What follows belongs to an exercise in optimizing a design on an open flow for small area; a production flow would make more cautious choices. Where RTL was checked, it was by simulation tests only, not by an equivalence proof against the original. Some runs may be left out. An edit can pass the tests and still lose a function that they never use. For runs 1 and 2, only the layout was checked, not whether the RTL still works.

### flow/config.mk
export PLATFORM = sky130hd
export DESIGN_NAME = filter
export DESIGN_NICKNAME = filter
export VERILOG_FILES = /design/flow/design.v
export SDC_FILE = /design/flow/constraint.sdc
export NUM_CORES = 4
export LEC_CHECK = 0
export CAP_MARGIN = 20
export CORE_MARGIN = 2
export CORE_UTILIZATION = 40
export SLEW_MARGIN = 20
export SYNTH_HIERARCHICAL = 1
export SYNTH_MINIMUM_KEEP_SIZE = 0
### flow/constraint.sdc
create_clock -name core_clock -period 14.0 [get_ports {clk}]
set_input_delay 2.8000 -clock core_clock [delete_from_list [all_inputs] [get_ports {clk}]]
set_output_delay 2.8000 -clock core_clock [all_outputs]
set_load 0.01 [all_outputs]
### flow/design.v
module dff #(
    parameter DATA_WIDTH = 33
) (
    input clk,
    input rst_n,
    input [DATA_WIDTH-1:0] d,
    output reg [DATA_WIDTH-1:0] q
);
always @(posedge clk or negedge rst_n) begin
    if (!rst_n) begin
        q <= 0;
    end else begin
        q <= d;
    end
end
endmodule
module filter #(
    parameter DATA_WIDTH = 16
)
(
    input                               clk,
    input                               rst_n,
    input   signed [DATA_WIDTH-1:0]     FilterIn,
    input                               ValidIn,
    output      signed [32:0]           data_out,
    output                              ValidOut
);
wire [15:0] xin = ValidIn ? FilterIn : 16'd0;
reg [15:0] d1;
reg [15:0] d2;
reg [15:0] d3;
reg [15:0] d4;
reg [15:0] d5;
reg [15:0] d6;
reg [15:0] d7;
reg [15:0] d8;
reg [15:0] d9;
reg [15:0] d10;
reg [15:0] d11;
reg [15:0] d12;
reg [15:0] d13;
reg [15:0] d14;
reg [15:0] d15;
reg [15:0] d16;
reg [4:0] cnt;
reg [13:0] lo_q;
reg [29:0] up_q;
assign ValidOut = |cnt;
always @(posedge clk or negedge rst_n) begin
    if (!rst_n) begin
        cnt <= 5'd0;
        d1 <= 16'd0;
        d2 <= 16'd0;
        d3 <= 16'd0;
        d4 <= 16'd0;
        d5 <= 16'd0;
        d6 <= 16'd0;
        d7 <= 16'd0;
        d8 <= 16'd0;
        d9 <= 16'd0;
        d10 <= 16'd0;
        d11 <= 16'd0;
        d12 <= 16'd0;
        d13 <= 16'd0;
        d14 <= 16'd0;
        d15 <= 16'd0;
        d16 <= 16'd0;
    end else begin
        cnt <= ValidIn ? 5'd17 : (cnt != 5'd0 ? cnt - 5'd1 : 5'd0);
        d1 <= xin;
        d2 <= d1;
        d3 <= d2;
        d4 <= d3;
        d5 <= d4;
        d6 <= d5;
        d7 <= d6;
        d8 <= d7;
        d9 <= d8;
        d10 <= d9;
        d11 <= d10;
        d12 <= d11;
        d13 <= d12;
        d14 <= d13;
        d15 <= d14;
        d16 <= d15;
    end
end
wire c2, c4, c6, c8, c10, c12, c14, c16, c18, c20, c22, c24, c26, c28, c30, c33, c35, c37, c39, c41, c43, c45, c47, c49, c51, c53, c55, c57, c59, c61, c63, c66, c68, c70, c72, c74, c76, c78, c80, c82, c84, c86, c88, c90, c92, c94, c96, c99, c101, c103, c105, c107, c109, c111, c113, c115, c117, c119, c121, c123, c125, c127, c129, c132, c134, c136, c138, c140, c142, c144, c146, c148, c150, c152, c154, c156, c158, c160, c162, c165, c167, c169, c171, c173, c175, c177, c179, c181, c183, c185, c187, c189, c191, c193, c195, c198, c200, c202, c204, c206, c208, c210, c212, c214, c216, c218, c220, c222, c224, c226, c228, c231, c233, c235, c237, c239, c241, c243, c245, c247, c249, c251, c253, c255, c257, c259, c261, c264, c266, c269, c271, c273, c275, c277, c280, c282, c284, c286, c288, c290, c292, c295, c297, c299, c301, c303, c305, c307, c309, c311, c313, c316, c318, c320, c322, c324, c326, c328, c330, c332, c334, c336, c338, c340, c343, c345, c347, c349, c351, c353, c355, c357, c359, c361, c363, c365, c367, c369, c371, c373, c375, c377, c379, c381, c383, c385, c387, c389, c391, c393, c395, c397, c399, c401, c403, c405, c407, c409, c411, c413, c415, c417, c419, c421, c423, c425, c427, c429, c431, c433, c435, c437, c439, c441, c443, c445, c447, c449, c451, c453, c455, c457, c459, c461, c463, c465, c467, c469, c471, c473, c475, c477, c479, c481, c483, c485, c487, c490, c492, c494, c496, c498, c500, c502, c504, c506, c508, c510, c512, c514, c516, c518, c520, c522, c524, c526, c528, c530, c532, c534, c536, c538, c540, c542, c545, c547, c549, c551, c553, c555, c557, c559, c561, c563, c565, c567, c569, c571, c573, c575, c577, c579, c581, c583, c585, c587, c589, c591, c593, c595, c597, c599, c601, c603, c606, c608, c610, c612, c614, c616, c618, c620, c622, c624, c626, c628, c630, c632, c634, c636, c638, c640, c642, c644, c646, c648, c650, c652, c654, c656, c658, c660, c662, c664, c666, c668, c670, c672, c675, c677, c679, c681, c683, c685, c687, c689, c691, c693, c695, c697, c699, c701, c703, c705, c707, c709, c711, c713, c715, c717, c719, c721, c723, c725, c727, c729, c731, c733, c735, c737, c739, c741, c743, c745, c748, c750, c752, c754, c756, c758, c760, c762, c764, c766, c768, c770, c772, c774, c776, c778, c780, c782, c784, c786, c788, c790, c792, c794, c796, c798, c800, c802, c804, c806, c808, c810, c812, c814, c816, c818, c820, c823, c825, c827, c829, c831, c833, c835, c837, c839, c841, c843, c845, c847, c849, c851, c853, c855, c857, c859, c861, c863, c865, c867, c869, c871, c873, c875, c877, c879, c881, c883, c885, c887, c889, c891, c893, c895, c897, c899, c901, c903, c905, c907, c909, c911, c913, c915, c917, c919, c921, c923, c925, c927, c929, c931, c933, c935, c937, c939, c941, c943, c945, c947, c949, c951, c953, c955, c957, c959, c961, c963, c965, c967, c969, c971, c973, c975, c978, c980, c982, c984, c986, c988, c990, c992, c994, c996, c998, c1000, c1002, c1004, c1006, c1008, c1010, c1012, c1014, c1016, c1018, c1020, c1022, c1024, c1026, c1028, c1030, c1032, c1034, c1036, c1038, c1040, c1042, c1044, c1046, c1048, c1050, c1052, c1054, c1056, c1059, c1061, c1063, c1065, c1067, c1069, c1071, c1073, c1075, c1077, c1079, c1081, c1083, c1085, c1087, c1089, c1091, c1093, c1095, c1097, c1099, c1101, c1103, c1105, c1107, c1109, c1111, c1113, c1115, c1117, c1119, c1121, c1123, c1125, c1127, c1129, c1131, c1133, c1135, c1137, c1139, c1141, c1143, c1145, c1147, c1149, c1151, c1153, c1155, c1157, c1159, c1161, c1163, c1165, c1167, c1169, c1171, c1173, c1175, c1177, c1179, c1181, c1183, c1185, c1187, c1189, c1191, c1193, c1195, c1197, c1199, c1201, c1204, c1206, c1208, c1210, c1212, c1214, c1216, c1218, c1220, c1222, c1224, c1226, c1228, c1230, c1232, c1234, c1236, c1238, c1240, c1242, c1244, c1246, c1248, c1250, c1252, c1254, c1256, c1258, c1260, c1262, c1264, c1266, c1268, c1271, c1273, c1275, c1277, c1279, c1281, c1283, c1285, c1287, c1289, c1291, c1293, c1295, c1297, c1299, c1301, c1303, c1305, c1307, c1309, c1311, c1313, c1315, c1317, c1319, c1321, c1323, c1325, c1327, c1329, c1331, c1333, c1335, c1337, c1339, c1341, c1343, c1345, c1347, c1349, c1351, c1353, c1355, c1357, c1359, c1361, c1363, c1365, c1367, c1369, c1371, c1373, c1375, c1377, c1379, c1381, c1384, c1386, c1388, c1390, c1392, c1394, c1396, c1398, c1400, c1402, c1404, c1406, c1408, c1410, c1412, c1414, c1416, c1418, c1420, c1422, c1424, c1426, c1428, c1430, c1433, c1435, c1437, c1439, c1441, c1443, c1445, c1447, c1449, c1451, c1453, c1455, c1457, c1459, c1461, c1463, c1465, c1467, c1469, c1471, c1473, c1475, c1477, c1479, c1481, c1483, c1485, c1487, c1489, c1491, c1493, c1495, c1497, c1499, c1501, c1503, c1505, c1507, c1509, c1511, c1513, c1515, c1517, c1519, c1521, c1523, c1525, c1527, c1529, c1531, c1533, c1535, c1537, c1539, c1541, c1543, c1545, c1548, c1550, c1552, c1554, c1556, c1558, c1560, c1562, c1564, c1566, c1568, c1570, c1572, c1574, c1576, c1578, c1580, c1582, c1584, c1586, c1588, c1590, c1592, c1594, c1596, c1598, c1601, c1603, c1605, c1608, c1610, c1613, c1616, c1618, c1621, c1624, c1627, c1629, c1631, c1633, c1635, c1637, c1639, c1642, c1644, c1646, c1649, c1651, c1653, c1656, c1658, c1661, c1664, c1667, c1670, c1673, c1676, c1679, c1682, c1685, c1688, i31, i64, i97, i130, i163, i196, i229, i262, i267, i278, i293, i314, i341, i488, i543, i604, i673, i746, i821, i976, i1057, i1202, i1269, i1382, i1431, i1546, i1599, i1606, i1611, i1614, i1619, i1622, i1625, i1640, i1647, i1654, i1659, i1662, i1665, i1668, i1671, i1674, i1677, i1680, i1683, i1686, s1, s3, s5, s7, s9, s11, s13, s15, s17, s19, s21, s23, s25, s27, s29, s32, s34, s36, s38, s40, s42, s44, s46, s48, s50, s52, s54, s56, s58, s60, s62, s65, s67, s69, s71, s73, s75, s77, s79, s81, s83, s85, s87, s89, s91, s93, s95, s98, s100, s102, s104, s106, s108, s110, s112, s114, s116, s118, s120, s122, s124, s126, s128, s131, s133, s135, s137, s139, s141, s143, s145, s147, s149, s151, s153, s155, s157, s159, s161, s164, s166, s168, s170, s172, s174, s176, s178, s180, s182, s184, s186, s188, s190, s192, s194, s197, s199, s201, s203, s205, s207, s209, s211, s213, s215, s217, s219, s221, s223, s225, s227, s230, s232, s234, s236, s238, s240, s242, s244, s246, s248, s250, s252, s254, s256, s258, s260, s263, s265, s268, s270, s272, s274, s276, s279, s281, s283, s285, s287, s289, s291, s294, s296, s298, s300, s302, s304, s306, s308, s310, s312, s315, s317, s319, s321, s323, s325, s327, s329, s331, s333, s335, s337, s339, s342, s344, s346, s348, s350, s352, s354, s356, s358, s360, s362, s364, s366, s368, s370, s372, s374, s376, s378, s380, s382, s384, s386, s388, s390, s392, s394, s396, s398, s400, s402, s404, s406, s408, s410, s412, s414, s416, s418, s420, s422, s424, s426, s428, s430, s432, s434, s436, s438, s440, s442, s444, s446, s448, s450, s452, s454, s456, s458, s460, s462, s464, s466, s468, s470, s472, s474, s476, s478, s480, s482, s484, s486, s489, s491, s493, s495, s497, s499, s501, s503, s505, s507, s509, s511, s513, s515, s517, s519, s521, s523, s525, s527, s529, s531, s533, s535, s537, s539, s541, s544, s546, s548, s550, s552, s554, s556, s558, s560, s562, s564, s566, s568, s570, s572, s574, s576, s578, s580, s582, s584, s586, s588, s590, s592, s594, s596, s598, s600, s602, s605, s607, s609, s611, s613, s615, s617, s619, s621, s623, s625, s627, s629, s631, s633, s635, s637, s639, s641, s643, s645, s647, s649, s651, s653, s655, s657, s659, s661, s663, s665, s667, s669, s671, s674, s676, s678, s680, s682, s684, s686, s688, s690, s692, s694, s696, s698, s700, s702, s704, s706, s708, s710, s712, s714, s716, s718, s720, s722, s724, s726, s728, s730, s732, s734, s736, s738, s740, s742, s744, s747, s749, s751, s753, s755, s757, s759, s761, s763, s765, s767, s769, s771, s773, s775, s777, s779, s781, s783, s785, s787, s789, s791, s793, s795, s797, s799, s801, s803, s805, s807, s809, s811, s813, s815, s817, s819, s822, s824, s826, s828, s830, s832, s834, s836, s838, s840, s842, s844, s846, s848, s850, s852, s854, s856, s858, s860, s862, s864, s866, s868, s870, s872, s874, s876, s878, s880, s882, s884, s886, s888, s890, s892, s894, s896, s898, s900, s902, s904, s906, s908, s910, s912, s914, s916, s918, s920, s922, s924, s926, s928, s930, s932, s934, s936, s938, s940, s942, s944, s946, s948, s950, s952, s954, s956, s958, s960, s962, s964, s966, s968, s970, s972, s974, s977, s979, s981, s983, s985, s987, s989, s991, s993, s995, s997, s999, s1001, s1003, s1005, s1007, s1009, s1011, s1013, s1015, s1017, s1019, s1021, s1023, s1025, s1027, s1029, s1031, s1033, s1035, s1037, s1039, s1041, s1043, s1045, s1047, s1049, s1051, s1053, s1055, s1058, s1060, s1062, s1064, s1066, s1068, s1070, s1072, s1074, s1076, s1078, s1080, s1082, s1084, s1086, s1088, s1090, s1092, s1094, s1096, s1098, s1100, s1102, s1104, s1106, s1108, s1110, s1112, s1114, s1116, s1118, s1120, s1122, s1124, s1126, s1128, s1130, s1132, s1134, s1136, s1138, s1140, s1142, s1144, s1146, s1148, s1150, s1152, s1154, s1156, s1158, s1160, s1162, s1164, s1166, s1168, s1170, s1172, s1174, s1176, s1178, s1180, s1182, s1184, s1186, s1188, s1190, s1192, s1194, s1196, s1198, s1200, s1203, s1205, s1207, s1209, s1211, s1213, s1215, s1217, s1219, s1221, s1223, s1225, s1227, s1229, s1231, s1233, s1235, s1237, s1239, s1241, s1243, s1245, s1247, s1249, s1251, s1253, s1255, s1257, s1259, s1261, s1263, s1265, s1267, s1270, s1272, s1274, s1276, s1278, s1280, s1282, s1284, s1286, s1288, s1290, s1292, s1294, s1296, s1298, s1300, s1302, s1304, s1306, s1308, s1310, s1312, s1314, s1316, s1318, s1320, s1322, s1324, s1326, s1328, s1330, s1332, s1334, s1336, s1338, s1340, s1342, s1344, s1346, s1348, s1350, s1352, s1354, s1356, s1358, s1360, s1362, s1364, s1366, s1368, s1370, s1372, s1374, s1376, s1378, s1380, s1383, s1385, s1387, s1389, s1391, s1393, s1395, s1397, s1399, s1401, s1403, s1405, s1407, s1409, s1411, s1413, s1415, s1417, s1419, s1421, s1423, s1425, s1427, s1429, s1432, s1434, s1436, s1438, s1440, s1442, s1444, s1446, s1448, s1450, s1452, s1454, s1456, s1458, s1460, s1462, s1464, s1466, s1468, s1470, s1472, s1474, s1476, s1478, s1480, s1482, s1484, s1486, s1488, s1490, s1492, s1494, s1496, s1498, s1500, s1502, s1504, s1506, s1508, s1510, s1512, s1514, s1516, s1518, s1520, s1522, s1524, s1526, s1528, s1530, s1532, s1534, s1536, s1538, s1540, s1542, s1544, s1547, s1549, s1551, s1553, s1555, s1557, s1559, s1561, s1563, s1565, s1567, s1569, s1571, s1573, s1575, s1577, s1579, s1581, s1583, s1585, s1587, s1589, s1591, s1593, s1595, s1597, s1600, s1602, s1604, s1607, s1609, s1612, s1615, s1617, s1620, s1623, s1626, s1628, s1630, s1632, s1634, s1636, s1638, s1641, s1643, s1645, s1648, s1650, s1652, s1655, s1657, s1660, s1663, s1666, s1669, s1672, s1675, s1678, s1681, s1684, s1687;
ha us1 (.a(xin[0]), .b(d16[0]), .s(s1), .co(c2));
fa us3 (.a(xin[1]), .b(d16[1]), .c(c2), .s(s3), .co(c4));
fa us5 (.a(xin[2]), .b(d16[2]), .c(c4), .s(s5), .co(c6));
fa us7 (.a(xin[3]), .b(d16[3]), .c(c6), .s(s7), .co(c8));
fa us9 (.a(xin[4]), .b(d16[4]), .c(c8), .s(s9), .co(c10));
fa us11 (.a(xin[5]), .b(d16[5]), .c(c10), .s(s11), .co(c12));
fa us13 (.a(xin[6]), .b(d16[6]), .c(c12), .s(s13), .co(c14));
fa us15 (.a(xin[7]), .b(d16[7]), .c(c14), .s(s15), .co(c16));
fa us17 (.a(xin[8]), .b(d16[8]), .c(c16), .s(s17), .co(c18));
fa us19 (.a(xin[9]), .b(d16[9]), .c(c18), .s(s19), .co(c20));
fa us21 (.a(xin[10]), .b(d16[10]), .c(c20), .s(s21), .co(c22));
fa us23 (.a(xin[11]), .b(d16[11]), .c(c22), .s(s23), .co(c24));
fa us25 (.a(xin[12]), .b(d16[12]), .c(c24), .s(s25), .co(c26));
fa us27 (.a(xin[13]), .b(d16[13]), .c(c26), .s(s27), .co(c28));
fa us29 (.a(xin[14]), .b(d16[14]), .c(c28), .s(s29), .co(c30));
assign i31 = ~c30;
fa us32 (.a(xin[15]), .b(d16[15]), .c(i31), .s(s32), .co(c33));
ha us34 (.a(d1[0]), .b(d15[0]), .s(s34), .co(c35));
fa us36 (.a(d1[1]), .b(d15[1]), .c(c35), .s(s36), .co(c37));
fa us38 (.a(d1[2]), .b(d15[2]), .c(c37), .s(s38), .co(c39));
fa us40 (.a(d1[3]), .b(d15[3]), .c(c39), .s(s40), .co(c41));
fa us42 (.a(d1[4]), .b(d15[4]), .c(c41), .s(s42), .co(c43));
fa us44 (.a(d1[5]), .b(d15[5]), .c(c43), .s(s44), .co(c45));
fa us46 (.a(d1[6]), .b(d15[6]), .c(c45), .s(s46), .co(c47));
fa us48 (.a(d1[7]), .b(d15[7]), .c(c47), .s(s48), .co(c49));
fa us50 (.a(d1[8]), .b(d15[8]), .c(c49), .s(s50), .co(c51));
fa us52 (.a(d1[9]), .b(d15[9]), .c(c51), .s(s52), .co(c53));
fa us54 (.a(d1[10]), .b(d15[10]), .c(c53), .s(s54), .co(c55));
fa us56 (.a(d1[11]), .b(d15[11]), .c(c55), .s(s56), .co(c57));
fa us58 (.a(d1[12]), .b(d15[12]), .c(c57), .s(s58), .co(c59));
fa us60 (.a(d1[13]), .b(d15[13]), .c(c59), .s(s60), .co(c61));
fa us62 (.a(d1[14]), .b(d15[14]), .c(c61), .s(s62), .co(c63));
assign i64 = ~c63;
fa us65 (.a(d1[15]), .b(d15[15]), .c(i64), .s(s65), .co(c66));
ha us67 (.a(d2[0]), .b(d14[0]), .s(s67), .co(c68));
fa us69 (.a(d2[1]), .b(d14[1]), .c(c68), .s(s69), .co(c70));
fa us71 (.a(d2[2]), .b(d14[2]), .c(c70), .s(s71), .co(c72));
fa us73 (.a(d2[3]), .b(d14[3]), .c(c72), .s(s73), .co(c74));
fa us75 (.a(d2[4]), .b(d14[4]), .c(c74), .s(s75), .co(c76));
fa us77 (.a(d2[5]), .b(d14[5]), .c(c76), .s(s77), .co(c78));
fa us79 (.a(d2[6]), .b(d14[6]), .c(c78), .s(s79), .co(c80));
fa us81 (.a(d2[7]), .b(d14[7]), .c(c80), .s(s81), .co(c82));
fa us83 (.a(d2[8]), .b(d14[8]), .c(c82), .s(s83), .co(c84));
fa us85 (.a(d2[9]), .b(d14[9]), .c(c84), .s(s85), .co(c86));
fa us87 (.a(d2[10]), .b(d14[10]), .c(c86), .s(s87), .co(c88));
fa us89 (.a(d2[11]), .b(d14[11]), .c(c88), .s(s89), .co(c90));
fa us91 (.a(d2[12]), .b(d14[12]), .c(c90), .s(s91), .co(c92));
fa us93 (.a(d2[13]), .b(d14[13]), .c(c92), .s(s93), .co(c94));
fa us95 (.a(d2[14]), .b(d14[14]), .c(c94), .s(s95), .co(c96));
assign i97 = ~c96;
fa us98 (.a(d2[15]), .b(d14[15]), .c(i97), .s(s98), .co(c99));
ha us100 (.a(d3[0]), .b(d13[0]), .s(s100), .co(c101));
fa us102 (.a(d3[1]), .b(d13[1]), .c(c101), .s(s102), .co(c103));
fa us104 (.a(d3[2]), .b(d13[2]), .c(c103), .s(s104), .co(c105));
fa us106 (.a(d3[3]), .b(d13[3]), .c(c105), .s(s106), .co(c107));
fa us108 (.a(d3[4]), .b(d13[4]), .c(c107), .s(s108), .co(c109));
fa us110 (.a(d3[5]), .b(d13[5]), .c(c109), .s(s110), .co(c111));
fa us112 (.a(d3[6]), .b(d13[6]), .c(c111), .s(s112), .co(c113));
fa us114 (.a(d3[7]), .b(d13[7]), .c(c113), .s(s114), .co(c115));
fa us116 (.a(d3[8]), .b(d13[8]), .c(c115), .s(s116), .co(c117));
fa us118 (.a(d3[9]), .b(d13[9]), .c(c117), .s(s118), .co(c119));
fa us120 (.a(d3[10]), .b(d13[10]), .c(c119), .s(s120), .co(c121));
fa us122 (.a(d3[11]), .b(d13[11]), .c(c121), .s(s122), .co(c123));
fa us124 (.a(d3[12]), .b(d13[12]), .c(c123), .s(s124), .co(c125));
fa us126 (.a(d3[13]), .b(d13[13]), .c(c125), .s(s126), .co(c127));
fa us128 (.a(d3[14]), .b(d13[14]), .c(c127), .s(s128), .co(c129));
assign i130 = ~c129;
fa us131 (.a(d3[15]), .b(d13[15]), .c(i130), .s(s131), .co(c132));
ha us133 (.a(d4[0]), .b(d12[0]), .s(s133), .co(c134));
fa us135 (.a(d4[1]), .b(d12[1]), .c(c134), .s(s135), .co(c136));
fa us137 (.a(d4[2]), .b(d12[2]), .c(c136), .s(s137), .co(c138));
fa us139 (.a(d4[3]), .b(d12[3]), .c(c138), .s(s139), .co(c140));
fa us141 (.a(d4[4]), .b(d12[4]), .c(c140), .s(s141), .co(c142));
fa us143 (.a(d4[5]), .b(d12[5]), .c(c142), .s(s143), .co(c144));
fa us145 (.a(d4[6]), .b(d12[6]), .c(c144), .s(s145), .co(c146));
fa us147 (.a(d4[7]), .b(d12[7]), .c(c146), .s(s147), .co(c148));
fa us149 (.a(d4[8]), .b(d12[8]), .c(c148), .s(s149), .co(c150));
fa us151 (.a(d4[9]), .b(d12[9]), .c(c150), .s(s151), .co(c152));
fa us153 (.a(d4[10]), .b(d12[10]), .c(c152), .s(s153), .co(c154));
fa us155 (.a(d4[11]), .b(d12[11]), .c(c154), .s(s155), .co(c156));
fa us157 (.a(d4[12]), .b(d12[12]), .c(c156), .s(s157), .co(c158));
fa us159 (.a(d4[13]), .b(d12[13]), .c(c158), .s(s159), .co(c160));
fa us161 (.a(d4[14]), .b(d12[14]), .c(c160), .s(s161), .co(c162));
assign i163 = ~c162;
fa us164 (.a(d4[15]), .b(d12[15]), .c(i163), .s(s164), .co(c165));
ha us166 (.a(d5[0]), .b(d11[0]), .s(s166), .co(c167));
fa us168 (.a(d5[1]), .b(d11[1]), .c(c167), .s(s168), .co(c169));
fa us170 (.a(d5[2]), .b(d11[2]), .c(c169), .s(s170), .co(c171));
fa us172 (.a(d5[3]), .b(d11[3]), .c(c171), .s(s172), .co(c173));
fa us174 (.a(d5[4]), .b(d11[4]), .c(c173), .s(s174), .co(c175));
fa us176 (.a(d5[5]), .b(d11[5]), .c(c175), .s(s176), .co(c177));
fa us178 (.a(d5[6]), .b(d11[6]), .c(c177), .s(s178), .co(c179));
fa us180 (.a(d5[7]), .b(d11[7]), .c(c179), .s(s180), .co(c181));
fa us182 (.a(d5[8]), .b(d11[8]), .c(c181), .s(s182), .co(c183));
fa us184 (.a(d5[9]), .b(d11[9]), .c(c183), .s(s184), .co(c185));
fa us186 (.a(d5[10]), .b(d11[10]), .c(c185), .s(s186), .co(c187));
fa us188 (.a(d5[11]), .b(d11[11]), .c(c187), .s(s188), .co(c189));
fa us190 (.a(d5[12]), .b(d11[12]), .c(c189), .s(s190), .co(c191));
fa us192 (.a(d5[13]), .b(d11[13]), .c(c191), .s(s192), .co(c193));
fa us194 (.a(d5[14]), .b(d11[14]), .c(c193), .s(s194), .co(c195));
assign i196 = ~c195;
fa us197 (.a(d5[15]), .b(d11[15]), .c(i196), .s(s197), .co(c198));
ha us199 (.a(d6[0]), .b(d10[0]), .s(s199), .co(c200));
fa us201 (.a(d6[1]), .b(d10[1]), .c(c200), .s(s201), .co(c202));
fa us203 (.a(d6[2]), .b(d10[2]), .c(c202), .s(s203), .co(c204));
fa us205 (.a(d6[3]), .b(d10[3]), .c(c204), .s(s205), .co(c206));
fa us207 (.a(d6[4]), .b(d10[4]), .c(c206), .s(s207), .co(c208));
fa us209 (.a(d6[5]), .b(d10[5]), .c(c208), .s(s209), .co(c210));
fa us211 (.a(d6[6]), .b(d10[6]), .c(c210), .s(s211), .co(c212));
fa us213 (.a(d6[7]), .b(d10[7]), .c(c212), .s(s213), .co(c214));
fa us215 (.a(d6[8]), .b(d10[8]), .c(c214), .s(s215), .co(c216));
fa us217 (.a(d6[9]), .b(d10[9]), .c(c216), .s(s217), .co(c218));
fa us219 (.a(d6[10]), .b(d10[10]), .c(c218), .s(s219), .co(c220));
fa us221 (.a(d6[11]), .b(d10[11]), .c(c220), .s(s221), .co(c222));
fa us223 (.a(d6[12]), .b(d10[12]), .c(c222), .s(s223), .co(c224));
fa us225 (.a(d6[13]), .b(d10[13]), .c(c224), .s(s225), .co(c226));
fa us227 (.a(d6[14]), .b(d10[14]), .c(c226), .s(s227), .co(c228));
assign i229 = ~c228;
fa us230 (.a(d6[15]), .b(d10[15]), .c(i229), .s(s230), .co(c231));
ha us232 (.a(d7[0]), .b(d9[0]), .s(s232), .co(c233));
fa us234 (.a(d7[1]), .b(d9[1]), .c(c233), .s(s234), .co(c235));
fa us236 (.a(d7[2]), .b(d9[2]), .c(c235), .s(s236), .co(c237));
fa us238 (.a(d7[3]), .b(d9[3]), .c(c237), .s(s238), .co(c239));
fa us240 (.a(d7[4]), .b(d9[4]), .c(c239), .s(s240), .co(c241));
fa us242 (.a(d7[5]), .b(d9[5]), .c(c241), .s(s242), .co(c243));
fa us244 (.a(d7[6]), .b(d9[6]), .c(c243), .s(s244), .co(c245));
fa us246 (.a(d7[7]), .b(d9[7]), .c(c245), .s(s246), .co(c247));
fa us248 (.a(d7[8]), .b(d9[8]), .c(c247), .s(s248), .co(c249));
fa us250 (.a(d7[9]), .b(d9[9]), .c(c249), .s(s250), .co(c251));
fa us252 (.a(d7[10]), .b(d9[10]), .c(c251), .s(s252), .co(c253));
fa us254 (.a(d7[11]), .b(d9[11]), .c(c253), .s(s254), .co(c255));
fa us256 (.a(d7[12]), .b(d9[12]), .c(c255), .s(s256), .co(c257));
fa us258 (.a(d7[13]), .b(d9[13]), .c(c257), .s(s258), .co(c259));
fa us260 (.a(d7[14]), .b(d9[14]), .c(c259), .s(s260), .co(c261));
assign i262 = ~c261;
fa us263 (.a(d7[15]), .b(d9[15]), .c(i262), .s(s263), .co(c264));
fa us265 (.a(s34), .b(s133), .c(s166), .s(s265), .co(c266));
assign i267 = ~s265;
ha us268 (.a(i267), .b(s1), .s(s268), .co(c269));
ha us270 (.a(d8[0]), .b(s100), .s(s270), .co(c271));
fa us272 (.a(s67), .b(c266), .c(s36), .s(s272), .co(c273));
fa us274 (.a(s135), .b(s168), .c(s272), .s(s274), .co(c275));
fa us276 (.a(s232), .b(s270), .c(c269), .s(s276), .co(c277));
assign i278 = ~s274;
fa us279 (.a(i278), .b(s3), .c(s276), .s(s279), .co(c280));
fa us281 (.a(d8[1]), .b(s34), .c(c271), .s(s281), .co(c282));
fa us283 (.a(s102), .b(s234), .c(s281), .s(s283), .co(c284));
fa us285 (.a(s133), .b(s69), .c(c273), .s(s285), .co(c286));
fa us287 (.a(s38), .b(s137), .c(s170), .s(s287), .co(c288));
fa us289 (.a(c275), .b(s285), .c(s287), .s(s289), .co(c290));
fa us291 (.a(s283), .b(c277), .c(s5), .s(s291), .co(c292));
assign i293 = ~s289;
fa us294 (.a(i293), .b(c280), .c(s291), .s(s294), .co(c295));
ha us296 (.a(d8[2]), .b(s100), .s(s296), .co(c297));
fa us298 (.a(s166), .b(s199), .c(s135), .s(s298), .co(c299));
fa us300 (.a(s296), .b(s36), .c(c282), .s(s300), .co(c301));
fa us302 (.a(s104), .b(s236), .c(c284), .s(s302), .co(c303));
fa us304 (.a(s71), .b(s298), .c(c286), .s(s304), .co(c305));
fa us306 (.a(s40), .b(s139), .c(s172), .s(s306), .co(c307));
fa us308 (.a(c288), .b(c290), .c(s304), .s(s308), .co(c309));
fa us310 (.a(s300), .b(s302), .c(s1), .s(s310), .co(c311));
fa us312 (.a(s310), .b(s7), .c(c292), .s(s312), .co(c313));
assign i314 = ~c295;
fa us315 (.a(s306), .b(s308), .c(i314), .s(s315), .co(c316));
ha us317 (.a(d8[3]), .b(s67), .s(s317), .co(c318));
fa us319 (.a(s133), .b(c297), .c(s317), .s(s319), .co(c320));
fa us321 (.a(s168), .b(s201), .c(c299), .s(s321), .co(c322));
fa us323 (.a(s102), .b(s319), .c(s38), .s(s323), .co(c324));
fa us325 (.a(c301), .b(s106), .c(s238), .s(s325), .co(c326));
fa us327 (.a(s137), .b(s73), .c(s321), .s(s327), .co(c328));
fa us329 (.a(c305), .b(s42), .c(s141), .s(s329), .co(c330));
fa us331 (.a(s323), .b(c303), .c(s325), .s(s331), .co(c332));
fa us333 (.a(s174), .b(c307), .c(s327), .s(s333), .co(c334));
fa us335 (.a(c309), .b(s329), .c(s333), .s(s335), .co(c336));
fa us337 (.a(s331), .b(c311), .c(s3), .s(s337), .co(c338));
fa us339 (.a(s337), .b(s9), .c(c313), .s(s339), .co(c340));
assign i341 = ~s339;
fa us342 (.a(s335), .b(i341), .c(c316), .s(s342), .co(c343));
fa us344 (.a(d8[4]), .b(s232), .c(c318), .s(s344), .co(c345));
fa us346 (.a(s69), .b(s135), .c(c320), .s(s346), .co(c347));
fa us348 (.a(s344), .b(s104), .c(s346), .s(s348), .co(c349));
fa us350 (.a(s170), .b(s203), .c(c322), .s(s350), .co(c351));
fa us352 (.a(s40), .b(c324), .c(s108), .s(s352), .co(c353));
fa us354 (.a(s240), .b(c326), .c(s348), .s(s354), .co(c355));
fa us356 (.a(s139), .b(s75), .c(c328), .s(s356), .co(c357));
fa us358 (.a(s350), .b(s44), .c(s143), .s(s358), .co(c359));
fa us360 (.a(c332), .b(s352), .c(s354), .s(s360), .co(c361));
fa us362 (.a(s176), .b(c330), .c(c334), .s(s362), .co(c363));
fa us364 (.a(s356), .b(s358), .c(c336), .s(s364), .co(c365));
fa us366 (.a(s360), .b(s5), .c(c338), .s(s366), .co(c367));
fa us368 (.a(s366), .b(s11), .c(c340), .s(s368), .co(c369));
fa us370 (.a(s362), .b(s364), .c(c343), .s(s370), .co(c371));
ha us372 (.a(d8[5]), .b(d8[0]), .s(s372), .co(c373));
fa us374 (.a(s372), .b(s234), .c(c345), .s(s374), .co(c375));
fa us376 (.a(s71), .b(s137), .c(c347), .s(s376), .co(c377));
fa us378 (.a(s67), .b(s133), .c(s172), .s(s378), .co(c379));
fa us380 (.a(s374), .b(s106), .c(c349), .s(s380), .co(c381));
fa us382 (.a(s205), .b(c351), .c(s141), .s(s382), .co(c383));
fa us384 (.a(s376), .b(s42), .c(s110), .s(s384), .co(c385));
fa us386 (.a(s242), .b(c353), .c(c355), .s(s386), .co(c387));
fa us388 (.a(s378), .b(s77), .c(c357), .s(s388), .co(c389));
fa us390 (.a(s382), .b(s46), .c(s145), .s(s390), .co(c391));
fa us392 (.a(s380), .b(s384), .c(c361), .s(s392), .co(c393));
fa us394 (.a(s178), .b(c359), .c(c363), .s(s394), .co(c395));
fa us396 (.a(s386), .b(s1), .c(s392), .s(s396), .co(c397));
fa us398 (.a(s388), .b(s390), .c(c365), .s(s398), .co(c399));
fa us400 (.a(s396), .b(s7), .c(c367), .s(s400), .co(c401));
fa us402 (.a(s400), .b(s13), .c(c369), .s(s402), .co(c403));
fa us404 (.a(s394), .b(s398), .c(c371), .s(s404), .co(c405));
ha us406 (.a(d8[6]), .b(d8[1]), .s(s406), .co(c407));
fa us408 (.a(s232), .b(s69), .c(s135), .s(s408), .co(c409));
fa us410 (.a(c373), .b(s406), .c(s236), .s(s410), .co(c411));
fa us412 (.a(c375), .b(s73), .c(s139), .s(s412), .co(c413));
fa us414 (.a(s408), .b(s174), .c(s207), .s(s414), .co(c415));
fa us416 (.a(s410), .b(c377), .c(s108), .s(s416), .co(c417));
fa us418 (.a(c379), .b(s143), .c(c383), .s(s418), .co(c419));
fa us420 (.a(s412), .b(c381), .c(s44), .s(s420), .co(c421));
fa us422 (.a(s416), .b(s112), .c(s244), .s(s422), .co(c423));
fa us424 (.a(s414), .b(s79), .c(c389), .s(s424), .co(c425));
fa us426 (.a(c385), .b(c387), .c(s420), .s(s426), .co(c427));
fa us428 (.a(s418), .b(s48), .c(s147), .s(s428), .co(c429));
fa us430 (.a(s180), .b(c391), .c(c395), .s(s430), .co(c431));
fa us432 (.a(s422), .b(c393), .c(s426), .s(s432), .co(c433));
fa us434 (.a(s424), .b(s428), .c(c399), .s(s434), .co(c435));
fa us436 (.a(s3), .b(c397), .c(s432), .s(s436), .co(c437));
fa us438 (.a(s436), .b(s9), .c(c401), .s(s438), .co(c439));
fa us440 (.a(s438), .b(s15), .c(c403), .s(s440), .co(c441));
fa us442 (.a(s430), .b(s434), .c(c405), .s(s442), .co(c443));
fa us444 (.a(d8[7]), .b(d8[2]), .c(c407), .s(s444), .co(c445));
fa us446 (.a(d8[0]), .b(s34), .c(s133), .s(s446), .co(c447));
fa us448 (.a(s199), .b(s234), .c(s446), .s(s448), .co(c449));
fa us450 (.a(c409), .b(s71), .c(s137), .s(s450), .co(c451));
fa us452 (.a(s67), .b(s444), .c(s238), .s(s452), .co(c453));
fa us454 (.a(c411), .b(s75), .c(s141), .s(s454), .co(c455));
fa us456 (.a(s448), .b(s450), .c(s176), .s(s456), .co(c457));
fa us458 (.a(c413), .b(s452), .c(s110), .s(s458), .co(c459));
fa us460 (.a(s209), .b(c415), .c(s145), .s(s460), .co(c461));
fa us462 (.a(c417), .b(s454), .c(s46), .s(s462), .co(c463));
fa us464 (.a(c421), .b(s458), .c(s1), .s(s464), .co(c465));
fa us466 (.a(c419), .b(s456), .c(s81), .s(s466), .co(c467));
fa us468 (.a(s114), .b(s246), .c(c423), .s(s468), .co(c469));
fa us470 (.a(c427), .b(s462), .c(s464), .s(s470), .co(c471));
fa us472 (.a(c425), .b(s460), .c(s50), .s(s472), .co(c473));
fa us474 (.a(s149), .b(s182), .c(c429), .s(s474), .co(c475));
fa us476 (.a(s468), .b(c433), .c(s5), .s(s476), .co(c477));
fa us478 (.a(s466), .b(c431), .c(s472), .s(s478), .co(c479));
fa us480 (.a(s470), .b(c437), .c(s476), .s(s480), .co(c481));
fa us482 (.a(s474), .b(c435), .c(s478), .s(s482), .co(c483));
fa us484 (.a(s480), .b(s11), .c(c439), .s(s484), .co(c485));
fa us486 (.a(s484), .b(s17), .c(c441), .s(s486), .co(c487));
assign i488 = ~s486;
fa us489 (.a(s482), .b(i488), .c(c443), .s(s489), .co(c490));
ha us491 (.a(d8[8]), .b(d8[3]), .s(s491), .co(c492));
fa us493 (.a(s100), .b(s232), .c(s491), .s(s493), .co(c494));
fa us495 (.a(d8[1]), .b(s166), .c(c447), .s(s495), .co(c496));
fa us497 (.a(s36), .b(s135), .c(s201), .s(s497), .co(c498));
fa us499 (.a(c445), .b(s69), .c(s493), .s(s499), .co(c500));
fa us501 (.a(s236), .b(c449), .c(s495), .s(s501), .co(c502));
fa us503 (.a(s497), .b(s73), .c(s139), .s(s503), .co(c504));
fa us505 (.a(s499), .b(s240), .c(c453), .s(s505), .co(c506));
fa us507 (.a(c451), .b(s501), .c(s503), .s(s507), .co(c508));
fa us509 (.a(s77), .b(s143), .c(c455), .s(s509), .co(c510));
fa us511 (.a(s507), .b(s178), .c(s211), .s(s511), .co(c512));
fa us513 (.a(s505), .b(s112), .c(c459), .s(s513), .co(c514));
fa us515 (.a(c457), .b(s147), .c(c461), .s(s515), .co(c516));
fa us517 (.a(s509), .b(s48), .c(c463), .s(s517), .co(c518));
fa us519 (.a(s513), .b(c465), .c(s3), .s(s519), .co(c520));
fa us521 (.a(s511), .b(s83), .c(c467), .s(s521), .co(c522));
fa us523 (.a(s116), .b(s248), .c(c469), .s(s523), .co(c524));
fa us525 (.a(s515), .b(s52), .c(s151), .s(s525), .co(c526));
fa us527 (.a(s184), .b(c473), .c(c475), .s(s527), .co(c528));
fa us529 (.a(s517), .b(c471), .c(s519), .s(s529), .co(c530));
fa us531 (.a(s523), .b(s7), .c(c477), .s(s531), .co(c532));
fa us533 (.a(s521), .b(c479), .c(s525), .s(s533), .co(c534));
fa us535 (.a(s529), .b(c481), .c(s531), .s(s535), .co(c536));
fa us537 (.a(s527), .b(c483), .c(s533), .s(s537), .co(c538));
fa us539 (.a(s535), .b(s13), .c(c485), .s(s539), .co(c540));
fa us541 (.a(s539), .b(s19), .c(c487), .s(s541), .co(c542));
assign i543 = ~s541;
fa us544 (.a(s537), .b(i543), .c(c490), .s(s544), .co(c545));
fa us546 (.a(d8[9]), .b(d8[4]), .c(c492), .s(s546), .co(c547));
fa us548 (.a(d8[2]), .b(s199), .c(s168), .s(s548), .co(c549));
fa us550 (.a(s67), .b(c494), .c(s102), .s(s550), .co(c551));
fa us552 (.a(c496), .b(c498), .c(s38), .s(s552), .co(c553));
fa us554 (.a(s234), .b(s546), .c(s71), .s(s554), .co(c555));
fa us556 (.a(s137), .b(s203), .c(s548), .s(s556), .co(c557));
fa us558 (.a(s238), .b(c502), .c(s552), .s(s558), .co(c559));
fa us560 (.a(c500), .b(s550), .c(s554), .s(s560), .co(c561));
fa us562 (.a(s556), .b(s75), .c(s141), .s(s562), .co(c563));
fa us564 (.a(s560), .b(s242), .c(c506), .s(s564), .co(c565));
fa us566 (.a(c504), .b(s558), .c(c508), .s(s566), .co(c567));
fa us568 (.a(s79), .b(s145), .c(c510), .s(s568), .co(c569));
fa us570 (.a(s562), .b(s566), .c(s1), .s(s570), .co(c571));
fa us572 (.a(s180), .b(s213), .c(c512), .s(s572), .co(c573));
fa us574 (.a(s564), .b(s114), .c(c514), .s(s574), .co(c575));
fa us576 (.a(s570), .b(s149), .c(c516), .s(s576), .co(c577));
fa us578 (.a(s568), .b(s50), .c(c518), .s(s578), .co(c579));
fa us580 (.a(s574), .b(s5), .c(c520), .s(s580), .co(c581));
fa us582 (.a(s572), .b(s85), .c(c522), .s(s582), .co(c583));
fa us584 (.a(s118), .b(s250), .c(c524), .s(s584), .co(c585));
fa us586 (.a(s576), .b(s54), .c(s153), .s(s586), .co(c587));
fa us588 (.a(s186), .b(c526), .c(c528), .s(s588), .co(c589));
fa us590 (.a(s578), .b(c530), .c(s580), .s(s590), .co(c591));
fa us592 (.a(s584), .b(s9), .c(c532), .s(s592), .co(c593));
fa us594 (.a(s582), .b(c534), .c(s586), .s(s594), .co(c595));
fa us596 (.a(s590), .b(c536), .c(s592), .s(s596), .co(c597));
fa us598 (.a(s588), .b(c538), .c(s594), .s(s598), .co(c599));
fa us600 (.a(s596), .b(s15), .c(c540), .s(s600), .co(c601));
fa us602 (.a(s600), .b(s21), .c(c542), .s(s602), .co(c603));
assign i604 = ~s602;
fa us605 (.a(s598), .b(i604), .c(c545), .s(s605), .co(c606));
ha us607 (.a(d8[10]), .b(d8[5]), .s(s607), .co(c608));
fa us609 (.a(d8[3]), .b(d8[0]), .c(s166), .s(s609), .co(c610));
fa us611 (.a(s100), .b(s133), .c(s607), .s(s611), .co(c612));
fa us613 (.a(c547), .b(s69), .c(s611), .s(s613), .co(c614));
fa us615 (.a(s201), .b(s609), .c(c549), .s(s615), .co(c616));
fa us617 (.a(c551), .b(s104), .c(s236), .s(s617), .co(c618));
fa us619 (.a(s170), .b(s40), .c(s139), .s(s619), .co(c620));
fa us621 (.a(s613), .b(s73), .c(c555), .s(s621), .co(c622));
fa us623 (.a(s205), .b(c553), .c(c557), .s(s623), .co(c624));
fa us625 (.a(s615), .b(s240), .c(c559), .s(s625), .co(c626));
fa us627 (.a(s617), .b(c561), .c(s621), .s(s627), .co(c628));
fa us629 (.a(s619), .b(s623), .c(s77), .s(s629), .co(c630));
fa us631 (.a(s143), .b(c563), .c(s625), .s(s631), .co(c632));
fa us633 (.a(s627), .b(s244), .c(c565), .s(s633), .co(c634));
fa us635 (.a(c567), .b(s629), .c(s631), .s(s635), .co(c636));
fa us637 (.a(s81), .b(s147), .c(c569), .s(s637), .co(c638));
fa us639 (.a(c571), .b(s3), .c(s182), .s(s639), .co(c640));
fa us641 (.a(s215), .b(c573), .c(s635), .s(s641), .co(c642));
fa us643 (.a(s633), .b(s116), .c(c575), .s(s643), .co(c644));
fa us645 (.a(s637), .b(s52), .c(c579), .s(s645), .co(c646));
fa us647 (.a(s151), .b(c577), .c(s639), .s(s647), .co(c648));
fa us649 (.a(s643), .b(s7), .c(c581), .s(s649), .co(c650));
fa us651 (.a(s641), .b(s87), .c(c583), .s(s651), .co(c652));
fa us653 (.a(s120), .b(s252), .c(c585), .s(s653), .co(c654));
fa us655 (.a(s647), .b(s56), .c(s155), .s(s655), .co(c656));
fa us657 (.a(s188), .b(c587), .c(c589), .s(s657), .co(c658));
fa us659 (.a(s645), .b(c591), .c(s649), .s(s659), .co(c660));
fa us661 (.a(s653), .b(s11), .c(c593), .s(s661), .co(c662));
fa us663 (.a(s651), .b(c595), .c(s655), .s(s663), .co(c664));
fa us665 (.a(s659), .b(c597), .c(s661), .s(s665), .co(c666));
fa us667 (.a(s657), .b(c599), .c(s663), .s(s667), .co(c668));
fa us669 (.a(s665), .b(s17), .c(c601), .s(s669), .co(c670));
fa us671 (.a(s669), .b(s23), .c(c603), .s(s671), .co(c672));
assign i673 = ~s671;
fa us674 (.a(s667), .b(i673), .c(c606), .s(s674), .co(c675));
ha us676 (.a(d8[11]), .b(d8[6]), .s(s676), .co(c677));
fa us678 (.a(d8[4]), .b(d8[1]), .c(c610), .s(s678), .co(c679));
fa us680 (.a(c608), .b(s676), .c(c612), .s(s680), .co(c681));
fa us682 (.a(s102), .b(s135), .c(s71), .s(s682), .co(c683));
fa us684 (.a(s168), .b(s203), .c(s678), .s(s684), .co(c685));
fa us686 (.a(c614), .b(s680), .c(s106), .s(s686), .co(c687));
fa us688 (.a(s238), .b(c618), .c(s682), .s(s688), .co(c689));
fa us690 (.a(c616), .b(s172), .c(s684), .s(s690), .co(c691));
fa us692 (.a(s42), .b(s141), .c(s207), .s(s692), .co(c693));
fa us694 (.a(s75), .b(c622), .c(s686), .s(s694), .co(c695));
fa us696 (.a(c620), .b(c624), .c(s690), .s(s696), .co(c697));
fa us698 (.a(s242), .b(c626), .c(s692), .s(s698), .co(c699));
fa us700 (.a(s688), .b(c628), .c(s694), .s(s700), .co(c701));
fa us702 (.a(s696), .b(s79), .c(s145), .s(s702), .co(c703));
fa us704 (.a(c630), .b(c632), .c(s698), .s(s704), .co(c705));
fa us706 (.a(s700), .b(s246), .c(c634), .s(s706), .co(c707));
fa us708 (.a(s702), .b(c636), .c(s704), .s(s708), .co(c709));
fa us710 (.a(s83), .b(s149), .c(c638), .s(s710), .co(c711));
fa us712 (.a(s5), .b(s184), .c(s217), .s(s712), .co(c713));
fa us714 (.a(c640), .b(c642), .c(s708), .s(s714), .co(c715));
fa us716 (.a(s706), .b(s118), .c(c644), .s(s716), .co(c717));
fa us718 (.a(s710), .b(s54), .c(c646), .s(s718), .co(c719));
fa us720 (.a(s153), .b(c648), .c(s712), .s(s720), .co(c721));
fa us722 (.a(s716), .b(s9), .c(c650), .s(s722), .co(c723));
fa us724 (.a(s714), .b(s89), .c(c652), .s(s724), .co(c725));
fa us726 (.a(s122), .b(s254), .c(c654), .s(s726), .co(c727));
fa us728 (.a(s720), .b(s58), .c(s157), .s(s728), .co(c729));
fa us730 (.a(s190), .b(c656), .c(c658), .s(s730), .co(c731));
fa us732 (.a(s718), .b(c660), .c(s722), .s(s732), .co(c733));
fa us734 (.a(s726), .b(s13), .c(c662), .s(s734), .co(c735));
fa us736 (.a(s724), .b(c664), .c(s728), .s(s736), .co(c737));
fa us738 (.a(s732), .b(c666), .c(s734), .s(s738), .co(c739));
fa us740 (.a(s730), .b(c668), .c(s736), .s(s740), .co(c741));
fa us742 (.a(s738), .b(s19), .c(c670), .s(s742), .co(c743));
fa us744 (.a(s742), .b(s25), .c(c672), .s(s744), .co(c745));
assign i746 = ~s744;
fa us747 (.a(s740), .b(i746), .c(c675), .s(s747), .co(c748));
fa us749 (.a(d8[12]), .b(d8[7]), .c(c677), .s(s749), .co(c750));
fa us751 (.a(d8[5]), .b(d8[2]), .c(s199), .s(s751), .co(c752));
fa us753 (.a(s751), .b(c679), .c(s170), .s(s753), .co(c754));
fa us755 (.a(s749), .b(c681), .c(s104), .s(s755), .co(c756));
fa us757 (.a(s137), .b(s73), .c(c683), .s(s757), .co(c758));
fa us759 (.a(s205), .b(c685), .c(s753), .s(s759), .co(c760));
fa us761 (.a(s755), .b(s108), .c(s240), .s(s761), .co(c762));
fa us763 (.a(c687), .b(c689), .c(s757), .s(s763), .co(c764));
fa us765 (.a(s174), .b(c691), .c(s759), .s(s765), .co(c766));
fa us767 (.a(s44), .b(s143), .c(s209), .s(s767), .co(c768));
fa us769 (.a(s77), .b(c695), .c(s761), .s(s769), .co(c770));
fa us771 (.a(c693), .b(c697), .c(s765), .s(s771), .co(c772));
fa us773 (.a(s244), .b(c699), .c(s767), .s(s773), .co(c774));
fa us775 (.a(s763), .b(c701), .c(s769), .s(s775), .co(c776));
fa us777 (.a(s81), .b(s147), .c(c703), .s(s777), .co(c778));
fa us779 (.a(s771), .b(c705), .c(s773), .s(s779), .co(c780));
fa us781 (.a(s775), .b(s248), .c(c707), .s(s781), .co(c782));
fa us783 (.a(s777), .b(c709), .c(s779), .s(s783), .co(c784));
fa us785 (.a(s85), .b(s151), .c(c711), .s(s785), .co(c786));
fa us787 (.a(s7), .b(s186), .c(s219), .s(s787), .co(c788));
fa us789 (.a(c713), .b(c715), .c(s783), .s(s789), .co(c790));
fa us791 (.a(s781), .b(s120), .c(c717), .s(s791), .co(c792));
fa us793 (.a(s785), .b(s56), .c(c719), .s(s793), .co(c794));
fa us795 (.a(s155), .b(c721), .c(s787), .s(s795), .co(c796));
fa us797 (.a(s791), .b(s11), .c(c723), .s(s797), .co(c798));
fa us799 (.a(s789), .b(s91), .c(c725), .s(s799), .co(c800));
fa us801 (.a(s124), .b(s256), .c(c727), .s(s801), .co(c802));
fa us803 (.a(s795), .b(s60), .c(s159), .s(s803), .co(c804));
fa us805 (.a(s192), .b(c729), .c(c731), .s(s805), .co(c806));
fa us807 (.a(s793), .b(c733), .c(s797), .s(s807), .co(c808));
fa us809 (.a(s801), .b(s15), .c(c735), .s(s809), .co(c810));
fa us811 (.a(s799), .b(c737), .c(s803), .s(s811), .co(c812));
fa us813 (.a(s807), .b(c739), .c(s809), .s(s813), .co(c814));
fa us815 (.a(s805), .b(c741), .c(s811), .s(s815), .co(c816));
fa us817 (.a(s813), .b(s21), .c(c743), .s(s817), .co(c818));
fa us819 (.a(s817), .b(s27), .c(c745), .s(s819), .co(c820));
assign i821 = ~s819;
fa us822 (.a(s815), .b(i821), .c(c748), .s(s822), .co(c823));
fa us824 (.a(d8[6]), .b(d8[3]), .c(d8[0]), .s(s824), .co(c825));
fa us826 (.a(d8[13]), .b(d8[8]), .c(c750), .s(s826), .co(c827));
fa us828 (.a(s232), .b(s824), .c(c752), .s(s828), .co(c829));
fa us830 (.a(s201), .b(s828), .c(s172), .s(s830), .co(c831));
fa us832 (.a(s826), .b(s106), .c(s139), .s(s832), .co(c833));
fa us834 (.a(c756), .b(s75), .c(c758), .s(s834), .co(c835));
fa us836 (.a(c754), .b(s207), .c(c760), .s(s836), .co(c837));
fa us838 (.a(s832), .b(s110), .c(s242), .s(s838), .co(c839));
fa us840 (.a(c762), .b(c764), .c(s834), .s(s840), .co(c841));
fa us842 (.a(s830), .b(s176), .c(c766), .s(s842), .co(c843));
fa us844 (.a(s836), .b(s46), .c(s145), .s(s844), .co(c845));
fa us846 (.a(s79), .b(c770), .c(s838), .s(s846), .co(c847));
fa us848 (.a(s211), .b(c768), .c(c772), .s(s848), .co(c849));
fa us850 (.a(s842), .b(s246), .c(c774), .s(s850), .co(c851));
fa us852 (.a(s840), .b(c776), .c(s846), .s(s852), .co(c853));
fa us854 (.a(s844), .b(s83), .c(s149), .s(s854), .co(c855));
fa us856 (.a(c778), .b(s848), .c(c780), .s(s856), .co(c857));
fa us858 (.a(s852), .b(s250), .c(c782), .s(s858), .co(c859));
fa us860 (.a(s850), .b(s854), .c(c784), .s(s860), .co(c861));
fa us862 (.a(s87), .b(s153), .c(c786), .s(s862), .co(c863));
fa us864 (.a(s856), .b(s9), .c(s188), .s(s864), .co(c865));
fa us866 (.a(s221), .b(c788), .c(c790), .s(s866), .co(c867));
fa us868 (.a(s858), .b(s122), .c(c792), .s(s868), .co(c869));
fa us870 (.a(s862), .b(s58), .c(c794), .s(s870), .co(c871));
fa us872 (.a(s860), .b(s157), .c(c796), .s(s872), .co(c873));
fa us874 (.a(s868), .b(s13), .c(c798), .s(s874), .co(c875));
fa us876 (.a(s864), .b(s866), .c(s93), .s(s876), .co(c877));
fa us878 (.a(s126), .b(s258), .c(c802), .s(s878), .co(c879));
fa us880 (.a(c800), .b(s872), .c(s62), .s(s880), .co(c881));
fa us882 (.a(s161), .b(s194), .c(c804), .s(s882), .co(c883));
fa us884 (.a(s870), .b(c808), .c(s874), .s(s884), .co(c885));
fa us886 (.a(s878), .b(s17), .c(c810), .s(s886), .co(c887));
fa us888 (.a(c806), .b(s876), .c(c812), .s(s888), .co(c889));
fa us890 (.a(s884), .b(c814), .c(s886), .s(s890), .co(c891));
fa us892 (.a(s880), .b(s882), .c(c816), .s(s892), .co(c893));
fa us894 (.a(s890), .b(s23), .c(c818), .s(s894), .co(c895));
fa us896 (.a(s894), .b(s29), .c(c820), .s(s896), .co(c897));
fa us898 (.a(s888), .b(s892), .c(c823), .s(s898), .co(c899));
fa us900 (.a(d8[7]), .b(d8[4]), .c(d8[1]), .s(s900), .co(c901));
fa us902 (.a(c825), .b(s900), .c(s234), .s(s902), .co(c903));
fa us904 (.a(d8[14]), .b(d8[9]), .c(c827), .s(s904), .co(c905));
fa us906 (.a(c829), .b(s203), .c(s902), .s(s906), .co(c907));
fa us908 (.a(s906), .b(s174), .c(c831), .s(s908), .co(c909));
fa us910 (.a(s904), .b(s108), .c(s141), .s(s910), .co(c911));
fa us912 (.a(c833), .b(s77), .c(c835), .s(s912), .co(c913));
fa us914 (.a(s209), .b(c837), .c(s908), .s(s914), .co(c915));
fa us916 (.a(s910), .b(s112), .c(s244), .s(s916), .co(c917));
fa us918 (.a(c839), .b(c841), .c(s912), .s(s918), .co(c919));
fa us920 (.a(s178), .b(c843), .c(s914), .s(s920), .co(c921));
fa us922 (.a(s48), .b(s147), .c(s213), .s(s922), .co(c923));
fa us924 (.a(s81), .b(c847), .c(s916), .s(s924), .co(c925));
fa us926 (.a(c845), .b(c849), .c(s920), .s(s926), .co(c927));
fa us928 (.a(s248), .b(c851), .c(s922), .s(s928), .co(c929));
fa us930 (.a(s918), .b(c853), .c(s924), .s(s930), .co(c931));
fa us932 (.a(s85), .b(s151), .c(c855), .s(s932), .co(c933));
fa us934 (.a(s926), .b(s928), .c(c857), .s(s934), .co(c935));
fa us936 (.a(s930), .b(s252), .c(c859), .s(s936), .co(c937));
fa us938 (.a(s932), .b(c861), .c(s934), .s(s938), .co(c939));
fa us940 (.a(s89), .b(s155), .c(c863), .s(s940), .co(c941));
fa us942 (.a(s11), .b(s190), .c(s223), .s(s942), .co(c943));
fa us944 (.a(c865), .b(c867), .c(s938), .s(s944), .co(c945));
fa us946 (.a(s936), .b(s124), .c(c869), .s(s946), .co(c947));
fa us948 (.a(s940), .b(s60), .c(c871), .s(s948), .co(c949));
fa us950 (.a(s159), .b(c873), .c(s942), .s(s950), .co(c951));
fa us952 (.a(s946), .b(s15), .c(c875), .s(s952), .co(c953));
fa us954 (.a(s944), .b(s95), .c(c877), .s(s954), .co(c955));
fa us956 (.a(s128), .b(s260), .c(c879), .s(s956), .co(c957));
fa us958 (.a(s950), .b(c881), .c(c883), .s(s958), .co(c959));
fa us960 (.a(s948), .b(c885), .c(s952), .s(s960), .co(c961));
fa us962 (.a(s65), .b(s164), .c(s197), .s(s962), .co(c963));
fa us964 (.a(s956), .b(s19), .c(c887), .s(s964), .co(c965));
fa us966 (.a(s954), .b(c889), .c(s958), .s(s966), .co(c967));
fa us968 (.a(s960), .b(s962), .c(c891), .s(s968), .co(c969));
fa us970 (.a(s964), .b(s968), .c(s25), .s(s970), .co(c971));
fa us972 (.a(c895), .b(s970), .c(c897), .s(s972), .co(c973));
fa us974 (.a(c893), .b(s966), .c(s32), .s(s974), .co(c975));
assign i976 = ~s972;
fa us977 (.a(i976), .b(c899), .c(s974), .s(s977), .co(c978));
fa us979 (.a(d8[15]), .b(d8[8]), .c(d8[5]), .s(s979), .co(c980));
fa us981 (.a(d8[2]), .b(c901), .c(s979), .s(s981), .co(c982));
fa us983 (.a(s981), .b(c903), .c(s236), .s(s983), .co(c984));
ha us985 (.a(d8[10]), .b(c905), .s(s985), .co(c986));
fa us987 (.a(s205), .b(c907), .c(s983), .s(s987), .co(c988));
fa us989 (.a(s987), .b(s176), .c(c909), .s(s989), .co(c990));
fa us991 (.a(s985), .b(s110), .c(s143), .s(s991), .co(c992));
fa us993 (.a(c911), .b(s79), .c(c913), .s(s993), .co(c994));
fa us995 (.a(s211), .b(c915), .c(s989), .s(s995), .co(c996));
fa us997 (.a(s991), .b(s114), .c(s246), .s(s997), .co(c998));
fa us999 (.a(c917), .b(c919), .c(s993), .s(s999), .co(c1000));
fa us1001 (.a(s180), .b(c921), .c(s995), .s(s1001), .co(c1002));
fa us1003 (.a(s50), .b(s149), .c(s215), .s(s1003), .co(c1004));
fa us1005 (.a(s83), .b(c925), .c(s997), .s(s1005), .co(c1006));
fa us1007 (.a(c923), .b(c927), .c(s1001), .s(s1007), .co(c1008));
fa us1009 (.a(s250), .b(s1003), .c(c929), .s(s1009), .co(c1010));
fa us1011 (.a(s999), .b(s1005), .c(c931), .s(s1011), .co(c1012));
fa us1013 (.a(s87), .b(s153), .c(c933), .s(s1013), .co(c1014));
fa us1015 (.a(s1007), .b(s1009), .c(c935), .s(s1015), .co(c1016));
fa us1017 (.a(s1011), .b(s254), .c(c937), .s(s1017), .co(c1018));
fa us1019 (.a(s1013), .b(c939), .c(s1015), .s(s1019), .co(c1020));
fa us1021 (.a(s91), .b(s157), .c(c941), .s(s1021), .co(c1022));
fa us1023 (.a(s13), .b(s192), .c(s225), .s(s1023), .co(c1024));
fa us1025 (.a(c943), .b(c945), .c(s1019), .s(s1025), .co(c1026));
fa us1027 (.a(s1017), .b(s126), .c(c947), .s(s1027), .co(c1028));
fa us1029 (.a(s1021), .b(s62), .c(c949), .s(s1029), .co(c1030));
fa us1031 (.a(s161), .b(c951), .c(s1023), .s(s1031), .co(c1032));
fa us1033 (.a(s1027), .b(s17), .c(c953), .s(s1033), .co(c1034));
fa us1035 (.a(c66), .b(c165), .c(c198), .s(s1035), .co(c1036));
fa us1037 (.a(s1025), .b(c955), .c(s131), .s(s1037), .co(c1038));
fa us1039 (.a(c957), .b(s98), .c(s1029), .s(s1039), .co(c1040));
fa us1041 (.a(s263), .b(s1031), .c(c959), .s(s1041), .co(c1042));
fa us1043 (.a(c961), .b(s1033), .c(c963), .s(s1043), .co(c1044));
fa us1045 (.a(s1035), .b(s1039), .c(s21), .s(s1045), .co(c1046));
fa us1047 (.a(s1037), .b(c967), .c(s1041), .s(s1047), .co(c1048));
fa us1049 (.a(c965), .b(s1043), .c(c969), .s(s1049), .co(c1050));
fa us1051 (.a(s1045), .b(s1049), .c(s27), .s(s1051), .co(c1052));
fa us1053 (.a(c971), .b(s1051), .c(c973), .s(s1053), .co(c1054));
fa us1055 (.a(s1047), .b(c33), .c(c975), .s(s1055), .co(c1056));
assign i1057 = ~s1053;
fa us1058 (.a(i1057), .b(c978), .c(s1055), .s(s1058), .co(c1059));
fa us1060 (.a(d8[9]), .b(d8[6]), .c(d8[3]), .s(s1060), .co(c1061));
fa us1062 (.a(c980), .b(s1060), .c(c982), .s(s1062), .co(c1063));
fa us1064 (.a(s1062), .b(s238), .c(c984), .s(s1064), .co(c1065));
fa us1066 (.a(s207), .b(c988), .c(s1064), .s(s1066), .co(c1067));
fa us1068 (.a(s1066), .b(s178), .c(c990), .s(s1068), .co(c1069));
fa us1070 (.a(d8[11]), .b(c986), .c(s112), .s(s1070), .co(c1071));
fa us1072 (.a(s145), .b(c992), .c(s81), .s(s1072), .co(c1073));
fa us1074 (.a(s213), .b(c996), .c(s1068), .s(s1074), .co(c1075));
fa us1076 (.a(c994), .b(s1070), .c(s116), .s(s1076), .co(c1077));
fa us1078 (.a(s248), .b(c998), .c(c1000), .s(s1078), .co(c1079));
fa us1080 (.a(s182), .b(c1002), .c(s1074), .s(s1080), .co(c1081));
fa us1082 (.a(s52), .b(s151), .c(s217), .s(s1082), .co(c1083));
fa us1084 (.a(s1072), .b(s85), .c(s1076), .s(s1084), .co(c1085));
fa us1086 (.a(c1004), .b(c1008), .c(s1080), .s(s1086), .co(c1087));
fa us1088 (.a(s252), .b(s1082), .c(c1010), .s(s1088), .co(c1089));
fa us1090 (.a(c1006), .b(s1078), .c(s1084), .s(s1090), .co(c1091));
fa us1092 (.a(s89), .b(s155), .c(c1014), .s(s1092), .co(c1093));
fa us1094 (.a(s1086), .b(s1088), .c(c1016), .s(s1094), .co(c1095));
fa us1096 (.a(c1012), .b(s1090), .c(s256), .s(s1096), .co(c1097));
fa us1098 (.a(s1092), .b(c1020), .c(s1094), .s(s1098), .co(c1099));
fa us1100 (.a(c1018), .b(s93), .c(s159), .s(s1100), .co(c1101));
fa us1102 (.a(s15), .b(s194), .c(s227), .s(s1102), .co(c1103));
fa us1104 (.a(c1024), .b(c1026), .c(s1098), .s(s1104), .co(c1105));
fa us1106 (.a(c1022), .b(s1096), .c(s128), .s(s1106), .co(c1107));
fa us1108 (.a(c1028), .b(s1100), .c(c99), .s(s1108), .co(c1109));
fa us1110 (.a(c132), .b(c264), .c(s65), .s(s1110), .co(c1111));
fa us1112 (.a(c1032), .b(s1102), .c(s1104), .s(s1112), .co(c1113));
fa us1114 (.a(c1030), .b(s164), .c(s1106), .s(s1114), .co(c1115));
fa us1116 (.a(s19), .b(c1034), .c(c1036), .s(s1116), .co(c1117));
fa us1118 (.a(c1038), .b(s1110), .c(s1112), .s(s1118), .co(c1119));
fa us1120 (.a(s1108), .b(c1040), .c(s1114), .s(s1120), .co(c1121));
fa us1122 (.a(c1044), .b(s1116), .c(s1120), .s(s1122), .co(c1123));
fa us1124 (.a(c1042), .b(s1118), .c(c1048), .s(s1124), .co(c1125));
fa us1126 (.a(s23), .b(c1046), .c(s1122), .s(s1126), .co(c1127));
fa us1128 (.a(c1050), .b(s1126), .c(s29), .s(s1128), .co(c1129));
fa us1130 (.a(c1052), .b(s1128), .c(c1054), .s(s1130), .co(c1131));
fa us1132 (.a(s1124), .b(c1056), .c(c1059), .s(s1132), .co(c1133));
fa us1134 (.a(d8[10]), .b(d8[7]), .c(d8[4]), .s(s1134), .co(c1135));
fa us1136 (.a(c1061), .b(s1134), .c(c1063), .s(s1136), .co(c1137));
fa us1138 (.a(s1136), .b(s240), .c(c1065), .s(s1138), .co(c1139));
fa us1140 (.a(s209), .b(c1067), .c(s1138), .s(s1140), .co(c1141));
fa us1142 (.a(s1140), .b(s180), .c(c1069), .s(s1142), .co(c1143));
ha us1144 (.a(d8[12]), .b(s114), .s(s1144), .co(c1145));
fa us1146 (.a(s147), .b(c1071), .c(s1144), .s(s1146), .co(c1147));
fa us1148 (.a(s215), .b(c1075), .c(s1142), .s(s1148), .co(c1149));
fa us1150 (.a(s83), .b(c1073), .c(s118), .s(s1150), .co(c1151));
fa us1152 (.a(s250), .b(c1077), .c(s1146), .s(s1152), .co(c1153));
fa us1154 (.a(s184), .b(s1148), .c(c1081), .s(s1154), .co(c1155));
fa us1156 (.a(s54), .b(s153), .c(s219), .s(s1156), .co(c1157));
fa us1158 (.a(c1079), .b(s87), .c(c1085), .s(s1158), .co(c1159));
fa us1160 (.a(c1083), .b(c1087), .c(s1154), .s(s1160), .co(c1161));
fa us1162 (.a(s254), .b(s1156), .c(c1089), .s(s1162), .co(c1163));
fa us1164 (.a(s1150), .b(s1152), .c(c1091), .s(s1164), .co(c1165));
fa us1166 (.a(s91), .b(s157), .c(c1093), .s(s1166), .co(c1167));
fa us1168 (.a(s1160), .b(s1162), .c(c1095), .s(s1168), .co(c1169));
fa us1170 (.a(s1158), .b(s1164), .c(s258), .s(s1170), .co(c1171));
fa us1172 (.a(s1166), .b(c1099), .c(s1168), .s(s1172), .co(c1173));
fa us1174 (.a(c1097), .b(s95), .c(s161), .s(s1174), .co(c1175));
fa us1176 (.a(c1101), .b(s1170), .c(c165), .s(s1176), .co(c1177));
fa us1178 (.a(s17), .b(c66), .c(c1103), .s(s1178), .co(c1179));
fa us1180 (.a(c1105), .b(s1172), .c(s131), .s(s1180), .co(c1181));
fa us1182 (.a(c1107), .b(s197), .c(s230), .s(s1182), .co(c1183));
fa us1184 (.a(s1174), .b(c1109), .c(s1176), .s(s1184), .co(c1185));
fa us1186 (.a(c1111), .b(c1113), .c(s1178), .s(s1186), .co(c1187));
fa us1188 (.a(c1115), .b(s1182), .c(s21), .s(s1188), .co(c1189));
fa us1190 (.a(s1180), .b(c1119), .c(s1186), .s(s1190), .co(c1191));
fa us1192 (.a(c1117), .b(s1184), .c(c1121), .s(s1192), .co(c1193));
fa us1194 (.a(s1188), .b(c1123), .c(s1192), .s(s1194), .co(c1195));
fa us1196 (.a(s25), .b(c1127), .c(s1194), .s(s1196), .co(c1197));
fa us1198 (.a(s1190), .b(c1125), .c(s32), .s(s1198), .co(c1199));
fa us1200 (.a(s1196), .b(c1129), .c(c1131), .s(s1200), .co(c1201));
assign i1202 = ~s1200;
fa us1203 (.a(s1198), .b(i1202), .c(c1133), .s(s1203), .co(c1204));
fa us1205 (.a(d8[11]), .b(d8[8]), .c(d8[5]), .s(s1205), .co(c1206));
fa us1207 (.a(c1135), .b(s1205), .c(c1137), .s(s1207), .co(c1208));
fa us1209 (.a(s1207), .b(s242), .c(c1139), .s(s1209), .co(c1210));
fa us1211 (.a(s211), .b(c1141), .c(s1209), .s(s1211), .co(c1212));
ha us1213 (.a(d8[13]), .b(c1145), .s(s1213), .co(c1214));
fa us1215 (.a(s1211), .b(s182), .c(c1143), .s(s1215), .co(c1216));
fa us1217 (.a(s116), .b(s149), .c(s1213), .s(s1217), .co(c1218));
fa us1219 (.a(s217), .b(s1215), .c(c1149), .s(s1219), .co(c1220));
fa us1221 (.a(c1147), .b(s85), .c(s1217), .s(s1221), .co(c1222));
fa us1223 (.a(s120), .b(s252), .c(c1151), .s(s1223), .co(c1224));
fa us1225 (.a(s186), .b(s1219), .c(c1155), .s(s1225), .co(c1226));
fa us1227 (.a(s56), .b(s155), .c(s221), .s(s1227), .co(c1228));
fa us1229 (.a(c1153), .b(s1221), .c(s89), .s(s1229), .co(c1230));
fa us1231 (.a(c1157), .b(c1161), .c(s1225), .s(s1231), .co(c1232));
fa us1233 (.a(c1159), .b(s1223), .c(s1229), .s(s1233), .co(c1234));
fa us1235 (.a(s256), .b(s1227), .c(c1163), .s(s1235), .co(c1236));
fa us1237 (.a(s93), .b(s159), .c(c1167), .s(s1237), .co(c1238));
fa us1239 (.a(s1231), .b(s1235), .c(c1169), .s(s1239), .co(c1240));
fa us1241 (.a(c1165), .b(s1233), .c(s260), .s(s1241), .co(c1242));
fa us1243 (.a(s1237), .b(c1173), .c(s1239), .s(s1243), .co(c1244));
fa us1245 (.a(c1171), .b(c198), .c(c231), .s(s1245), .co(c1246));
fa us1247 (.a(c132), .b(s98), .c(s164), .s(s1247), .co(c1248));
fa us1249 (.a(c1175), .b(s1241), .c(c1177), .s(s1249), .co(c1250));
fa us1251 (.a(s19), .b(c1179), .c(s1243), .s(s1251), .co(c1252));
fa us1253 (.a(c1183), .b(s1245), .c(c1185), .s(s1253), .co(c1254));
fa us1255 (.a(c1181), .b(s1247), .c(c1187), .s(s1255), .co(c1256));
fa us1257 (.a(s1249), .b(s23), .c(c1189), .s(s1257), .co(c1258));
fa us1259 (.a(s1251), .b(c1191), .c(s1255), .s(s1259), .co(c1260));
fa us1261 (.a(s1253), .b(c1193), .c(s1257), .s(s1261), .co(c1262));
fa us1263 (.a(c1195), .b(s27), .c(s1261), .s(s1263), .co(c1264));
fa us1265 (.a(s1259), .b(c33), .c(c1199), .s(s1265), .co(c1266));
fa us1267 (.a(c1197), .b(s1263), .c(c1201), .s(s1267), .co(c1268));
assign i1269 = ~s1267;
fa us1270 (.a(s1265), .b(i1269), .c(c1204), .s(s1270), .co(c1271));
fa us1272 (.a(d8[12]), .b(d8[9]), .c(d8[6]), .s(s1272), .co(c1273));
fa us1274 (.a(c1206), .b(s1272), .c(c1208), .s(s1274), .co(c1275));
fa us1276 (.a(s1274), .b(s244), .c(c1210), .s(s1276), .co(c1277));
fa us1278 (.a(s213), .b(c1212), .c(s1276), .s(s1278), .co(c1279));
fa us1280 (.a(s1278), .b(s184), .c(c1216), .s(s1280), .co(c1281));
fa us1282 (.a(d8[14]), .b(c1214), .c(s118), .s(s1282), .co(c1283));
fa us1284 (.a(s151), .b(c1218), .c(s87), .s(s1284), .co(c1285));
fa us1286 (.a(s219), .b(s1280), .c(c1220), .s(s1286), .co(c1287));
fa us1288 (.a(s1282), .b(c1222), .c(s122), .s(s1288), .co(c1289));
fa us1290 (.a(s254), .b(c1224), .c(s1284), .s(s1290), .co(c1291));
fa us1292 (.a(s188), .b(s1286), .c(c1226), .s(s1292), .co(c1293));
fa us1294 (.a(s58), .b(s157), .c(s223), .s(s1294), .co(c1295));
fa us1296 (.a(s91), .b(c1230), .c(s1288), .s(s1296), .co(c1297));
fa us1298 (.a(c1228), .b(c1232), .c(s1292), .s(s1298), .co(c1299));
fa us1300 (.a(s258), .b(s1294), .c(c1236), .s(s1300), .co(c1301));
fa us1302 (.a(s1290), .b(c1234), .c(s1296), .s(s1302), .co(c1303));
fa us1304 (.a(s95), .b(s161), .c(c1238), .s(s1304), .co(c1305));
fa us1306 (.a(s1298), .b(s1300), .c(c1240), .s(s1306), .co(c1307));
fa us1308 (.a(c99), .b(c165), .c(s263), .s(s1308), .co(c1309));
fa us1310 (.a(s1304), .b(c1244), .c(s1306), .s(s1310), .co(c1311));
fa us1312 (.a(s1302), .b(c1242), .c(c1246), .s(s1312), .co(c1313));
fa us1314 (.a(c1248), .b(s1308), .c(s21), .s(s1314), .co(c1315));
fa us1316 (.a(c1252), .b(s1310), .c(s1314), .s(s1316), .co(c1317));
fa us1318 (.a(c1250), .b(s1312), .c(c1254), .s(s1318), .co(c1319));
fa us1320 (.a(s25), .b(c1258), .c(s1318), .s(s1320), .co(c1321));
fa us1322 (.a(c1256), .b(s1316), .c(c1260), .s(s1322), .co(c1323));
fa us1324 (.a(c1262), .b(s1320), .c(s29), .s(s1324), .co(c1325));
fa us1326 (.a(c1264), .b(s1324), .c(c1268), .s(s1326), .co(c1327));
fa us1328 (.a(s1322), .b(c1266), .c(c1271), .s(s1328), .co(c1329));
fa us1330 (.a(d8[15]), .b(d8[13]), .c(d8[10]), .s(s1330), .co(c1331));
fa us1332 (.a(d8[7]), .b(c1273), .c(s1330), .s(s1332), .co(c1333));
fa us1334 (.a(s1332), .b(c1275), .c(s246), .s(s1334), .co(c1335));
fa us1336 (.a(c1277), .b(s215), .c(c1279), .s(s1336), .co(c1337));
fa us1338 (.a(s1334), .b(s1336), .c(s186), .s(s1338), .co(c1339));
ha us1340 (.a(s120), .b(s153), .s(s1340), .co(c1341));
fa us1342 (.a(c1283), .b(s1340), .c(s89), .s(s1342), .co(c1343));
fa us1344 (.a(c1281), .b(s221), .c(s1338), .s(s1344), .co(c1345));
fa us1346 (.a(c1285), .b(s124), .c(s256), .s(s1346), .co(c1347));
fa us1348 (.a(c1289), .b(c1291), .c(s1342), .s(s1348), .co(c1349));
fa us1350 (.a(c1287), .b(s190), .c(s1344), .s(s1350), .co(c1351));
fa us1352 (.a(c1293), .b(s60), .c(s159), .s(s1352), .co(c1353));
fa us1354 (.a(s93), .b(c1297), .c(s1346), .s(s1354), .co(c1355));
fa us1356 (.a(s225), .b(c1295), .c(s1350), .s(s1356), .co(c1357));
fa us1358 (.a(c1299), .b(s260), .c(s1352), .s(s1358), .co(c1359));
fa us1360 (.a(s1348), .b(c1303), .c(s1354), .s(s1360), .co(c1361));
fa us1362 (.a(c1301), .b(c264), .c(s1356), .s(s1362), .co(c1363));
fa us1364 (.a(c1305), .b(s1358), .c(c1307), .s(s1364), .co(c1365));
fa us1366 (.a(s98), .b(s164), .c(s1360), .s(s1366), .co(c1367));
fa us1368 (.a(c1309), .b(s1362), .c(c1311), .s(s1368), .co(c1369));
fa us1370 (.a(s1364), .b(s23), .c(c1315), .s(s1370), .co(c1371));
fa us1372 (.a(s1368), .b(c1317), .c(s1370), .s(s1372), .co(c1373));
fa us1374 (.a(c1313), .b(s1366), .c(c1319), .s(s1374), .co(c1375));
fa us1376 (.a(s27), .b(c1321), .c(s1374), .s(s1376), .co(c1377));
fa us1378 (.a(s1372), .b(c1323), .c(s32), .s(s1378), .co(c1379));
fa us1380 (.a(s1376), .b(c1325), .c(c1327), .s(s1380), .co(c1381));
assign i1382 = ~s1380;
fa us1383 (.a(s1378), .b(i1382), .c(c1329), .s(s1383), .co(c1384));
fa us1385 (.a(d8[14]), .b(d8[11]), .c(d8[8]), .s(s1385), .co(c1386));
fa us1387 (.a(c1331), .b(s1385), .c(c1333), .s(s1387), .co(c1388));
fa us1389 (.a(s1387), .b(s248), .c(c1335), .s(s1389), .co(c1390));
fa us1391 (.a(s217), .b(s1389), .c(c1337), .s(s1391), .co(c1392));
fa us1393 (.a(s1391), .b(s188), .c(c1339), .s(s1393), .co(c1394));
fa us1395 (.a(c1341), .b(s122), .c(s155), .s(s1395), .co(c1396));
fa us1397 (.a(s223), .b(c1345), .c(s1393), .s(s1397), .co(c1398));
fa us1399 (.a(s91), .b(c1343), .c(s1395), .s(s1399), .co(c1400));
fa us1401 (.a(s126), .b(s258), .c(c1347), .s(s1401), .co(c1402));
fa us1403 (.a(s192), .b(c1351), .c(s1397), .s(s1403), .co(c1404));
fa us1405 (.a(s62), .b(s161), .c(s227), .s(s1405), .co(c1406));
fa us1407 (.a(c1349), .b(s1399), .c(s95), .s(s1407), .co(c1408));
fa us1409 (.a(c1353), .b(c1357), .c(s1403), .s(s1409), .co(c1410));
fa us1411 (.a(c1355), .b(s1401), .c(c99), .s(s1411), .co(c1412));
fa us1413 (.a(c165), .b(s263), .c(s1407), .s(s1413), .co(c1414));
fa us1415 (.a(c1359), .b(s1405), .c(c1363), .s(s1415), .co(c1416));
fa us1417 (.a(c1361), .b(s1411), .c(s1413), .s(s1417), .co(c1418));
fa us1419 (.a(s1409), .b(c1365), .c(s1415), .s(s1419), .co(c1420));
fa us1421 (.a(c1369), .b(s1419), .c(s25), .s(s1421), .co(c1422));
fa us1423 (.a(c1371), .b(c1373), .c(s1421), .s(s1423), .co(c1424));
fa us1425 (.a(c1367), .b(s1417), .c(c1375), .s(s1425), .co(c1426));
fa us1427 (.a(s29), .b(c1377), .c(s1425), .s(s1427), .co(c1428));
fa us1429 (.a(s1423), .b(c33), .c(c1379), .s(s1429), .co(c1430));
assign i1431 = ~s1429;
fa us1432 (.a(s1427), .b(i1431), .c(c1381), .s(s1432), .co(c1433));
fa us1434 (.a(d8[12]), .b(d8[9]), .c(c1386), .s(s1434), .co(c1435));
fa us1436 (.a(s1434), .b(c1388), .c(s250), .s(s1436), .co(c1437));
fa us1438 (.a(c1390), .b(s219), .c(s1436), .s(s1438), .co(c1439));
fa us1440 (.a(c1392), .b(s1438), .c(s190), .s(s1440), .co(c1441));
ha us1442 (.a(d8[15]), .b(s124), .s(s1442), .co(c1443));
fa us1444 (.a(s157), .b(c1396), .c(s1442), .s(s1444), .co(c1445));
fa us1446 (.a(c1394), .b(s225), .c(c1398), .s(s1446), .co(c1447));
fa us1448 (.a(s93), .b(c1400), .c(s1444), .s(s1448), .co(c1449));
fa us1450 (.a(s128), .b(s260), .c(c1402), .s(s1450), .co(c1451));
fa us1452 (.a(s1440), .b(s194), .c(c1404), .s(s1452), .co(c1453));
fa us1454 (.a(s1446), .b(c1406), .c(s98), .s(s1454), .co(c1455));
fa us1456 (.a(c264), .b(c1408), .c(s65), .s(s1456), .co(c1457));
fa us1458 (.a(s164), .b(s230), .c(s1448), .s(s1458), .co(c1459));
fa us1460 (.a(s1450), .b(c1412), .c(c1414), .s(s1460), .co(c1461));
fa us1462 (.a(c1410), .b(s1452), .c(s1454), .s(s1462), .co(c1463));
fa us1464 (.a(s1456), .b(s1458), .c(c1418), .s(s1464), .co(c1465));
fa us1466 (.a(c1416), .b(s1462), .c(c1420), .s(s1466), .co(c1467));
fa us1468 (.a(s1466), .b(s27), .c(c1422), .s(s1468), .co(c1469));
fa us1470 (.a(s1460), .b(s1464), .c(c1426), .s(s1470), .co(c1471));
fa us1472 (.a(c1424), .b(s1468), .c(s32), .s(s1472), .co(c1473));
fa us1474 (.a(c1428), .b(s1470), .c(c1433), .s(s1474), .co(c1475));
ha us1476 (.a(s1472), .b(c1430), .s(s1476), .co(c1477));
fa us1478 (.a(d8[13]), .b(d8[10]), .c(c1435), .s(s1478), .co(c1479));
fa us1480 (.a(s1478), .b(s252), .c(c1437), .s(s1480), .co(c1481));
fa us1482 (.a(s221), .b(c1439), .c(s1480), .s(s1482), .co(c1483));
fa us1484 (.a(s1482), .b(s192), .c(c1441), .s(s1484), .co(c1485));
fa us1486 (.a(c1443), .b(s126), .c(s159), .s(s1486), .co(c1487));
fa us1488 (.a(s227), .b(c1447), .c(s1484), .s(s1488), .co(c1489));
fa us1490 (.a(c1445), .b(s95), .c(s1486), .s(s1490), .co(c1491));
fa us1492 (.a(c66), .b(c165), .c(c231), .s(s1492), .co(c1493));
fa us1494 (.a(c99), .b(s131), .c(s263), .s(s1494), .co(c1495));
fa us1496 (.a(c1449), .b(c1451), .c(s197), .s(s1496), .co(c1497));
fa us1498 (.a(c1453), .b(s1488), .c(c1455), .s(s1498), .co(c1499));
fa us1500 (.a(s1490), .b(c1457), .c(s1492), .s(s1500), .co(c1501));
fa us1502 (.a(c1459), .b(s1496), .c(c1461), .s(s1502), .co(c1503));
fa us1504 (.a(s1494), .b(c1463), .c(s1498), .s(s1504), .co(c1505));
fa us1506 (.a(s1500), .b(c1465), .c(s1502), .s(s1506), .co(c1507));
fa us1508 (.a(s1504), .b(c1467), .c(s29), .s(s1508), .co(c1509));
fa us1510 (.a(c1469), .b(c33), .c(s1508), .s(s1510), .co(c1511));
fa us1512 (.a(c1473), .b(s1510), .c(c1477), .s(s1512), .co(c1513));
fa us1514 (.a(s1506), .b(c1471), .c(c1475), .s(s1514), .co(c1515));
fa us1516 (.a(d8[14]), .b(d8[11]), .c(c1479), .s(s1516), .co(c1517));
fa us1518 (.a(s1516), .b(s254), .c(c1481), .s(s1518), .co(c1519));
fa us1520 (.a(s223), .b(c1483), .c(s1518), .s(s1520), .co(c1521));
fa us1522 (.a(s1520), .b(s194), .c(c1485), .s(s1522), .co(c1523));
ha us1524 (.a(s128), .b(s161), .s(s1524), .co(c1525));
fa us1526 (.a(c1487), .b(s1524), .c(c198), .s(s1526), .co(c1527));
fa us1528 (.a(c132), .b(c264), .c(s98), .s(s1528), .co(c1529));
fa us1530 (.a(s230), .b(c1491), .c(c1493), .s(s1530), .co(c1531));
fa us1532 (.a(c1489), .b(s1522), .c(c1495), .s(s1532), .co(c1533));
fa us1534 (.a(c1497), .b(s1526), .c(c1501), .s(s1534), .co(c1535));
fa us1536 (.a(s1528), .b(c1499), .c(s1532), .s(s1536), .co(c1537));
fa us1538 (.a(s1530), .b(c1503), .c(s1534), .s(s1538), .co(c1539));
fa us1540 (.a(c1505), .b(s1536), .c(c1509), .s(s1540), .co(c1541));
fa us1542 (.a(c1507), .b(s1538), .c(s32), .s(s1542), .co(c1543));
fa us1544 (.a(c1511), .b(s1540), .c(c1513), .s(s1544), .co(c1545));
assign i1546 = ~s1544;
fa us1547 (.a(s1542), .b(i1546), .c(c1515), .s(s1547), .co(c1548));
fa us1549 (.a(d8[12]), .b(c1517), .c(s256), .s(s1549), .co(c1550));
fa us1551 (.a(c1519), .b(s225), .c(c1521), .s(s1551), .co(c1552));
fa us1553 (.a(s1549), .b(s1551), .c(c99), .s(s1553), .co(c1554));
fa us1555 (.a(d8[15]), .b(c1525), .c(c231), .s(s1555), .co(c1556));
fa us1557 (.a(c1523), .b(s131), .c(s164), .s(s1557), .co(c1558));
fa us1559 (.a(s197), .b(c1527), .c(s1555), .s(s1559), .co(c1560));
fa us1561 (.a(c1529), .b(s1553), .c(s1557), .s(s1561), .co(c1562));
fa us1563 (.a(c1531), .b(s1559), .c(c1535), .s(s1563), .co(c1564));
fa us1565 (.a(c1533), .b(s1561), .c(c1537), .s(s1565), .co(c1566));
fa us1567 (.a(c1539), .b(s1563), .c(c33), .s(s1567), .co(c1568));
fa us1569 (.a(s1565), .b(c1541), .c(c1545), .s(s1569), .co(c1570));
fa us1571 (.a(c1543), .b(s1567), .c(c1548), .s(s1571), .co(c1572));
fa us1573 (.a(d8[13]), .b(s258), .c(c1550), .s(s1573), .co(c1574));
fa us1575 (.a(s227), .b(c1552), .c(s1573), .s(s1575), .co(c1576));
fa us1577 (.a(c132), .b(c165), .c(s1575), .s(s1577), .co(c1578));
ha us1579 (.a(c198), .b(c1556), .s(s1579), .co(c1580));
fa us1581 (.a(c1554), .b(c1558), .c(s1577), .s(s1581), .co(c1582));
fa us1583 (.a(s1579), .b(c1560), .c(c1564), .s(s1583), .co(c1584));
fa us1585 (.a(c1562), .b(s1581), .c(c1566), .s(s1585), .co(c1586));
fa us1587 (.a(s1583), .b(c1568), .c(c1572), .s(s1587), .co(c1588));
ha us1589 (.a(s1585), .b(c1570), .s(s1589), .co(c1590));
fa us1591 (.a(d8[14]), .b(s260), .c(c1574), .s(s1591), .co(c1592));
fa us1593 (.a(c1576), .b(s1591), .c(c1578), .s(s1593), .co(c1594));
fa us1595 (.a(s230), .b(c1580), .c(c1584), .s(s1595), .co(c1596));
fa us1597 (.a(c1582), .b(s1593), .c(c1586), .s(s1597), .co(c1598));
assign i1599 = ~s1595;
fa us1600 (.a(i1599), .b(s1597), .c(c1590), .s(s1600), .co(c1601));
fa us1602 (.a(d8[15]), .b(c231), .c(s263), .s(s1602), .co(c1603));
fa us1604 (.a(c1592), .b(c1594), .c(c1598), .s(s1604), .co(c1605));
assign i1606 = ~s1604;
fa us1607 (.a(s1602), .b(c1596), .c(i1606), .s(s1607), .co(c1608));
ha us1609 (.a(c264), .b(c1603), .s(s1609), .co(c1610));
assign i1611 = ~c1605;
fa us1612 (.a(s1609), .b(i1611), .c(c1608), .s(s1612), .co(c1613));
assign i1614 = ~s312;
ha us1615 (.a(i1614), .b(s315), .s(s1615), .co(c1616));
ha us1617 (.a(s342), .b(c1616), .s(s1617), .co(c1618));
assign i1619 = ~s368;
fa us1620 (.a(i1619), .b(s370), .c(c1618), .s(s1620), .co(c1621));
assign i1622 = ~s402;
fa us1623 (.a(i1622), .b(s404), .c(c1621), .s(s1623), .co(c1624));
assign i1625 = ~s440;
fa us1626 (.a(i1625), .b(s442), .c(c1624), .s(s1626), .co(c1627));
ha us1628 (.a(s489), .b(c1627), .s(s1628), .co(c1629));
ha us1630 (.a(s544), .b(c1629), .s(s1630), .co(c1631));
ha us1632 (.a(s605), .b(c1631), .s(s1632), .co(c1633));
ha us1634 (.a(s674), .b(c1633), .s(s1634), .co(c1635));
ha us1636 (.a(s747), .b(c1635), .s(s1636), .co(c1637));
ha us1638 (.a(s822), .b(c1637), .s(s1638), .co(c1639));
assign i1640 = ~up_q[1];
fa us1641 (.a(i1640), .b(up_q[2]), .c(up_q[0]), .s(s1641), .co(c1642));
ha us1643 (.a(up_q[3]), .b(c1642), .s(s1643), .co(c1644));
ha us1645 (.a(up_q[4]), .b(c1644), .s(s1645), .co(c1646));
assign i1647 = ~up_q[5];
fa us1648 (.a(i1647), .b(up_q[6]), .c(c1646), .s(s1648), .co(c1649));
ha us1650 (.a(up_q[7]), .b(c1649), .s(s1650), .co(c1651));
ha us1652 (.a(up_q[8]), .b(c1651), .s(s1652), .co(c1653));
assign i1654 = ~up_q[9];
fa us1655 (.a(i1654), .b(up_q[10]), .c(c1653), .s(s1655), .co(c1656));
ha us1657 (.a(up_q[11]), .b(c1656), .s(s1657), .co(c1658));
assign i1659 = ~up_q[13];
fa us1660 (.a(up_q[12]), .b(i1659), .c(c1658), .s(s1660), .co(c1661));
assign i1662 = ~up_q[14];
fa us1663 (.a(i1662), .b(up_q[15]), .c(c1661), .s(s1663), .co(c1664));
assign i1665 = ~up_q[17];
fa us1666 (.a(up_q[16]), .b(i1665), .c(c1664), .s(s1666), .co(c1667));
assign i1668 = ~up_q[18];
ha us1669 (.a(i1668), .b(c1667), .s(s1669), .co(c1670));
assign i1671 = ~up_q[20];
fa us1672 (.a(up_q[19]), .b(i1671), .c(c1670), .s(s1672), .co(c1673));
assign i1674 = ~up_q[21];
fa us1675 (.a(i1674), .b(up_q[22]), .c(c1673), .s(s1675), .co(c1676));
assign i1677 = ~up_q[23];
fa us1678 (.a(i1677), .b(up_q[24]), .c(c1676), .s(s1678), .co(c1679));
assign i1680 = ~up_q[26];
fa us1681 (.a(up_q[25]), .b(i1680), .c(c1679), .s(s1681), .co(c1682));
assign i1683 = ~up_q[27];
ha us1684 (.a(i1683), .b(c1682), .s(s1684), .co(c1685));
assign i1686 = ~c1685;
fa us1687 (.a(up_q[28]), .b(up_q[29]), .c(i1686), .s(s1687), .co(c1688));
always @(posedge clk) begin
    lo_q[0] <= s268;
    lo_q[1] <= s279;
    lo_q[2] <= s294;
    lo_q[3] <= s1615;
    lo_q[4] <= s1617;
    lo_q[5] <= s1620;
    lo_q[6] <= s1623;
    lo_q[7] <= s1626;
    lo_q[8] <= s1628;
    lo_q[9] <= s1630;
    lo_q[10] <= s1632;
    lo_q[11] <= s1634;
    lo_q[12] <= s1636;
    lo_q[13] <= s1638;
    up_q[0] <= c1639;
    up_q[1] <= s896;
    up_q[2] <= s898;
    up_q[3] <= s977;
    up_q[4] <= s1058;
    up_q[5] <= s1130;
    up_q[6] <= s1132;
    up_q[7] <= s1203;
    up_q[8] <= s1270;
    up_q[9] <= s1326;
    up_q[10] <= s1328;
    up_q[11] <= s1383;
    up_q[12] <= c1384;
    up_q[13] <= s1432;
    up_q[14] <= s1474;
    up_q[15] <= s1476;
    up_q[16] <= s1512;
    up_q[17] <= s1514;
    up_q[18] <= s1547;
    up_q[19] <= s1569;
    up_q[20] <= s1571;
    up_q[21] <= s1587;
    up_q[22] <= s1589;
    up_q[23] <= c1588;
    up_q[24] <= s1600;
    up_q[25] <= c1601;
    up_q[26] <= s1607;
    up_q[27] <= s1612;
    up_q[28] <= c1610;
    up_q[29] <= c1613;
end
assign data_out = {c1688, ~s1687, s1684, s1681, s1678, s1675, s1672, s1669, s1666, s1663, s1660, s1657, s1655, s1652, s1650, s1648, s1645, s1643, s1641, lo_q[13], lo_q[12], lo_q[11], lo_q[10], lo_q[9], lo_q[8], lo_q[7], lo_q[6], lo_q[5], lo_q[4], lo_q[3], ~lo_q[2], ~lo_q[1], ~lo_q[0]};
endmodule
module fa (input a, input b, input c, output s, output co);
assign s = a ^ b ^ c;
assign co = (a & b) | (a & c) | (b & c);
endmodule
module ha (input a, input b, output s, output co);
assign s = a ^ b;
assign co = a & b;
endmodule
### flow/run.sh
#!/bin/bash
# synth_recipe.tcl (not shown) runs the flow's synth.tcl, then flattens the netlist and writes it again
# the make line also repeats each setting of config.mk as NAME=value (left out here)
make -C /OpenROAD-flow-scripts/flow DESIGN_CONFIG=/design/flow/config.mk WORK_HOME=/design/flow/orfs CLKGATE_MAP_FILE= SYNTH_SCRIPT=/design/flow/synth_recipe.tcl finish
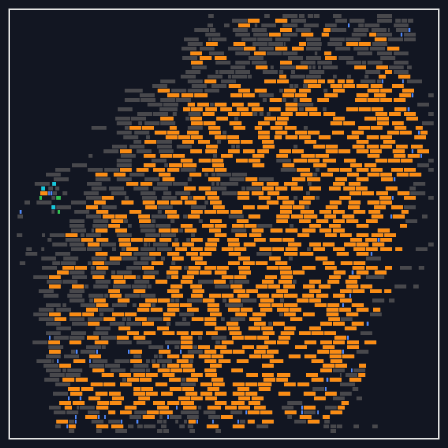
Fig. 1. Logic cells by family (run 1).
[orange] adder and majority cells | cells: 822
[cyan] inverting AOI/OAI gates | cells: 3
[green] NOR gates | cells: 3
[blue] inverters | cells: 53 | where: all over the die

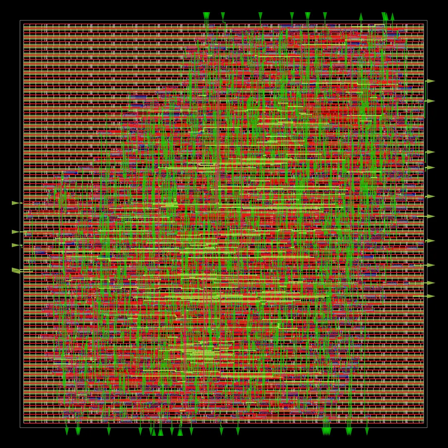
Fig. 2. Signal routing as the flow saved it (run 1).
met2 WL post-DR: 27,800 um
met1 layer wirelength in the final routing: 27,100 um
Met3 Wirelength: 4260 um

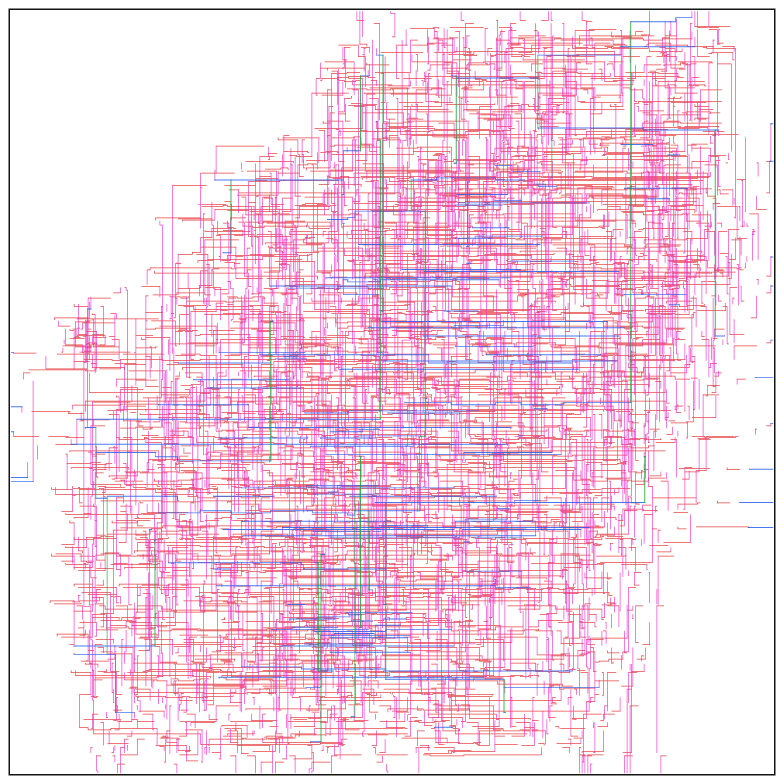
Fig. 3. Signal wires by layer (run 1).
[blue] met3 | wire length: 4,260 um
[magenta] met2 | wire length: 27.8 mm
[red] met1 | wire length: 27.1 mm
[green] met4 | wire length: 1,270 um

-- run 1: state kept, by name, indices dropped and copies added, names as in the netlist --
register / cells
d7: 16
d6: 16
d15: 16
d9: 16
d12: 16
d4: 16
d10: 16
up_q: 30
d16: 16
d3: 16
d13: 16
d11: 16
d14: 16
d5: 16
d2: 16
cnt: 5
d8: 16
d1: 16
lo_q: 14
-- run 1: worst max-delay path, delay by kind of cell --
family                     cells  cell delay, ns
adders and majority gates     27           10.46
buffers and inverters          3            0.79
and+or+nand+nor                1            0.15
-- run 1: synthesized netlist by cell type (all sizes together) --
cell	number	area share [%]
and2	16	0.41
ha	43	2.2
a21o	1	0.031
dfrtp	261	27
inv	53	0.82
a211oi	1	0.031
buf	29	0.90
o31ai	1	0.031
o21bai	1	0.031
dfxtp	44	3.6
nor4b	1	0.036
fa	779	65
nor3	2	0.041
or4	1	0.031
xnor2	1	0.036
clkbuf	2	0.031
or3b	1	0.036
==> flow_results.org, run 1 <==
** Logic synthesis
- Measured against the total synthesized area, the mux share comes to 0%.
- Summing the areas of all and, or, nand and nor instances in the mapped netlist gives less than 1% of the synthesized area.
- The synthesized netlist devotes 66.8% of its cell area to adder and majority cells.
- FF+latch count, synth :: ~310
- For this run, the number of Yosys warnings is 7.
- By area, the combinational part of the netlist is dominated by adder cells.
- In this run the cell area of the synthesized design comes to 0.0241 mm^2.
- Summing the sequential cell areas from Yosys gives 30.7% of the chip area.
- Net Count, Synth :: between 2,000 and 2,500
- The synthesized netlist devotes less than 1% of its cell area to XOR and XNOR gates.
- Cell count after synthesis :: 1,237

** Detailed routing
- Using the TritonRoute via totals, the vias-per-cell ratio works out to 4.94.
- Overall routed net length :: roughly 60,000 um
- Drt first pass iters :: 4
- Vias after detailed routing :: 10,959
- Final routed DRC violation total :: 0

** Min path
- The worst hold path was traced through 0 stages.
- The tightest min-delay check is of the reg -> reg type.

** Finish
- The number of antenna diodes in the final layout is 0.
- Dominant class by area :: multi-input gates
- The net count of the finished layout is between 2,000 and 2,500.
- Most common library cell in the layout ignoring fill and taps :: fa_1
- Multi-input comb cells :: between 800 and 900
- Layout Area Growth over Synthesis :: 14.8%
- The final layout contains a sequential cell count of approximately 300.
- Number of clock buffer instances in the layout :: between 40 and 50
- Number of non-clock inverters :: 53
- The layout has 165 buffers outside the clock class.
- Signal buf overhead :: 5.05%
- Area of all placed cells without fillers :: around 0.028 mm^2

** Placed design
- Number of input and output port buffers inserted :: 52
- At the placement stage, the worst setup path has a slack of -0.798 ns.
- After detailed placement, the total cell area comes to 0.0264 mm^2.
- Gpl congestion :: just over 0.9

** Critical path
- The cell that appears most often on the critical path is fa_1.
- The worst setup path is launched from an input port.
- The most critical setup path has its startpoint at ValidIn.
- Reg-to-reg setup timing slack :: 0.33 ns
- Category of the worst setup path capture point :: flip-flop
- The slowest stage of the critical path belongs to the cell fa_1.
- Worst Reg2Reg Path Length in Cells :: 32
- The critical path in this run is classified as in -> reg.
- Critical Path Fanout Max :: 7
- In this run the critical register-to-register path is captured at up_q[21].
- The most critical setup path has its endpoint at up_q[21].

** Floorplanning
- Well tap count :: 782
- Die span in y :: 250 um
- Width of the die :: around 250 um
- After floorplanning, the core was sized to cover ~0.060 mm^2.
- Effective utilization at floorplan :: 40.2%
- Top Ports :: 53

** STA
- Between clock sinks in the finished design, the worst skew comes to 0.0468 ns.
- The worst path needs around 14 ns of the cycle, external delays included.
- The max-slew violation count is 0.
- The total count of hold-check failures in the final report was 0.
- Hold is met by between 0.3 and 0.4 ns.
- Setup violations remaining at the end of the flow were counted as 0.
- Worst slew pin tran :: 1.03 ns
- Worst setup margin :: approximately 0.25 ns
- Final worst-path cycle share :: roughly 98%

** Clocking
- After clock tree synthesis, the flow added hold-fix buffers numbering 0.
- Register clock-pin slew on the reported worst setup and hold paths :: 0.07 ns
- The number of clock buffers added by TritonCTS is 37.
- Post-CTS setup repair buffer count :: 0
- Clock tree synthesis selected as its root buffer the cell clkbuf_16.

** Status
- Result of the run :: no timing/DRC/antenna violations

** GRT
- For met3 alone, demand over resource in global routing was between 5 and 6%.
- Largest net degree at the start of global routing :: between 150 and 200
- Global route overflow :: 0
- Global routing used 20.9% of the available tracks.
--- run 2 (changed files replaced; the others as in run 1) ---
removed: flow/run.sh
==> flow/design.v <==
module dff #(
    parameter DATA_WIDTH = 33
) (
    input clk,
    input rst_n,
    input [DATA_WIDTH-1:0] d,
    output reg [DATA_WIDTH-1:0] q
);
always @(posedge clk or negedge rst_n) begin
    if (!rst_n) begin
        q <= 0;
    end else begin
        q <= d;
    end
end
endmodule
module filter #(
    parameter DATA_WIDTH = 16
)
(
    input                               clk,
    input                               rst_n,
    input   signed [DATA_WIDTH-1:0]     FilterIn,
    input                               ValidIn,
    output      signed [32:0]           data_out,
    output                              ValidOut
);
wire [15:0] xin = ValidIn ? FilterIn : 16'd0;
reg [15:0] d1;
reg [15:0] d2;
reg [15:0] d3;
reg [15:0] d4;
reg [15:0] d5;
reg [15:0] d6;
reg [15:0] d7;
reg [15:0] d8;
reg [15:0] d9;
reg [15:0] d10;
reg [15:0] d11;
reg [15:0] d12;
reg [15:0] d13;
reg [15:0] d14;
reg [15:0] d15;
reg [15:0] d16;
reg [4:0] cnt;
reg [19:0] lo_q;
reg [25:0] up_q;
assign ValidOut = |cnt;
always @(posedge clk or negedge rst_n) begin
    if (!rst_n) begin
        cnt <= 5'd0;
        d1 <= 16'd0;
        d2 <= 16'd0;
        d3 <= 16'd0;
        d4 <= 16'd0;
        d5 <= 16'd0;
        d6 <= 16'd0;
        d7 <= 16'd0;
        d8 <= 16'd0;
        d9 <= 16'd0;
        d10 <= 16'd0;
        d11 <= 16'd0;
        d12 <= 16'd0;
        d13 <= 16'd0;
        d14 <= 16'd0;
        d15 <= 16'd0;
        d16 <= 16'd0;
    end else begin
        cnt <= ValidIn ? 5'd17 : (cnt != 5'd0 ? cnt - 5'd1 : 5'd0);
        d1 <= xin;
        d2 <= d1;
        d3 <= d2;
        d4 <= d3;
        d5 <= d4;
        d6 <= d5;
        d7 <= d6;
        d8 <= d7;
        d9 <= d8;
        d10 <= d9;
        d11 <= d10;
        d12 <= d11;
        d13 <= d12;
        d14 <= d13;
        d15 <= d14;
        d16 <= d15;
    end
end
wire c2, c4, c6, c8, c10, c12, c14, c16, c18, c20, c22, c24, c26, c28, c30, c33, c35, c37, c39, c41, c43, c45, c47, c49, c51, c53, c55, c57, c59, c61, c63, c66, c68, c70, c72, c74, c76, c78, c80, c82, c84, c86, c88, c90, c92, c94, c96, c99, c101, c103, c105, c107, c109, c111, c113, c115, c117, c119, c121, c123, c125, c127, c129, c132, c134, c136, c138, c140, c142, c144, c146, c148, c150, c152, c154, c156, c158, c160, c162, c165, c167, c169, c171, c173, c175, c177, c179, c181, c183, c185, c187, c189, c191, c193, c195, c198, c200, c202, c204, c206, c208, c210, c212, c214, c216, c218, c220, c222, c224, c226, c228, c231, c233, c235, c237, c239, c241, c243, c245, c247, c249, c251, c253, c255, c257, c259, c261, c264, c267, c270, c273, c276, c279, c282, c285, c288, c291, c294, c297, c300, c303, c306, c309, c312, c315, c318, c321, c324, c327, c330, c333, c336, c339, c342, c345, c348, c351, c354, c356, c360, c362, c364, c367, c370, c373, c376, c379, c382, c385, c388, c391, c394, c397, c400, c403, c406, c408, c411, c413, c415, c417, c419, c421, c423, c425, c427, c429, c431, c433, c435, c437, c439, c441, c443, c446, c448, c451, c454, c456, c458, c460, c462, c464, c466, c468, c470, c472, c474, c476, c478, c480, c482, c484, c487, c489, c491, c493, c495, c497, c499, c501, c503, c505, c507, c509, c511, c513, c515, c518, c521, c523, c525, c527, c529, c531, c533, c535, c537, c539, c541, c543, c545, c547, c549, c551, c553, c555, c557, c559, c562, c565, c568, c571, c574, c577, c580, c583, c586, c589, c592, c595, c598, c601, c604, c607, c610, c612, c614, c618, c620, c622, c624, c626, c628, c630, c632, c634, c636, c638, c640, c642, c645, c647, c649, c652, c655, c658, c660, c662, c664, c666, c668, c670, c672, c675, c678, c680, c682, c684, c686, c688, c690, c693, c695, c697, c699, c701, c703, c705, c707, c710, c712, c714, c716, c718, c720, c722, c724, c727, c729, c731, c733, c735, c737, c739, c741, c743, c746, c749, c751, c753, c755, c757, c759, c761, c763, c765, c767, c769, c772, c774, c776, c778, c780, c782, c784, c786, c788, c790, c792, c794, c797, c799, c801, c803, c805, c807, c809, c811, c813, c815, c817, c819, c822, c825, c827, c829, c831, c833, c835, c837, c839, c841, c843, c845, c847, c849, c851, c853, c855, c857, c859, c861, c863, c865, c867, c869, c871, c873, c875, c877, c879, c881, c883, c885, c887, c889, c891, c893, c895, c897, c899, c901, c903, c905, c907, c909, c911, c913, c915, c917, c919, c921, c923, c925, c927, c929, c931, c933, c935, c937, c939, c941, c943, c946, c948, c950, c952, c954, c956, c958, c960, c962, c964, c966, c968, c970, c972, c974, c976, c979, c982, c984, c986, c988, c990, c992, c994, c996, c998, c1000, c1002, c1004, c1006, c1008, c1010, c1012, c1014, c1016, c1018, c1020, c1022, c1024, c1026, c1028, c1030, c1032, c1034, c1036, c1038, c1040, c1042, c1044, c1046, c1049, c1052, c1054, c1056, c1058, c1060, c1062, c1064, c1066, c1068, c1070, c1072, c1074, c1076, c1078, c1080, c1083, c1086, c1088, c1090, c1092, c1094, c1096, c1098, c1100, c1102, c1104, c1106, c1108, c1110, c1112, c1115, c1118, c1120, c1122, c1124, c1126, c1128, c1130, c1132, c1134, c1136, c1138, c1140, c1142, c1145, c1148, c1150, c1152, c1154, c1156, c1158, c1160, c1162, c1164, c1166, c1168, c1170, c1172, c1175, c1177, c1179, c1181, c1183, c1185, c1187, c1189, c1191, c1193, c1195, c1198, c1201, c1203, c1205, c1207, c1209, c1211, c1213, c1215, c1217, c1219, c1221, c1224, c1226, c1228, c1230, c1232, c1234, c1236, c1238, c1240, c1242, c1244, c1246, c1248, c1250, c1252, c1254, c1256, c1259, c1261, c1263, c1265, c1267, c1269, c1271, c1274, c1276, c1278, c1280, c1282, c1284, c1286, c1289, c1291, c1293, c1295, c1297, c1299, c1301, c1303, c1305, c1308, c1310, c1312, c1315, c1317, c1320, c1322, c1325, c1328, c1331, c1334, c1336, c1339, c1341, c1343, c1345, c1347, c1350, c1353, c1356, c1358, c1360, c1363, c1365, c1367, c1369, c1371, c1373, c1375, c1377, c1380, c1382, c1385, c1388, c1391, c1394, c1397, c1400, c1403, c1407, i31, i64, i97, i130, i163, i196, i229, i262, i265, i268, i271, i274, i277, i280, i283, i286, i289, i292, i295, i298, i301, i304, i307, i310, i313, i316, i319, i322, i325, i328, i331, i334, i337, i340, i343, i346, i349, i352, i357, i358, i365, i368, i371, i374, i377, i380, i383, i386, i389, i392, i395, i398, i401, i404, i409, i444, i449, i452, i485, i516, i519, i560, i563, i566, i569, i572, i575, i578, i581, i584, i587, i590, i593, i596, i599, i602, i605, i608, i615, i616, i643, i650, i653, i656, i673, i676, i691, i708, i725, i744, i747, i770, i795, i820, i823, i944, i977, i980, i1047, i1050, i1081, i1084, i1113, i1116, i1143, i1146, i1173, i1196, i1199, i1222, i1257, i1272, i1287, i1306, i1313, i1318, i1323, i1326, i1329, i1332, i1337, i1348, i1351, i1354, i1361, i1378, i1383, i1386, i1389, i1392, i1395, i1398, i1401, i1404, i1405, s1, s3, s5, s7, s9, s11, s13, s15, s17, s19, s21, s23, s25, s27, s29, s32, s34, s36, s38, s40, s42, s44, s46, s48, s50, s52, s54, s56, s58, s60, s62, s65, s67, s69, s71, s73, s75, s77, s79, s81, s83, s85, s87, s89, s91, s93, s95, s98, s100, s102, s104, s106, s108, s110, s112, s114, s116, s118, s120, s122, s124, s126, s128, s131, s133, s135, s137, s139, s141, s143, s145, s147, s149, s151, s153, s155, s157, s159, s161, s164, s166, s168, s170, s172, s174, s176, s178, s180, s182, s184, s186, s188, s190, s192, s194, s197, s199, s201, s203, s205, s207, s209, s211, s213, s215, s217, s219, s221, s223, s225, s227, s230, s232, s234, s236, s238, s240, s242, s244, s246, s248, s250, s252, s254, s256, s258, s260, s263, s266, s269, s272, s275, s278, s281, s284, s287, s290, s293, s296, s299, s302, s305, s308, s311, s314, s317, s320, s323, s326, s329, s332, s335, s338, s341, s344, s347, s350, s353, s355, s359, s361, s363, s366, s369, s372, s375, s378, s381, s384, s387, s390, s393, s396, s399, s402, s405, s407, s410, s412, s414, s416, s418, s420, s422, s424, s426, s428, s430, s432, s434, s436, s438, s440, s442, s445, s447, s450, s453, s455, s457, s459, s461, s463, s465, s467, s469, s471, s473, s475, s477, s479, s481, s483, s486, s488, s490, s492, s494, s496, s498, s500, s502, s504, s506, s508, s510, s512, s514, s517, s520, s522, s524, s526, s528, s530, s532, s534, s536, s538, s540, s542, s544, s546, s548, s550, s552, s554, s556, s558, s561, s564, s567, s570, s573, s576, s579, s582, s585, s588, s591, s594, s597, s600, s603, s606, s609, s611, s613, s617, s619, s621, s623, s625, s627, s629, s631, s633, s635, s637, s639, s641, s644, s646, s648, s651, s654, s657, s659, s661, s663, s665, s667, s669, s671, s674, s677, s679, s681, s683, s685, s687, s689, s692, s694, s696, s698, s700, s702, s704, s706, s709, s711, s713, s715, s717, s719, s721, s723, s726, s728, s730, s732, s734, s736, s738, s740, s742, s745, s748, s750, s752, s754, s756, s758, s760, s762, s764, s766, s768, s771, s773, s775, s777, s779, s781, s783, s785, s787, s789, s791, s793, s796, s798, s800, s802, s804, s806, s808, s810, s812, s814, s816, s818, s821, s824, s826, s828, s830, s832, s834, s836, s838, s840, s842, s844, s846, s848, s850, s852, s854, s856, s858, s860, s862, s864, s866, s868, s870, s872, s874, s876, s878, s880, s882, s884, s886, s888, s890, s892, s894, s896, s898, s900, s902, s904, s906, s908, s910, s912, s914, s916, s918, s920, s922, s924, s926, s928, s930, s932, s934, s936, s938, s940, s942, s945, s947, s949, s951, s953, s955, s957, s959, s961, s963, s965, s967, s969, s971, s973, s975, s978, s981, s983, s985, s987, s989, s991, s993, s995, s997, s999, s1001, s1003, s1005, s1007, s1009, s1011, s1013, s1015, s1017, s1019, s1021, s1023, s1025, s1027, s1029, s1031, s1033, s1035, s1037, s1039, s1041, s1043, s1045, s1048, s1051, s1053, s1055, s1057, s1059, s1061, s1063, s1065, s1067, s1069, s1071, s1073, s1075, s1077, s1079, s1082, s1085, s1087, s1089, s1091, s1093, s1095, s1097, s1099, s1101, s1103, s1105, s1107, s1109, s1111, s1114, s1117, s1119, s1121, s1123, s1125, s1127, s1129, s1131, s1133, s1135, s1137, s1139, s1141, s1144, s1147, s1149, s1151, s1153, s1155, s1157, s1159, s1161, s1163, s1165, s1167, s1169, s1171, s1174, s1176, s1178, s1180, s1182, s1184, s1186, s1188, s1190, s1192, s1194, s1197, s1200, s1202, s1204, s1206, s1208, s1210, s1212, s1214, s1216, s1218, s1220, s1223, s1225, s1227, s1229, s1231, s1233, s1235, s1237, s1239, s1241, s1243, s1245, s1247, s1249, s1251, s1253, s1255, s1258, s1260, s1262, s1264, s1266, s1268, s1270, s1273, s1275, s1277, s1279, s1281, s1283, s1285, s1288, s1290, s1292, s1294, s1296, s1298, s1300, s1302, s1304, s1307, s1309, s1311, s1314, s1316, s1319, s1321, s1324, s1327, s1330, s1333, s1335, s1338, s1340, s1342, s1344, s1346, s1349, s1352, s1355, s1357, s1359, s1362, s1364, s1366, s1368, s1370, s1372, s1374, s1376, s1379, s1381, s1384, s1387, s1390, s1393, s1396, s1399, s1402, s1406;
ha us1 (.a(xin[0]), .b(d16[0]), .s(s1), .co(c2));
fa us3 (.a(xin[1]), .b(d16[1]), .c(c2), .s(s3), .co(c4));
fa us5 (.a(xin[2]), .b(d16[2]), .c(c4), .s(s5), .co(c6));
fa us7 (.a(xin[3]), .b(d16[3]), .c(c6), .s(s7), .co(c8));
fa us9 (.a(xin[4]), .b(d16[4]), .c(c8), .s(s9), .co(c10));
fa us11 (.a(xin[5]), .b(d16[5]), .c(c10), .s(s11), .co(c12));
fa us13 (.a(xin[6]), .b(d16[6]), .c(c12), .s(s13), .co(c14));
fa us15 (.a(xin[7]), .b(d16[7]), .c(c14), .s(s15), .co(c16));
fa us17 (.a(xin[8]), .b(d16[8]), .c(c16), .s(s17), .co(c18));
fa us19 (.a(xin[9]), .b(d16[9]), .c(c18), .s(s19), .co(c20));
fa us21 (.a(xin[10]), .b(d16[10]), .c(c20), .s(s21), .co(c22));
fa us23 (.a(xin[11]), .b(d16[11]), .c(c22), .s(s23), .co(c24));
fa us25 (.a(xin[12]), .b(d16[12]), .c(c24), .s(s25), .co(c26));
fa us27 (.a(xin[13]), .b(d16[13]), .c(c26), .s(s27), .co(c28));
fa us29 (.a(xin[14]), .b(d16[14]), .c(c28), .s(s29), .co(c30));
assign i31 = ~c30;
fa us32 (.a(xin[15]), .b(d16[15]), .c(i31), .s(s32), .co(c33));
ha us34 (.a(d1[0]), .b(d15[0]), .s(s34), .co(c35));
fa us36 (.a(d1[1]), .b(d15[1]), .c(c35), .s(s36), .co(c37));
fa us38 (.a(d1[2]), .b(d15[2]), .c(c37), .s(s38), .co(c39));
fa us40 (.a(d1[3]), .b(d15[3]), .c(c39), .s(s40), .co(c41));
fa us42 (.a(d1[4]), .b(d15[4]), .c(c41), .s(s42), .co(c43));
fa us44 (.a(d1[5]), .b(d15[5]), .c(c43), .s(s44), .co(c45));
fa us46 (.a(d1[6]), .b(d15[6]), .c(c45), .s(s46), .co(c47));
fa us48 (.a(d1[7]), .b(d15[7]), .c(c47), .s(s48), .co(c49));
fa us50 (.a(d1[8]), .b(d15[8]), .c(c49), .s(s50), .co(c51));
fa us52 (.a(d1[9]), .b(d15[9]), .c(c51), .s(s52), .co(c53));
fa us54 (.a(d1[10]), .b(d15[10]), .c(c53), .s(s54), .co(c55));
fa us56 (.a(d1[11]), .b(d15[11]), .c(c55), .s(s56), .co(c57));
fa us58 (.a(d1[12]), .b(d15[12]), .c(c57), .s(s58), .co(c59));
fa us60 (.a(d1[13]), .b(d15[13]), .c(c59), .s(s60), .co(c61));
fa us62 (.a(d1[14]), .b(d15[14]), .c(c61), .s(s62), .co(c63));
assign i64 = ~c63;
fa us65 (.a(d1[15]), .b(d15[15]), .c(i64), .s(s65), .co(c66));
ha us67 (.a(d2[0]), .b(d14[0]), .s(s67), .co(c68));
fa us69 (.a(d2[1]), .b(d14[1]), .c(c68), .s(s69), .co(c70));
fa us71 (.a(d2[2]), .b(d14[2]), .c(c70), .s(s71), .co(c72));
fa us73 (.a(d2[3]), .b(d14[3]), .c(c72), .s(s73), .co(c74));
fa us75 (.a(d2[4]), .b(d14[4]), .c(c74), .s(s75), .co(c76));
fa us77 (.a(d2[5]), .b(d14[5]), .c(c76), .s(s77), .co(c78));
fa us79 (.a(d2[6]), .b(d14[6]), .c(c78), .s(s79), .co(c80));
fa us81 (.a(d2[7]), .b(d14[7]), .c(c80), .s(s81), .co(c82));
fa us83 (.a(d2[8]), .b(d14[8]), .c(c82), .s(s83), .co(c84));
fa us85 (.a(d2[9]), .b(d14[9]), .c(c84), .s(s85), .co(c86));
fa us87 (.a(d2[10]), .b(d14[10]), .c(c86), .s(s87), .co(c88));
fa us89 (.a(d2[11]), .b(d14[11]), .c(c88), .s(s89), .co(c90));
fa us91 (.a(d2[12]), .b(d14[12]), .c(c90), .s(s91), .co(c92));
fa us93 (.a(d2[13]), .b(d14[13]), .c(c92), .s(s93), .co(c94));
fa us95 (.a(d2[14]), .b(d14[14]), .c(c94), .s(s95), .co(c96));
assign i97 = ~c96;
fa us98 (.a(d2[15]), .b(d14[15]), .c(i97), .s(s98), .co(c99));
ha us100 (.a(d3[0]), .b(d13[0]), .s(s100), .co(c101));
fa us102 (.a(d3[1]), .b(d13[1]), .c(c101), .s(s102), .co(c103));
fa us104 (.a(d3[2]), .b(d13[2]), .c(c103), .s(s104), .co(c105));
fa us106 (.a(d3[3]), .b(d13[3]), .c(c105), .s(s106), .co(c107));
fa us108 (.a(d3[4]), .b(d13[4]), .c(c107), .s(s108), .co(c109));
fa us110 (.a(d3[5]), .b(d13[5]), .c(c109), .s(s110), .co(c111));
fa us112 (.a(d3[6]), .b(d13[6]), .c(c111), .s(s112), .co(c113));
fa us114 (.a(d3[7]), .b(d13[7]), .c(c113), .s(s114), .co(c115));
fa us116 (.a(d3[8]), .b(d13[8]), .c(c115), .s(s116), .co(c117));
fa us118 (.a(d3[9]), .b(d13[9]), .c(c117), .s(s118), .co(c119));
fa us120 (.a(d3[10]), .b(d13[10]), .c(c119), .s(s120), .co(c121));
fa us122 (.a(d3[11]), .b(d13[11]), .c(c121), .s(s122), .co(c123));
fa us124 (.a(d3[12]), .b(d13[12]), .c(c123), .s(s124), .co(c125));
fa us126 (.a(d3[13]), .b(d13[13]), .c(c125), .s(s126), .co(c127));
fa us128 (.a(d3[14]), .b(d13[14]), .c(c127), .s(s128), .co(c129));
assign i130 = ~c129;
fa us131 (.a(d3[15]), .b(d13[15]), .c(i130), .s(s131), .co(c132));
ha us133 (.a(d4[0]), .b(d12[0]), .s(s133), .co(c134));
fa us135 (.a(d4[1]), .b(d12[1]), .c(c134), .s(s135), .co(c136));
fa us137 (.a(d4[2]), .b(d12[2]), .c(c136), .s(s137), .co(c138));
fa us139 (.a(d4[3]), .b(d12[3]), .c(c138), .s(s139), .co(c140));
fa us141 (.a(d4[4]), .b(d12[4]), .c(c140), .s(s141), .co(c142));
fa us143 (.a(d4[5]), .b(d12[5]), .c(c142), .s(s143), .co(c144));
fa us145 (.a(d4[6]), .b(d12[6]), .c(c144), .s(s145), .co(c146));
fa us147 (.a(d4[7]), .b(d12[7]), .c(c146), .s(s147), .co(c148));
fa us149 (.a(d4[8]), .b(d12[8]), .c(c148), .s(s149), .co(c150));
fa us151 (.a(d4[9]), .b(d12[9]), .c(c150), .s(s151), .co(c152));
fa us153 (.a(d4[10]), .b(d12[10]), .c(c152), .s(s153), .co(c154));
fa us155 (.a(d4[11]), .b(d12[11]), .c(c154), .s(s155), .co(c156));
fa us157 (.a(d4[12]), .b(d12[12]), .c(c156), .s(s157), .co(c158));
fa us159 (.a(d4[13]), .b(d12[13]), .c(c158), .s(s159), .co(c160));
fa us161 (.a(d4[14]), .b(d12[14]), .c(c160), .s(s161), .co(c162));
assign i163 = ~c162;
fa us164 (.a(d4[15]), .b(d12[15]), .c(i163), .s(s164), .co(c165));
ha us166 (.a(d5[0]), .b(d11[0]), .s(s166), .co(c167));
fa us168 (.a(d5[1]), .b(d11[1]), .c(c167), .s(s168), .co(c169));
fa us170 (.a(d5[2]), .b(d11[2]), .c(c169), .s(s170), .co(c171));
fa us172 (.a(d5[3]), .b(d11[3]), .c(c171), .s(s172), .co(c173));
fa us174 (.a(d5[4]), .b(d11[4]), .c(c173), .s(s174), .co(c175));
fa us176 (.a(d5[5]), .b(d11[5]), .c(c175), .s(s176), .co(c177));
fa us178 (.a(d5[6]), .b(d11[6]), .c(c177), .s(s178), .co(c179));
fa us180 (.a(d5[7]), .b(d11[7]), .c(c179), .s(s180), .co(c181));
fa us182 (.a(d5[8]), .b(d11[8]), .c(c181), .s(s182), .co(c183));
fa us184 (.a(d5[9]), .b(d11[9]), .c(c183), .s(s184), .co(c185));
fa us186 (.a(d5[10]), .b(d11[10]), .c(c185), .s(s186), .co(c187));
fa us188 (.a(d5[11]), .b(d11[11]), .c(c187), .s(s188), .co(c189));
fa us190 (.a(d5[12]), .b(d11[12]), .c(c189), .s(s190), .co(c191));
fa us192 (.a(d5[13]), .b(d11[13]), .c(c191), .s(s192), .co(c193));
fa us194 (.a(d5[14]), .b(d11[14]), .c(c193), .s(s194), .co(c195));
assign i196 = ~c195;
fa us197 (.a(d5[15]), .b(d11[15]), .c(i196), .s(s197), .co(c198));
ha us199 (.a(d6[0]), .b(d10[0]), .s(s199), .co(c200));
fa us201 (.a(d6[1]), .b(d10[1]), .c(c200), .s(s201), .co(c202));
fa us203 (.a(d6[2]), .b(d10[2]), .c(c202), .s(s203), .co(c204));
fa us205 (.a(d6[3]), .b(d10[3]), .c(c204), .s(s205), .co(c206));
fa us207 (.a(d6[4]), .b(d10[4]), .c(c206), .s(s207), .co(c208));
fa us209 (.a(d6[5]), .b(d10[5]), .c(c208), .s(s209), .co(c210));
fa us211 (.a(d6[6]), .b(d10[6]), .c(c210), .s(s211), .co(c212));
fa us213 (.a(d6[7]), .b(d10[7]), .c(c212), .s(s213), .co(c214));
fa us215 (.a(d6[8]), .b(d10[8]), .c(c214), .s(s215), .co(c216));
fa us217 (.a(d6[9]), .b(d10[9]), .c(c216), .s(s217), .co(c218));
fa us219 (.a(d6[10]), .b(d10[10]), .c(c218), .s(s219), .co(c220));
fa us221 (.a(d6[11]), .b(d10[11]), .c(c220), .s(s221), .co(c222));
fa us223 (.a(d6[12]), .b(d10[12]), .c(c222), .s(s223), .co(c224));
fa us225 (.a(d6[13]), .b(d10[13]), .c(c224), .s(s225), .co(c226));
fa us227 (.a(d6[14]), .b(d10[14]), .c(c226), .s(s227), .co(c228));
assign i229 = ~c228;
fa us230 (.a(d6[15]), .b(d10[15]), .c(i229), .s(s230), .co(c231));
ha us232 (.a(d7[0]), .b(d9[0]), .s(s232), .co(c233));
fa us234 (.a(d7[1]), .b(d9[1]), .c(c233), .s(s234), .co(c235));
fa us236 (.a(d7[2]), .b(d9[2]), .c(c235), .s(s236), .co(c237));
fa us238 (.a(d7[3]), .b(d9[3]), .c(c237), .s(s238), .co(c239));
fa us240 (.a(d7[4]), .b(d9[4]), .c(c239), .s(s240), .co(c241));
fa us242 (.a(d7[5]), .b(d9[5]), .c(c241), .s(s242), .co(c243));
fa us244 (.a(d7[6]), .b(d9[6]), .c(c243), .s(s244), .co(c245));
fa us246 (.a(d7[7]), .b(d9[7]), .c(c245), .s(s246), .co(c247));
fa us248 (.a(d7[8]), .b(d9[8]), .c(c247), .s(s248), .co(c249));
fa us250 (.a(d7[9]), .b(d9[9]), .c(c249), .s(s250), .co(c251));
fa us252 (.a(d7[10]), .b(d9[10]), .c(c251), .s(s252), .co(c253));
fa us254 (.a(d7[11]), .b(d9[11]), .c(c253), .s(s254), .co(c255));
fa us256 (.a(d7[12]), .b(d9[12]), .c(c255), .s(s256), .co(c257));
fa us258 (.a(d7[13]), .b(d9[13]), .c(c257), .s(s258), .co(c259));
fa us260 (.a(d7[14]), .b(d9[14]), .c(c259), .s(s260), .co(c261));
assign i262 = ~c261;
fa us263 (.a(d7[15]), .b(d9[15]), .c(i262), .s(s263), .co(c264));
assign i265 = ~s166;
ha us266 (.a(s100), .b(i265), .s(s266), .co(c267));
assign i268 = ~s168;
fa us269 (.a(s102), .b(i268), .c(c267), .s(s269), .co(c270));
assign i271 = ~s170;
fa us272 (.a(s104), .b(i271), .c(c270), .s(s272), .co(c273));
assign i274 = ~s172;
fa us275 (.a(s106), .b(i274), .c(c273), .s(s275), .co(c276));
assign i277 = ~s174;
fa us278 (.a(s108), .b(i277), .c(c276), .s(s278), .co(c279));
assign i280 = ~s176;
fa us281 (.a(s110), .b(i280), .c(c279), .s(s281), .co(c282));
assign i283 = ~s178;
fa us284 (.a(s112), .b(i283), .c(c282), .s(s284), .co(c285));
assign i286 = ~s180;
fa us287 (.a(s114), .b(i286), .c(c285), .s(s287), .co(c288));
assign i289 = ~s182;
fa us290 (.a(s116), .b(i289), .c(c288), .s(s290), .co(c291));
assign i292 = ~s184;
fa us293 (.a(s118), .b(i292), .c(c291), .s(s293), .co(c294));
assign i295 = ~s186;
fa us296 (.a(s120), .b(i295), .c(c294), .s(s296), .co(c297));
assign i298 = ~s188;
fa us299 (.a(s122), .b(i298), .c(c297), .s(s299), .co(c300));
assign i301 = ~s190;
fa us302 (.a(s124), .b(i301), .c(c300), .s(s302), .co(c303));
assign i304 = ~s192;
fa us305 (.a(s126), .b(i304), .c(c303), .s(s305), .co(c306));
assign i307 = ~s194;
fa us308 (.a(s128), .b(i307), .c(c306), .s(s308), .co(c309));
assign i310 = ~s131;
fa us311 (.a(i310), .b(s197), .c(c309), .s(s311), .co(c312));
assign i313 = ~c132;
fa us314 (.a(i313), .b(c198), .c(c312), .s(s314), .co(c315));
assign i316 = ~s232;
ha us317 (.a(s139), .b(i316), .s(s317), .co(c318));
assign i319 = ~s234;
fa us320 (.a(s141), .b(i319), .c(c318), .s(s320), .co(c321));
assign i322 = ~s236;
fa us323 (.a(s143), .b(i322), .c(c321), .s(s323), .co(c324));
assign i325 = ~s238;
fa us326 (.a(s145), .b(i325), .c(c324), .s(s326), .co(c327));
assign i328 = ~s240;
fa us329 (.a(s147), .b(i328), .c(c327), .s(s329), .co(c330));
assign i331 = ~s242;
fa us332 (.a(s149), .b(i331), .c(c330), .s(s332), .co(c333));
assign i334 = ~s244;
fa us335 (.a(s151), .b(i334), .c(c333), .s(s335), .co(c336));
assign i337 = ~s246;
fa us338 (.a(s153), .b(i337), .c(c336), .s(s338), .co(c339));
assign i340 = ~s248;
fa us341 (.a(s155), .b(i340), .c(c339), .s(s341), .co(c342));
assign i343 = ~s250;
fa us344 (.a(s157), .b(i343), .c(c342), .s(s344), .co(c345));
assign i346 = ~s252;
fa us347 (.a(s159), .b(i346), .c(c345), .s(s347), .co(c348));
assign i349 = ~s254;
fa us350 (.a(s161), .b(i349), .c(c348), .s(s350), .co(c351));
assign i352 = ~c351;
fa us353 (.a(s164), .b(s256), .c(i352), .s(s353), .co(c354));
fa us355 (.a(c165), .b(s258), .c(c354), .s(s355), .co(c356));
assign i357 = ~s260;
assign i358 = ~c356;
ha us359 (.a(i357), .b(i358), .s(s359), .co(c360));
ha us361 (.a(s263), .b(c360), .s(s361), .co(c362));
ha us363 (.a(c264), .b(c362), .s(s363), .co(c364));
assign i365 = ~s67;
ha us366 (.a(s137), .b(i365), .s(s366), .co(c367));
assign i368 = ~s69;
fa us369 (.a(s317), .b(i368), .c(c367), .s(s369), .co(c370));
assign i371 = ~s71;
fa us372 (.a(s320), .b(i371), .c(c370), .s(s372), .co(c373));
assign i374 = ~s73;
fa us375 (.a(s323), .b(i374), .c(c373), .s(s375), .co(c376));
assign i377 = ~s75;
fa us378 (.a(s326), .b(i377), .c(c376), .s(s378), .co(c379));
assign i380 = ~s77;
fa us381 (.a(s329), .b(i380), .c(c379), .s(s381), .co(c382));
assign i383 = ~s79;
fa us384 (.a(s332), .b(i383), .c(c382), .s(s384), .co(c385));
assign i386 = ~s81;
fa us387 (.a(s335), .b(i386), .c(c385), .s(s387), .co(c388));
assign i389 = ~s83;
fa us390 (.a(s338), .b(i389), .c(c388), .s(s390), .co(c391));
assign i392 = ~s85;
fa us393 (.a(s341), .b(i392), .c(c391), .s(s393), .co(c394));
assign i395 = ~s87;
fa us396 (.a(s344), .b(i395), .c(c394), .s(s396), .co(c397));
assign i398 = ~s89;
fa us399 (.a(s347), .b(i398), .c(c397), .s(s399), .co(c400));
assign i401 = ~s91;
fa us402 (.a(s350), .b(i401), .c(c400), .s(s402), .co(c403));
assign i404 = ~c403;
fa us405 (.a(s353), .b(s93), .c(i404), .s(s405), .co(c406));
fa us407 (.a(s355), .b(s95), .c(c406), .s(s407), .co(c408));
assign i409 = ~c408;
fa us410 (.a(s359), .b(s98), .c(i409), .s(s410), .co(c411));
fa us412 (.a(s361), .b(c99), .c(c411), .s(s412), .co(c413));
ha us414 (.a(s363), .b(c413), .s(s414), .co(c415));
ha us416 (.a(c364), .b(c415), .s(s416), .co(c417));
ha us418 (.a(d8[2]), .b(s1), .s(s418), .co(c419));
fa us420 (.a(d8[3]), .b(s3), .c(c419), .s(s420), .co(c421));
fa us422 (.a(d8[4]), .b(s5), .c(c421), .s(s422), .co(c423));
fa us424 (.a(d8[5]), .b(s7), .c(c423), .s(s424), .co(c425));
fa us426 (.a(d8[6]), .b(s9), .c(c425), .s(s426), .co(c427));
fa us428 (.a(d8[7]), .b(s11), .c(c427), .s(s428), .co(c429));
fa us430 (.a(d8[8]), .b(s13), .c(c429), .s(s430), .co(c431));
fa us432 (.a(d8[9]), .b(s15), .c(c431), .s(s432), .co(c433));
fa us434 (.a(d8[10]), .b(s17), .c(c433), .s(s434), .co(c435));
fa us436 (.a(d8[11]), .b(s19), .c(c435), .s(s436), .co(c437));
fa us438 (.a(d8[12]), .b(s21), .c(c437), .s(s438), .co(c439));
fa us440 (.a(d8[13]), .b(s23), .c(c439), .s(s440), .co(c441));
fa us442 (.a(d8[14]), .b(s25), .c(c441), .s(s442), .co(c443));
assign i444 = ~d8[15];
fa us445 (.a(i444), .b(s27), .c(c443), .s(s445), .co(c446));
ha us447 (.a(s29), .b(c446), .s(s447), .co(c448));
assign i449 = ~s32;
ha us450 (.a(i449), .b(c448), .s(s450), .co(c451));
assign i452 = ~c33;
ha us453 (.a(i452), .b(c451), .s(s453), .co(c454));
ha us455 (.a(s34), .b(s133), .s(s455), .co(c456));
fa us457 (.a(s36), .b(s135), .c(c456), .s(s457), .co(c458));
fa us459 (.a(s38), .b(s137), .c(c458), .s(s459), .co(c460));
fa us461 (.a(s40), .b(s139), .c(c460), .s(s461), .co(c462));
fa us463 (.a(s42), .b(s141), .c(c462), .s(s463), .co(c464));
fa us465 (.a(s44), .b(s143), .c(c464), .s(s465), .co(c466));
fa us467 (.a(s46), .b(s145), .c(c466), .s(s467), .co(c468));
fa us469 (.a(s48), .b(s147), .c(c468), .s(s469), .co(c470));
fa us471 (.a(s50), .b(s149), .c(c470), .s(s471), .co(c472));
fa us473 (.a(s52), .b(s151), .c(c472), .s(s473), .co(c474));
fa us475 (.a(s54), .b(s153), .c(c474), .s(s475), .co(c476));
fa us477 (.a(s56), .b(s155), .c(c476), .s(s477), .co(c478));
fa us479 (.a(s58), .b(s157), .c(c478), .s(s479), .co(c480));
fa us481 (.a(s60), .b(s159), .c(c480), .s(s481), .co(c482));
fa us483 (.a(s62), .b(s161), .c(c482), .s(s483), .co(c484));
assign i485 = ~c484;
fa us486 (.a(s65), .b(s164), .c(i485), .s(s486), .co(c487));
fa us488 (.a(c66), .b(c165), .c(c487), .s(s488), .co(c489));
ha us490 (.a(s366), .b(d8[0]), .s(s490), .co(c491));
fa us492 (.a(s369), .b(d8[1]), .c(c491), .s(s492), .co(c493));
fa us494 (.a(s372), .b(s418), .c(c493), .s(s494), .co(c495));
fa us496 (.a(s375), .b(s420), .c(c495), .s(s496), .co(c497));
fa us498 (.a(s378), .b(s422), .c(c497), .s(s498), .co(c499));
fa us500 (.a(s381), .b(s424), .c(c499), .s(s500), .co(c501));
fa us502 (.a(s384), .b(s426), .c(c501), .s(s502), .co(c503));
fa us504 (.a(s387), .b(s428), .c(c503), .s(s504), .co(c505));
fa us506 (.a(s390), .b(s430), .c(c505), .s(s506), .co(c507));
fa us508 (.a(s393), .b(s432), .c(c507), .s(s508), .co(c509));
fa us510 (.a(s396), .b(s434), .c(c509), .s(s510), .co(c511));
fa us512 (.a(s399), .b(s436), .c(c511), .s(s512), .co(c513));
fa us514 (.a(s402), .b(s438), .c(c513), .s(s514), .co(c515));
assign i516 = ~s405;
fa us517 (.a(i516), .b(s440), .c(c515), .s(s517), .co(c518));
assign i519 = ~s407;
fa us520 (.a(i519), .b(s442), .c(c518), .s(s520), .co(c521));
fa us522 (.a(s410), .b(s445), .c(c521), .s(s522), .co(c523));
fa us524 (.a(s412), .b(s447), .c(c523), .s(s524), .co(c525));
fa us526 (.a(s414), .b(s450), .c(c525), .s(s526), .co(c527));
fa us528 (.a(s416), .b(s453), .c(c527), .s(s528), .co(c529));
fa us530 (.a(c417), .b(c454), .c(c529), .s(s530), .co(c531));
ha us532 (.a(s201), .b(d8[0]), .s(s532), .co(c533));
fa us534 (.a(s203), .b(d8[1]), .c(c533), .s(s534), .co(c535));
fa us536 (.a(s205), .b(d8[2]), .c(c535), .s(s536), .co(c537));
fa us538 (.a(s207), .b(d8[3]), .c(c537), .s(s538), .co(c539));
fa us540 (.a(s209), .b(d8[4]), .c(c539), .s(s540), .co(c541));
fa us542 (.a(s211), .b(d8[5]), .c(c541), .s(s542), .co(c543));
fa us544 (.a(s213), .b(d8[6]), .c(c543), .s(s544), .co(c545));
fa us546 (.a(s215), .b(d8[7]), .c(c545), .s(s546), .co(c547));
fa us548 (.a(s217), .b(d8[8]), .c(c547), .s(s548), .co(c549));
fa us550 (.a(s219), .b(d8[9]), .c(c549), .s(s550), .co(c551));
fa us552 (.a(s221), .b(d8[10]), .c(c551), .s(s552), .co(c553));
fa us554 (.a(s223), .b(d8[11]), .c(c553), .s(s554), .co(c555));
fa us556 (.a(s225), .b(d8[12]), .c(c555), .s(s556), .co(c557));
fa us558 (.a(s227), .b(d8[13]), .c(c557), .s(s558), .co(c559));
assign i560 = ~s230;
fa us561 (.a(i560), .b(d8[14]), .c(c559), .s(s561), .co(c562));
assign i563 = ~c562;
fa us564 (.a(c231), .b(d8[15]), .c(i563), .s(s564), .co(c565));
assign i566 = ~s266;
ha us567 (.a(s457), .b(i566), .s(s567), .co(c568));
assign i569 = ~s269;
fa us570 (.a(s459), .b(i569), .c(c568), .s(s570), .co(c571));
assign i572 = ~s272;
fa us573 (.a(s461), .b(i572), .c(c571), .s(s573), .co(c574));
assign i575 = ~s275;
fa us576 (.a(s463), .b(i575), .c(c574), .s(s576), .co(c577));
assign i578 = ~s278;
fa us579 (.a(s465), .b(i578), .c(c577), .s(s579), .co(c580));
assign i581 = ~s281;
fa us582 (.a(s467), .b(i581), .c(c580), .s(s582), .co(c583));
assign i584 = ~s284;
fa us585 (.a(s469), .b(i584), .c(c583), .s(s585), .co(c586));
assign i587 = ~s287;
fa us588 (.a(s471), .b(i587), .c(c586), .s(s588), .co(c589));
assign i590 = ~s290;
fa us591 (.a(s473), .b(i590), .c(c589), .s(s591), .co(c592));
assign i593 = ~s293;
fa us594 (.a(s475), .b(i593), .c(c592), .s(s594), .co(c595));
assign i596 = ~s296;
fa us597 (.a(s477), .b(i596), .c(c595), .s(s597), .co(c598));
assign i599 = ~s299;
fa us600 (.a(s479), .b(i599), .c(c598), .s(s600), .co(c601));
assign i602 = ~s302;
fa us603 (.a(s481), .b(i602), .c(c601), .s(s603), .co(c604));
assign i605 = ~s305;
fa us606 (.a(s483), .b(i605), .c(c604), .s(s606), .co(c607));
assign i608 = ~c607;
fa us609 (.a(s486), .b(s308), .c(i608), .s(s609), .co(c610));
fa us611 (.a(s488), .b(s311), .c(c610), .s(s611), .co(c612));
fa us613 (.a(c489), .b(s314), .c(c612), .s(s613), .co(c614));
assign i615 = ~c315;
assign i616 = ~c614;
ha us617 (.a(i615), .b(i616), .s(s617), .co(c618));
ha us619 (.a(s573), .b(i566), .s(s619), .co(c620));
fa us621 (.a(s576), .b(i569), .c(c620), .s(s621), .co(c622));
fa us623 (.a(s579), .b(i572), .c(c622), .s(s623), .co(c624));
fa us625 (.a(s582), .b(i575), .c(c624), .s(s625), .co(c626));
fa us627 (.a(s585), .b(i578), .c(c626), .s(s627), .co(c628));
fa us629 (.a(s588), .b(i581), .c(c628), .s(s629), .co(c630));
fa us631 (.a(s591), .b(i584), .c(c630), .s(s631), .co(c632));
fa us633 (.a(s594), .b(i587), .c(c632), .s(s633), .co(c634));
fa us635 (.a(s597), .b(i590), .c(c634), .s(s635), .co(c636));
fa us637 (.a(s600), .b(i593), .c(c636), .s(s637), .co(c638));
fa us639 (.a(s603), .b(i596), .c(c638), .s(s639), .co(c640));
fa us641 (.a(s606), .b(i599), .c(c640), .s(s641), .co(c642));
assign i643 = ~c642;
fa us644 (.a(s609), .b(s302), .c(i643), .s(s644), .co(c645));
fa us646 (.a(s611), .b(s305), .c(c645), .s(s646), .co(c647));
fa us648 (.a(s613), .b(s308), .c(c647), .s(s648), .co(c649));
assign i650 = ~s617;
fa us651 (.a(i650), .b(s311), .c(c649), .s(s651), .co(c652));
assign i653 = ~c618;
fa us654 (.a(i653), .b(s314), .c(c652), .s(s654), .co(c655));
assign i656 = ~c655;
ha us657 (.a(i615), .b(i656), .s(s657), .co(c658));
ha us659 (.a(i265), .b(s455), .s(s659), .co(c660));
ha us661 (.a(d8[0]), .b(s232), .s(s661), .co(c662));
fa us663 (.a(s67), .b(c660), .c(s567), .s(s663), .co(c664));
fa us665 (.a(s661), .b(s168), .c(s3), .s(s665), .co(c666));
fa us667 (.a(d8[1]), .b(s34), .c(c662), .s(s667), .co(c668));
fa us669 (.a(s234), .b(s667), .c(s170), .s(s669), .co(c670));
fa us671 (.a(s133), .b(s69), .c(c664), .s(s671), .co(c672));
assign i673 = ~s669;
fa us674 (.a(i673), .b(s570), .c(s671), .s(s674), .co(c675));
assign i676 = ~c666;
ha us677 (.a(i676), .b(s674), .s(s677), .co(c678));
ha us679 (.a(s36), .b(c668), .s(s679), .co(c680));
fa us681 (.a(s199), .b(s135), .c(s71), .s(s681), .co(c682));
fa us683 (.a(s236), .b(s679), .c(s172), .s(s683), .co(c684));
fa us685 (.a(s681), .b(c672), .c(s619), .s(s685), .co(c686));
fa us687 (.a(c670), .b(s683), .c(s418), .s(s687), .co(c688));
fa us689 (.a(c675), .b(s685), .c(c678), .s(s689), .co(c690));
assign i691 = ~s687;
ha us692 (.a(i691), .b(s689), .s(s692), .co(c693));
fa us694 (.a(s133), .b(s38), .c(c680), .s(s694), .co(c695));
fa us696 (.a(s201), .b(s366), .c(s73), .s(s696), .co(c697));
fa us698 (.a(s238), .b(s694), .c(s174), .s(s698), .co(c699));
fa us700 (.a(c682), .b(s696), .c(c686), .s(s700), .co(c701));
fa us702 (.a(c684), .b(s698), .c(c688), .s(s702), .co(c703));
fa us704 (.a(s621), .b(s700), .c(c690), .s(s704), .co(c705));
fa us706 (.a(s420), .b(s702), .c(s9), .s(s706), .co(c707));
assign i708 = ~s706;
ha us709 (.a(s704), .b(i708), .s(s709), .co(c710));
fa us711 (.a(s135), .b(s40), .c(c695), .s(s711), .co(c712));
fa us713 (.a(s203), .b(s75), .c(c697), .s(s713), .co(c714));
fa us715 (.a(s240), .b(s711), .c(s176), .s(s715), .co(c716));
fa us717 (.a(s369), .b(s713), .c(c701), .s(s717), .co(c718));
fa us719 (.a(c699), .b(s715), .c(c703), .s(s719), .co(c720));
fa us721 (.a(s623), .b(s717), .c(c705), .s(s721), .co(c722));
fa us723 (.a(s422), .b(s719), .c(s11), .s(s723), .co(c724));
assign i725 = ~c707;
fa us726 (.a(i725), .b(c710), .c(s721), .s(s726), .co(c727));
ha us728 (.a(s490), .b(s42), .s(s728), .co(c729));
fa us730 (.a(s133), .b(s205), .c(s77), .s(s730), .co(c731));
fa us732 (.a(c712), .b(s728), .c(s242), .s(s732), .co(c733));
fa us734 (.a(s178), .b(c716), .c(s732), .s(s734), .co(c735));
fa us736 (.a(c714), .b(s730), .c(s372), .s(s736), .co(c737));
fa us738 (.a(s736), .b(c718), .c(s625), .s(s738), .co(c739));
fa us740 (.a(s1), .b(s734), .c(c720), .s(s740), .co(c741));
fa us742 (.a(s424), .b(s740), .c(s13), .s(s742), .co(c743));
assign i744 = ~c724;
fa us745 (.a(s738), .b(c722), .c(i744), .s(s745), .co(c746));
assign i747 = ~s742;
ha us748 (.a(i747), .b(s745), .s(s748), .co(c749));
ha us750 (.a(c729), .b(s44), .s(s750), .co(c751));
fa us752 (.a(s135), .b(s207), .c(s79), .s(s752), .co(c753));
fa us754 (.a(s750), .b(s244), .c(c733), .s(s754), .co(c755));
fa us756 (.a(s492), .b(s180), .c(c735), .s(s756), .co(c757));
fa us758 (.a(c731), .b(s752), .c(s375), .s(s758), .co(c759));
fa us760 (.a(s754), .b(s3), .c(s756), .s(s760), .co(c761));
fa us762 (.a(c737), .b(s758), .c(s627), .s(s762), .co(c763));
fa us764 (.a(s760), .b(c741), .c(s426), .s(s764), .co(c765));
fa us766 (.a(s764), .b(s15), .c(c743), .s(s766), .co(c767));
fa us768 (.a(c739), .b(s762), .c(c746), .s(s768), .co(c769));
assign i770 = ~s766;
ha us771 (.a(i770), .b(s768), .s(s771), .co(c772));
fa us773 (.a(s199), .b(s455), .c(s490), .s(s773), .co(c774));
fa us775 (.a(s773), .b(s209), .c(s81), .s(s775), .co(c776));
fa us777 (.a(c751), .b(s46), .c(s246), .s(s777), .co(c778));
fa us779 (.a(c755), .b(s182), .c(c757), .s(s779), .co(c780));
fa us781 (.a(c753), .b(s775), .c(s378), .s(s781), .co(c782));
fa us783 (.a(s777), .b(s494), .c(s5), .s(s783), .co(c784));
fa us785 (.a(s779), .b(c761), .c(s783), .s(s785), .co(c786));
fa us787 (.a(c759), .b(s781), .c(s629), .s(s787), .co(c788));
fa us789 (.a(s785), .b(s428), .c(c765), .s(s789), .co(c790));
fa us791 (.a(s789), .b(s17), .c(c767), .s(s791), .co(c792));
fa us793 (.a(c763), .b(s787), .c(c769), .s(s793), .co(c794));
assign i795 = ~s791;
ha us796 (.a(i795), .b(s793), .s(s796), .co(c797));
fa us798 (.a(s201), .b(s567), .c(c774), .s(s798), .co(c799));
fa us800 (.a(s798), .b(s211), .c(s492), .s(s800), .co(c801));
fa us802 (.a(s800), .b(s83), .c(c776), .s(s802), .co(c803));
ha us804 (.a(s48), .b(s248), .s(s804), .co(c805));
fa us806 (.a(c778), .b(s804), .c(s184), .s(s806), .co(c807));
fa us808 (.a(s802), .b(s381), .c(c782), .s(s808), .co(c809));
fa us810 (.a(c780), .b(s7), .c(c784), .s(s810), .co(c811));
fa us812 (.a(s496), .b(s806), .c(c786), .s(s812), .co(c813));
fa us814 (.a(s808), .b(s631), .c(c788), .s(s814), .co(c815));
fa us816 (.a(s810), .b(s812), .c(s430), .s(s816), .co(c817));
fa us818 (.a(c790), .b(s816), .c(s19), .s(s818), .co(c819));
assign i820 = ~c792;
fa us821 (.a(s814), .b(i820), .c(c794), .s(s821), .co(c822));
assign i823 = ~s818;
ha us824 (.a(i823), .b(s821), .s(s824), .co(c825));
fa us826 (.a(s199), .b(s203), .c(s570), .s(s826), .co(c827));
fa us828 (.a(c799), .b(s826), .c(s213), .s(s828), .co(c829));
ha us830 (.a(s67), .b(s50), .s(s830), .co(c831));
fa us832 (.a(c801), .b(s828), .c(s494), .s(s832), .co(c833));
fa us834 (.a(c805), .b(s830), .c(s250), .s(s834), .co(c835));
fa us836 (.a(s85), .b(c803), .c(s832), .s(s836), .co(c837));
fa us838 (.a(s186), .b(c807), .c(s834), .s(s838), .co(c839));
fa us840 (.a(s384), .b(c809), .c(s836), .s(s840), .co(c841));
fa us842 (.a(s9), .b(c811), .c(s498), .s(s842), .co(c843));
fa us844 (.a(s838), .b(c813), .c(s842), .s(s844), .co(c845));
fa us846 (.a(s840), .b(s633), .c(c815), .s(s846), .co(c847));
fa us848 (.a(s844), .b(s432), .c(c817), .s(s848), .co(c849));
fa us850 (.a(s848), .b(s21), .c(c819), .s(s850), .co(c851));
fa us852 (.a(s846), .b(c822), .c(c825), .s(s852), .co(c853));
ha us854 (.a(s133), .b(s69), .s(s854), .co(c855));
fa us856 (.a(s532), .b(s205), .c(c827), .s(s856), .co(c857));
fa us858 (.a(s619), .b(s856), .c(s215), .s(s858), .co(c859));
fa us860 (.a(s854), .b(c831), .c(s52), .s(s860), .co(c861));
fa us862 (.a(c829), .b(s858), .c(c833), .s(s862), .co(c863));
fa us864 (.a(s252), .b(c835), .c(s860), .s(s864), .co(c865));
fa us866 (.a(s87), .b(s496), .c(c837), .s(s866), .co(c867));
fa us868 (.a(s188), .b(c839), .c(s864), .s(s868), .co(c869));
fa us870 (.a(s862), .b(s387), .c(c841), .s(s870), .co(c871));
fa us872 (.a(s11), .b(s500), .c(c843), .s(s872), .co(c873));
fa us874 (.a(s868), .b(c845), .c(s872), .s(s874), .co(c875));
fa us876 (.a(s866), .b(s870), .c(s635), .s(s876), .co(c877));
fa us878 (.a(s874), .b(s434), .c(c849), .s(s878), .co(c879));
fa us880 (.a(s878), .b(s23), .c(c851), .s(s880), .co(c881));
fa us882 (.a(c847), .b(s876), .c(c853), .s(s882), .co(c883));
fa us884 (.a(s135), .b(c855), .c(s71), .s(s884), .co(c885));
fa us886 (.a(s534), .b(s207), .c(c857), .s(s886), .co(c887));
fa us888 (.a(s886), .b(s621), .c(s217), .s(s888), .co(c889));
fa us890 (.a(s884), .b(s54), .c(c861), .s(s890), .co(c891));
fa us892 (.a(c859), .b(s888), .c(c863), .s(s892), .co(c893));
fa us894 (.a(s254), .b(c865), .c(s890), .s(s894), .co(c895));
fa us896 (.a(s89), .b(s498), .c(c867), .s(s896), .co(c897));
fa us898 (.a(s190), .b(c869), .c(s894), .s(s898), .co(c899));
fa us900 (.a(s892), .b(s390), .c(c871), .s(s900), .co(c901));
fa us902 (.a(s13), .b(s502), .c(c873), .s(s902), .co(c903));
fa us904 (.a(s898), .b(c875), .c(s902), .s(s904), .co(c905));
fa us906 (.a(s896), .b(s900), .c(s637), .s(s906), .co(c907));
fa us908 (.a(s904), .b(s436), .c(c879), .s(s908), .co(c909));
fa us910 (.a(s908), .b(s25), .c(c881), .s(s910), .co(c911));
fa us912 (.a(c877), .b(s906), .c(c883), .s(s912), .co(c913));
fa us914 (.a(s137), .b(s73), .c(c885), .s(s914), .co(c915));
fa us916 (.a(s199), .b(s536), .c(s209), .s(s916), .co(c917));
fa us918 (.a(s916), .b(c887), .c(s623), .s(s918), .co(c919));
fa us920 (.a(s219), .b(c889), .c(s918), .s(s920), .co(c921));
fa us922 (.a(s914), .b(s56), .c(c891), .s(s922), .co(c923));
fa us924 (.a(s920), .b(c893), .c(s91), .s(s924), .co(c925));
fa us926 (.a(s256), .b(c895), .c(s922), .s(s926), .co(c927));
fa us928 (.a(s500), .b(c897), .c(s924), .s(s928), .co(c929));
fa us930 (.a(s192), .b(c899), .c(s926), .s(s930), .co(c931));
fa us932 (.a(s15), .b(s504), .c(c903), .s(s932), .co(c933));
fa us934 (.a(s393), .b(c901), .c(s928), .s(s934), .co(c935));
fa us936 (.a(s930), .b(c905), .c(s932), .s(s936), .co(c937));
fa us938 (.a(s934), .b(s639), .c(c907), .s(s938), .co(c939));
fa us940 (.a(s936), .b(s438), .c(c909), .s(s940), .co(c941));
fa us942 (.a(s940), .b(s27), .c(c911), .s(s942), .co(c943));
assign i944 = ~s942;
ha us945 (.a(s938), .b(i944), .s(s945), .co(c946));
ha us947 (.a(s317), .b(s75), .s(s947), .co(c948));
fa us949 (.a(s532), .b(s538), .c(s211), .s(s949), .co(c950));
fa us951 (.a(c917), .b(s949), .c(s625), .s(s951), .co(c952));
fa us953 (.a(c919), .b(s221), .c(c921), .s(s953), .co(c954));
fa us955 (.a(c915), .b(s947), .c(s58), .s(s955), .co(c956));
fa us957 (.a(s951), .b(s953), .c(s93), .s(s957), .co(c958));
fa us959 (.a(c923), .b(s258), .c(c927), .s(s959), .co(c960));
fa us961 (.a(c925), .b(s502), .c(c929), .s(s961), .co(c962));
fa us963 (.a(s955), .b(s194), .c(c931), .s(s963), .co(c964));
fa us965 (.a(s959), .b(s17), .c(s506), .s(s965), .co(c966));
fa us967 (.a(s957), .b(s396), .c(c935), .s(s967), .co(c968));
fa us969 (.a(c933), .b(s963), .c(c937), .s(s969), .co(c970));
fa us971 (.a(s961), .b(s967), .c(s641), .s(s971), .co(c972));
fa us973 (.a(s965), .b(s969), .c(s440), .s(s973), .co(c974));
fa us975 (.a(c941), .b(s973), .c(s29), .s(s975), .co(c976));
assign i977 = ~c943;
fa us978 (.a(c939), .b(s971), .c(i977), .s(s978), .co(c979));
assign i980 = ~s975;
ha us981 (.a(i980), .b(s978), .s(s981), .co(c982));
ha us983 (.a(c948), .b(s77), .s(s983), .co(c984));
fa us985 (.a(s534), .b(s540), .c(s213), .s(s985), .co(c986));
fa us987 (.a(c950), .b(s985), .c(s627), .s(s987), .co(c988));
fa us989 (.a(c952), .b(s223), .c(c954), .s(s989), .co(c990));
fa us991 (.a(s320), .b(s983), .c(s60), .s(s991), .co(c992));
fa us993 (.a(s987), .b(s989), .c(s95), .s(s993), .co(c994));
fa us995 (.a(c956), .b(s260), .c(c960), .s(s995), .co(c996));
fa us997 (.a(c958), .b(s504), .c(s197), .s(s997), .co(c998));
fa us999 (.a(s991), .b(c964), .c(s995), .s(s999), .co(c1000));
fa us1001 (.a(c962), .b(s993), .c(s399), .s(s1001), .co(c1002));
fa us1003 (.a(s19), .b(s508), .c(c966), .s(s1003), .co(c1004));
fa us1005 (.a(s997), .b(c968), .c(s1001), .s(s1005), .co(c1006));
fa us1007 (.a(s999), .b(c970), .c(s1003), .s(s1007), .co(c1008));
fa us1009 (.a(s1007), .b(s644), .c(s442), .s(s1009), .co(c1010));
fa us1011 (.a(c974), .b(s1009), .c(c976), .s(s1011), .co(c1012));
fa us1013 (.a(s1005), .b(c972), .c(s32), .s(s1013), .co(c1014));
fa us1015 (.a(c979), .b(c982), .c(s1013), .s(s1015), .co(c1016));
fa us1017 (.a(c984), .b(s79), .c(s323), .s(s1017), .co(c1018));
fa us1019 (.a(s536), .b(s542), .c(s215), .s(s1019), .co(c1020));
fa us1021 (.a(c986), .b(s1019), .c(s629), .s(s1021), .co(c1022));
fa us1023 (.a(c988), .b(s225), .c(c990), .s(s1023), .co(c1024));
fa us1025 (.a(s1017), .b(s62), .c(c992), .s(s1025), .co(c1026));
fa us1027 (.a(s1021), .b(s1023), .c(c198), .s(s1027), .co(c1028));
fa us1029 (.a(c994), .b(s263), .c(s506), .s(s1029), .co(c1030));
fa us1031 (.a(s98), .b(c996), .c(s1025), .s(s1031), .co(c1032));
fa us1033 (.a(c998), .b(s1027), .c(s1029), .s(s1033), .co(c1034));
fa us1035 (.a(c1000), .b(s1031), .c(s21), .s(s1035), .co(c1036));
fa us1037 (.a(s402), .b(c1002), .c(s1033), .s(s1037), .co(c1038));
fa us1039 (.a(s510), .b(c1004), .c(s1035), .s(s1039), .co(c1040));
fa us1041 (.a(c1008), .b(s1039), .c(s646), .s(s1041), .co(c1042));
fa us1043 (.a(s445), .b(c1010), .c(s1041), .s(s1043), .co(c1044));
fa us1045 (.a(c1006), .b(s1037), .c(c33), .s(s1045), .co(c1046));
assign i1047 = ~c1014;
fa us1048 (.a(s1043), .b(c1012), .c(i1047), .s(s1048), .co(c1049));
assign i1050 = ~s1048;
ha us1051 (.a(s1045), .b(i1050), .s(s1051), .co(c1052));
fa us1053 (.a(s81), .b(s326), .c(c1018), .s(s1053), .co(c1054));
fa us1055 (.a(s538), .b(s544), .c(s217), .s(s1055), .co(c1056));
fa us1057 (.a(c1020), .b(s1055), .c(s631), .s(s1057), .co(c1058));
fa us1059 (.a(c1022), .b(s227), .c(c1024), .s(s1059), .co(c1060));
fa us1061 (.a(s1053), .b(c99), .c(c1026), .s(s1061), .co(c1062));
fa us1063 (.a(s1057), .b(c264), .c(s65), .s(s1063), .co(c1064));
fa us1065 (.a(s1059), .b(c1028), .c(s508), .s(s1065), .co(c1066));
fa us1067 (.a(c1030), .b(s1063), .c(c1034), .s(s1067), .co(c1068));
fa us1069 (.a(c1032), .b(s1061), .c(s405), .s(s1069), .co(c1070));
fa us1071 (.a(s23), .b(c1036), .c(s512), .s(s1071), .co(c1072));
fa us1073 (.a(s1065), .b(c1038), .c(s1067), .s(s1073), .co(c1074));
fa us1075 (.a(s1069), .b(c1040), .c(s1071), .s(s1075), .co(c1076));
fa us1077 (.a(s1075), .b(s648), .c(c1042), .s(s1077), .co(c1078));
fa us1079 (.a(s447), .b(c1044), .c(s1077), .s(s1079), .co(c1080));
assign i1081 = ~s1079;
fa us1082 (.a(s1073), .b(c1046), .c(i1081), .s(s1082), .co(c1083));
assign i1084 = ~c1049;
ha us1085 (.a(i1084), .b(s1082), .s(s1085), .co(c1086));
ha us1087 (.a(s83), .b(s329), .s(s1087), .co(c1088));
fa us1089 (.a(s540), .b(s546), .c(s219), .s(s1089), .co(c1090));
fa us1091 (.a(c1056), .b(s1089), .c(s633), .s(s1091), .co(c1092));
fa us1093 (.a(c1058), .b(c66), .c(c1060), .s(s1093), .co(c1094));
fa us1095 (.a(c1054), .b(s1087), .c(s230), .s(s1095), .co(c1096));
fa us1097 (.a(s1091), .b(c1064), .c(s1093), .s(s1097), .co(c1098));
fa us1099 (.a(s510), .b(c1066), .c(s1097), .s(s1099), .co(c1100));
fa us1101 (.a(c1062), .b(s1095), .c(c1070), .s(s1101), .co(c1102));
fa us1103 (.a(s407), .b(s25), .c(s514), .s(s1103), .co(c1104));
fa us1105 (.a(c1068), .b(s1099), .c(c1074), .s(s1105), .co(c1106));
fa us1107 (.a(c1072), .b(s1101), .c(c1076), .s(s1107), .co(c1108));
fa us1109 (.a(s1103), .b(s1107), .c(s651), .s(s1109), .co(c1110));
fa us1111 (.a(c1078), .b(s450), .c(c1080), .s(s1111), .co(c1112));
assign i1113 = ~s1105;
fa us1114 (.a(i1113), .b(s1109), .c(s1111), .s(s1114), .co(c1115));
assign i1116 = ~s1114;
ha us1117 (.a(c1083), .b(i1116), .s(s1117), .co(c1118));
ha us1119 (.a(c1088), .b(s85), .s(s1119), .co(c1120));
fa us1121 (.a(s542), .b(s548), .c(s221), .s(s1121), .co(c1122));
fa us1123 (.a(c1090), .b(s1121), .c(s635), .s(s1123), .co(c1124));
fa us1125 (.a(s332), .b(s1119), .c(c231), .s(s1125), .co(c1126));
fa us1127 (.a(c1092), .b(c1094), .c(s1123), .s(s1127), .co(c1128));
fa us1129 (.a(c1098), .b(s1127), .c(s512), .s(s1129), .co(c1130));
fa us1131 (.a(c1096), .b(s1125), .c(c1102), .s(s1131), .co(c1132));
fa us1133 (.a(c1100), .b(s1129), .c(s410), .s(s1133), .co(c1134));
fa us1135 (.a(s27), .b(s517), .c(c1104), .s(s1135), .co(c1136));
fa us1137 (.a(s1131), .b(c1108), .c(s1135), .s(s1137), .co(c1138));
fa us1139 (.a(s1137), .b(s654), .c(c1110), .s(s1139), .co(c1140));
fa us1141 (.a(s453), .b(c1112), .c(s1139), .s(s1141), .co(c1142));
assign i1143 = ~c1115;
fa us1144 (.a(c1106), .b(s1133), .c(i1143), .s(s1144), .co(c1145));
assign i1146 = ~s1141;
ha us1147 (.a(i1146), .b(s1144), .s(s1147), .co(c1148));
ha us1149 (.a(c1120), .b(s87), .s(s1149), .co(c1150));
fa us1151 (.a(s544), .b(s550), .c(s223), .s(s1151), .co(c1152));
fa us1153 (.a(c1122), .b(s1151), .c(s637), .s(s1153), .co(c1154));
fa us1155 (.a(s335), .b(s1149), .c(c1126), .s(s1155), .co(c1156));
fa us1157 (.a(c1124), .b(c1128), .c(s1153), .s(s1157), .co(c1158));
fa us1159 (.a(s1157), .b(s514), .c(c1130), .s(s1159), .co(c1160));
fa us1161 (.a(s1155), .b(c1132), .c(s29), .s(s1161), .co(c1162));
fa us1163 (.a(s1159), .b(s412), .c(c1134), .s(s1163), .co(c1164));
fa us1165 (.a(s520), .b(c1136), .c(s1161), .s(s1165), .co(c1166));
fa us1167 (.a(c1138), .b(s1165), .c(c454), .s(s1167), .co(c1168));
fa us1169 (.a(c1140), .b(s1167), .c(c1142), .s(s1169), .co(c1170));
fa us1171 (.a(s1163), .b(s657), .c(c1145), .s(s1171), .co(c1172));
assign i1173 = ~s1169;
ha us1174 (.a(i1173), .b(s1171), .s(s1174), .co(c1175));
ha us1176 (.a(c1150), .b(s89), .s(s1176), .co(c1177));
fa us1178 (.a(s546), .b(s552), .c(s225), .s(s1178), .co(c1179));
fa us1180 (.a(c1152), .b(s1178), .c(s639), .s(s1180), .co(c1181));
fa us1182 (.a(s338), .b(s1176), .c(c1156), .s(s1182), .co(c1183));
fa us1184 (.a(c1154), .b(c1158), .c(s1180), .s(s1184), .co(c1185));
fa us1186 (.a(s1184), .b(s517), .c(c1160), .s(s1186), .co(c1187));
fa us1188 (.a(s414), .b(s1186), .c(c1164), .s(s1188), .co(c1189));
fa us1190 (.a(s1182), .b(c1162), .c(s522), .s(s1190), .co(c1191));
fa us1192 (.a(s32), .b(s1188), .c(c658), .s(s1192), .co(c1193));
fa us1194 (.a(c1166), .b(s1190), .c(c1168), .s(s1194), .co(c1195));
assign i1196 = ~s1192;
fa us1197 (.a(i1196), .b(s1194), .c(c1170), .s(s1197), .co(c1198));
assign i1199 = ~s1197;
ha us1200 (.a(c1172), .b(i1199), .s(s1200), .co(c1201));
ha us1202 (.a(c1177), .b(s91), .s(s1202), .co(c1203));
fa us1204 (.a(s548), .b(s554), .c(s227), .s(s1204), .co(c1205));
fa us1206 (.a(c1179), .b(s1204), .c(s641), .s(s1206), .co(c1207));
fa us1208 (.a(s341), .b(s1202), .c(c1183), .s(s1208), .co(c1209));
fa us1210 (.a(c1181), .b(c1185), .c(s1206), .s(s1210), .co(c1211));
fa us1212 (.a(s1210), .b(s520), .c(c1187), .s(s1212), .co(c1213));
fa us1214 (.a(c33), .b(s416), .c(s1212), .s(s1214), .co(c1215));
fa us1216 (.a(s1208), .b(s524), .c(c1191), .s(s1216), .co(c1217));
fa us1218 (.a(c1189), .b(s1214), .c(c1193), .s(s1218), .co(c1219));
fa us1220 (.a(s1216), .b(c1195), .c(c1198), .s(s1220), .co(c1221));
assign i1222 = ~s1220;
ha us1223 (.a(s1218), .b(i1222), .s(s1223), .co(c1224));
fa us1225 (.a(c1203), .b(s93), .c(s344), .s(s1225), .co(c1226));
fa us1227 (.a(s550), .b(s556), .c(c1205), .s(s1227), .co(c1228));
fa us1229 (.a(s1225), .b(s230), .c(s644), .s(s1229), .co(c1230));
fa us1231 (.a(s1227), .b(c1207), .c(c1211), .s(s1231), .co(c1232));
fa us1233 (.a(s1231), .b(c417), .c(s522), .s(s1233), .co(c1234));
fa us1235 (.a(c1213), .b(c1215), .c(s1233), .s(s1235), .co(c1236));
fa us1237 (.a(c1209), .b(s1229), .c(s526), .s(s1237), .co(c1238));
fa us1239 (.a(c1217), .b(s1237), .c(c1221), .s(s1239), .co(c1240));
fa us1241 (.a(s1235), .b(c1219), .c(c1224), .s(s1241), .co(c1242));
fa us1243 (.a(s95), .b(s347), .c(c1226), .s(s1243), .co(c1244));
fa us1245 (.a(s552), .b(s558), .c(c1228), .s(s1245), .co(c1246));
fa us1247 (.a(c231), .b(s1243), .c(s646), .s(s1247), .co(c1248));
fa us1249 (.a(s1245), .b(c1232), .c(s524), .s(s1249), .co(c1250));
fa us1251 (.a(c1234), .b(c1236), .c(s1249), .s(s1251), .co(c1252));
fa us1253 (.a(c1230), .b(s1247), .c(s528), .s(s1253), .co(c1254));
fa us1255 (.a(c1238), .b(s1253), .c(c1240), .s(s1255), .co(c1256));
assign i1257 = ~s1255;
ha us1258 (.a(s1251), .b(i1257), .s(s1258), .co(c1259));
ha us1260 (.a(s350), .b(c1244), .s(s1260), .co(c1261));
fa us1262 (.a(s554), .b(s98), .c(s561), .s(s1262), .co(c1263));
fa us1264 (.a(s1260), .b(s648), .c(c1248), .s(s1264), .co(c1265));
fa us1266 (.a(c1246), .b(s1262), .c(s526), .s(s1266), .co(c1267));
fa us1268 (.a(c1250), .b(c1252), .c(s1266), .s(s1268), .co(c1269));
fa us1270 (.a(s1264), .b(s530), .c(c1254), .s(s1270), .co(c1271));
assign i1272 = ~s1268;
fa us1273 (.a(i1272), .b(s1270), .c(c1256), .s(s1273), .co(c1274));
fa us1275 (.a(s556), .b(c99), .c(s353), .s(s1275), .co(c1276));
ha us1277 (.a(c1261), .b(s564), .s(s1277), .co(c1278));
fa us1279 (.a(s1277), .b(s651), .c(c1265), .s(s1279), .co(c1280));
fa us1281 (.a(c1263), .b(s1275), .c(s528), .s(s1281), .co(c1282));
fa us1283 (.a(c1267), .b(c1269), .c(s1281), .s(s1283), .co(c1284));
fa us1285 (.a(s1279), .b(c531), .c(c1271), .s(s1285), .co(c1286));
assign i1287 = ~s1285;
ha us1288 (.a(s1283), .b(i1287), .s(s1288), .co(c1289));
fa us1290 (.a(s558), .b(s355), .c(c1276), .s(s1290), .co(c1291));
fa us1292 (.a(c565), .b(c1278), .c(s654), .s(s1292), .co(c1293));
fa us1294 (.a(s1290), .b(s530), .c(c1282), .s(s1294), .co(c1295));
fa us1296 (.a(c1280), .b(s1292), .c(c1286), .s(s1296), .co(c1297));
fa us1298 (.a(c1284), .b(s1294), .c(c1289), .s(s1298), .co(c1299));
fa us1300 (.a(s561), .b(c1291), .c(s657), .s(s1300), .co(c1301));
ha us1302 (.a(s359), .b(c1293), .s(s1302), .co(c1303));
fa us1304 (.a(s1300), .b(c531), .c(c1295), .s(s1304), .co(c1305));
assign i1306 = ~s1304;
fa us1307 (.a(s1302), .b(i1306), .c(c1297), .s(s1307), .co(c1308));
fa us1309 (.a(s564), .b(s361), .c(c1303), .s(s1309), .co(c1310));
fa us1311 (.a(c658), .b(c1301), .c(c1305), .s(s1311), .co(c1312));
assign i1313 = ~s1309;
ha us1314 (.a(i1313), .b(s1311), .s(s1314), .co(c1315));
ha us1316 (.a(c565), .b(s363), .s(s1316), .co(c1317));
assign i1318 = ~c1312;
fa us1319 (.a(s1316), .b(c1310), .c(i1318), .s(s1319), .co(c1320));
ha us1321 (.a(c364), .b(c1317), .s(s1321), .co(c1322));
assign i1323 = ~s1;
ha us1324 (.a(s659), .b(i1323), .s(s1324), .co(c1325));
assign i1326 = ~s665;
fa us1327 (.a(s663), .b(i1326), .c(c1325), .s(s1327), .co(c1328));
assign i1329 = ~s5;
fa us1330 (.a(s677), .b(i1329), .c(c1328), .s(s1330), .co(c1331));
assign i1332 = ~s7;
fa us1333 (.a(s692), .b(i1332), .c(c1331), .s(s1333), .co(c1334));
fa us1335 (.a(s709), .b(c693), .c(c1334), .s(s1335), .co(c1336));
assign i1337 = ~s723;
fa us1338 (.a(i1337), .b(s726), .c(c1336), .s(s1338), .co(c1339));
fa us1340 (.a(s748), .b(c727), .c(c1339), .s(s1340), .co(c1341));
fa us1342 (.a(s771), .b(c749), .c(c1341), .s(s1342), .co(c1343));
fa us1344 (.a(s796), .b(c772), .c(c1343), .s(s1344), .co(c1345));
fa us1346 (.a(s824), .b(c797), .c(c1345), .s(s1346), .co(c1347));
assign i1348 = ~s850;
fa us1349 (.a(i1348), .b(s852), .c(c1347), .s(s1349), .co(c1350));
assign i1351 = ~s880;
fa us1352 (.a(i1351), .b(s882), .c(c1350), .s(s1352), .co(c1353));
assign i1354 = ~s910;
fa us1355 (.a(i1354), .b(s912), .c(c1353), .s(s1355), .co(c1356));
fa us1357 (.a(s945), .b(c913), .c(c1356), .s(s1357), .co(c1358));
fa us1359 (.a(s981), .b(c946), .c(c1358), .s(s1359), .co(c1360));
assign i1361 = ~s1011;
fa us1362 (.a(i1361), .b(s1015), .c(c1360), .s(s1362), .co(c1363));
fa us1364 (.a(s1051), .b(c1016), .c(c1363), .s(s1364), .co(c1365));
fa us1366 (.a(s1085), .b(c1052), .c(c1365), .s(s1366), .co(c1367));
fa us1368 (.a(s1117), .b(c1086), .c(c1367), .s(s1368), .co(c1369));
fa us1370 (.a(s1147), .b(c1118), .c(c1369), .s(s1370), .co(c1371));
fa us1372 (.a(up_q[1]), .b(up_q[2]), .c(up_q[0]), .s(s1372), .co(c1373));
fa us1374 (.a(up_q[3]), .b(up_q[4]), .c(c1373), .s(s1374), .co(c1375));
fa us1376 (.a(up_q[5]), .b(up_q[6]), .c(c1375), .s(s1376), .co(c1377));
assign i1378 = ~up_q[7];
fa us1379 (.a(i1378), .b(up_q[8]), .c(c1377), .s(s1379), .co(c1380));
fa us1381 (.a(up_q[9]), .b(up_q[10]), .c(c1380), .s(s1381), .co(c1382));
assign i1383 = ~up_q[12];
fa us1384 (.a(up_q[11]), .b(i1383), .c(c1382), .s(s1384), .co(c1385));
assign i1386 = ~up_q[14];
fa us1387 (.a(up_q[13]), .b(i1386), .c(c1385), .s(s1387), .co(c1388));
assign i1389 = ~up_q[15];
fa us1390 (.a(i1389), .b(up_q[16]), .c(c1388), .s(s1390), .co(c1391));
assign i1392 = ~up_q[18];
fa us1393 (.a(up_q[17]), .b(i1392), .c(c1391), .s(s1393), .co(c1394));
assign i1395 = ~up_q[20];
fa us1396 (.a(up_q[19]), .b(i1395), .c(c1394), .s(s1396), .co(c1397));
assign i1398 = ~up_q[22];
fa us1399 (.a(up_q[21]), .b(i1398), .c(c1397), .s(s1399), .co(c1400));
assign i1401 = ~c1400;
fa us1402 (.a(up_q[23]), .b(up_q[24]), .c(i1401), .s(s1402), .co(c1403));
assign i1404 = ~up_q[25];
assign i1405 = ~c1403;
ha us1406 (.a(i1404), .b(i1405), .s(s1406), .co(c1407));
always @(posedge clk) begin
    lo_q[0] <= s1324;
    lo_q[1] <= s1327;
    lo_q[2] <= s1330;
    lo_q[3] <= s1333;
    lo_q[4] <= s1335;
    lo_q[5] <= s1338;
    lo_q[6] <= s1340;
    lo_q[7] <= s1342;
    lo_q[8] <= s1344;
    lo_q[9] <= s1346;
    lo_q[10] <= s1349;
    lo_q[11] <= s1352;
    lo_q[12] <= s1355;
    lo_q[13] <= s1357;
    lo_q[14] <= s1359;
    lo_q[15] <= s1362;
    lo_q[16] <= s1364;
    lo_q[17] <= s1366;
    lo_q[18] <= s1368;
    lo_q[19] <= s1370;
    up_q[0] <= c1371;
    up_q[1] <= s1174;
    up_q[2] <= c1148;
    up_q[3] <= s1200;
    up_q[4] <= c1175;
    up_q[5] <= s1223;
    up_q[6] <= c1201;
    up_q[7] <= s1239;
    up_q[8] <= s1241;
    up_q[9] <= s1258;
    up_q[10] <= c1242;
    up_q[11] <= c1259;
    up_q[12] <= s1273;
    up_q[13] <= s1288;
    up_q[14] <= c1274;
    up_q[15] <= s1296;
    up_q[16] <= s1298;
    up_q[17] <= c1299;
    up_q[18] <= s1307;
    up_q[19] <= s1314;
    up_q[20] <= c1308;
    up_q[21] <= c1315;
    up_q[22] <= s1319;
    up_q[23] <= c1320;
    up_q[24] <= s1321;
    up_q[25] <= c1322;
end
assign data_out = {s1406, ~s1402, s1399, s1396, s1393, s1390, s1387, s1384, s1381, s1379, s1376, s1374, s1372, lo_q[19], lo_q[18], lo_q[17], lo_q[16], lo_q[15], lo_q[14], lo_q[13], lo_q[12], lo_q[11], lo_q[10], lo_q[9], lo_q[8], lo_q[7], lo_q[6], lo_q[5], lo_q[4], lo_q[3], lo_q[2], lo_q[1], lo_q[0]};
endmodule
module fa (input a, input b, input c, output s, output co);
assign s = a ^ b ^ c;
assign co = (a & b) | (a & c) | (b & c);
endmodule
module ha (input a, input b, output s, output co);
assign s = a ^ b;
assign co = a & b;
endmodule
==> flow/flow/run.sh <==
#!/bin/bash
export BUFFER_PORTS_ARGS="-buffer_cell sky130_fd_sc_hd__buf_1"
export PRE_GLOBAL_PLACE_TCL="$PWD/flow/pre_gpl.tcl"
export CTS_ARGS="-sink_clustering_enable -repair_clock_nets -sink_clustering_size 18 -sink_clustering_max_diameter 90 -buf_list sky130_fd_sc_hd__clkbuf_8 -dont_use_dummy_load"
bash standard.sh > standard.log 2>&1
==> flow/flow/pre_gpl.tcl <==
remove_buffers
==> flow/standard.sh <==
#!/bin/bash
# synth_recipe.tcl (not shown) runs the flow's synth.tcl, then flattens the netlist and writes it again
# the make line also repeats each setting of config.mk as NAME=value (left out here)
make -C /OpenROAD-flow-scripts/flow DESIGN_CONFIG=/design/flow/config.mk WORK_HOME=/design/flow/orfs CLKGATE_MAP_FILE= SYNTH_SCRIPT=/design/flow/synth_recipe.tcl "${@:-finish}"
==> flow/config.mk <==
export PLATFORM = sky130hd
export DESIGN_NAME = filter
export DESIGN_NICKNAME = filter
export VERILOG_FILES = /design/flow/design.v
export SDC_FILE = /design/flow/constraint.sdc
export NUM_CORES = 4
export LEC_CHECK = 0
export CAP_MARGIN = 5
export CORE_MARGIN = 2
export CORE_UTILIZATION = 65
export GPL_TIMING_DRIVEN = 0
export SLEW_MARGIN = 5
export SYNTH_HIERARCHICAL = 1
export SYNTH_MINIMUM_KEEP_SIZE = 0
==> flow_results.org, run 2 <==
** Logic synthesis
- In the synthesized netlist the dominant register cell turns out to be dfrtp_1.
- Async SR Flop Fraction :: 85.0% (-0.56 points)
- The biggest area contributor in the post-synthesis netlist is fa_1.
- Portion of the post-synthesis area used by sequential elements :: 36.4% (+5.7 points)
- The count of synthesis-stage warnings from yosys was 7 (unchanged).
- The number of synthesized register bits came to 307 (+0.66%).
- Post-synth design cell area :: 0.0205 mm^2 (-15%)
- Most frequent cells after synthesis :: fa_1, dfrtp_1, inv_1, ha_1, dfxtp_1
- Number of flops mapped to enable cells by yosys :: 0 (unchanged)
- The post-synthesis net count is 1,779 (-14%).
- The number of instances in the synthesized netlist came to 1,123 (-9.2%).
- Top post-synthesis cells by area :: fa_1, dfrtp_1, dfxtp_1
- The top cell type's share of synthesized area was 55.5% (-9.1 points).
- The most common cell in the synthesized netlist is fa_1.

** Min path
- Worst Hold Class :: reg -> reg
- The depth of the worst hold-timing path is 0 (unchanged).

** Clocking
- The clock transition at the registers of the reported paths was 0.11 ns (+0.04 ns).
- The number of CTS-inserted buffers came to 21 (-43%).
- Post-CTS Hold Buffers :: 0 (unchanged)
- Post_cts resized :: 0
- The post-CTS repair timing setup buffer count was 0 (unchanged).
- In this run the clock root is driven by a clkbuf_8.
- Clock tree from TritonCTS :: built
- Deepest clock path buffer count :: 3

** Critical path
- Worst Reg2Reg Path Length in Cells :: 32 (unchanged)
- Cell seen most often among critical-path stages :: fa_1
- Type of the worst setup path :: in -> reg
- The depth of the critical timing path with buffers and inverters included came to 27 (-13%).
- STA classifies the critical path startpoint as an input port.
- The largest driver fanout on the critical path came to 21 (+14).
- For this design, the slowest cell found on the critical path is fa_1.
- On the critical path the largest part of the delay comes from adder cells.
- CP bufs+invs :: 1 (-2)
- Worst endpoint data arrival time :: ~14 ns
- STA classifies the critical path endpoint as a flip-flop.

** STA
- The slew at the pin closest to its max-slew limit is 0.996 ns (-0.0369 ns).
- The minimum clock period after layout came to 13.69 ns (-0.0668 ns).
- Setup repair after global routing left no endpoint under its margin.
- Final Hold Vio Count :: 0 (unchanged)
- Maximum frequency from static timing analysis :: roughly 73 MHz
- Final setup vio count :: 0 (unchanged)
- Worst setup margin :: 0.315 ns (+0.0668 ns)
- Final worst-path cycle share :: 97.8% (-0.48 points)
- The max-slew violation count is 0 (unchanged).
- Smallest hold slack :: 0.364 ns (-0.0174 ns)
- Largest clock skew in the final design :: 0.0405 ns (-0.00632 ns)

** GRT
- The via count of the first global-routing pass came to 10,529.
- Global route overflow :: 0 (unchanged)
- GRT met2 Usage :: around 39%
- The met3 track demand over resource in global routing was 8.62% (+3.0 points).
- GRT Total Usage :: 28.5% (+7.6 points)
- The maximum number of pins on one net before global-route repair came to 41 (-75%).

** Placed design
- Placed inst area :: 0.0212 mm^2 (-20%)
- The quantity of I/O buffers inserted on ports was 52 (unchanged).
- The final estimated routing congestion in global placement came to 0.939 (+3.2%).
- Worst setup timing slack at the placement stage :: -0.382 ns (+0.416 ns)

** Floorplanning
- Effective utilization at floorplan :: 66.4% (+26 points)
- Cell Rows :: 64
- The die height was 182 um (-27%).
- Width of the die :: 182 um (-27%)
- The standard cell core area was 0.0308 mm^2 (-49%).
- Top Ports :: 53 (unchanged)
- Die Outline Area :: about 0.033 mm^2

** Finish
- The area growth from synthesis to layout is 5.40%.
- Registers with the highest flip-flop counts :: up_q (26), lo_q (20)
- Flip-flop count of the largest register, all copies and words added :: 26 (-13%)
- Final Non-Filler Cells :: between 1,500 and 2,000
- The library cell used most frequently in the layout, excluding fill and tap cells, is fa_1.
- # diodes :: 0 (unchanged)
- The final cell area excluding filler cells is 0.0216 mm^2 (-22%).
- More flip-flops sit in one register than any other, and that register is up_q.
- The post-layout net count came to 1,851 (-18%).

** Detailed routing
- The total length of routed met3 wires is 4290 um (+0.68%).
- The number of vias in the routed layout was 8,905 (-19%).
- First DRT Iteration DRCs :: 662
- Final routed DRC violation total :: 0 (unchanged)
- The met1 routed wirelength after detailed routing is 19,600 um (-27%).
- Post-detailed-route via-to-cell ratio :: 5.60 (+14%)
- Overall routed net length :: 42,600 um (-30%)
- Met2 WL post-DR :: 18,100 um (-35%)
- Drt first pass iters :: 5 (+1)

** Status
- The flow ran to the end and the layout has no timing, DRC or antenna violations.
-- run 2: cells by family (layout without fill, tap and decap cells) --
logic type / count (synthesis) / in the layout / synth area share, %
AO/OA/AOI/OAI: 4 / 4 / 0.147
XOR/XNOR: 1 / 1 / 0.0428
adder cells (fa/ha/maj): 637 / 637 / 59.7
buffers and inverters: 153 / 223 / 3.02
flip-flops: 307 / 307 / 36.4
AND/OR/NAND/NOR: 21 / 21 / 0.660
-- run 2: modules after synthesis (local to each module, per instance) --
module,copies in the design,area [um^2],cells,flip-flops and latches
filter,1,8260,487,307
fa,568,20.0,1,0
ha,68,12.5,1,0
-- run 2: path summary, 6_finish.rpt --
| path | end | slack [ns] | startpoint |
|---|---|---|---|
| worst max-delay path | up_q[12] | 0.31 | ValidIn |
| worst min-delay path | d4[14] | 0.36 | d3[14] |
| worst max register to register | up_q[12] | 0.35 | d12[0] |
| worst min register to register | d4[14] | 0.36 | d3[14] |
| max in group asynchronous | d11[1] | 10.54 | rst_n |
| min in group asynchronous | d9[15] | 2.18 | rst_n |
-- run 2: cell type report --
type                       instances  area (um^2)
multi-input combinational        663        12500
inverter                         139          522
fill                            2040         9240
clock buffer                      21          289
tap                              396          495
timing repair buffer              63          367
sequential                       307         7450
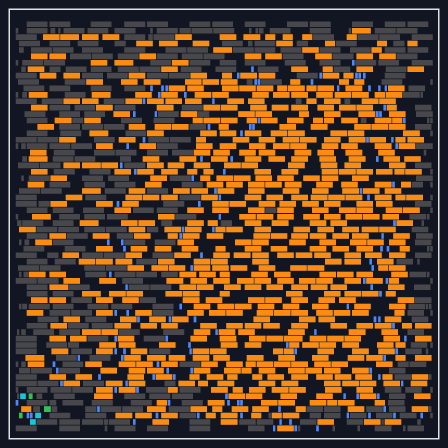
Fig. 4. Logic cells by family (run 2).
[cyan] inverting AOI/OAI gates | cells: 3
[orange] adder and majority cells | cells: 637 | where: all over the die
[blue] inverters | cells: 139 | where: all over the die
[green] NOR gates | cells: 3

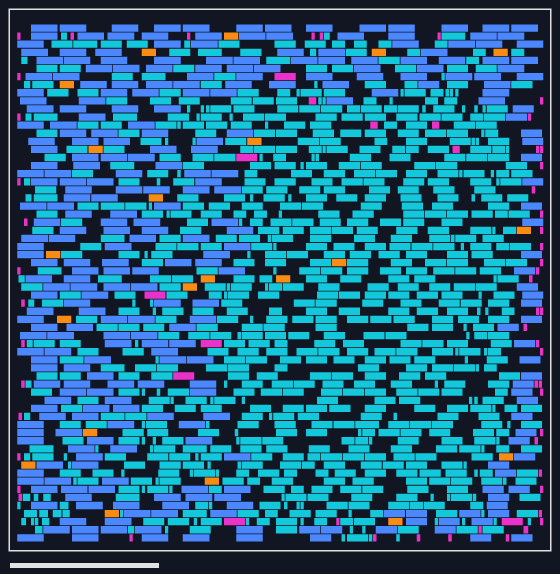
Fig. 5. Placed cells, one color a class (run 2).
Scale bar: 50 um.
[cyan] all other logic | cells: 802 | share of their area: 62%
[magenta] other buffers and delay cells | cells: 63 | share of their area: 1.7%
[blue] flip-flops | cells: 307 | share of their area: 35%
[orange] cells driving clock nets | cells: 21 | share of their area: 1.4%

## Run 3: large edit since run 2, in outline
flow/design.v: 917 -> 951 lines; modules unchanged: 3
  filter: edited, 893 -> 927 lines
==> flow/run.sh (new file) <==
#!/bin/bash
# synth_recipe.tcl (not shown) runs the flow's synth.tcl, then flattens the netlist and writes it again
# the make line also repeats each setting of config.mk as NAME=value (left out here)
make -C /OpenROAD-flow-scripts/flow DESIGN_CONFIG=/design/flow/config.mk WORK_HOME=/design/flow/orfs CLKGATE_MAP_FILE= SYNTH_SCRIPT=/design/flow/synth_recipe.tcl finish
--- a/flow/config.mk
+++ b/flow/config.mk
@@ -6,9 +6,10 @@
 export NUM_CORES = 4
 export LEC_CHECK = 0
-export CAP_MARGIN = 5
+export CAP_MARGIN = 20
 export CORE_MARGIN = 2
 export CORE_UTILIZATION = 65
+export CTS_BUF_LIST = sky130_fd_sc_hd__clkbuf_4 sky130_fd_sc_hd__clkbuf_8
 export GPL_TIMING_DRIVEN = 0
-export SLEW_MARGIN = 5
+export SLEW_MARGIN = 20
 export SYNTH_HIERARCHICAL = 1
 export SYNTH_MINIMUM_KEEP_SIZE = 0
removed: flow/flow/run.sh
removed: flow/flow/pre_gpl.tcl
removed: flow/standard.sh
==> flow_results.org, run 3 <==
** Critical path
- Among the stages of the critical path, the cell type that occurs most often is fa_1.
- On the worst path, the slowest cell contributes a delay of 0.59 ns.
- In this run the critical register-to-register path is captured at up_q[22].
- The worst setup path is captured at a flip-flop.
- Slowest cell on crit path :: fa_1
- Crit path to :: up_q[22]
- The arrival time of the worst setup path came to 12.93 ns (-1.22 ns).
- Critical Path Fanout Max :: 2 (-90%)
- Type of the worst setup path :: reg -> reg
- Element type at the critical path start :: flip-flop
- The slack of the worst reg-to-reg path was 1.57 ns (+1.22 ns).
- Required time of the critical path :: roughly 15 ns
- Tracing the worst setup path back leads to its startpoint at d2[0].
- Startpoint of the lowest-slack register-to-register path :: d2[0]
- The cell count of the worst reg-to-reg path was 29 (-9.4%).

** Floorplanning
- The standard cell core area was 0.0327 mm^2 (+6.1%).
- The row count came to 66 (+3.1%).
- Width of the die :: 187 um (+2.8%)
- The initial core utilization was 66.3% (-0.16 points).
- The area of the die came to 0.0348 mm^2 (+5.7%).
- Top Ports :: 53 (unchanged)
- Die span in y :: 187 um (+2.8%)

** GRT
- The total global routing track utilization is 30.3% (+1.7 points).
- Largest net degree at the start of global routing :: 97 (+140%)
- GRT met2 Usage :: 43.1% (+4.2 points)
- The first global-routing pass estimated 73,100 um of wire.
- The met3 track demand over resource in global routing is 11.1% (+2.4 points).
- Top Usage Layer GRT :: met1
- The total overflow reported by the global router was 0 (unchanged).
- Number of antenna violations at the first check in global routing :: 0
- Grt met1 use :: roughly 47%
- The via count of the first global-routing pass is 12,094 (+15%).

** Placed design
- Worst setup timing slack at the placement stage :: 1.20 ns (+1.58 ns)
- After detailed placement, the design holds a cell count of 1,664.
- The final estimated routing congestion in global placement was 0.925 (-1.5%).
- Detailed placer's ending HPWL :: 41,000 um
- Placed inst area :: 0.0228 mm^2 (+7.6%)
- Number of input and output port buffers inserted :: 52 (unchanged)

** STA
- Maximum frequency from static timing analysis :: 80.4 MHz (+10%)
- The max-slew violation count came to 0 (unchanged).
- The number of setup violations in the final report was 0 (unchanged).
- The final setup slack of the worst path is 1.57 ns (+1.25 ns).
- Time the worst path needs with I/O delays and setup :: 12.43 ns (-1.25 ns)
- The clock skew after layout was 0.0381 ns (-0.00233 ns).
- The total count of hold-check failures in the final report came to 0 (unchanged).
- Smallest hold slack :: 0.381 ns (+0.0164 ns)
- Post-route setup TNS :: 0 ns
- Worst slew pin tran :: 0.811 ns (-0.185 ns)
- Setup repair after global routing left no endpoint under its margin.
- The worst pin sits at a relative slew slack of a little under half.
- Final worst-path cycle share :: 88.8% (-9.0 points)

** Finish
- Share of post-route cells with drive strength above 1 :: a little under a tenth
- Most common library cell in the layout ignoring fill and taps :: fa_1
- The number of antenna cells inserted is 0 (unchanged).
- Total Nets Final :: 1,979 (+6.9%)
- Area of all placed cells without fillers :: 0.0240 mm^2 (+11%)
- The non-filler instance count after layout was 1,755 (+10%).
- Register containing the most flip-flops in the final layout :: up_q
- Final Util :: 73.3%
- The library cells used most frequently in the layout, excluding fill and tap cells, are fa_1, dfrtp_1, inv_1, ha_1, clkbuf_8.
- Flip-flop count of the largest register, all copies and words added :: 37 (+42%)
- Compared with the post-synthesis result, the final layout area differs by 10.7%.

** Status
- The run finished with no timing, DRC or antenna violations.

** Clocking
- CTS H-Tree Depth :: 2
- The number of hold buffers added after cts came to 0 (unchanged).
- The number of CTS-inserted buffers is 50 (+140%).
- The maximum clock insertion buffer count came to 3 (unchanged).
- The tree is rooted in a clkbuf_8.
- The post-CTS repair timing setup buffer count is 0 (unchanged).
- Register clock-pin slew on the reported worst setup and hold paths :: 0.06 ns (-0.05 ns)
- TritonCTS built the clock tree.
- Clock Latency Late Sink :: approximately 0.65 ns
- Post_cts resized :: 0 (unchanged)
- The tree built by TritonCTS fans out to 312 sinks.

** Logic synthesis
- Fraction of the mapped netlist area in simple logic gates :: 0.658% (-0.0016 points)
- The synthesized-area fraction occupied by ao, oa, aoi and oai cells is 0.162% (+0.015 points).
- Summed over all instances, the cell type with the most area after synthesis is fa_1.
- The post-synthesis net count came to 1,872 (+5.2%).
- Netlist cell types :: 21
- Async SR Flop Fraction :: 83.7% (-1.4 points)
- The share of the yosys chip area belonging to registers is 34.8% (-1.5 points).
- The post-synthesis cell area is 0.0217 mm^2 (+5.8%).
- The commonest cells after synthesis are fa_1, dfrtp_1, inv_1, ha_1, dfxtp_1.
- fa_1 is the most common cell in the netlist.
- Area share of xor/xnor cells in the synthesized design :: 0.0404% (-0.0024 points)
- Top post-synthesis cells by area :: fa_1, dfrtp_1, dfxtp_1
- FF+latch count, synth :: 312 (+1.6%)
- The adder-cell share of the synthesized area came to 61.2% (+1.5 points).
- Count of yosys warnings during synthesis :: 7 (unchanged)
- The share of cell area taken by muxes after synthesis was 0.462% (+0.46 points).
- In this run the mean area of a mapped cell was 18.6 um^2.
- Synth Flop Type :: dfrtp_1
- The number of flops mapped to enable cells by yosys came to 0 (unchanged).
- After synthesis, the largest family of logic cells by area is adder cells.
- Cell count after synthesis :: 1,167 (+3.9%)
- The top cell type's share of synthesized area was 57.6% (+2.0 points).

** Detailed routing
- Routed wirelength normalized by instance count :: 27.0 um
- First DRT Iteration DRCs :: 700 (+5.7%)
- The total wire length after detailed routing was 47,300 um (+11%).
- The count of nets left with antenna violations once routing finished came out at 0.
- The number of remaining DRC errors was 0 (unchanged).
- Drt first pass iters :: 6 (+1)
- The number of vias in the routed layout is 9,721 (+9.2%).
- The detailed-route vias per instance is 5.54 (-1.2%).

** Job
- Across the run, the number of max-cap violations was 0.

** Min path
- The tightest min-delay check is of the reg -> reg type.
[run 3: worst min path at each step]
stage	from	end	slack, ns	cells after the start
6_report	d7[0]	d8[0]	0.38	0
5_1_grt	d5[10]	d6[10]	0.39	0
4_1_cts	d5[10]	d6[10]	0.38	0
3_5_place_dp	d1[0]	d2[0]	0.37	0
3_3_place_gp	d1[0]	d2[0]	0.36	0
2_1_floorplan	d9[0]	d10[0]	0.36	0
[run 3: cell type report]
type,instances,area [um^2]
Fill cell,2087,8720
Sequential cell,312,7550
Clock inverter,13,193
Inverter,113,424
Multi-Input combinational cell,721,13600
Clock buffer,78,967
Buffer,21,148
Tap cell,442,553
Timing Repair Buffer,55,592
[run 3: metal layers]
layer | up-vias | routed length [um]
met4 | 0 | 646
met3 | 46 | 4660
li1 | 3732 | -
met1 | 5658 | 20600
met2 | 285 | 21400
met5 | - | 0
[run 3: critical path: cells and delay by family, from the launching register on]
kind | cells | cell delay [ns]
adders and majority gates | 28 | 11.83
buffers and inverters | 1 | 0.07
DFF | 1 | 0.38
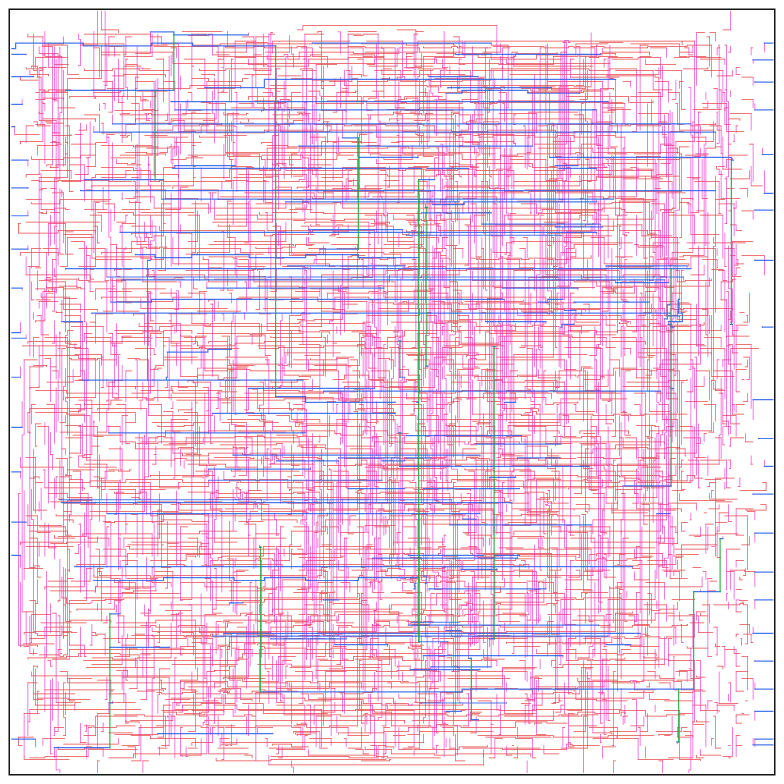
Fig. 6. Signal wires by layer (run 3).
[magenta] met2 | wire length: 21.4 mm
[green] met4 | wire length: 647 um
[red] met1 | wire length: 20.6 mm
[blue] met3 | wire length: 4,660 um

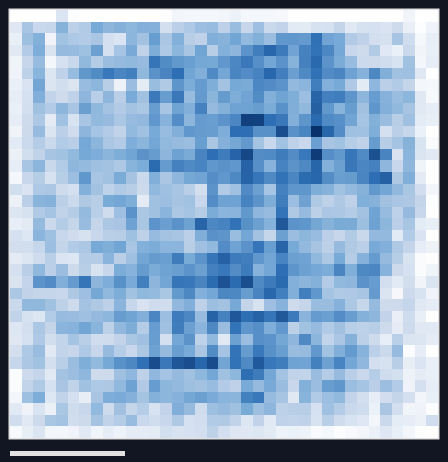
Fig. 7. Wiring heat map (run 3).
Scale bar: 50 um. 37 x 37 tiles, from white (low) to dark blue (high), scaled to the fullest tile. Values are wire area over tile area, all layers added.
fullest tile: 0.58
tiles over half the peak: 28%
densest ninth of the die: center
nearly empty tiles: 2.9%

## Run 4: what changed since run 3
--- a/flow/config.mk
+++ b/flow/config.mk
@@ -9,5 +9,6 @@
 export CORE_MARGIN = 2
 export CORE_UTILIZATION = 65
-export CTS_BUF_LIST = sky130_fd_sc_hd__clkbuf_4 sky130_fd_sc_hd__clkbuf_8
+export CTS_CLUSTER_DIAMETER = 100
+export CTS_CLUSTER_SIZE = 26
 export GPL_TIMING_DRIVEN = 0
 export SLEW_MARGIN = 20
==> flow_results.org, run 4 <==
** Logic synthesis
- The adder-cell share of the synthesized area was 61.2% (unchanged).
- Number of flops mapped to enable cells by yosys :: 0 (unchanged)
- The most common cell in the synthesized netlist is fa_1.
- The async set-reset flop share out of synthesis is 83.7% (unchanged).
- Area share of xor/xnor cells in the synthesized design :: 0.0404% (unchanged)
- Cell count after synthesis :: 1,167 (unchanged)
- The count of synthesis-stage warnings from yosys is 7 (unchanged).
- The number of synthesized register bits was 312 (unchanged).
- The post-synthesis net count is 1,872 (unchanged).
- The share of the yosys chip area belonging to registers is 34.8% (unchanged).
- Syn_area_per_cell :: 18.6 um^2 (unchanged)
- The commonest cells after synthesis are fa_1, dfrtp_1, inv_1, ha_1, dfxtp_1.
- The post-synthesis cell area is 0.0217 mm^2 (unchanged).
- Synth Flop Type :: dfrtp_1
- Share of the synthesized area in the top cell type :: 57.6% (unchanged)
- The fraction of the mapped netlist area in simple logic gates is 0.658% (unchanged).

** Finish
- Multi-input combinational cell area :: 0.0136 mm^2 (unchanged)
- The biggest slice of the area belongs to multi-input gates.
- The sequential standard cell area came to 0.00755 mm^2 (unchanged).
- Most common library cell in the layout ignoring fill and taps :: fa_1
- The total number of multi-input combinational cells was 721 (unchanged).
- The clock buffer count in the final layout came to 19 (-76%).
- The count of non-CTS buffers in the layout is 76 (unchanged).
- The register with the most flip-flops in the final layout is up_q.
- Signal buf overhead :: 3.17% (+0.084 points)
- Final Non-Filler Cells :: 1,689 (-3.8%)
- Fraction of area in multi-input gates :: 58.0% (+1.5 points)
- Filler cell count :: 2,153 (+3.2%)
- Compared with the post-synthesis result, the final layout area differs by 7.73%.
- The fraction of area in registers came to 32.4% (+0.86 points).
- The number of antenna cells inserted came to 0 (unchanged).
- Most frequent cells in the layout :: fa_1, dfrtp_1, inv_1, ha_1
- Sequential cell count of the final layout :: 312 (unchanged)
- Number of non-clock inverters :: 113 (unchanged)

** Floorplanning
- Die Outline Area :: 0.0348 mm^2 (unchanged)
- The die height is 187 um (unchanged).
- Core footprint :: 0.0327 mm^2 (unchanged)
- The I/O pin count came to 53 (unchanged).

** Detailed routing
- Drt first pass iters :: 4 (-2)
- The wire length on met2 came to 20,800 um (-3.1%).
- The final antenna-violating net count came to 0 (unchanged).
- Final routed DRC violation total :: 0 (unchanged)
- First DRT Iteration DRCs :: 697 (-0.43%)
- The post-detailed-route wirelength per cell came to 27.3 um (+1.2%).
- The met1 routed wirelength after detailed routing is 20,600 um (-0.11%).
- Overall routed net length :: 46,100 um (-2.6%)

** Clocking
- Post_cts resized :: 0 (unchanged)
- Clock root buffer :: clkbuf_16
- The maximum clock insertion buffer count is 3 (unchanged).
- The clock transition at the registers of the reported paths came to 0.10 ns (+0.04 ns).
- Clock Latency Late Sink :: 0.53 ns (-0.12 ns)
- Clock tree from TritonCTS :: built

** Min path
- Terminating pin of the worst hold path :: d8[0]
- Origin of the worst min-delay path :: d7[0]
- Worst Hold Class :: reg -> reg
- Hold Path Stages :: 0 (unchanged)

** GRT
- GRT Total Usage :: 29.3% (-0.95 points)
- First-pass GRT wire length :: 71,400 um (-2.3%)
- The total overflow reported by the global router came to 0 (unchanged).
- GRT met2 Usage :: 42.3% (-0.80 points)
- Top Usage Layer GRT :: met1
- Via count of the first global-routing pass :: 11,828 (-2.2%)
- Met3 usage in global routing :: 8.93% (-2.1 points)
- Largest net degree at the start of global routing :: 97 (unchanged)

** STA
- Largest clock skew in the final design :: 0.0272 ns (-0.0109 ns)
- The slew at the pin closest to its max-slew limit was 0.799 ns (-0.0119 ns).
- Smallest hold slack :: 0.390 ns (+0.00967 ns)
- Final worst-path cycle share :: 88.8% (about the same)
- The headroom to the max-slew limit is 46.7% (+0.79 points).

** Critical path
- Among the stages of the critical path, the cell type that occurs most often is fa_1.
- STA classifies the critical path endpoint as a flip-flop.
- Element type at the critical path start :: flip-flop
- The largest stage delay on the critical path came to 0.58 ns (about the same).
- Critical Path Fanout Max :: 2 (unchanged)

** Placed design
- The cell count after placement was 1,664 (unchanged).
- Number of input and output port buffers inserted :: 52 (unchanged)
- The final estimated routing congestion in global placement came to 0.925 (unchanged).

** Job
- The reported max-cap violation count was 0 (unchanged).

** Status
- The flow ran to the end and the layout has no timing, DRC or antenna violations.
run 4: worst max-delay path, delay by kind of cell, from the launching register on:
kind       cells  cell delay, ns
buf+inv        1            0.07
fa+ha+maj     28           11.83
flops          1            0.40
run 4: worst max path at each step:
stage / end / slack (ns) / from
6_report: up_q[22] / 1.57 / d2[0]
5_1_grt: up_q[22] / 1.18 / d2[0]
4_1_cts: up_q[22] / 1.50 / d2[0]
3_5_place_dp: up_q[22] / 1.20 / ValidIn
3_3_place_gp: d10[15] / -0.16 / rst_n
2_1_floorplan: up_q[22] / 2.32 / ValidIn
run 4: metrics by stage:
step | utilization [%] | area, um^2 | worst slack [ns]
final | 71.4 | 23300 | 1.57
after global routing | 71.4 | 23300 | 1.18
after CTS | 71.4 | 23300 | 1.50
after detailed placement | 69.8 | 22800 | 1.20
after global placement | 69.6 | 22700 | -0.160
after floorplan | - | 21700 | 2.32
run 4: per-module statistics from Yosys, one instance, submodules excluded:
| module | flip-flops and latches | cell area [um^2] |
|---|---|---|
| fa | 0 | 20.0 |
| filter | 312 | 8440 |
| ha | 0 | 12.5 |
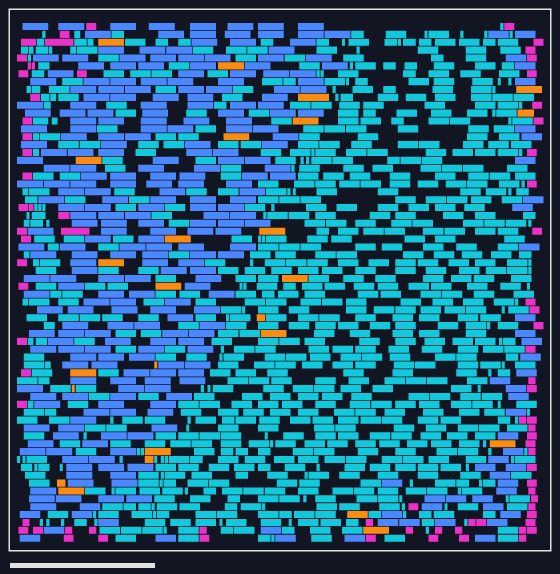
Fig. 8. Placed cells, one color a class (run 4).
Scale bar: 50 um.
[orange] clock drivers and dummy loads | cells: 25 | share of their area: 2.3%
[cyan] all other logic | cells: 834 | share of their area: 61%
[magenta] other buffers and delay cells | cells: 76 | share of their area: 3.2%
[blue] flip-flops | cells: 312 | share of their area: 33%

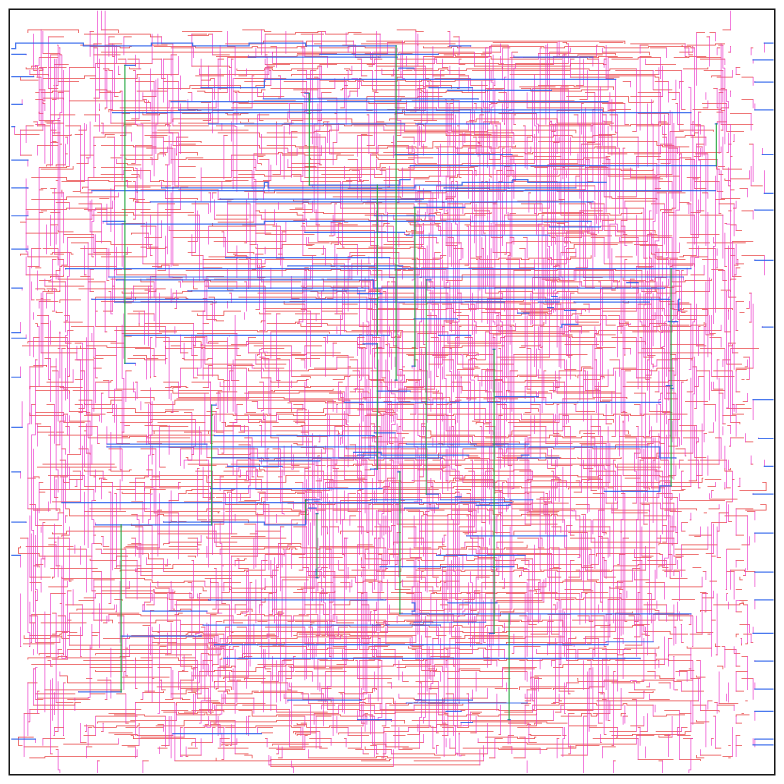
Fig. 9. Signal wires by layer (run 4).
[green] met4 | wire length: 619 um
[blue] met3 | wire length: 4,110 um
[red] met1 | wire length: 20.6 mm
[magenta] met2 | wire length: 20.8 mm

## Run 5: what changed since run 4
--- a/flow/config.mk
+++ b/flow/config.mk
@@ -8,7 +8,5 @@
 export CAP_MARGIN = 20
 export CORE_MARGIN = 2
-export CORE_UTILIZATION = 65
-export CTS_CLUSTER_DIAMETER = 100
-export CTS_CLUSTER_SIZE = 26
+export CORE_UTILIZATION = 40
 export GPL_TIMING_DRIVEN = 0
 export SLEW_MARGIN = 20
==> flow_results.org, run 5 <==
** Status
- Result of the run :: no timing/DRC/antenna violations

** Logic synthesis
- The post-synthesis share of cell area spent on xor and xnor gates was 0.0404% (unchanged).
- The post-synthesis net count is 1,872 (unchanged).
- Fraction of the mapped netlist area in simple logic gates :: 0.658% (unchanged)
- Number of flops mapped to enable cells by yosys :: 0 (unchanged)
- The adder-cell share of the synthesized area is 61.2% (unchanged).
- The number of synthesized register bits is 312 (unchanged).
- Syn_area_per_cell :: 18.6 um^2 (unchanged)
- The top cell type's share of synthesized area is 57.6% (unchanged).
- Async SR Flop Fraction :: 83.7% (unchanged)
- Cell count after synthesis :: 1,167 (unchanged)
- The count of synthesis-stage warnings from yosys is 7 (unchanged).
- Most frequent cells after synthesis :: fa_1, dfrtp_1, inv_1, ha_1, dfxtp_1
- Post-synth design cell area :: 0.0217 mm^2 (unchanged)
- The share of the yosys chip area belonging to registers was 34.8% (unchanged).
- In the post-synthesis netlist, the cell with the most instances is fa_1.
- The most used flip-flop cell after synthesis is dfrtp_1.

** Critical path
- STA classifies the critical path endpoint as a flip-flop.
- STA puts the critical path data required time at around 14 ns.
- Critical Path Fanout Max :: 2 (unchanged)
- The setup check on the worst reg-to-reg path leaves a slack of around 1.5 ns.
- At the worst endpoint, the arrival time is 12.90 ns.
- Max stage delay on crit path :: 0.58 ns (about the same)
- Element type at the critical path start :: flip-flop
- The critical path ends at up_q[22].
- By instance count, the cell type seen most on the critical path is fa_1.
- Slowest cell on crit path :: fa_1
- Tracing the worst setup path back leads to its startpoint at d2[0].

** Finish
- The non-filler instance count after layout came to 1,981 (+17%).
- Total Nets Final :: about 2,000
- Leaving out fill and tap cells, the most frequent cells in the layout are fa_1, dfrtp_1, inv_1, ha_1.
- Layout Area Growth over Synthesis :: 12.3%
- # diodes :: 0 (unchanged)
- The post-route core utilization is 45.3% (-26 points).
- Most common library cell in the layout ignoring fill and taps :: fa_1
- The final cell area excluding filler cells is 0.0243 mm^2 (+4.3%).
- Register containing the most flip-flops in the final layout :: up_q

** Floorplanning
- Die Outline Area :: 0.0561 mm^2 (+61%)
- The die height was 237 um (+27%).
- Core footprint :: 0.0537 mm^2 (+64%)
- Top Ports :: 53 (unchanged)

** Detailed routing
- Routed wirelength normalized by instance count :: 23.9 um (-12%)
- The total wire length after detailed routing came to 47,400 um (+2.9%).
- Detail Route Antenna Nets :: 0 (unchanged)
- First DRT Iteration DRCs :: 655 (-6.0%)
- Drt first pass iters :: 4 (unchanged)
- Final routed DRC violation total :: 0 (unchanged)

** GRT
- Global route overflow :: 0 (unchanged)
- The via count of the first global-routing pass came to 11,850 (+0.19%).
- First-pass GRT wire length :: 72,000 um (+0.89%)
- The layer flagged by global routing as most heavily used is met2.
- Largest net degree at the start of global routing :: 111 (+14%)
- GRT met2 Usage :: 28.2% (-14 points)
- The total global routing track utilization came to 18.2% (-11 points).
- The met3 track demand over resource in global routing was 3.57% (-5.4 points).

** STA
- Worst slew margin relative to its limit :: 48.9% (+2.3 points)
- Smallest hold slack :: 0.382 ns (-0.00890 ns)
- The clock skew after layout was 0.0448 ns (+0.0175 ns).
- Final worst-path cycle share :: 89.1% (+0.26 points)
- The final setup slack of the worst path is 1.53 ns (-0.0359 ns).
- The slew at the pin closest to its max-slew limit was 0.765 ns (-0.0340 ns).

** Clocking
- Clock Latency Late Sink :: 0.56 ns (+0.03 ns)
- The number of hold buffers added after CTS was 0.
- The clock transition at the registers of the reported paths came to 0.07 ns (-0.03 ns).
- Deepest clock path buffer count :: 3 (unchanged)
- Clock tree from TritonCTS :: built
- Post_cts resized :: 0 (unchanged)
- In this run the clock root is driven by a clkbuf_16.

** Placed design
- The cell count after placement is 1,918 (+15%).
- Gpl congestion :: 0.891 (-3.7%)
- Worst setup timing slack at the placement stage :: 0.885 ns (-0.311 ns)
- Number of input and output port buffers inserted :: 52 (unchanged)

** Min path
- The worst hold path begins at d3[0].
- Hold Path Stages :: 0 (unchanged)
- Terminating pin of the worst hold path :: d4[0]
- The min-delay analysis places its worst path in the category reg -> reg.

** Job
- The reported max-cap violation count was 0 (unchanged).
## run 5: critical path, delay by kind of cell (launching register included)
kind / cells / cell delay (ns)
adders and majority gates: 28 / 11.87
buffers and inverters: 1 / 0.06
DFF: 1 / 0.40
## run 5: area by class of cell
class                   count  area [um^2]
fillers                  4604        29400
multi-input cells         721        13600
flip-flops and latches    312         7550
clock buffers              48         1000
well taps                 696          871
repair buffers             55          596
inverters                 113          424
clock inverters            15          200
plain buffers              21          148
## run 5: per-module statistics from Yosys, one instance, submodules excluded
module | flip-flops and latches | copies in the design | cell area (um^2)
filter | 312 | 1 | 8440
fa | 0 | 623 | 20.0
ha | 0 | 61 | 12.5
## run 5: metal layers
layer  share of wire, %  up-vias
met3                6.6       39
met1                 44     5421
li1                   -     3691
met5                  0        -
met2                 48      176
met4                1.4        0
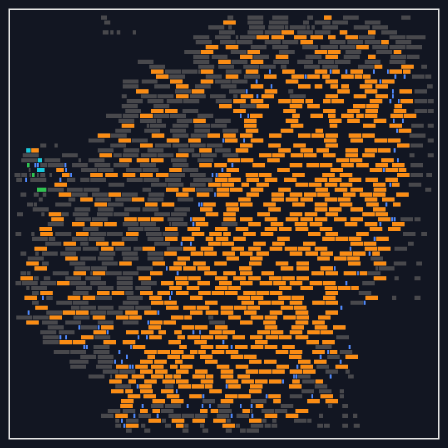
Fig. 10. Logic cells by family (run 5).
[green] NOR gates | cells: 3
[cyan] inverting AOI/OAI gates | cells: 3
[orange] adder and majority cells | cells: 686
[blue] inverters | cells: 113 | where: all over the die

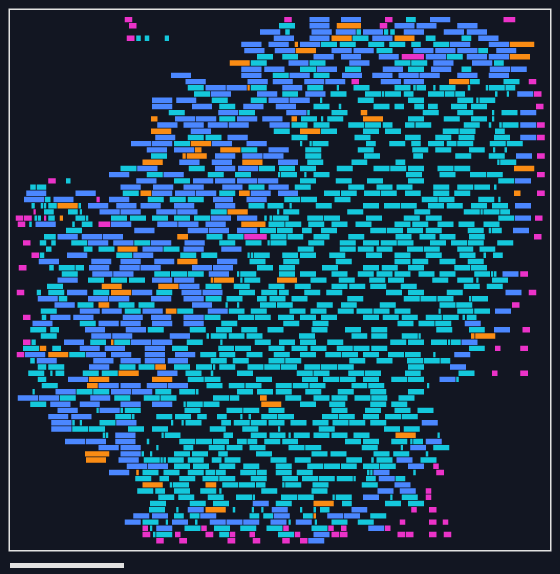
Fig. 11. Placed cells, one color a class (run 5).
Scale bar: 50 um.
[orange] clock drivers and dummy loads | cells: 63 | share of their area: 5.1%
[blue] flip-flops | cells: 312 | share of their area: 32%
[cyan] all other logic | cells: 834 | share of their area: 60%
[magenta] other buffers and delay cells | cells: 76 | share of their area: 3.2%

==> run 6: too many edits to list; what changed since run 5 <==
flow/design.v: 951 -> 924 lines; modules unchanged: 3
  filter: edited, 927 -> 900 lines
--- a/flow/config.mk
+++ b/flow/config.mk
@@ -8,5 +8,7 @@
 export CAP_MARGIN = 20
 export CORE_MARGIN = 2
-export CORE_UTILIZATION = 40
+export CORE_UTILIZATION = 65
+export CTS_CLUSTER_DIAMETER = 120
+export CTS_CLUSTER_SIZE = 32
 export GPL_TIMING_DRIVEN = 0
 export SLEW_MARGIN = 20
==> flow_results.org, run 6 <==
** Floorplanning
- Top Ports :: 53 (unchanged)
- Die span in y :: 185 um (-22%)
- The standard cell core area was 0.0324 mm^2 (-40%).
- Die Outline Area :: 0.0341 mm^2 (-39%)

** Clocking
- The maximum clock insertion buffer count was 3 (unchanged).
- The number of hold buffers added after cts was 0 (unchanged).
- The clock latency at the later pin of the worst-skew pair is 0.52 ns (-0.04 ns).
- Post_cts resized :: 0 (unchanged)
- TritonCTS built the clock tree.
- TritonCTS sink count :: 306
- The tree is rooted in a clkbuf_16.
- CTS built an H-tree with a depth of 1.

** Finish
- The post-layout net count is 1,897 (-3.4%).
- The fill cell total of the finished layout was 2,174 (-53%).
- The non-filler instance count after layout came to 1,645 (-17%).
- The sequential standard cell area is 0.00743 mm^2 (-1.6%).
- The post-route core utilization was 70.4% (+25 points).
- Cells with a size suffix above 1 make up slightly below 3% of the layout.
- The top cell types in the final layout, fill and taps aside, are fa_1, dfrtp_1, inv_1, ha_1, clkdlybuf4s50_1.
- The final cell area excluding filler cells was 0.0228 mm^2 (-6.4%).
- The number of antenna cells inserted was 0 (unchanged).
- Ranked by flip-flop count, first place goes to up_q.
- Leaving out fill and tap cells, the most frequent cell in the layout is fa_1.
- Layout Area Growth over Synthesis :: 7.38%
- Multi-input combinational cell area :: 0.0133 mm^2 (-1.9%)

** Min path
- Terminating pin of the worst hold path :: d2[0]
- Worst Hold Class :: reg -> reg
- Hold Path Stages :: 0 (unchanged)
- Origin of the worst min-delay path :: d1[0]

** Logic synthesis
- Most common cell in the netlist :: fa_1
- The async set-reset flop share out of synthesis is 85.3% (+1.6 points).
- Among all flip-flop cells after synthesis, the most frequent one is dfrtp_1.
- Cell count after synthesis :: 1,130 (-3.2%)
- Most frequent cells after synthesis :: fa_1, dfrtp_1, inv_1, ha_1, dfxtp_1
- Post-synth design cell area :: 0.0212 mm^2 (-2.1%)
- Portion of the post-synthesis area used by sequential elements :: 35.0% (+0.18 points)
- FF+latch count, synth :: 306 (-1.9%)
- Fraction of the mapped netlist area in simple logic gates :: 0.637% (-0.021 points)
- Count of yosys warnings during synthesis :: 7 (unchanged)
- The top cell type's share of synthesized area came to 58.2% (+0.67 points).
- The adder-cell share of the synthesized area was 61.8% (+0.63 points).
- The mean instance size in the synthesized netlist came to 18.8 um^2 (+1.1%).
- Net Count, Synth :: 1,827 (-2.4%)
- Number of flops mapped to enable cells by yosys :: 0 (unchanged)
- The post-synthesis share of cell area spent on xor and xnor gates is 0.0413% (+0.00087 points).

** Detailed routing
- The count of TritonRoute iterations in the first routing pass came to 5 (+1).
- The highest metal layer carrying signal wires in the routed design is met4.
- The wire length on met2 is 20,300 um (-11%).
- Met1 layer wirelength in the final routing :: 20,300 um (-2.8%)
- Detail Route Antenna Nets :: 0 (unchanged)
- The post-detailed-route wirelength per cell was 27.4 um (+14%).
- Overall routed net length :: 45,000 um (-5.2%)
- Met3 Wirelength :: 3840 um (+22%)
- The number of DRC markers after the initial detailed-route iteration came to 731 (+12%).
- The number of remaining DRC errors came to 0 (unchanged).

** STA
- Worst setup margin :: 0.645 ns (-0.888 ns)
- The clock skew after layout was 0.0314 ns (-0.0133 ns).
- The worst hold slack came to 0.398 ns (+0.0161 ns).
- Counting I/O delays and the setup requirement, the final critical path takes between 10 and 15 ns.
- Final worst-path cycle share :: 95.4% (+6.3 points)
- Worst slew pin tran :: 0.774 ns (+0.00892 ns)
- Worst slew margin relative to its limit :: 47.7% (-1.3 points)

** Placed design
- Gpl congestion :: 0.932 (+4.6%)
- The worst setup slack before clock tree synthesis was 0.0686 ns (-0.816 ns).
- Total instance count after detailed placement :: 1,626 (-15%)

** GRT
- Met3 usage in global routing :: 8.56% (+5.0 points)
- The via count of the first global-routing pass is 11,308 (-4.6%).
- Largest net degree at the start of global routing :: 109 (-1.8%)
- Global route overflow :: 0 (unchanged)
- met1 is the most crowded layer.
- The total global routing track utilization came to 29.6% (+11 points).
- First-pass GRT wire length :: 68,800 um (-4.5%)
- GRT met2 Usage :: 42.3% (+14 points)

** Job
- Max-cap check violation count :: 0 (unchanged)

** Critical path
- Category of the worst setup path capture point :: flip-flop
- Critical Path Fanout Max :: 10 (+8)
- Element type at the critical path start :: input port
- Cell seen most often among critical-path stages :: fa_1
- The number of buffer and inverter instances along the worst setup path was 4 (+3).
- Reg-to-reg setup timing slack :: 0.88 ns (-0.65 ns)
- Required time of the critical path :: 14.38 ns (-0.05 ns)
- Max stage delay on crit path :: 0.63 ns (+0.05 ns)
- The largest individual stage delay along the critical path comes from the cell fa_1.
- CP delay by family, top :: adder cells

** Status
- The flow ran to the end and the layout has no timing, DRC or antenna violations.
[run 6: cell count changes in the layout (fill, tap and decap cells not counted), sizes merged, moves of 2 or more]
cell    previous run  this run
buf               23        15
fa               623       617
dfxtp             51        45
mux2               8         0
bufinv             4         0
clkinv             6         1
clkbuf            50        17
ha                63        61
inv              117       108
[run 6: worst max path at each step]
stage                     cells past startpoint        to  slack [ns]    start
final                                        29  up_q[10]        0.65  ValidIn
after detailed placement                     29  up_q[10]        0.07  ValidIn
after global placement                        1   d15[15]       -0.18    rst_n
after floorplan                              28  up_q[10]        1.46  ValidIn
after CTS                                    29  up_q[10]        0.58  ValidIn
after global routing                         29  up_q[10]        0.25  ValidIn
[run 6: worst reg2reg max path: cells and delay by family (launching register included)]
| kind | cells | cell delay, ns |
|---|---|---|
| adder cells (fa/ha/maj) | 29 | 12.58 |
| flip-flops | 1 | 0.41 |
[run 6: final cells by class]
class	instances	area share, %
clock buffer	15	1.65
clock inverter	4	0.247
buffer	14	0.428
inverter	106	1.75
tap	442	2.43
sequential	306	32.6
multi-input combinational	704	58.3
timing repair buffer	54	2.55
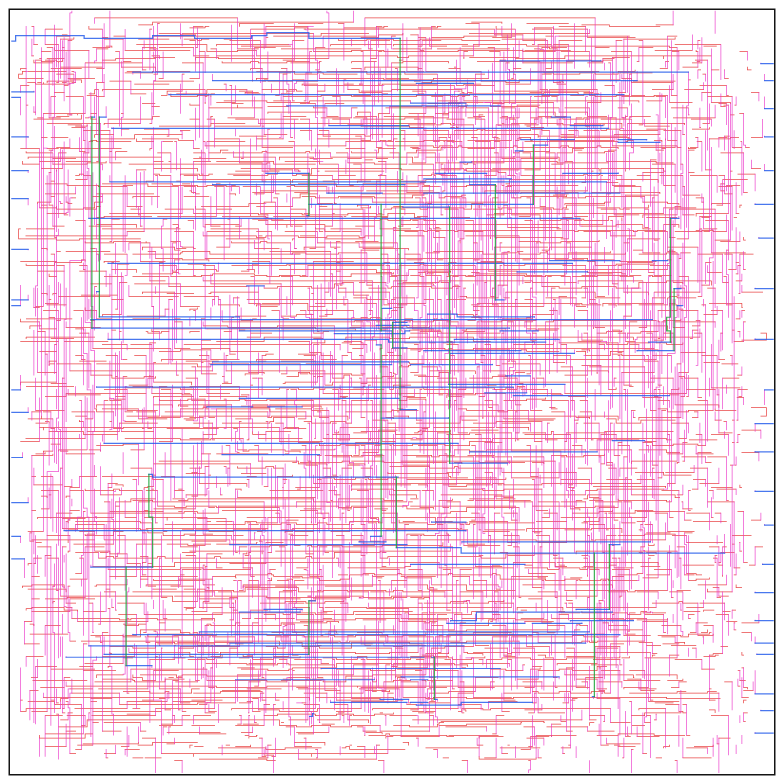
Fig. 12. Signal wires by layer (run 6).
[green] met4 | wire length: 571 um
[red] met1 | wire length: 20.3 mm
[magenta] met2 | wire length: 20.3 mm
[blue] met3 | wire length: 3,840 um

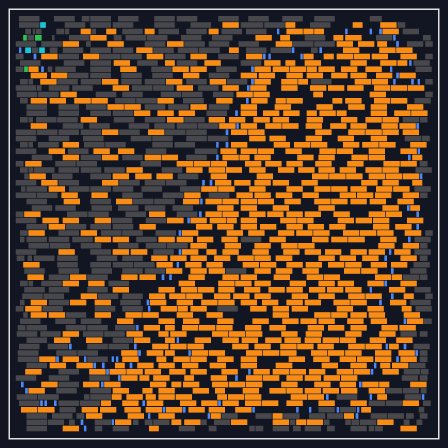
Fig. 13. Logic cells by family (run 6).
[green] NOR gates | cells: 3
[cyan] inverting AOI/OAI gates | cells: 3
[orange] adder and majority cells | cells: 678 | where: all over the die
[blue] inverters | cells: 106 | where: all over the die

## Run 7: what changed since run 6
--- a/flow/config.mk
+++ b/flow/config.mk
@@ -9,6 +9,6 @@
 export CORE_MARGIN = 2
 export CORE_UTILIZATION = 65
-export CTS_CLUSTER_DIAMETER = 120
-export CTS_CLUSTER_SIZE = 32
+export CTS_CLUSTER_DIAMETER = 100
+export CTS_CLUSTER_SIZE = 26
 export GPL_TIMING_DRIVEN = 0
 export SLEW_MARGIN = 20
==> flow_results.org, run 7 <==
** Status
- The flow ran to the end and the layout has no timing, DRC or antenna violations.

** Critical path
- Element type at the critical path start :: input port
- Setup crit start :: ValidIn
- The worst register-to-register path begins at d7[0].
- Category of the worst setup path capture point :: flip-flop
- Total stage count of the critical path :: 29 (unchanged)
- The kind of cell with the highest combined delay along the critical path is adder cells.
- The required time at the endpoint of the critical path was 14.41 ns (+0.03 ns).
- In this run the critical register-to-register path is captured at up_q[10].
- The number of buffer and inverter instances along the worst setup path came to 4 (unchanged).
- The critical path ends at up_q[10].
- Worst Reg2Reg Path Length in Cells :: 29
- Type of the worst setup path :: in -> reg
- Reg-to-reg setup timing slack :: 0.89 ns (about the same)
- Max stage delay on crit path :: 0.63 ns (about the same)
- Data arrives at the worst endpoint at about 14 ns.
- The largest driver fanout on the critical path is 10 (unchanged).
- Slowest cell on crit path :: fa_1
- Cell seen most often among critical-path stages :: fa_1

** Finish
- The largest registers in the layout are up_q (25), lo_q (20).
- The final cell area excluding filler cells was 0.0228 mm^2 (+0.23%).
- Register containing the most flip-flops in the final layout :: up_q
- Final Util :: 70.5% (+0.16 points)
- Most common library cell in the layout ignoring fill and taps :: fa_1
- The number of antenna cells inserted is 0 (unchanged).
- Layout Area Growth over Synthesis :: 7.62%
- Total Nets Final :: 1,899 (+0.11%)
- The non-filler instance count after layout is 1,648 (+0.18%).
- Filler cell count :: 2,167 (-0.32%)
- Share of post-route cells with drive strength above 1 :: 3.15% (+0.24 points)
- Flip-flop count of the largest register, all copies and words added :: 25
- Most frequent cells in the layout :: fa_1, dfrtp_1, inv_1, ha_1, clkdlybuf4s50_1

** Placed design
- Gpl congestion :: 0.932 (unchanged)
- The worst setup slack before clock tree synthesis is 0.0686 ns (unchanged).
- Number of input and output port buffers inserted :: 52
- Detailed placer's ending HPWL :: between 30,000 and 40,000 um
- Placed inst area :: approximately 0.022 mm^2
- Total instance count after detailed placement :: 1,626 (unchanged)

** STA
- Max-slew violations :: 0
- Based on the critical path, the design can be clocked at up to ~75 MHz.
- Worst setup margin :: 0.673 ns (+0.0274 ns)
- Worst slew margin relative to its limit :: 47.7% (about the same)
- Final Hold Vio Count :: 0
- The worst hold slack was 0.397 ns (-0.000738 ns).
- Final setup vio count :: 0
- The clock skew after layout was 0.0177 ns (-0.0138 ns).
- The minimum clock period after layout came to 13.33 ns (-0.0274 ns).
- Setup repair after global routing left no endpoint under its margin.
- Post-route setup TNS :: 0 ns
- Worst slew pin tran :: 0.774 ns (+0.000189 ns)
- Final worst-path cycle share :: 95.2% (-0.20 points)

** Logic synthesis
- By area, the combinational part of the netlist is dominated by adder cells.
- The post-synthesis net count was 1,827 (unchanged).
- The number of synthesized register bits is 306 (unchanged).
- The async set-reset flop share out of synthesis came to 85.3% (unchanged).
- By area the synthesized netlist is led by fa_1, dfrtp_1, dfxtp_1.
- Most frequent cells after synthesis :: fa_1, dfrtp_1, inv_1, ha_1, dfxtp_1
- The synthesized netlist contains 17 unique library cells.
- Number of flops mapped to enable cells by yosys :: 0 (unchanged)
- Post-synthesis compound-gate area fraction :: less than 1%
- Post-synth design cell area :: 0.0212 mm^2 (unchanged)
- In the post-synthesis netlist, the cell with the most instances is fa_1.
- The count of synthesis-stage warnings from yosys came to 7 (unchanged).
- The portion of synthesized area spent on multiplexers is 0%.
- Fraction of the mapped netlist area in simple logic gates :: 0.637% (unchanged)
- The number of instances in the synthesized netlist is 1,130 (unchanged).
- The share of the yosys chip area belonging to registers came to 35.0% (unchanged).
- The post-synthesis share of cell area spent on xor and xnor gates is 0.0413% (unchanged).
- The adder-cell share of the synthesized area is 61.8% (unchanged).
- Syn_area_per_cell :: 18.8 um^2 (unchanged)
- Share of the synthesized area in the top cell type :: 58.2% (unchanged)
- Largest area contributor in the netlist :: fa_1
- The most used flip-flop cell after synthesis is dfrtp_1.

** Clocking
- The clock sink total was 306 (unchanged).
- Deepest clock path buffer count :: 3 (unchanged)
- Clock Latency Late Sink :: 0.53 ns (about the same)
- The maximum level of the CTS H-tree was 1 (unchanged).
- Post-CTS Hold Buffers :: 0 (unchanged)
- Clock-pin slew was measured on the worst setup and hold paths at 0.09 ns.
- Clock root buffer :: clkbuf_16
- Post-CTS timing repair inserted 0 buffers for setup.
- Post_cts resized :: 0 (unchanged)
- Clock tree from TritonCTS :: built
- TritonCTS created 16 clock buffers.

** Detailed routing
- Drt first pass iters :: 5 (unchanged)
- The met1 routed wirelength after detailed routing is 20,300 um (-0.12%).
- The total wire length after detailed routing came to 45,000 um (about the same).
- The total length of routed met3 wires is 3980 um (+3.9%).
- Post-detailed-route via-to-cell ratio :: roughly 5.6
- Met2 WL post-DR :: 20,100 um (-1.2%)
- The final antenna-violating net count was 0 (unchanged).
- Routed signal wires occupy layers up through met4.
- The number of DRC markers after the initial detailed-route iteration was 617 (-16%).
- Routed wirelength normalized by instance count :: 27.3 um (-0.23%)
- The number of remaining DRC errors is 0 (unchanged).
- Vias after detailed routing :: slightly above 9,000

** Job
- Max-cap check violation count :: 0 (unchanged)

** GRT
- Number of antenna violations at the first check in global routing :: 0
- After global routing, the most crowded layer is met1.
- GRT Total Usage :: 29.5% (-0.087 points)
- The met3 track demand over resource in global routing came to 8.65% (+0.099 points).
- Global route overflow :: 0 (unchanged)
- The via count of the first global-routing pass is 11,292 (-0.14%).
- The met2 global-route usage came to 41.5% (-0.80 points).
- Grt met1 use :: ~48%
- The global-route wire length before repair came to 68,600 um (-0.20%).
- The maximum number of pins on one net before global-route repair was 109 (unchanged).

** Floorplanning
- Measured along the x axis, the die boundary spans roughly 180 um.
- Top Ports :: 53 (unchanged)
- The standard cell core area was 0.0324 mm^2 (unchanged).
- Once the floorplan was initialized, standard cells occupied between 60% and 70% of the core.
- The die height came to 185 um (unchanged).
- The floorplan has 66 rows.
- The area of the die is 0.0341 mm^2 (unchanged).

** Min path
- The min-delay analysis places its worst path in the category reg -> reg.
[run 7: cell counts after synthesis]
No cell type changed its count.
[run 7: cell type report]
cell class	count	area, um^2	area share [%]
multi-input cells	704	13300	58.2
flip-flops and latches	306	7430	32.5
repair buffers	54	581	2.54
well taps	442	553	2.42
clock buffers	16	400	1.75
inverters	106	398	1.74
plain buffers	14	97.6	0.427
clock inverters	6	82.6	0.362
[run 7: worst min path at each step]
stage               startpoint     end  slack [ns]  cells after the start
finish                   d1[0]   d2[0]        0.40                      0
global route             d1[0]   d2[0]        0.41                      0
CTS                      d1[0]   d2[0]        0.40                      0
detailed placement       d1[0]   d2[0]        0.38                      0
global placement         d1[0]   d2[0]        0.37                      0
floorplan                d9[0]  d10[0]        0.36                      0
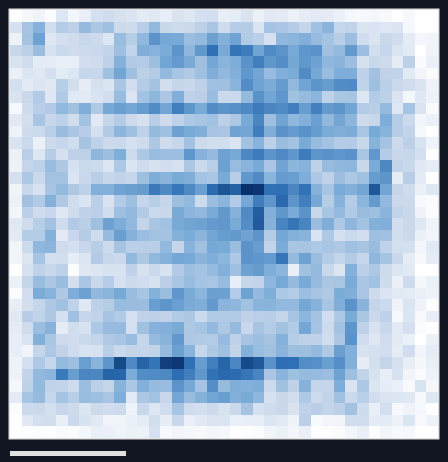
Fig. 14. Wiring heat map (run 7).
Scale bar: 50 um. 37 x 37 tiles, from white (low) to dark blue (high), scaled to the fullest tile. Values are wire area over tile area, all layers added.
densest ninth of the die: center
mean over tiles: 0.21
nearly empty tiles: 2.5%
fullest tile: 0.65
emptiest ninth of the die: south-east
tiles over half the peak: 17%

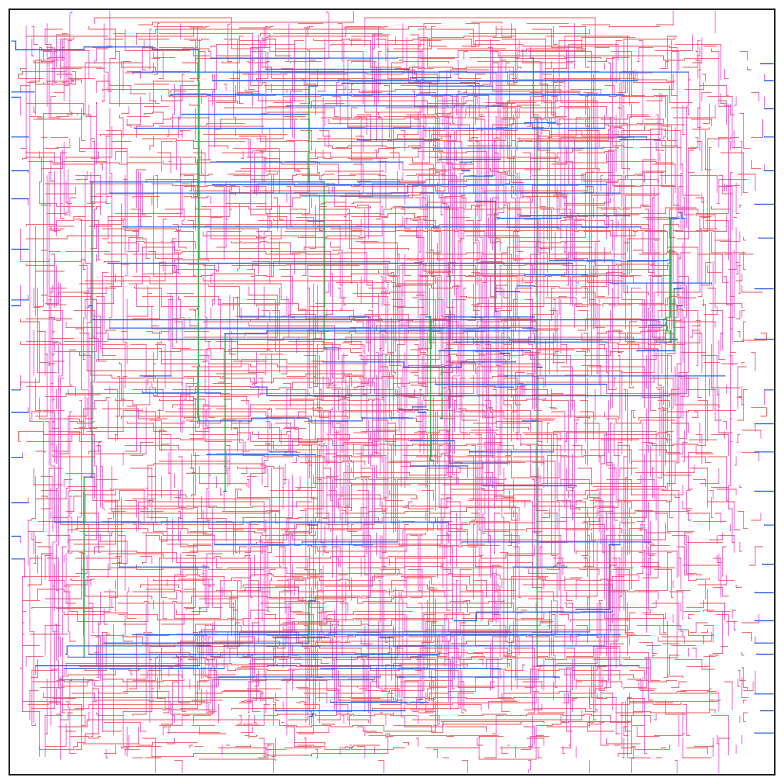
Fig. 15. Signal wires by layer (run 7).
[red] met1 | wire length: 20.3 mm
[blue] met3 | wire length: 3,980 um
[magenta] met2 | wire length: 20.1 mm
[green] met4 | wire length: 662 um

--- run 8: outline of the changes from run 7 ---
flow/design.v: 924 -> 924 lines; modules unchanged: 3
  filter: edited, 900 -> 900 lines
==> flow_results.org, run 8 <==
** Clocking
- CTS H-Tree Depth :: 1 (unchanged)
- The number of CTS-inserted buffers was 16 (unchanged).
- Clock tree from TritonCTS :: built
- Clock Latency Late Sink :: 0.52 ns (about the same)
- Register clock-pin slew on the reported worst setup and hold paths :: 0.09 ns (about the same)
- Post-CTS Hold Buffers :: 0 (unchanged)
- The maximum clock insertion buffer count is 3 (unchanged).
- The number of resized instances in the post-cts repair step is 0 (unchanged).
- Clock tree synthesis selected as its root buffer the cell clkbuf_16.
- Post-CTS setup repair buffer count :: 0 (unchanged)

** STA
- Worst slew margin relative to its limit :: 46.7% (-1.0 points)
- The final cycle utilization of the critical path is 97.3% (+2.1 points).
- The slew at the pin closest to its max-slew limit is 0.789 ns (+0.0149 ns).
- Post-route setup TNS :: 0 ns (unchanged)
- The max-slew violation count came to 0 (unchanged).
- The minimum clock period after layout came to 13.62 ns (+0.295 ns).
- The number of setup violations in the final report is 0 (unchanged).
- The clock skew after layout was 0.0183 ns (+0.000639 ns).
- Maximum frequency from static timing analysis :: 73.4 MHz (-2.2%)
- The total count of hold-check failures in the final report was 0 (unchanged).
- The worst hold slack came to 0.388 ns (-0.00901 ns).
- Setup repair after global routing left no endpoint under its margin.

** Critical path
- Worst endpoint data arrival time :: 14.01 ns (+0.27 ns)
- Slowest cell on crit path :: fa_1
- CP bufs+invs :: 4 (unchanged)
- Cell seen most often among critical-path stages :: fa_1
- End of the worst register-to-register path :: up_q[19]
- The cell count of the worst reg-to-reg path came to 33 (+14%).
- The critical path ends at up_q[19].
- CP delay by family, top :: adder cells
- The setup path with the least slack is of type in -> reg.
- Required time of the critical path :: 14.39 ns (-0.02 ns)
- The largest driver fanout on the critical path is 10 (unchanged).
- Total stage count of the critical path :: 29 (unchanged)
- Setup crit start :: ValidIn
- The largest stage delay on the critical path was 0.83 ns (+0.20 ns).
- Category of the worst setup path capture point :: flip-flop
- The slack of the worst reg-to-reg path is 1.12 ns (+0.23 ns).

** Status
- Result of the run :: no timing/DRC/antenna violations

** Floorplanning
- The standard cell core area was 0.0313 mm^2 (-3.3%).
- The I/O pin count was 53 (unchanged).
- Cell Rows :: 65 (-1.5%)
- Effective utilization at floorplan :: 65.7% (+0.12 points)
- Die span in y :: 182 um (-1.5%)
- Die Outline Area :: 0.0331 mm^2 (-3.0%)

** Logic synthesis
- Share of the synthesized area in the top cell type :: 55.4% (-2.8 points)
- The number of instances in the synthesized netlist came to 1,130 (unchanged).
- Of all cell types, the one taking the most synthesized area is fa_1.
- In the post-synthesis netlist, the biggest area contributors are fa_1, dfrtp_1, dfxtp_1.
- Netlist cell types :: 17 (unchanged)
- Most frequent cells after synthesis :: fa_1, dfrtp_1, inv_1, ha_1, dfxtp_1
- Net Count, Synth :: 1,789 (-2.1%)
- The number of synthesized register bits came to 308 (+0.65%).
- Number of flops mapped to enable cells by yosys :: 0 (unchanged)
- The count of synthesis-stage warnings from yosys came to 7 (unchanged).
- Among all cell types in the netlist, the one instantiated most often is fa_1.
- The share of the yosys chip area belonging to registers came to 36.3% (+1.3 points).
- The post-synthesis cell area came to 0.0206 mm^2 (-3.1%).

** GRT
- Via count of the first global-routing pass :: 10,787 (-4.5%)
- The total overflow reported by the global router is 0 (unchanged).
- The total global routing track utilization was 28.7% (-0.82 points).
- First-pass GRT wire length :: 66,200 um (-3.6%)
- Number of antenna violations at the first check in global routing :: 0 (unchanged)
- Largest net degree at the start of global routing :: 107 (-1.8%)

** Min path
- Hold Path Stages :: 0 (unchanged)
- Origin of the worst min-delay path :: d7[0]
- Terminating pin of the worst hold path :: d8[0]
- Worst Hold Class :: reg -> reg

** Finish
- The number of antenna cells inserted was 0 (unchanged).
- In the final layout, the registers with the most flip-flops are up_q (27), lo_q (20).
- Final Non-Filler Cells :: 1,614 (-2.1%)
- Layout Area Growth over Synthesis :: 7.67% (about the same)
- Register containing the most flip-flops in the final layout :: up_q
- The post-route core utilization is 70.7% (+0.16 points).
- Area of all placed cells without fillers :: 0.0221 mm^2 (-3.1%)
- Most common library cell in the layout ignoring fill and taps :: fa_1
- The ratio of cells with drive above 1 in the final layout came to 3.05% (-0.098 points).

** Placed design
- The worst setup slack before clock tree synthesis is -0.138 ns (-0.207 ns).
- Number of input and output port buffers inserted :: 52 (unchanged)
- Gpl congestion :: 0.911 (-2.2%)
- The cell count after placement came to 1,586 (-2.5%).
- The HPWL after detailed placement came to 38,400 um (-3.7%).
- The total placed instance area was 0.0216 mm^2 (-3.2%).

** Detailed routing
- The count of TritonRoute iterations in the first routing pass is 7 (+2).
- The post-detailed-route wirelength per cell came to 26.5 um (-2.8%).
- Final routed DRC violation total :: 0 (unchanged)
- The final antenna-violating net count came to 0 (unchanged).
- The number of DRC markers after the initial detailed-route iteration was 649 (+5.2%).
- Post-detailed-route via-to-cell ratio :: 5.57 (about the same)
-- run 8: cell families after synthesis --
kind of cell,count (synthesis),synth area share (%)
AOI/OAI and AO/OA,4,0.146
xor gates and xnor gates,1,0.0426
adders and majority gates,640,59.7
buffers and inverters,156,3.09
DFF,308,36.3
and+or+nand+nor,21,0.657
-- run 8: metal layers --
layer / vias to the layer above / global-route usage (%)
met4: 0 / 4.06
met5: - / 0
li1: 3503 / -
met1: 5136 / 47.3
met2: 318 / 39.4
met3: 33 / 9.43
-- run 8: area by class of cell --
cell class / instances / area [um^2]
well taps: 402 / 503
fillers: 2022 / 9180
plain buffers: 15 / 105
flip-flops and latches: 308 / 7470
multi-input cells: 666 / 12500
clock buffers: 25 / 455
inverters: 141 / 529
repair buffers: 54 / 581
clock inverters: 3 / 37.5
-- run 8: Yosys stat by module (local to each module, per instance) --
module,area [um^2],cells inside,flip-flops and latches
ha,12.5,1,0
fa,20.0,1,0
filter,8290,491,308
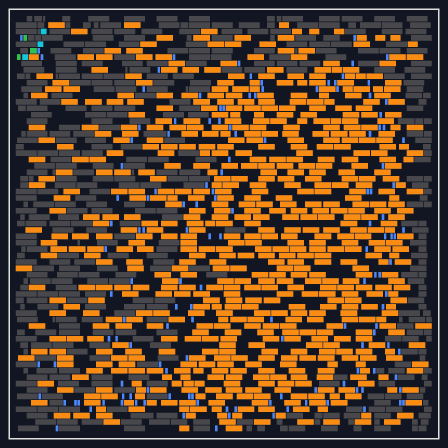
Fig. 16. Logic cells by family (run 8).
[cyan] inverting AOI/OAI gates | cells: 3
[green] NOR gates | cells: 3
[orange] adder and majority cells | cells: 640 | where: all over the die
[blue] inverters | cells: 141 | where: all over the die

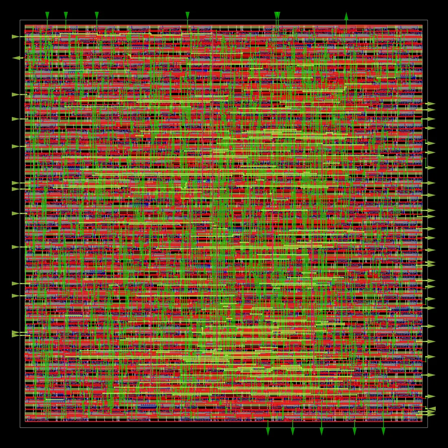
Fig. 17. Signal routing as the flow saved it (run 8).
highest routing layer actually used: met4
Met3 Wirelength: 4320 um
met2 WL post-DR: 18,400 um
overall routed net length: 42,800 um
vias after detailed routing: 8,990

## Run 9: what changed since run 8
==> flow/flow/run.sh (new file) <==
#!/bin/bash
export BUFFER_PORTS_ARGS="-buffer_cell sky130_fd_sc_hd__buf_1"
export PRE_GLOBAL_PLACE_TCL="$PWD/flow/pre_gpl.tcl"
bash standard.sh > standard.log 2>&1
==> flow/flow/pre_gpl.tcl (new file) <==
remove_buffers
==> flow/standard.sh (new file) <==
#!/bin/bash
# synth_recipe.tcl (not shown) runs the flow's synth.tcl, then flattens the netlist and writes it again
# the make line also repeats each setting of config.mk as NAME=value (left out here)
make -C /OpenROAD-flow-scripts/flow DESIGN_CONFIG=/design/flow/config.mk WORK_HOME=/design/flow/orfs CLKGATE_MAP_FILE= SYNTH_SCRIPT=/design/flow/synth_recipe.tcl "${@:-finish}"
removed: flow/run.sh
==> flow_results.org, run 9 <==
** Detailed routing
- Overall routed net length :: 43,200 um (+0.96%)
- The number of remaining DRC errors was 0 (unchanged).
- Routed wirelength normalized by instance count :: 26.9 um (+1.5%)
- The number of DRC markers after the initial detailed-route iteration came to 685 (+5.5%).
- The detailed-route vias per instance came to 5.58 (+0.21%).
- The final antenna-violating net count is 0 (unchanged).
- Drt first pass iters :: 5 (-2)
- Vias after detailed routing :: 8,964 (-0.29%)

** Logic synthesis
- Sorting the synthesized cells by area gives the leading types as fa_1, dfrtp_1, dfxtp_1.
- The top cell type's share of synthesized area is 55.4% (unchanged).
- Netlist cell types :: 17 (unchanged)
- Async SR Flop Fraction :: between 80% and 90%
- The fraction of the mapped netlist area in simple logic gates is 0.657% (unchanged).
- Largest area contributor in the netlist :: fa_1
- Syn_area_per_cell :: 18.2 um^2
- The number of synthesized register bits came to 308 (unchanged).
- Combinational family with the most area after synthesis :: adder cells
- By count the netlist is led by fa_1, dfrtp_1, inv_1, ha_1, dfxtp_1.
- Post-synth design cell area :: 0.0206 mm^2 (unchanged)
- Post-synthesis compound-gate area fraction :: 0.146% (unchanged)
- The count of synthesis-stage warnings from yosys is 7 (unchanged).
- The post-synthesis net count was 1,789 (unchanged).
- Cell count after synthesis :: 1,130 (unchanged)
- Most common cell in the netlist :: fa_1
- The number of flops mapped to enable cells by yosys is 0 (unchanged).
- Area share of xor/xnor cells in the synthesized design :: 0.0426% (unchanged)
- Proportion of synthesized area in mux cells :: 0% (unchanged)
- Post-synthesis share of cell area spent on full adders, half adders and majority gates :: 59.7% (unchanged)
- For this run, the leading register cell type out of synthesis is dfrtp_1.
- The share of the yosys chip area belonging to registers is 36.3% (unchanged).

** Finish
- Counting flops per register, the top entry is up_q.
- Leaving out fill and tap cells, the most frequent cells in the layout are fa_1, dfrtp_1, inv_1, ha_1, buf_1.
- Most common library cell in the layout ignoring fill and taps :: fa_1
- The ratio of cells with drive above 1 in the final layout is 2.66% (-0.39 points).
- Compared with the post-synthesis result, the final layout area differs by 6.46%.
- The post-route core utilization came to 69.9% (-0.80 points).
- Flip-flop count of the largest register, all copies and words added :: 27
- # diodes :: 0 (unchanged)
- The non-filler instance count after layout was 1,606 (-0.50%).
- Registers with the highest flip-flop counts :: up_q (27), lo_q (20)
- Area of all placed cells without fillers :: 0.0219 mm^2 (-1.1%)
- Total Nets Final :: between 1,500 and 2,000

** Clocking
- The number of CTS-inserted buffers is 16 (unchanged).
- Clock root buffer :: clkbuf_16
- Post-CTS Hold Buffers :: 0 (unchanged)
- TritonCTS sink count :: 308
- The number of resized instances in the post-cts repair step came to 0 (unchanged).
- Register clock-pin slew on the reported worst setup and hold paths :: 0.09 ns (about the same)
- The maximum clock insertion buffer count was 3 (unchanged).
- The maximum level of the CTS H-tree is 1 (unchanged).
- Post-CTS setup repair buffer count :: 0 (unchanged)
- Clock tree from TritonCTS :: built
- Clock Latency Late Sink :: 0.52 ns (about the same)

** GRT
- Global route overflow :: 0 (unchanged)
- The maximum number of pins on one net before global-route repair came to 35 (-67%).
- The via count of the first global-routing pass was 10,675 (-1.0%).
- Number of antenna violations at the first check in global routing :: 0 (unchanged)
- GRT Total Usage :: 28.8% (+0.13 points)
- First-pass GRT wire length :: 66,300 um (+0.14%)

** Critical path
- Slowest cell on crit path :: fa_1
- Cell seen most often among critical-path stages :: fa_1
- The worst setup path is launched from an input port.
- Type of the worst setup path :: in -> reg
- Critical Path Fanout Max :: 21 (+11)
- Reg-to-reg setup timing slack :: 0.97 ns (-0.15 ns)
- The largest stage delay on the critical path is 0.75 ns (-0.08 ns).
- CP delay by family, top :: adder cells
- STA classifies the critical path endpoint as a flip-flop.
- The number of buffer and inverter instances along the worst setup path came to 3 (-1).
- Required time of the critical path :: 14.39 ns (about the same)
- The arrival time of the worst setup path is 13.74 ns (-0.27 ns).

** STA
- The max-slew violation count came to 0 (unchanged).
- The total count of hold-check failures in the final report came to 0 (unchanged).
- Post-route setup TNS :: 0 ns (unchanged)
- The slew at the pin closest to its max-slew limit is 0.890 ns (+0.101 ns).
- Worst setup margin :: between 0.6 and 0.7 ns
- Worst slew margin relative to its limit :: 40.7% (-6.0 points)
- Time the worst path needs with I/O delays and setup :: 13.35 ns (-0.273 ns)
- Final setup vio count :: 0 (unchanged)
- Setup repair after global routing left no endpoint under its margin.
- Maximum frequency from static timing analysis :: 74.9 MHz (+2.0%)
- Final worst-path cycle share :: 95.3% (-2.0 points)
- Smallest hold slack :: 0.386 ns (-0.00235 ns)
- Largest clock skew in the final design :: 0.0308 ns (+0.0125 ns)

** Floorplanning
- Effective utilization at floorplan :: 65.7% (unchanged)
- Die span in y :: 182 um (unchanged)
- Measured along the x axis, the die boundary spans 182 um.
- Cell Rows :: 65 (unchanged)
- Core footprint :: 0.0313 mm^2 (unchanged)
- Top Ports :: 53 (unchanged)
- The area of the die is 0.0331 mm^2 (unchanged).

** Status
- The flow ran to the end and the layout has no timing, DRC or antenna violations.

** Placed design
- The quantity of I/O buffers inserted on ports was 52 (unchanged).
- The worst setup slack before clock tree synthesis is 0.0653 ns (+0.203 ns).
- Placed inst area :: 0.0213 mm^2 (-1.4%)
- Detailed placer's ending HPWL :: 38,900 um (+1.2%)
- The cell count after placement was 1,578 (-0.50%).
- The final estimated routing congestion in global placement was 0.907 (-0.44%).

** Job
- Max-cap violations in this run came to 0.

** Min path
- The min-delay analysis places its worst path in the category reg -> reg.
[run 9: cell counts after synthesis]
No cell type changed its count.
[run 9: worst paths after layout]
| path | from | endpoint | cells after the start |
|---|---|---|---|
| setup reg to reg | d4[0] | up_q[19] | 33 |
| min in group asynchronous | rst_n | d9[15] | 2 |
| setup / recovery | ValidIn | up_q[19] | 28 |
| hold reg to reg | d1[0] | d2[0] | 0 |
| max in group asynchronous | rst_n | d9[1] | 8 |
| hold / removal | d1[0] | d2[0] | 0 |
[run 9: final cells by class]
cell class / count / area [um^2]
multi-input combinational: 666 / 12500
inverter: 141 / 529
fill: 2065 / 9420
clock inverter: 3 / 80.1
sequential: 308 / 7470
tap: 402 / 503
timing repair buffer: 61 / 384
clock buffer: 25 / 465
[run 9: per-layer routing]
layer / part of all wire (%) / up-vias / GRT usage (%) / wire (um)
met5: 0 / - / 0 / 0
met4: 1.5 / 0 / 4.39 / 650
met3: 9.2 / 39 / 8.66 / 3980
met2: 43 / 291 / 39.7 / 18500
met1: 47 / 5141 / 47.8 / 20100
li1: - / 3493 / - / -
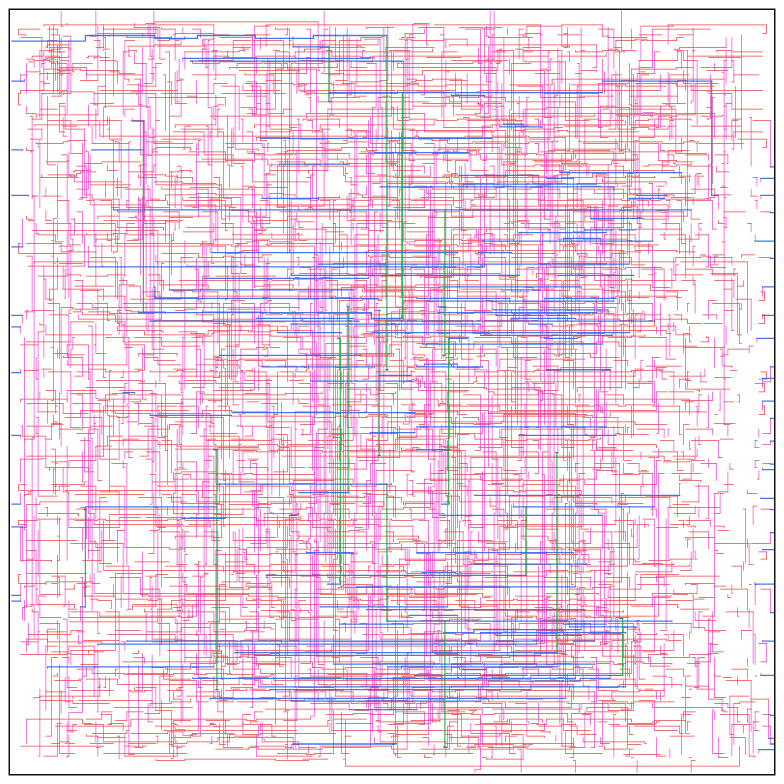
Fig. 18. Signal wires by layer (run 9).
[blue] met3 | wire length: 3,980 um
[red] met1 | wire length: 20.1 mm
[green] met4 | wire length: 651 um
[magenta] met2 | wire length: 18,500 um

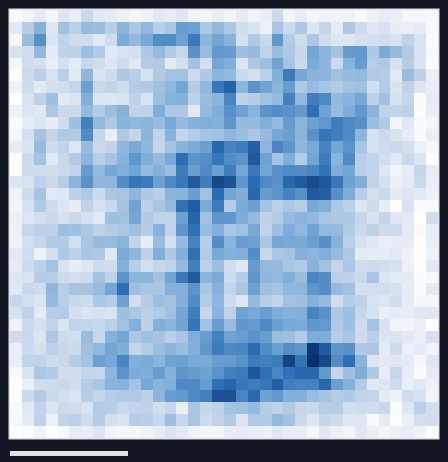
Fig. 19. Wiring heat map (run 9).
Scale bar: 50 um. 36 x 36 tiles, from white (low) to dark blue (high), scaled to the fullest tile. Values are wire area over tile area, all layers added.
tiles over half the peak: 21%
nearly empty tiles: 1.5%
fullest tile: 0.62
mean over tiles: 0.21

## Run 10: what changed since run 9
==> flow/flow/run.sh (replaced) <==
#!/bin/bash
export BUFFER_PORTS_ARGS="-buffer_cell sky130_fd_sc_hd__buf_1"
export PRE_GLOBAL_PLACE_TCL="$PWD/flow/pre_gpl.tcl"
export CTS_ARGS="-sink_clustering_enable -repair_clock_nets -sink_clustering_size 26 -sink_clustering_max_diameter 100 -dont_use_dummy_load"
bash standard.sh > standard.log 2>&1
==> flow_results.org, run 10 <==
** Status
- The flow ran to the end and the layout has no timing, DRC or antenna violations.

** Detailed routing
- Met2 WL post-DR :: 18,400 um (-0.35%)
- Detail Route Antenna Nets :: 0 (unchanged)
- Final routed DRC violation total :: 0 (unchanged)
- The highest layer touched by signal routing is met4.
- The number of vias in the routed layout came to 8,957 (-0.078%).
- The count of TritonRoute iterations in the first routing pass was 5 (unchanged).

** Critical path
- The worst setup path is launched from an input port.
- The cell count of the worst reg-to-reg path is 33 (unchanged).
- Required time of the critical path :: 14.39 ns (about the same)
- Slowest cell on crit path :: fa_1
- Category of the worst setup path capture point :: flip-flop
- CP delay by family, top :: adder cells
- The depth of the critical timing path with buffers and inverters included was 28 (unchanged).
- By startpoint and endpoint, the worst setup path is classified as in -> reg.

** Clocking
- The clock transition at the registers of the reported paths was 0.09 ns (about the same).
- The root buffer cell chosen for the clock tree is clkbuf_16.
- The number of resized instances in the post-cts repair step is 0 (unchanged).
- The maximum clock insertion buffer count was 3 (unchanged).
- CTS H-Tree Depth :: 1 (unchanged)
- The number of hold buffers added after cts came to 0 (unchanged).

** STA
- Post-route setup TNS :: 0 ns (unchanged)
- Time the worst path needs with I/O delays and setup :: 13.36 ns (+0.00643 ns)
- The final cycle utilization of the critical path was 95.4% (about the same).
- The slew at the pin closest to its max-slew limit came to 0.915 ns (+0.0253 ns).
- The peak clock frequency supported by timing was 74.9 MHz (about the same).
- Worst slew margin relative to its limit :: 39.0% (-1.7 points)
- The clock skew after layout was 0.0630 ns (+0.0322 ns).

** Min path
- The depth of the worst hold-timing path was 0 (unchanged).
- The min-delay analysis places its worst path in the category reg -> reg.

** Finish
- Total Nets Final :: 1,853 (unchanged)
- In the layout the commonest cells are fa_1, dfrtp_1, inv_1, ha_1, buf_1.
- Fraction of area in multi-input gates :: 57.3% (+0.38 points)
- Fraction of area in registers :: 34.4% (+0.23 points)
- Ranked by flip-flop count, first place goes to up_q.
- The layout inverter count without the clock tree is 141 (unchanged).
- The library cell used most frequently in the layout, excluding fill and tap cells, is fa_1.
- Footprint of the flip-flops and latches :: 0.00747 mm^2 (unchanged)
- By area, multi-input gates come first.
- Repair and plain buffers :: 61 (unchanged)
- The total number of multi-input combinational cells came to 666 (unchanged).
- From synthesis to final layout, the design area changed by 5.75%.
- The number of flip-flops under the largest register name was 27 (unchanged).
- The final sequential cell count is 308 (unchanged).
- Filler cell count :: 2,076 (+0.53%)
- The non-filler instance count after layout came to 1,594 (-0.75%).
- The post-route core utilization is 69.4% (-0.46 points).

** GRT
- The total global routing track utilization came to 28.7% (-0.066 points).
- Number of antenna violations at the first check in global routing :: 0 (unchanged)
- The met3 track demand over resource in global routing was 8.86% (+0.20 points).
- The routing usage on met1 came to 47.5% (-0.29 points).
- The global-route wire length before repair was 66,100 um (-0.29%).
- GRT met2 Usage :: 39.6% (-0.092 points)
- The total overflow reported by the global router is 0 (unchanged).
- The via count of the first global-routing pass was 10,645 (-0.28%).

** Floorplanning
- Top Ports :: 53 (unchanged)
- The row count is 65 (unchanged).
- The die extent in x is 182 um (unchanged).
- The count of inserted tapcells was 402 (unchanged).
- Die Outline Area :: 0.0331 mm^2 (unchanged)
- The initial core utilization was 65.7% (unchanged).

** Logic synthesis
- Post-synthesis compound-gate area fraction :: 0.146% (unchanged)
- Post-synthesis share of cell area spent on full adders, half adders and majority gates :: 59.7% (unchanged)
- After synthesis, the largest family of logic cells by area is adder cells.
- The post-synthesis cell area is 0.0206 mm^2 (unchanged).
- Syn_area_per_cell :: 18.2 um^2 (unchanged)
- Yosys instantiated no cell more often than fa_1.
- FF+latch count, synth :: 308 (unchanged)
- In the post-synthesis netlist, the biggest area contributors are fa_1, dfrtp_1, dfxtp_1.
- The post-synthesis share of cell area spent on xor and xnor gates was 0.0426% (unchanged).
- Ranked by instance count, the synthesized netlist is headed by fa_1, dfrtp_1, inv_1, ha_1, dfxtp_1.

** Placed design
- The HPWL after detailed placement was 38,900 um (unchanged).
- The final estimated routing congestion in global placement was 0.907 (unchanged).
- The quantity of I/O buffers inserted on ports came to 52 (unchanged).
- Total instance count after detailed placement :: 1,578 (unchanged)
run 10: modules after synthesis (local to each module, per instance):
module	cells inside	flops+latches	copies in the design	cell area [um^2]
filter	491	308	1	8290
fa	1	0	569	20.0
ha	1	0	70	12.5
run 10: kinds of logic after synthesis:
logic type / count (synthesis)
xor gates and xnor gates: 1
AOI/OAI and AO/OA: 4
buffers and inverters: 156
adders and majority gates: 640
DFF: 308
and+or+nand+nor: 21
run 10: stage by stage:
stage | cell area, um^2 | hold WS [ns] | worst slack, ns
2_1_floorplan | 20600 | 0.357 | 1.35
3_3_place_gp | 21200 | 0.365 | -2.31
3_5_place_dp | 21300 | 0.367 | 0.0653
4_1_cts | 21700 | 0.389 | 0.585
5_1_grt | 21700 | 0.403 | 0.242
6_report | 21700 | 0.388 | 0.645
run 10: final timing paths:
check / startpoint / end / slack (ns)
max in group asynchronous: rst_n / d9[1] / 10.18
hold / removal: d1[0] / d2[0] / 0.39
min in group asynchronous: rst_n / d9[15] / 2.24
setup reg to reg: d4[0] / up_q[19] / 1.00
setup / recovery: ValidIn / up_q[19] / 0.64
hold reg to reg: d1[0] / d2[0] / 0.39
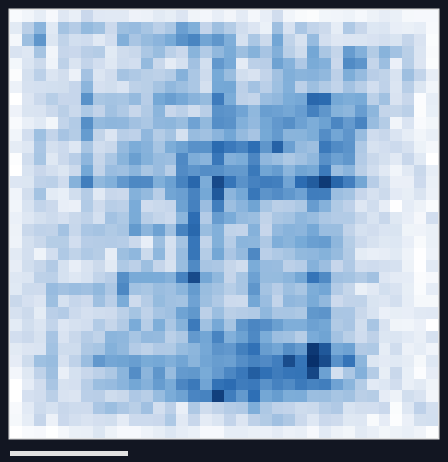
Fig. 20. Wiring heat map (run 10).
Scale bar: 50 um. 36 x 36 tiles, from white (low) to dark blue (high), scaled to the fullest tile. Values are wire area over tile area, all layers added.
mean over tiles: 0.21
tiles over half the peak: 19%
fullest tile: 0.65
nearly empty tiles: 1.5%

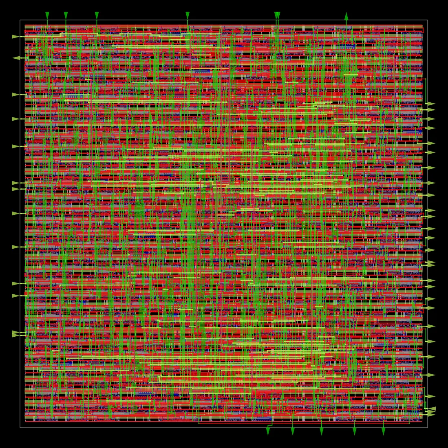
Fig. 21. Signal routing as the flow saved it (run 10).
overall routed net length: 43,100 um
Met3 Wirelength: 3890 um
met1 layer wirelength in the final routing: 20,100 um
routed wirelength normalized by instance count: 27.0 um

## Run 11: what changed since run 10
--- a/flow/config.mk
+++ b/flow/config.mk
@@ -6,5 +6,5 @@
 export NUM_CORES = 4
 export LEC_CHECK = 0
-export CAP_MARGIN = 20
+export CAP_MARGIN = 5
 export CORE_MARGIN = 2
 export CORE_UTILIZATION = 65
@@ -12,5 +12,5 @@
 export CTS_CLUSTER_SIZE = 26
 export GPL_TIMING_DRIVEN = 0
-export SLEW_MARGIN = 20
+export SLEW_MARGIN = 5
 export SYNTH_HIERARCHICAL = 1
 export SYNTH_MINIMUM_KEEP_SIZE = 0
==> flow_results.org, run 11 <==
** Status
- The run finished with no timing, DRC or antenna violations.

** Placed design
- Detailed placer's ending HPWL :: 38,800 um (-0.37%)
- The quantity of I/O buffers inserted on ports is 52 (unchanged).
- The worst setup slack before clock tree synthesis was 0.0755 ns (+0.0102 ns).
- The final estimated routing congestion in global placement came to 0.907 (unchanged).

** Critical path
- The critical path is of the in -> reg type.
- The cell count of the worst reg-to-reg path was 33 (unchanged).
- Broken down by cell family, the worst path's largest delay share belongs to adder cells.
- Element type at the critical path start :: input port
- The slack of the worst reg-to-reg path is 1.02 ns (+0.02 ns).
- Category of the worst setup path capture point :: flip-flop
- Tracing the worst setup path back leads to its startpoint at ValidIn.
- The depth of the critical timing path with buffers and inverters included came to 28 (unchanged).
- The most critical setup path has its endpoint at up_q[19].
- The startpoint identified for the worst register-to-register timing path is d4[0].
- End of the worst register-to-register path :: up_q[19]
- Required time of the critical path :: 14.35 ns (-0.04 ns)
- Slowest cell on crit path :: fa_1

** Logic synthesis
- The mean instance size in the synthesized netlist was 18.2 um^2 (unchanged).
- Of the total synthesized cell area, the portion taken by AND, OR, NAND and NOR gates is less than 1%.
- Post-synthesis compound-gate area fraction :: 0.146% (unchanged)
- Yosys attributes the largest share of cell area to fa_1, dfrtp_1, dfxtp_1.
- FF+latch count, synth :: 308 (unchanged)
- Net Count, Synth :: between 1,500 and 2,000
- The post-synthesis cell area was 0.0206 mm^2 (unchanged).
- Synth Flop Type :: dfrtp_1
- Combinational family with the most area after synthesis :: adder cells
- The post-synthesis share of cell area spent on xor and xnor gates came to 0.0426% (unchanged).
- By count the netlist is led by fa_1, dfrtp_1, inv_1, ha_1, dfxtp_1.
- Count of yosys warnings during synthesis :: 7
- The adder-cell share of the synthesized area came to 59.7% (unchanged).
- In the post-synthesis netlist, the cell with the most instances is fa_1.

** Finish
- Layout Area Growth over Synthesis :: 5.52%
- Total Nets Final :: 1,851 (-0.11%)
- Registers with the highest flip-flop counts :: up_q (27), lo_q (20)
- Flip-flop count of the largest register, all copies and words added :: 27 (unchanged)
- Register containing the most flip-flops in the final layout :: up_q
- Leaving out fill and tap cells, the most frequent cell in the layout is fa_1.
- The top cell types in the final layout, fill and taps aside, are fa_1, dfrtp_1, inv_1, ha_1, buf_1.
- Of the cells placed in the final design, the portion with a size suffix greater than 1 is roughly 2.1%.

** Floorplanning
- Top Ports :: 53 (unchanged)
- The initial core utilization came to 65.7% (unchanged).
- The area of the die is 0.0331 mm^2 (unchanged).
- The die extent in x came to 182 um (unchanged).
- Cell Rows :: 65 (unchanged)

** Detailed routing
- For this block, the initial DRC count from the detailed router was between 600 and 700.
- The post-detailed-route wirelength per cell is 27.0 um (about the same).
- Met2 WL post-DR :: 18,300 um (-0.39%)
- Vias after detailed routing :: 8,877 (-0.89%)
- The total wire length after detailed routing came to 43,000 um (-0.14%).
- Drt first pass iters :: 5 (unchanged)
- The final antenna-violating net count was 0 (unchanged).
- Final routed DRC violation total :: 0 (unchanged)
- The highest metal layer carrying signal wires in the routed design is met4.
- Met3 Wirelength :: 3540 um (-8.9%)
- The met1 routed wirelength after detailed routing came to 20,400 um (+1.5%).

** STA
- Setup repair after global routing left no endpoint under its margin.
- Setup violations remaining at the end of the flow were counted as 0.
- Final Hold Vio Count :: 0
- The headroom to the max-slew limit is 39.0% (about the same).
- The clock skew after layout was 0.0635 ns (+0.000530 ns).
- The minimum clock period after layout was 13.44 ns (+0.0859 ns).
- Final worst-path cycle share :: 96.0% (+0.61 points)
- The peak clock frequency supported by timing was 74.4 MHz (-0.64%).
- Worst slew pin tran :: 0.916 ns (+0.000182 ns)
- The final setup slack of the worst path was 0.559 ns (-0.0859 ns).

** GRT
- Largest net degree at the start of global routing :: 42
- The initial antenna violation count is 0 (unchanged).
- The met2 global-route usage came to 39.3% (-0.37 points).
- Global route overflow :: 0 (unchanged)
- Via count of the first global-routing pass :: 10,495 (-1.4%)
- First-pass GRT wire length :: 65,700 um (-0.56%)
- Met3 usage in global routing :: 8.36% (-0.50 points)
- GRT Total Usage :: 28.6% (-0.090 points)
- The routing usage on met1 was 47.9% (+0.39 points).

** Clocking
- Number of buffers inserted during clock tree synthesis :: 16
- The cell sitting at the root of the clock tree is a clkbuf_16.
- Register clock-pin slew on the reported worst setup and hold paths :: 0.10 ns (about the same)
- Post_cts resized :: 0 (unchanged)
- The maximum clock insertion buffer count came to 3 (unchanged).
- The number of hold buffers added after cts is 0 (unchanged).
- The maximum level of the CTS H-tree was 1 (unchanged).
- TritonCTS built the clock tree.

** Min path
- The worst hold path belongs to the class reg -> reg.
[run 11: cell type report]
type                            instances  area [um^2]
Tap cell                              402          503
Sequential cell                       308         7470
Inverter                              141          529
Multi-Input combinational cell        666        12500
Fill cell                            2068         9620
Timing Repair Buffer                   59          337
Clock buffer                           16          400
[run 11: worst min-delay path by stage]
stage,start,end,slack [ns],cells past startpoint
2_1_floorplan,d9[0],d10[0],0.36,0
3_3_place_gp,d4[0],d5[0],0.36,0
3_5_place_dp,d5[0],d6[0],0.37,0
4_1_cts,d2[13],d3[13],0.39,0
5_1_grt,d2[13],d3[13],0.40,0
6_report,d5[0],d6[0],0.39,0
[run 11: modules after synthesis (local to each module, per instance)]
module	cells inside	flip-flops and latches	copies in the design
filter	491	308	1
fa	1	0	569
ha	1	0	70
[run 11: through the flow]
stage | cells | area (um^2) | utilization [%] | TNS, ns | hold WS, ns
after global placement | 1569 | 21200 | 67.6 | -591.75 | 0.365
after global routing | 1592 | 21700 | 69.3 | 0 | 0.401
final | 1592 | 21700 | 69.3 | 0 | 0.388
after CTS | 1592 | 21700 | 69.3 | 0 | 0.390
after floorplan | 1130 | 20600 | - | 0 | 0.357
after detailed placement | 1576 | 21300 | 68.0 | 0 | 0.366
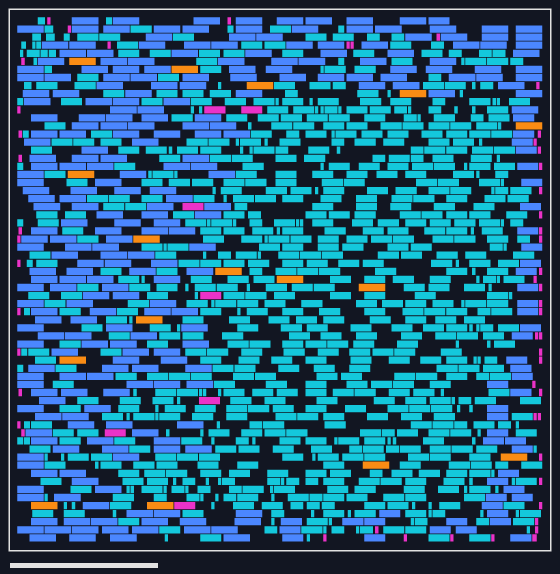
Fig. 22. Placed cells, one color a class (run 11).
Scale bar: 50 um.
[magenta] other buffers and delay cells | cells: 59 | share of their area: 1.6%
[blue] flip-flops | cells: 308 | share of their area: 35%
[orange] cells driving clock nets | cells: 16 | share of their area: 1.9%
[cyan] all other logic | cells: 807 | share of their area: 61%

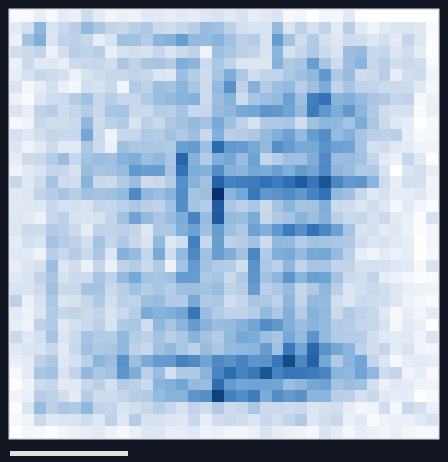
Fig. 23. Wiring heat map (run 11).
Scale bar: 50 um. 36 x 36 tiles, from white (low) to dark blue (high), scaled to the fullest tile. Values are wire area over tile area, all layers added.
densest ninth of the die: center
tiles over half the peak: 13%
nearly empty tiles: 1.5%
mean over tiles: 0.21
fullest tile: 0.70


==> gallery <==
Signal routing as the flow saved it.
image #1
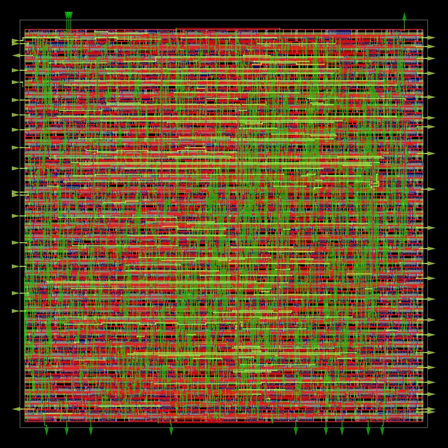
image #2
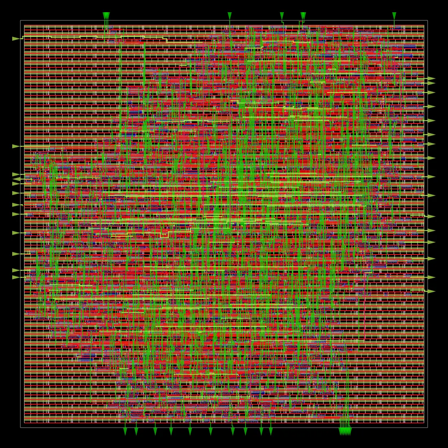
image #3
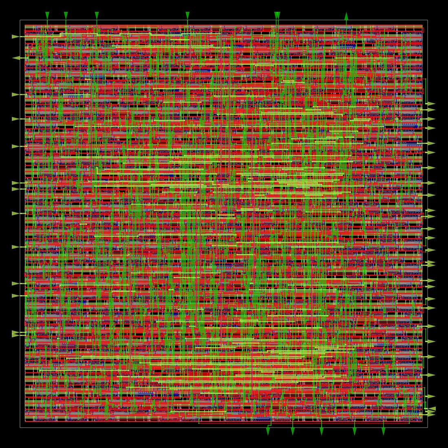
image #4
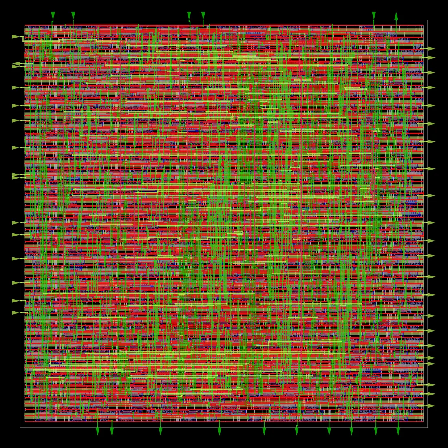
run 7: image #4
run 5: image #2
run 9: image #3
run 3: image #1

[what the ideal ports hide]
No port has a modelled driver above. Below, the same layouts with a new extraction and two added sets of constraints.
Step 1 (the two cells are an assumption about what drives the block):
set clk [get_ports {clk}]
set_driving_cell -lib_cell sky130_fd_sc_hd__clkbuf_16 $clk
set_driving_cell -lib_cell sky130_fd_sc_hd__buf_2 [delete_from_list [all_inputs] $clk]
Step 2 also shifts input and output timing later by t, the mid clock arrival at the registers, as if the neighbouring blocks saw the same clock.
Slacks: ideal / step 1 / step 2; pairs: ideal / step 1.
run	t, ns	setup WS [ns]	hold WS [ns]	worst setup path at the end	pins driven straight from the clock port
run 1	0.625	0.248 / 0.284 / -0.341	0.382 / 0.382 / 0.382	input to register	1
run 2	0.611	0.315 / 0.348 / -0.263	0.364 / 0.364 / 0.364	input to register	1
run 3	0.679	1.569 / 1.569 / 1.267	0.381 / 0.381 / 0.381	input to register	1
run 4	0.568	1.569 / 1.569 / 1.237	0.390 / 0.390 / 0.390	input to register	1
run 5	0.594	1.533 / 1.533 / 1.027	0.382 / 0.382 / 0.382	input to register	1
run 6	0.566	0.645 / 0.671 / 0.105	0.398 / 0.398 / 0.398	input to register	1
run 7	0.581	0.673 / 0.699 / 0.118	0.397 / 0.397 / 0.397	input to register	1
run 8	0.563	0.378 / 0.412 / -0.151	0.388 / 0.388 / 0.388	input to register	1
run 9	0.556	0.651 / 0.684 / 0.128	0.386 / 0.386 / 0.386	input to register	1
run 10	0.541	0.645 / 0.679 / 0.137	0.388 / 0.388 / 0.388	input to register	1
run 11	0.550	0.559 / 0.594 / 0.044	0.388 / 0.388 / 0.388	input to register	1
Met with ideal ports but missed after step 2: setup timing in run 1, run 2 and run 8. The setup slack of run 1, which loses most, moves by +0.036 ns with the drivers and by -0.589 ns with both steps.
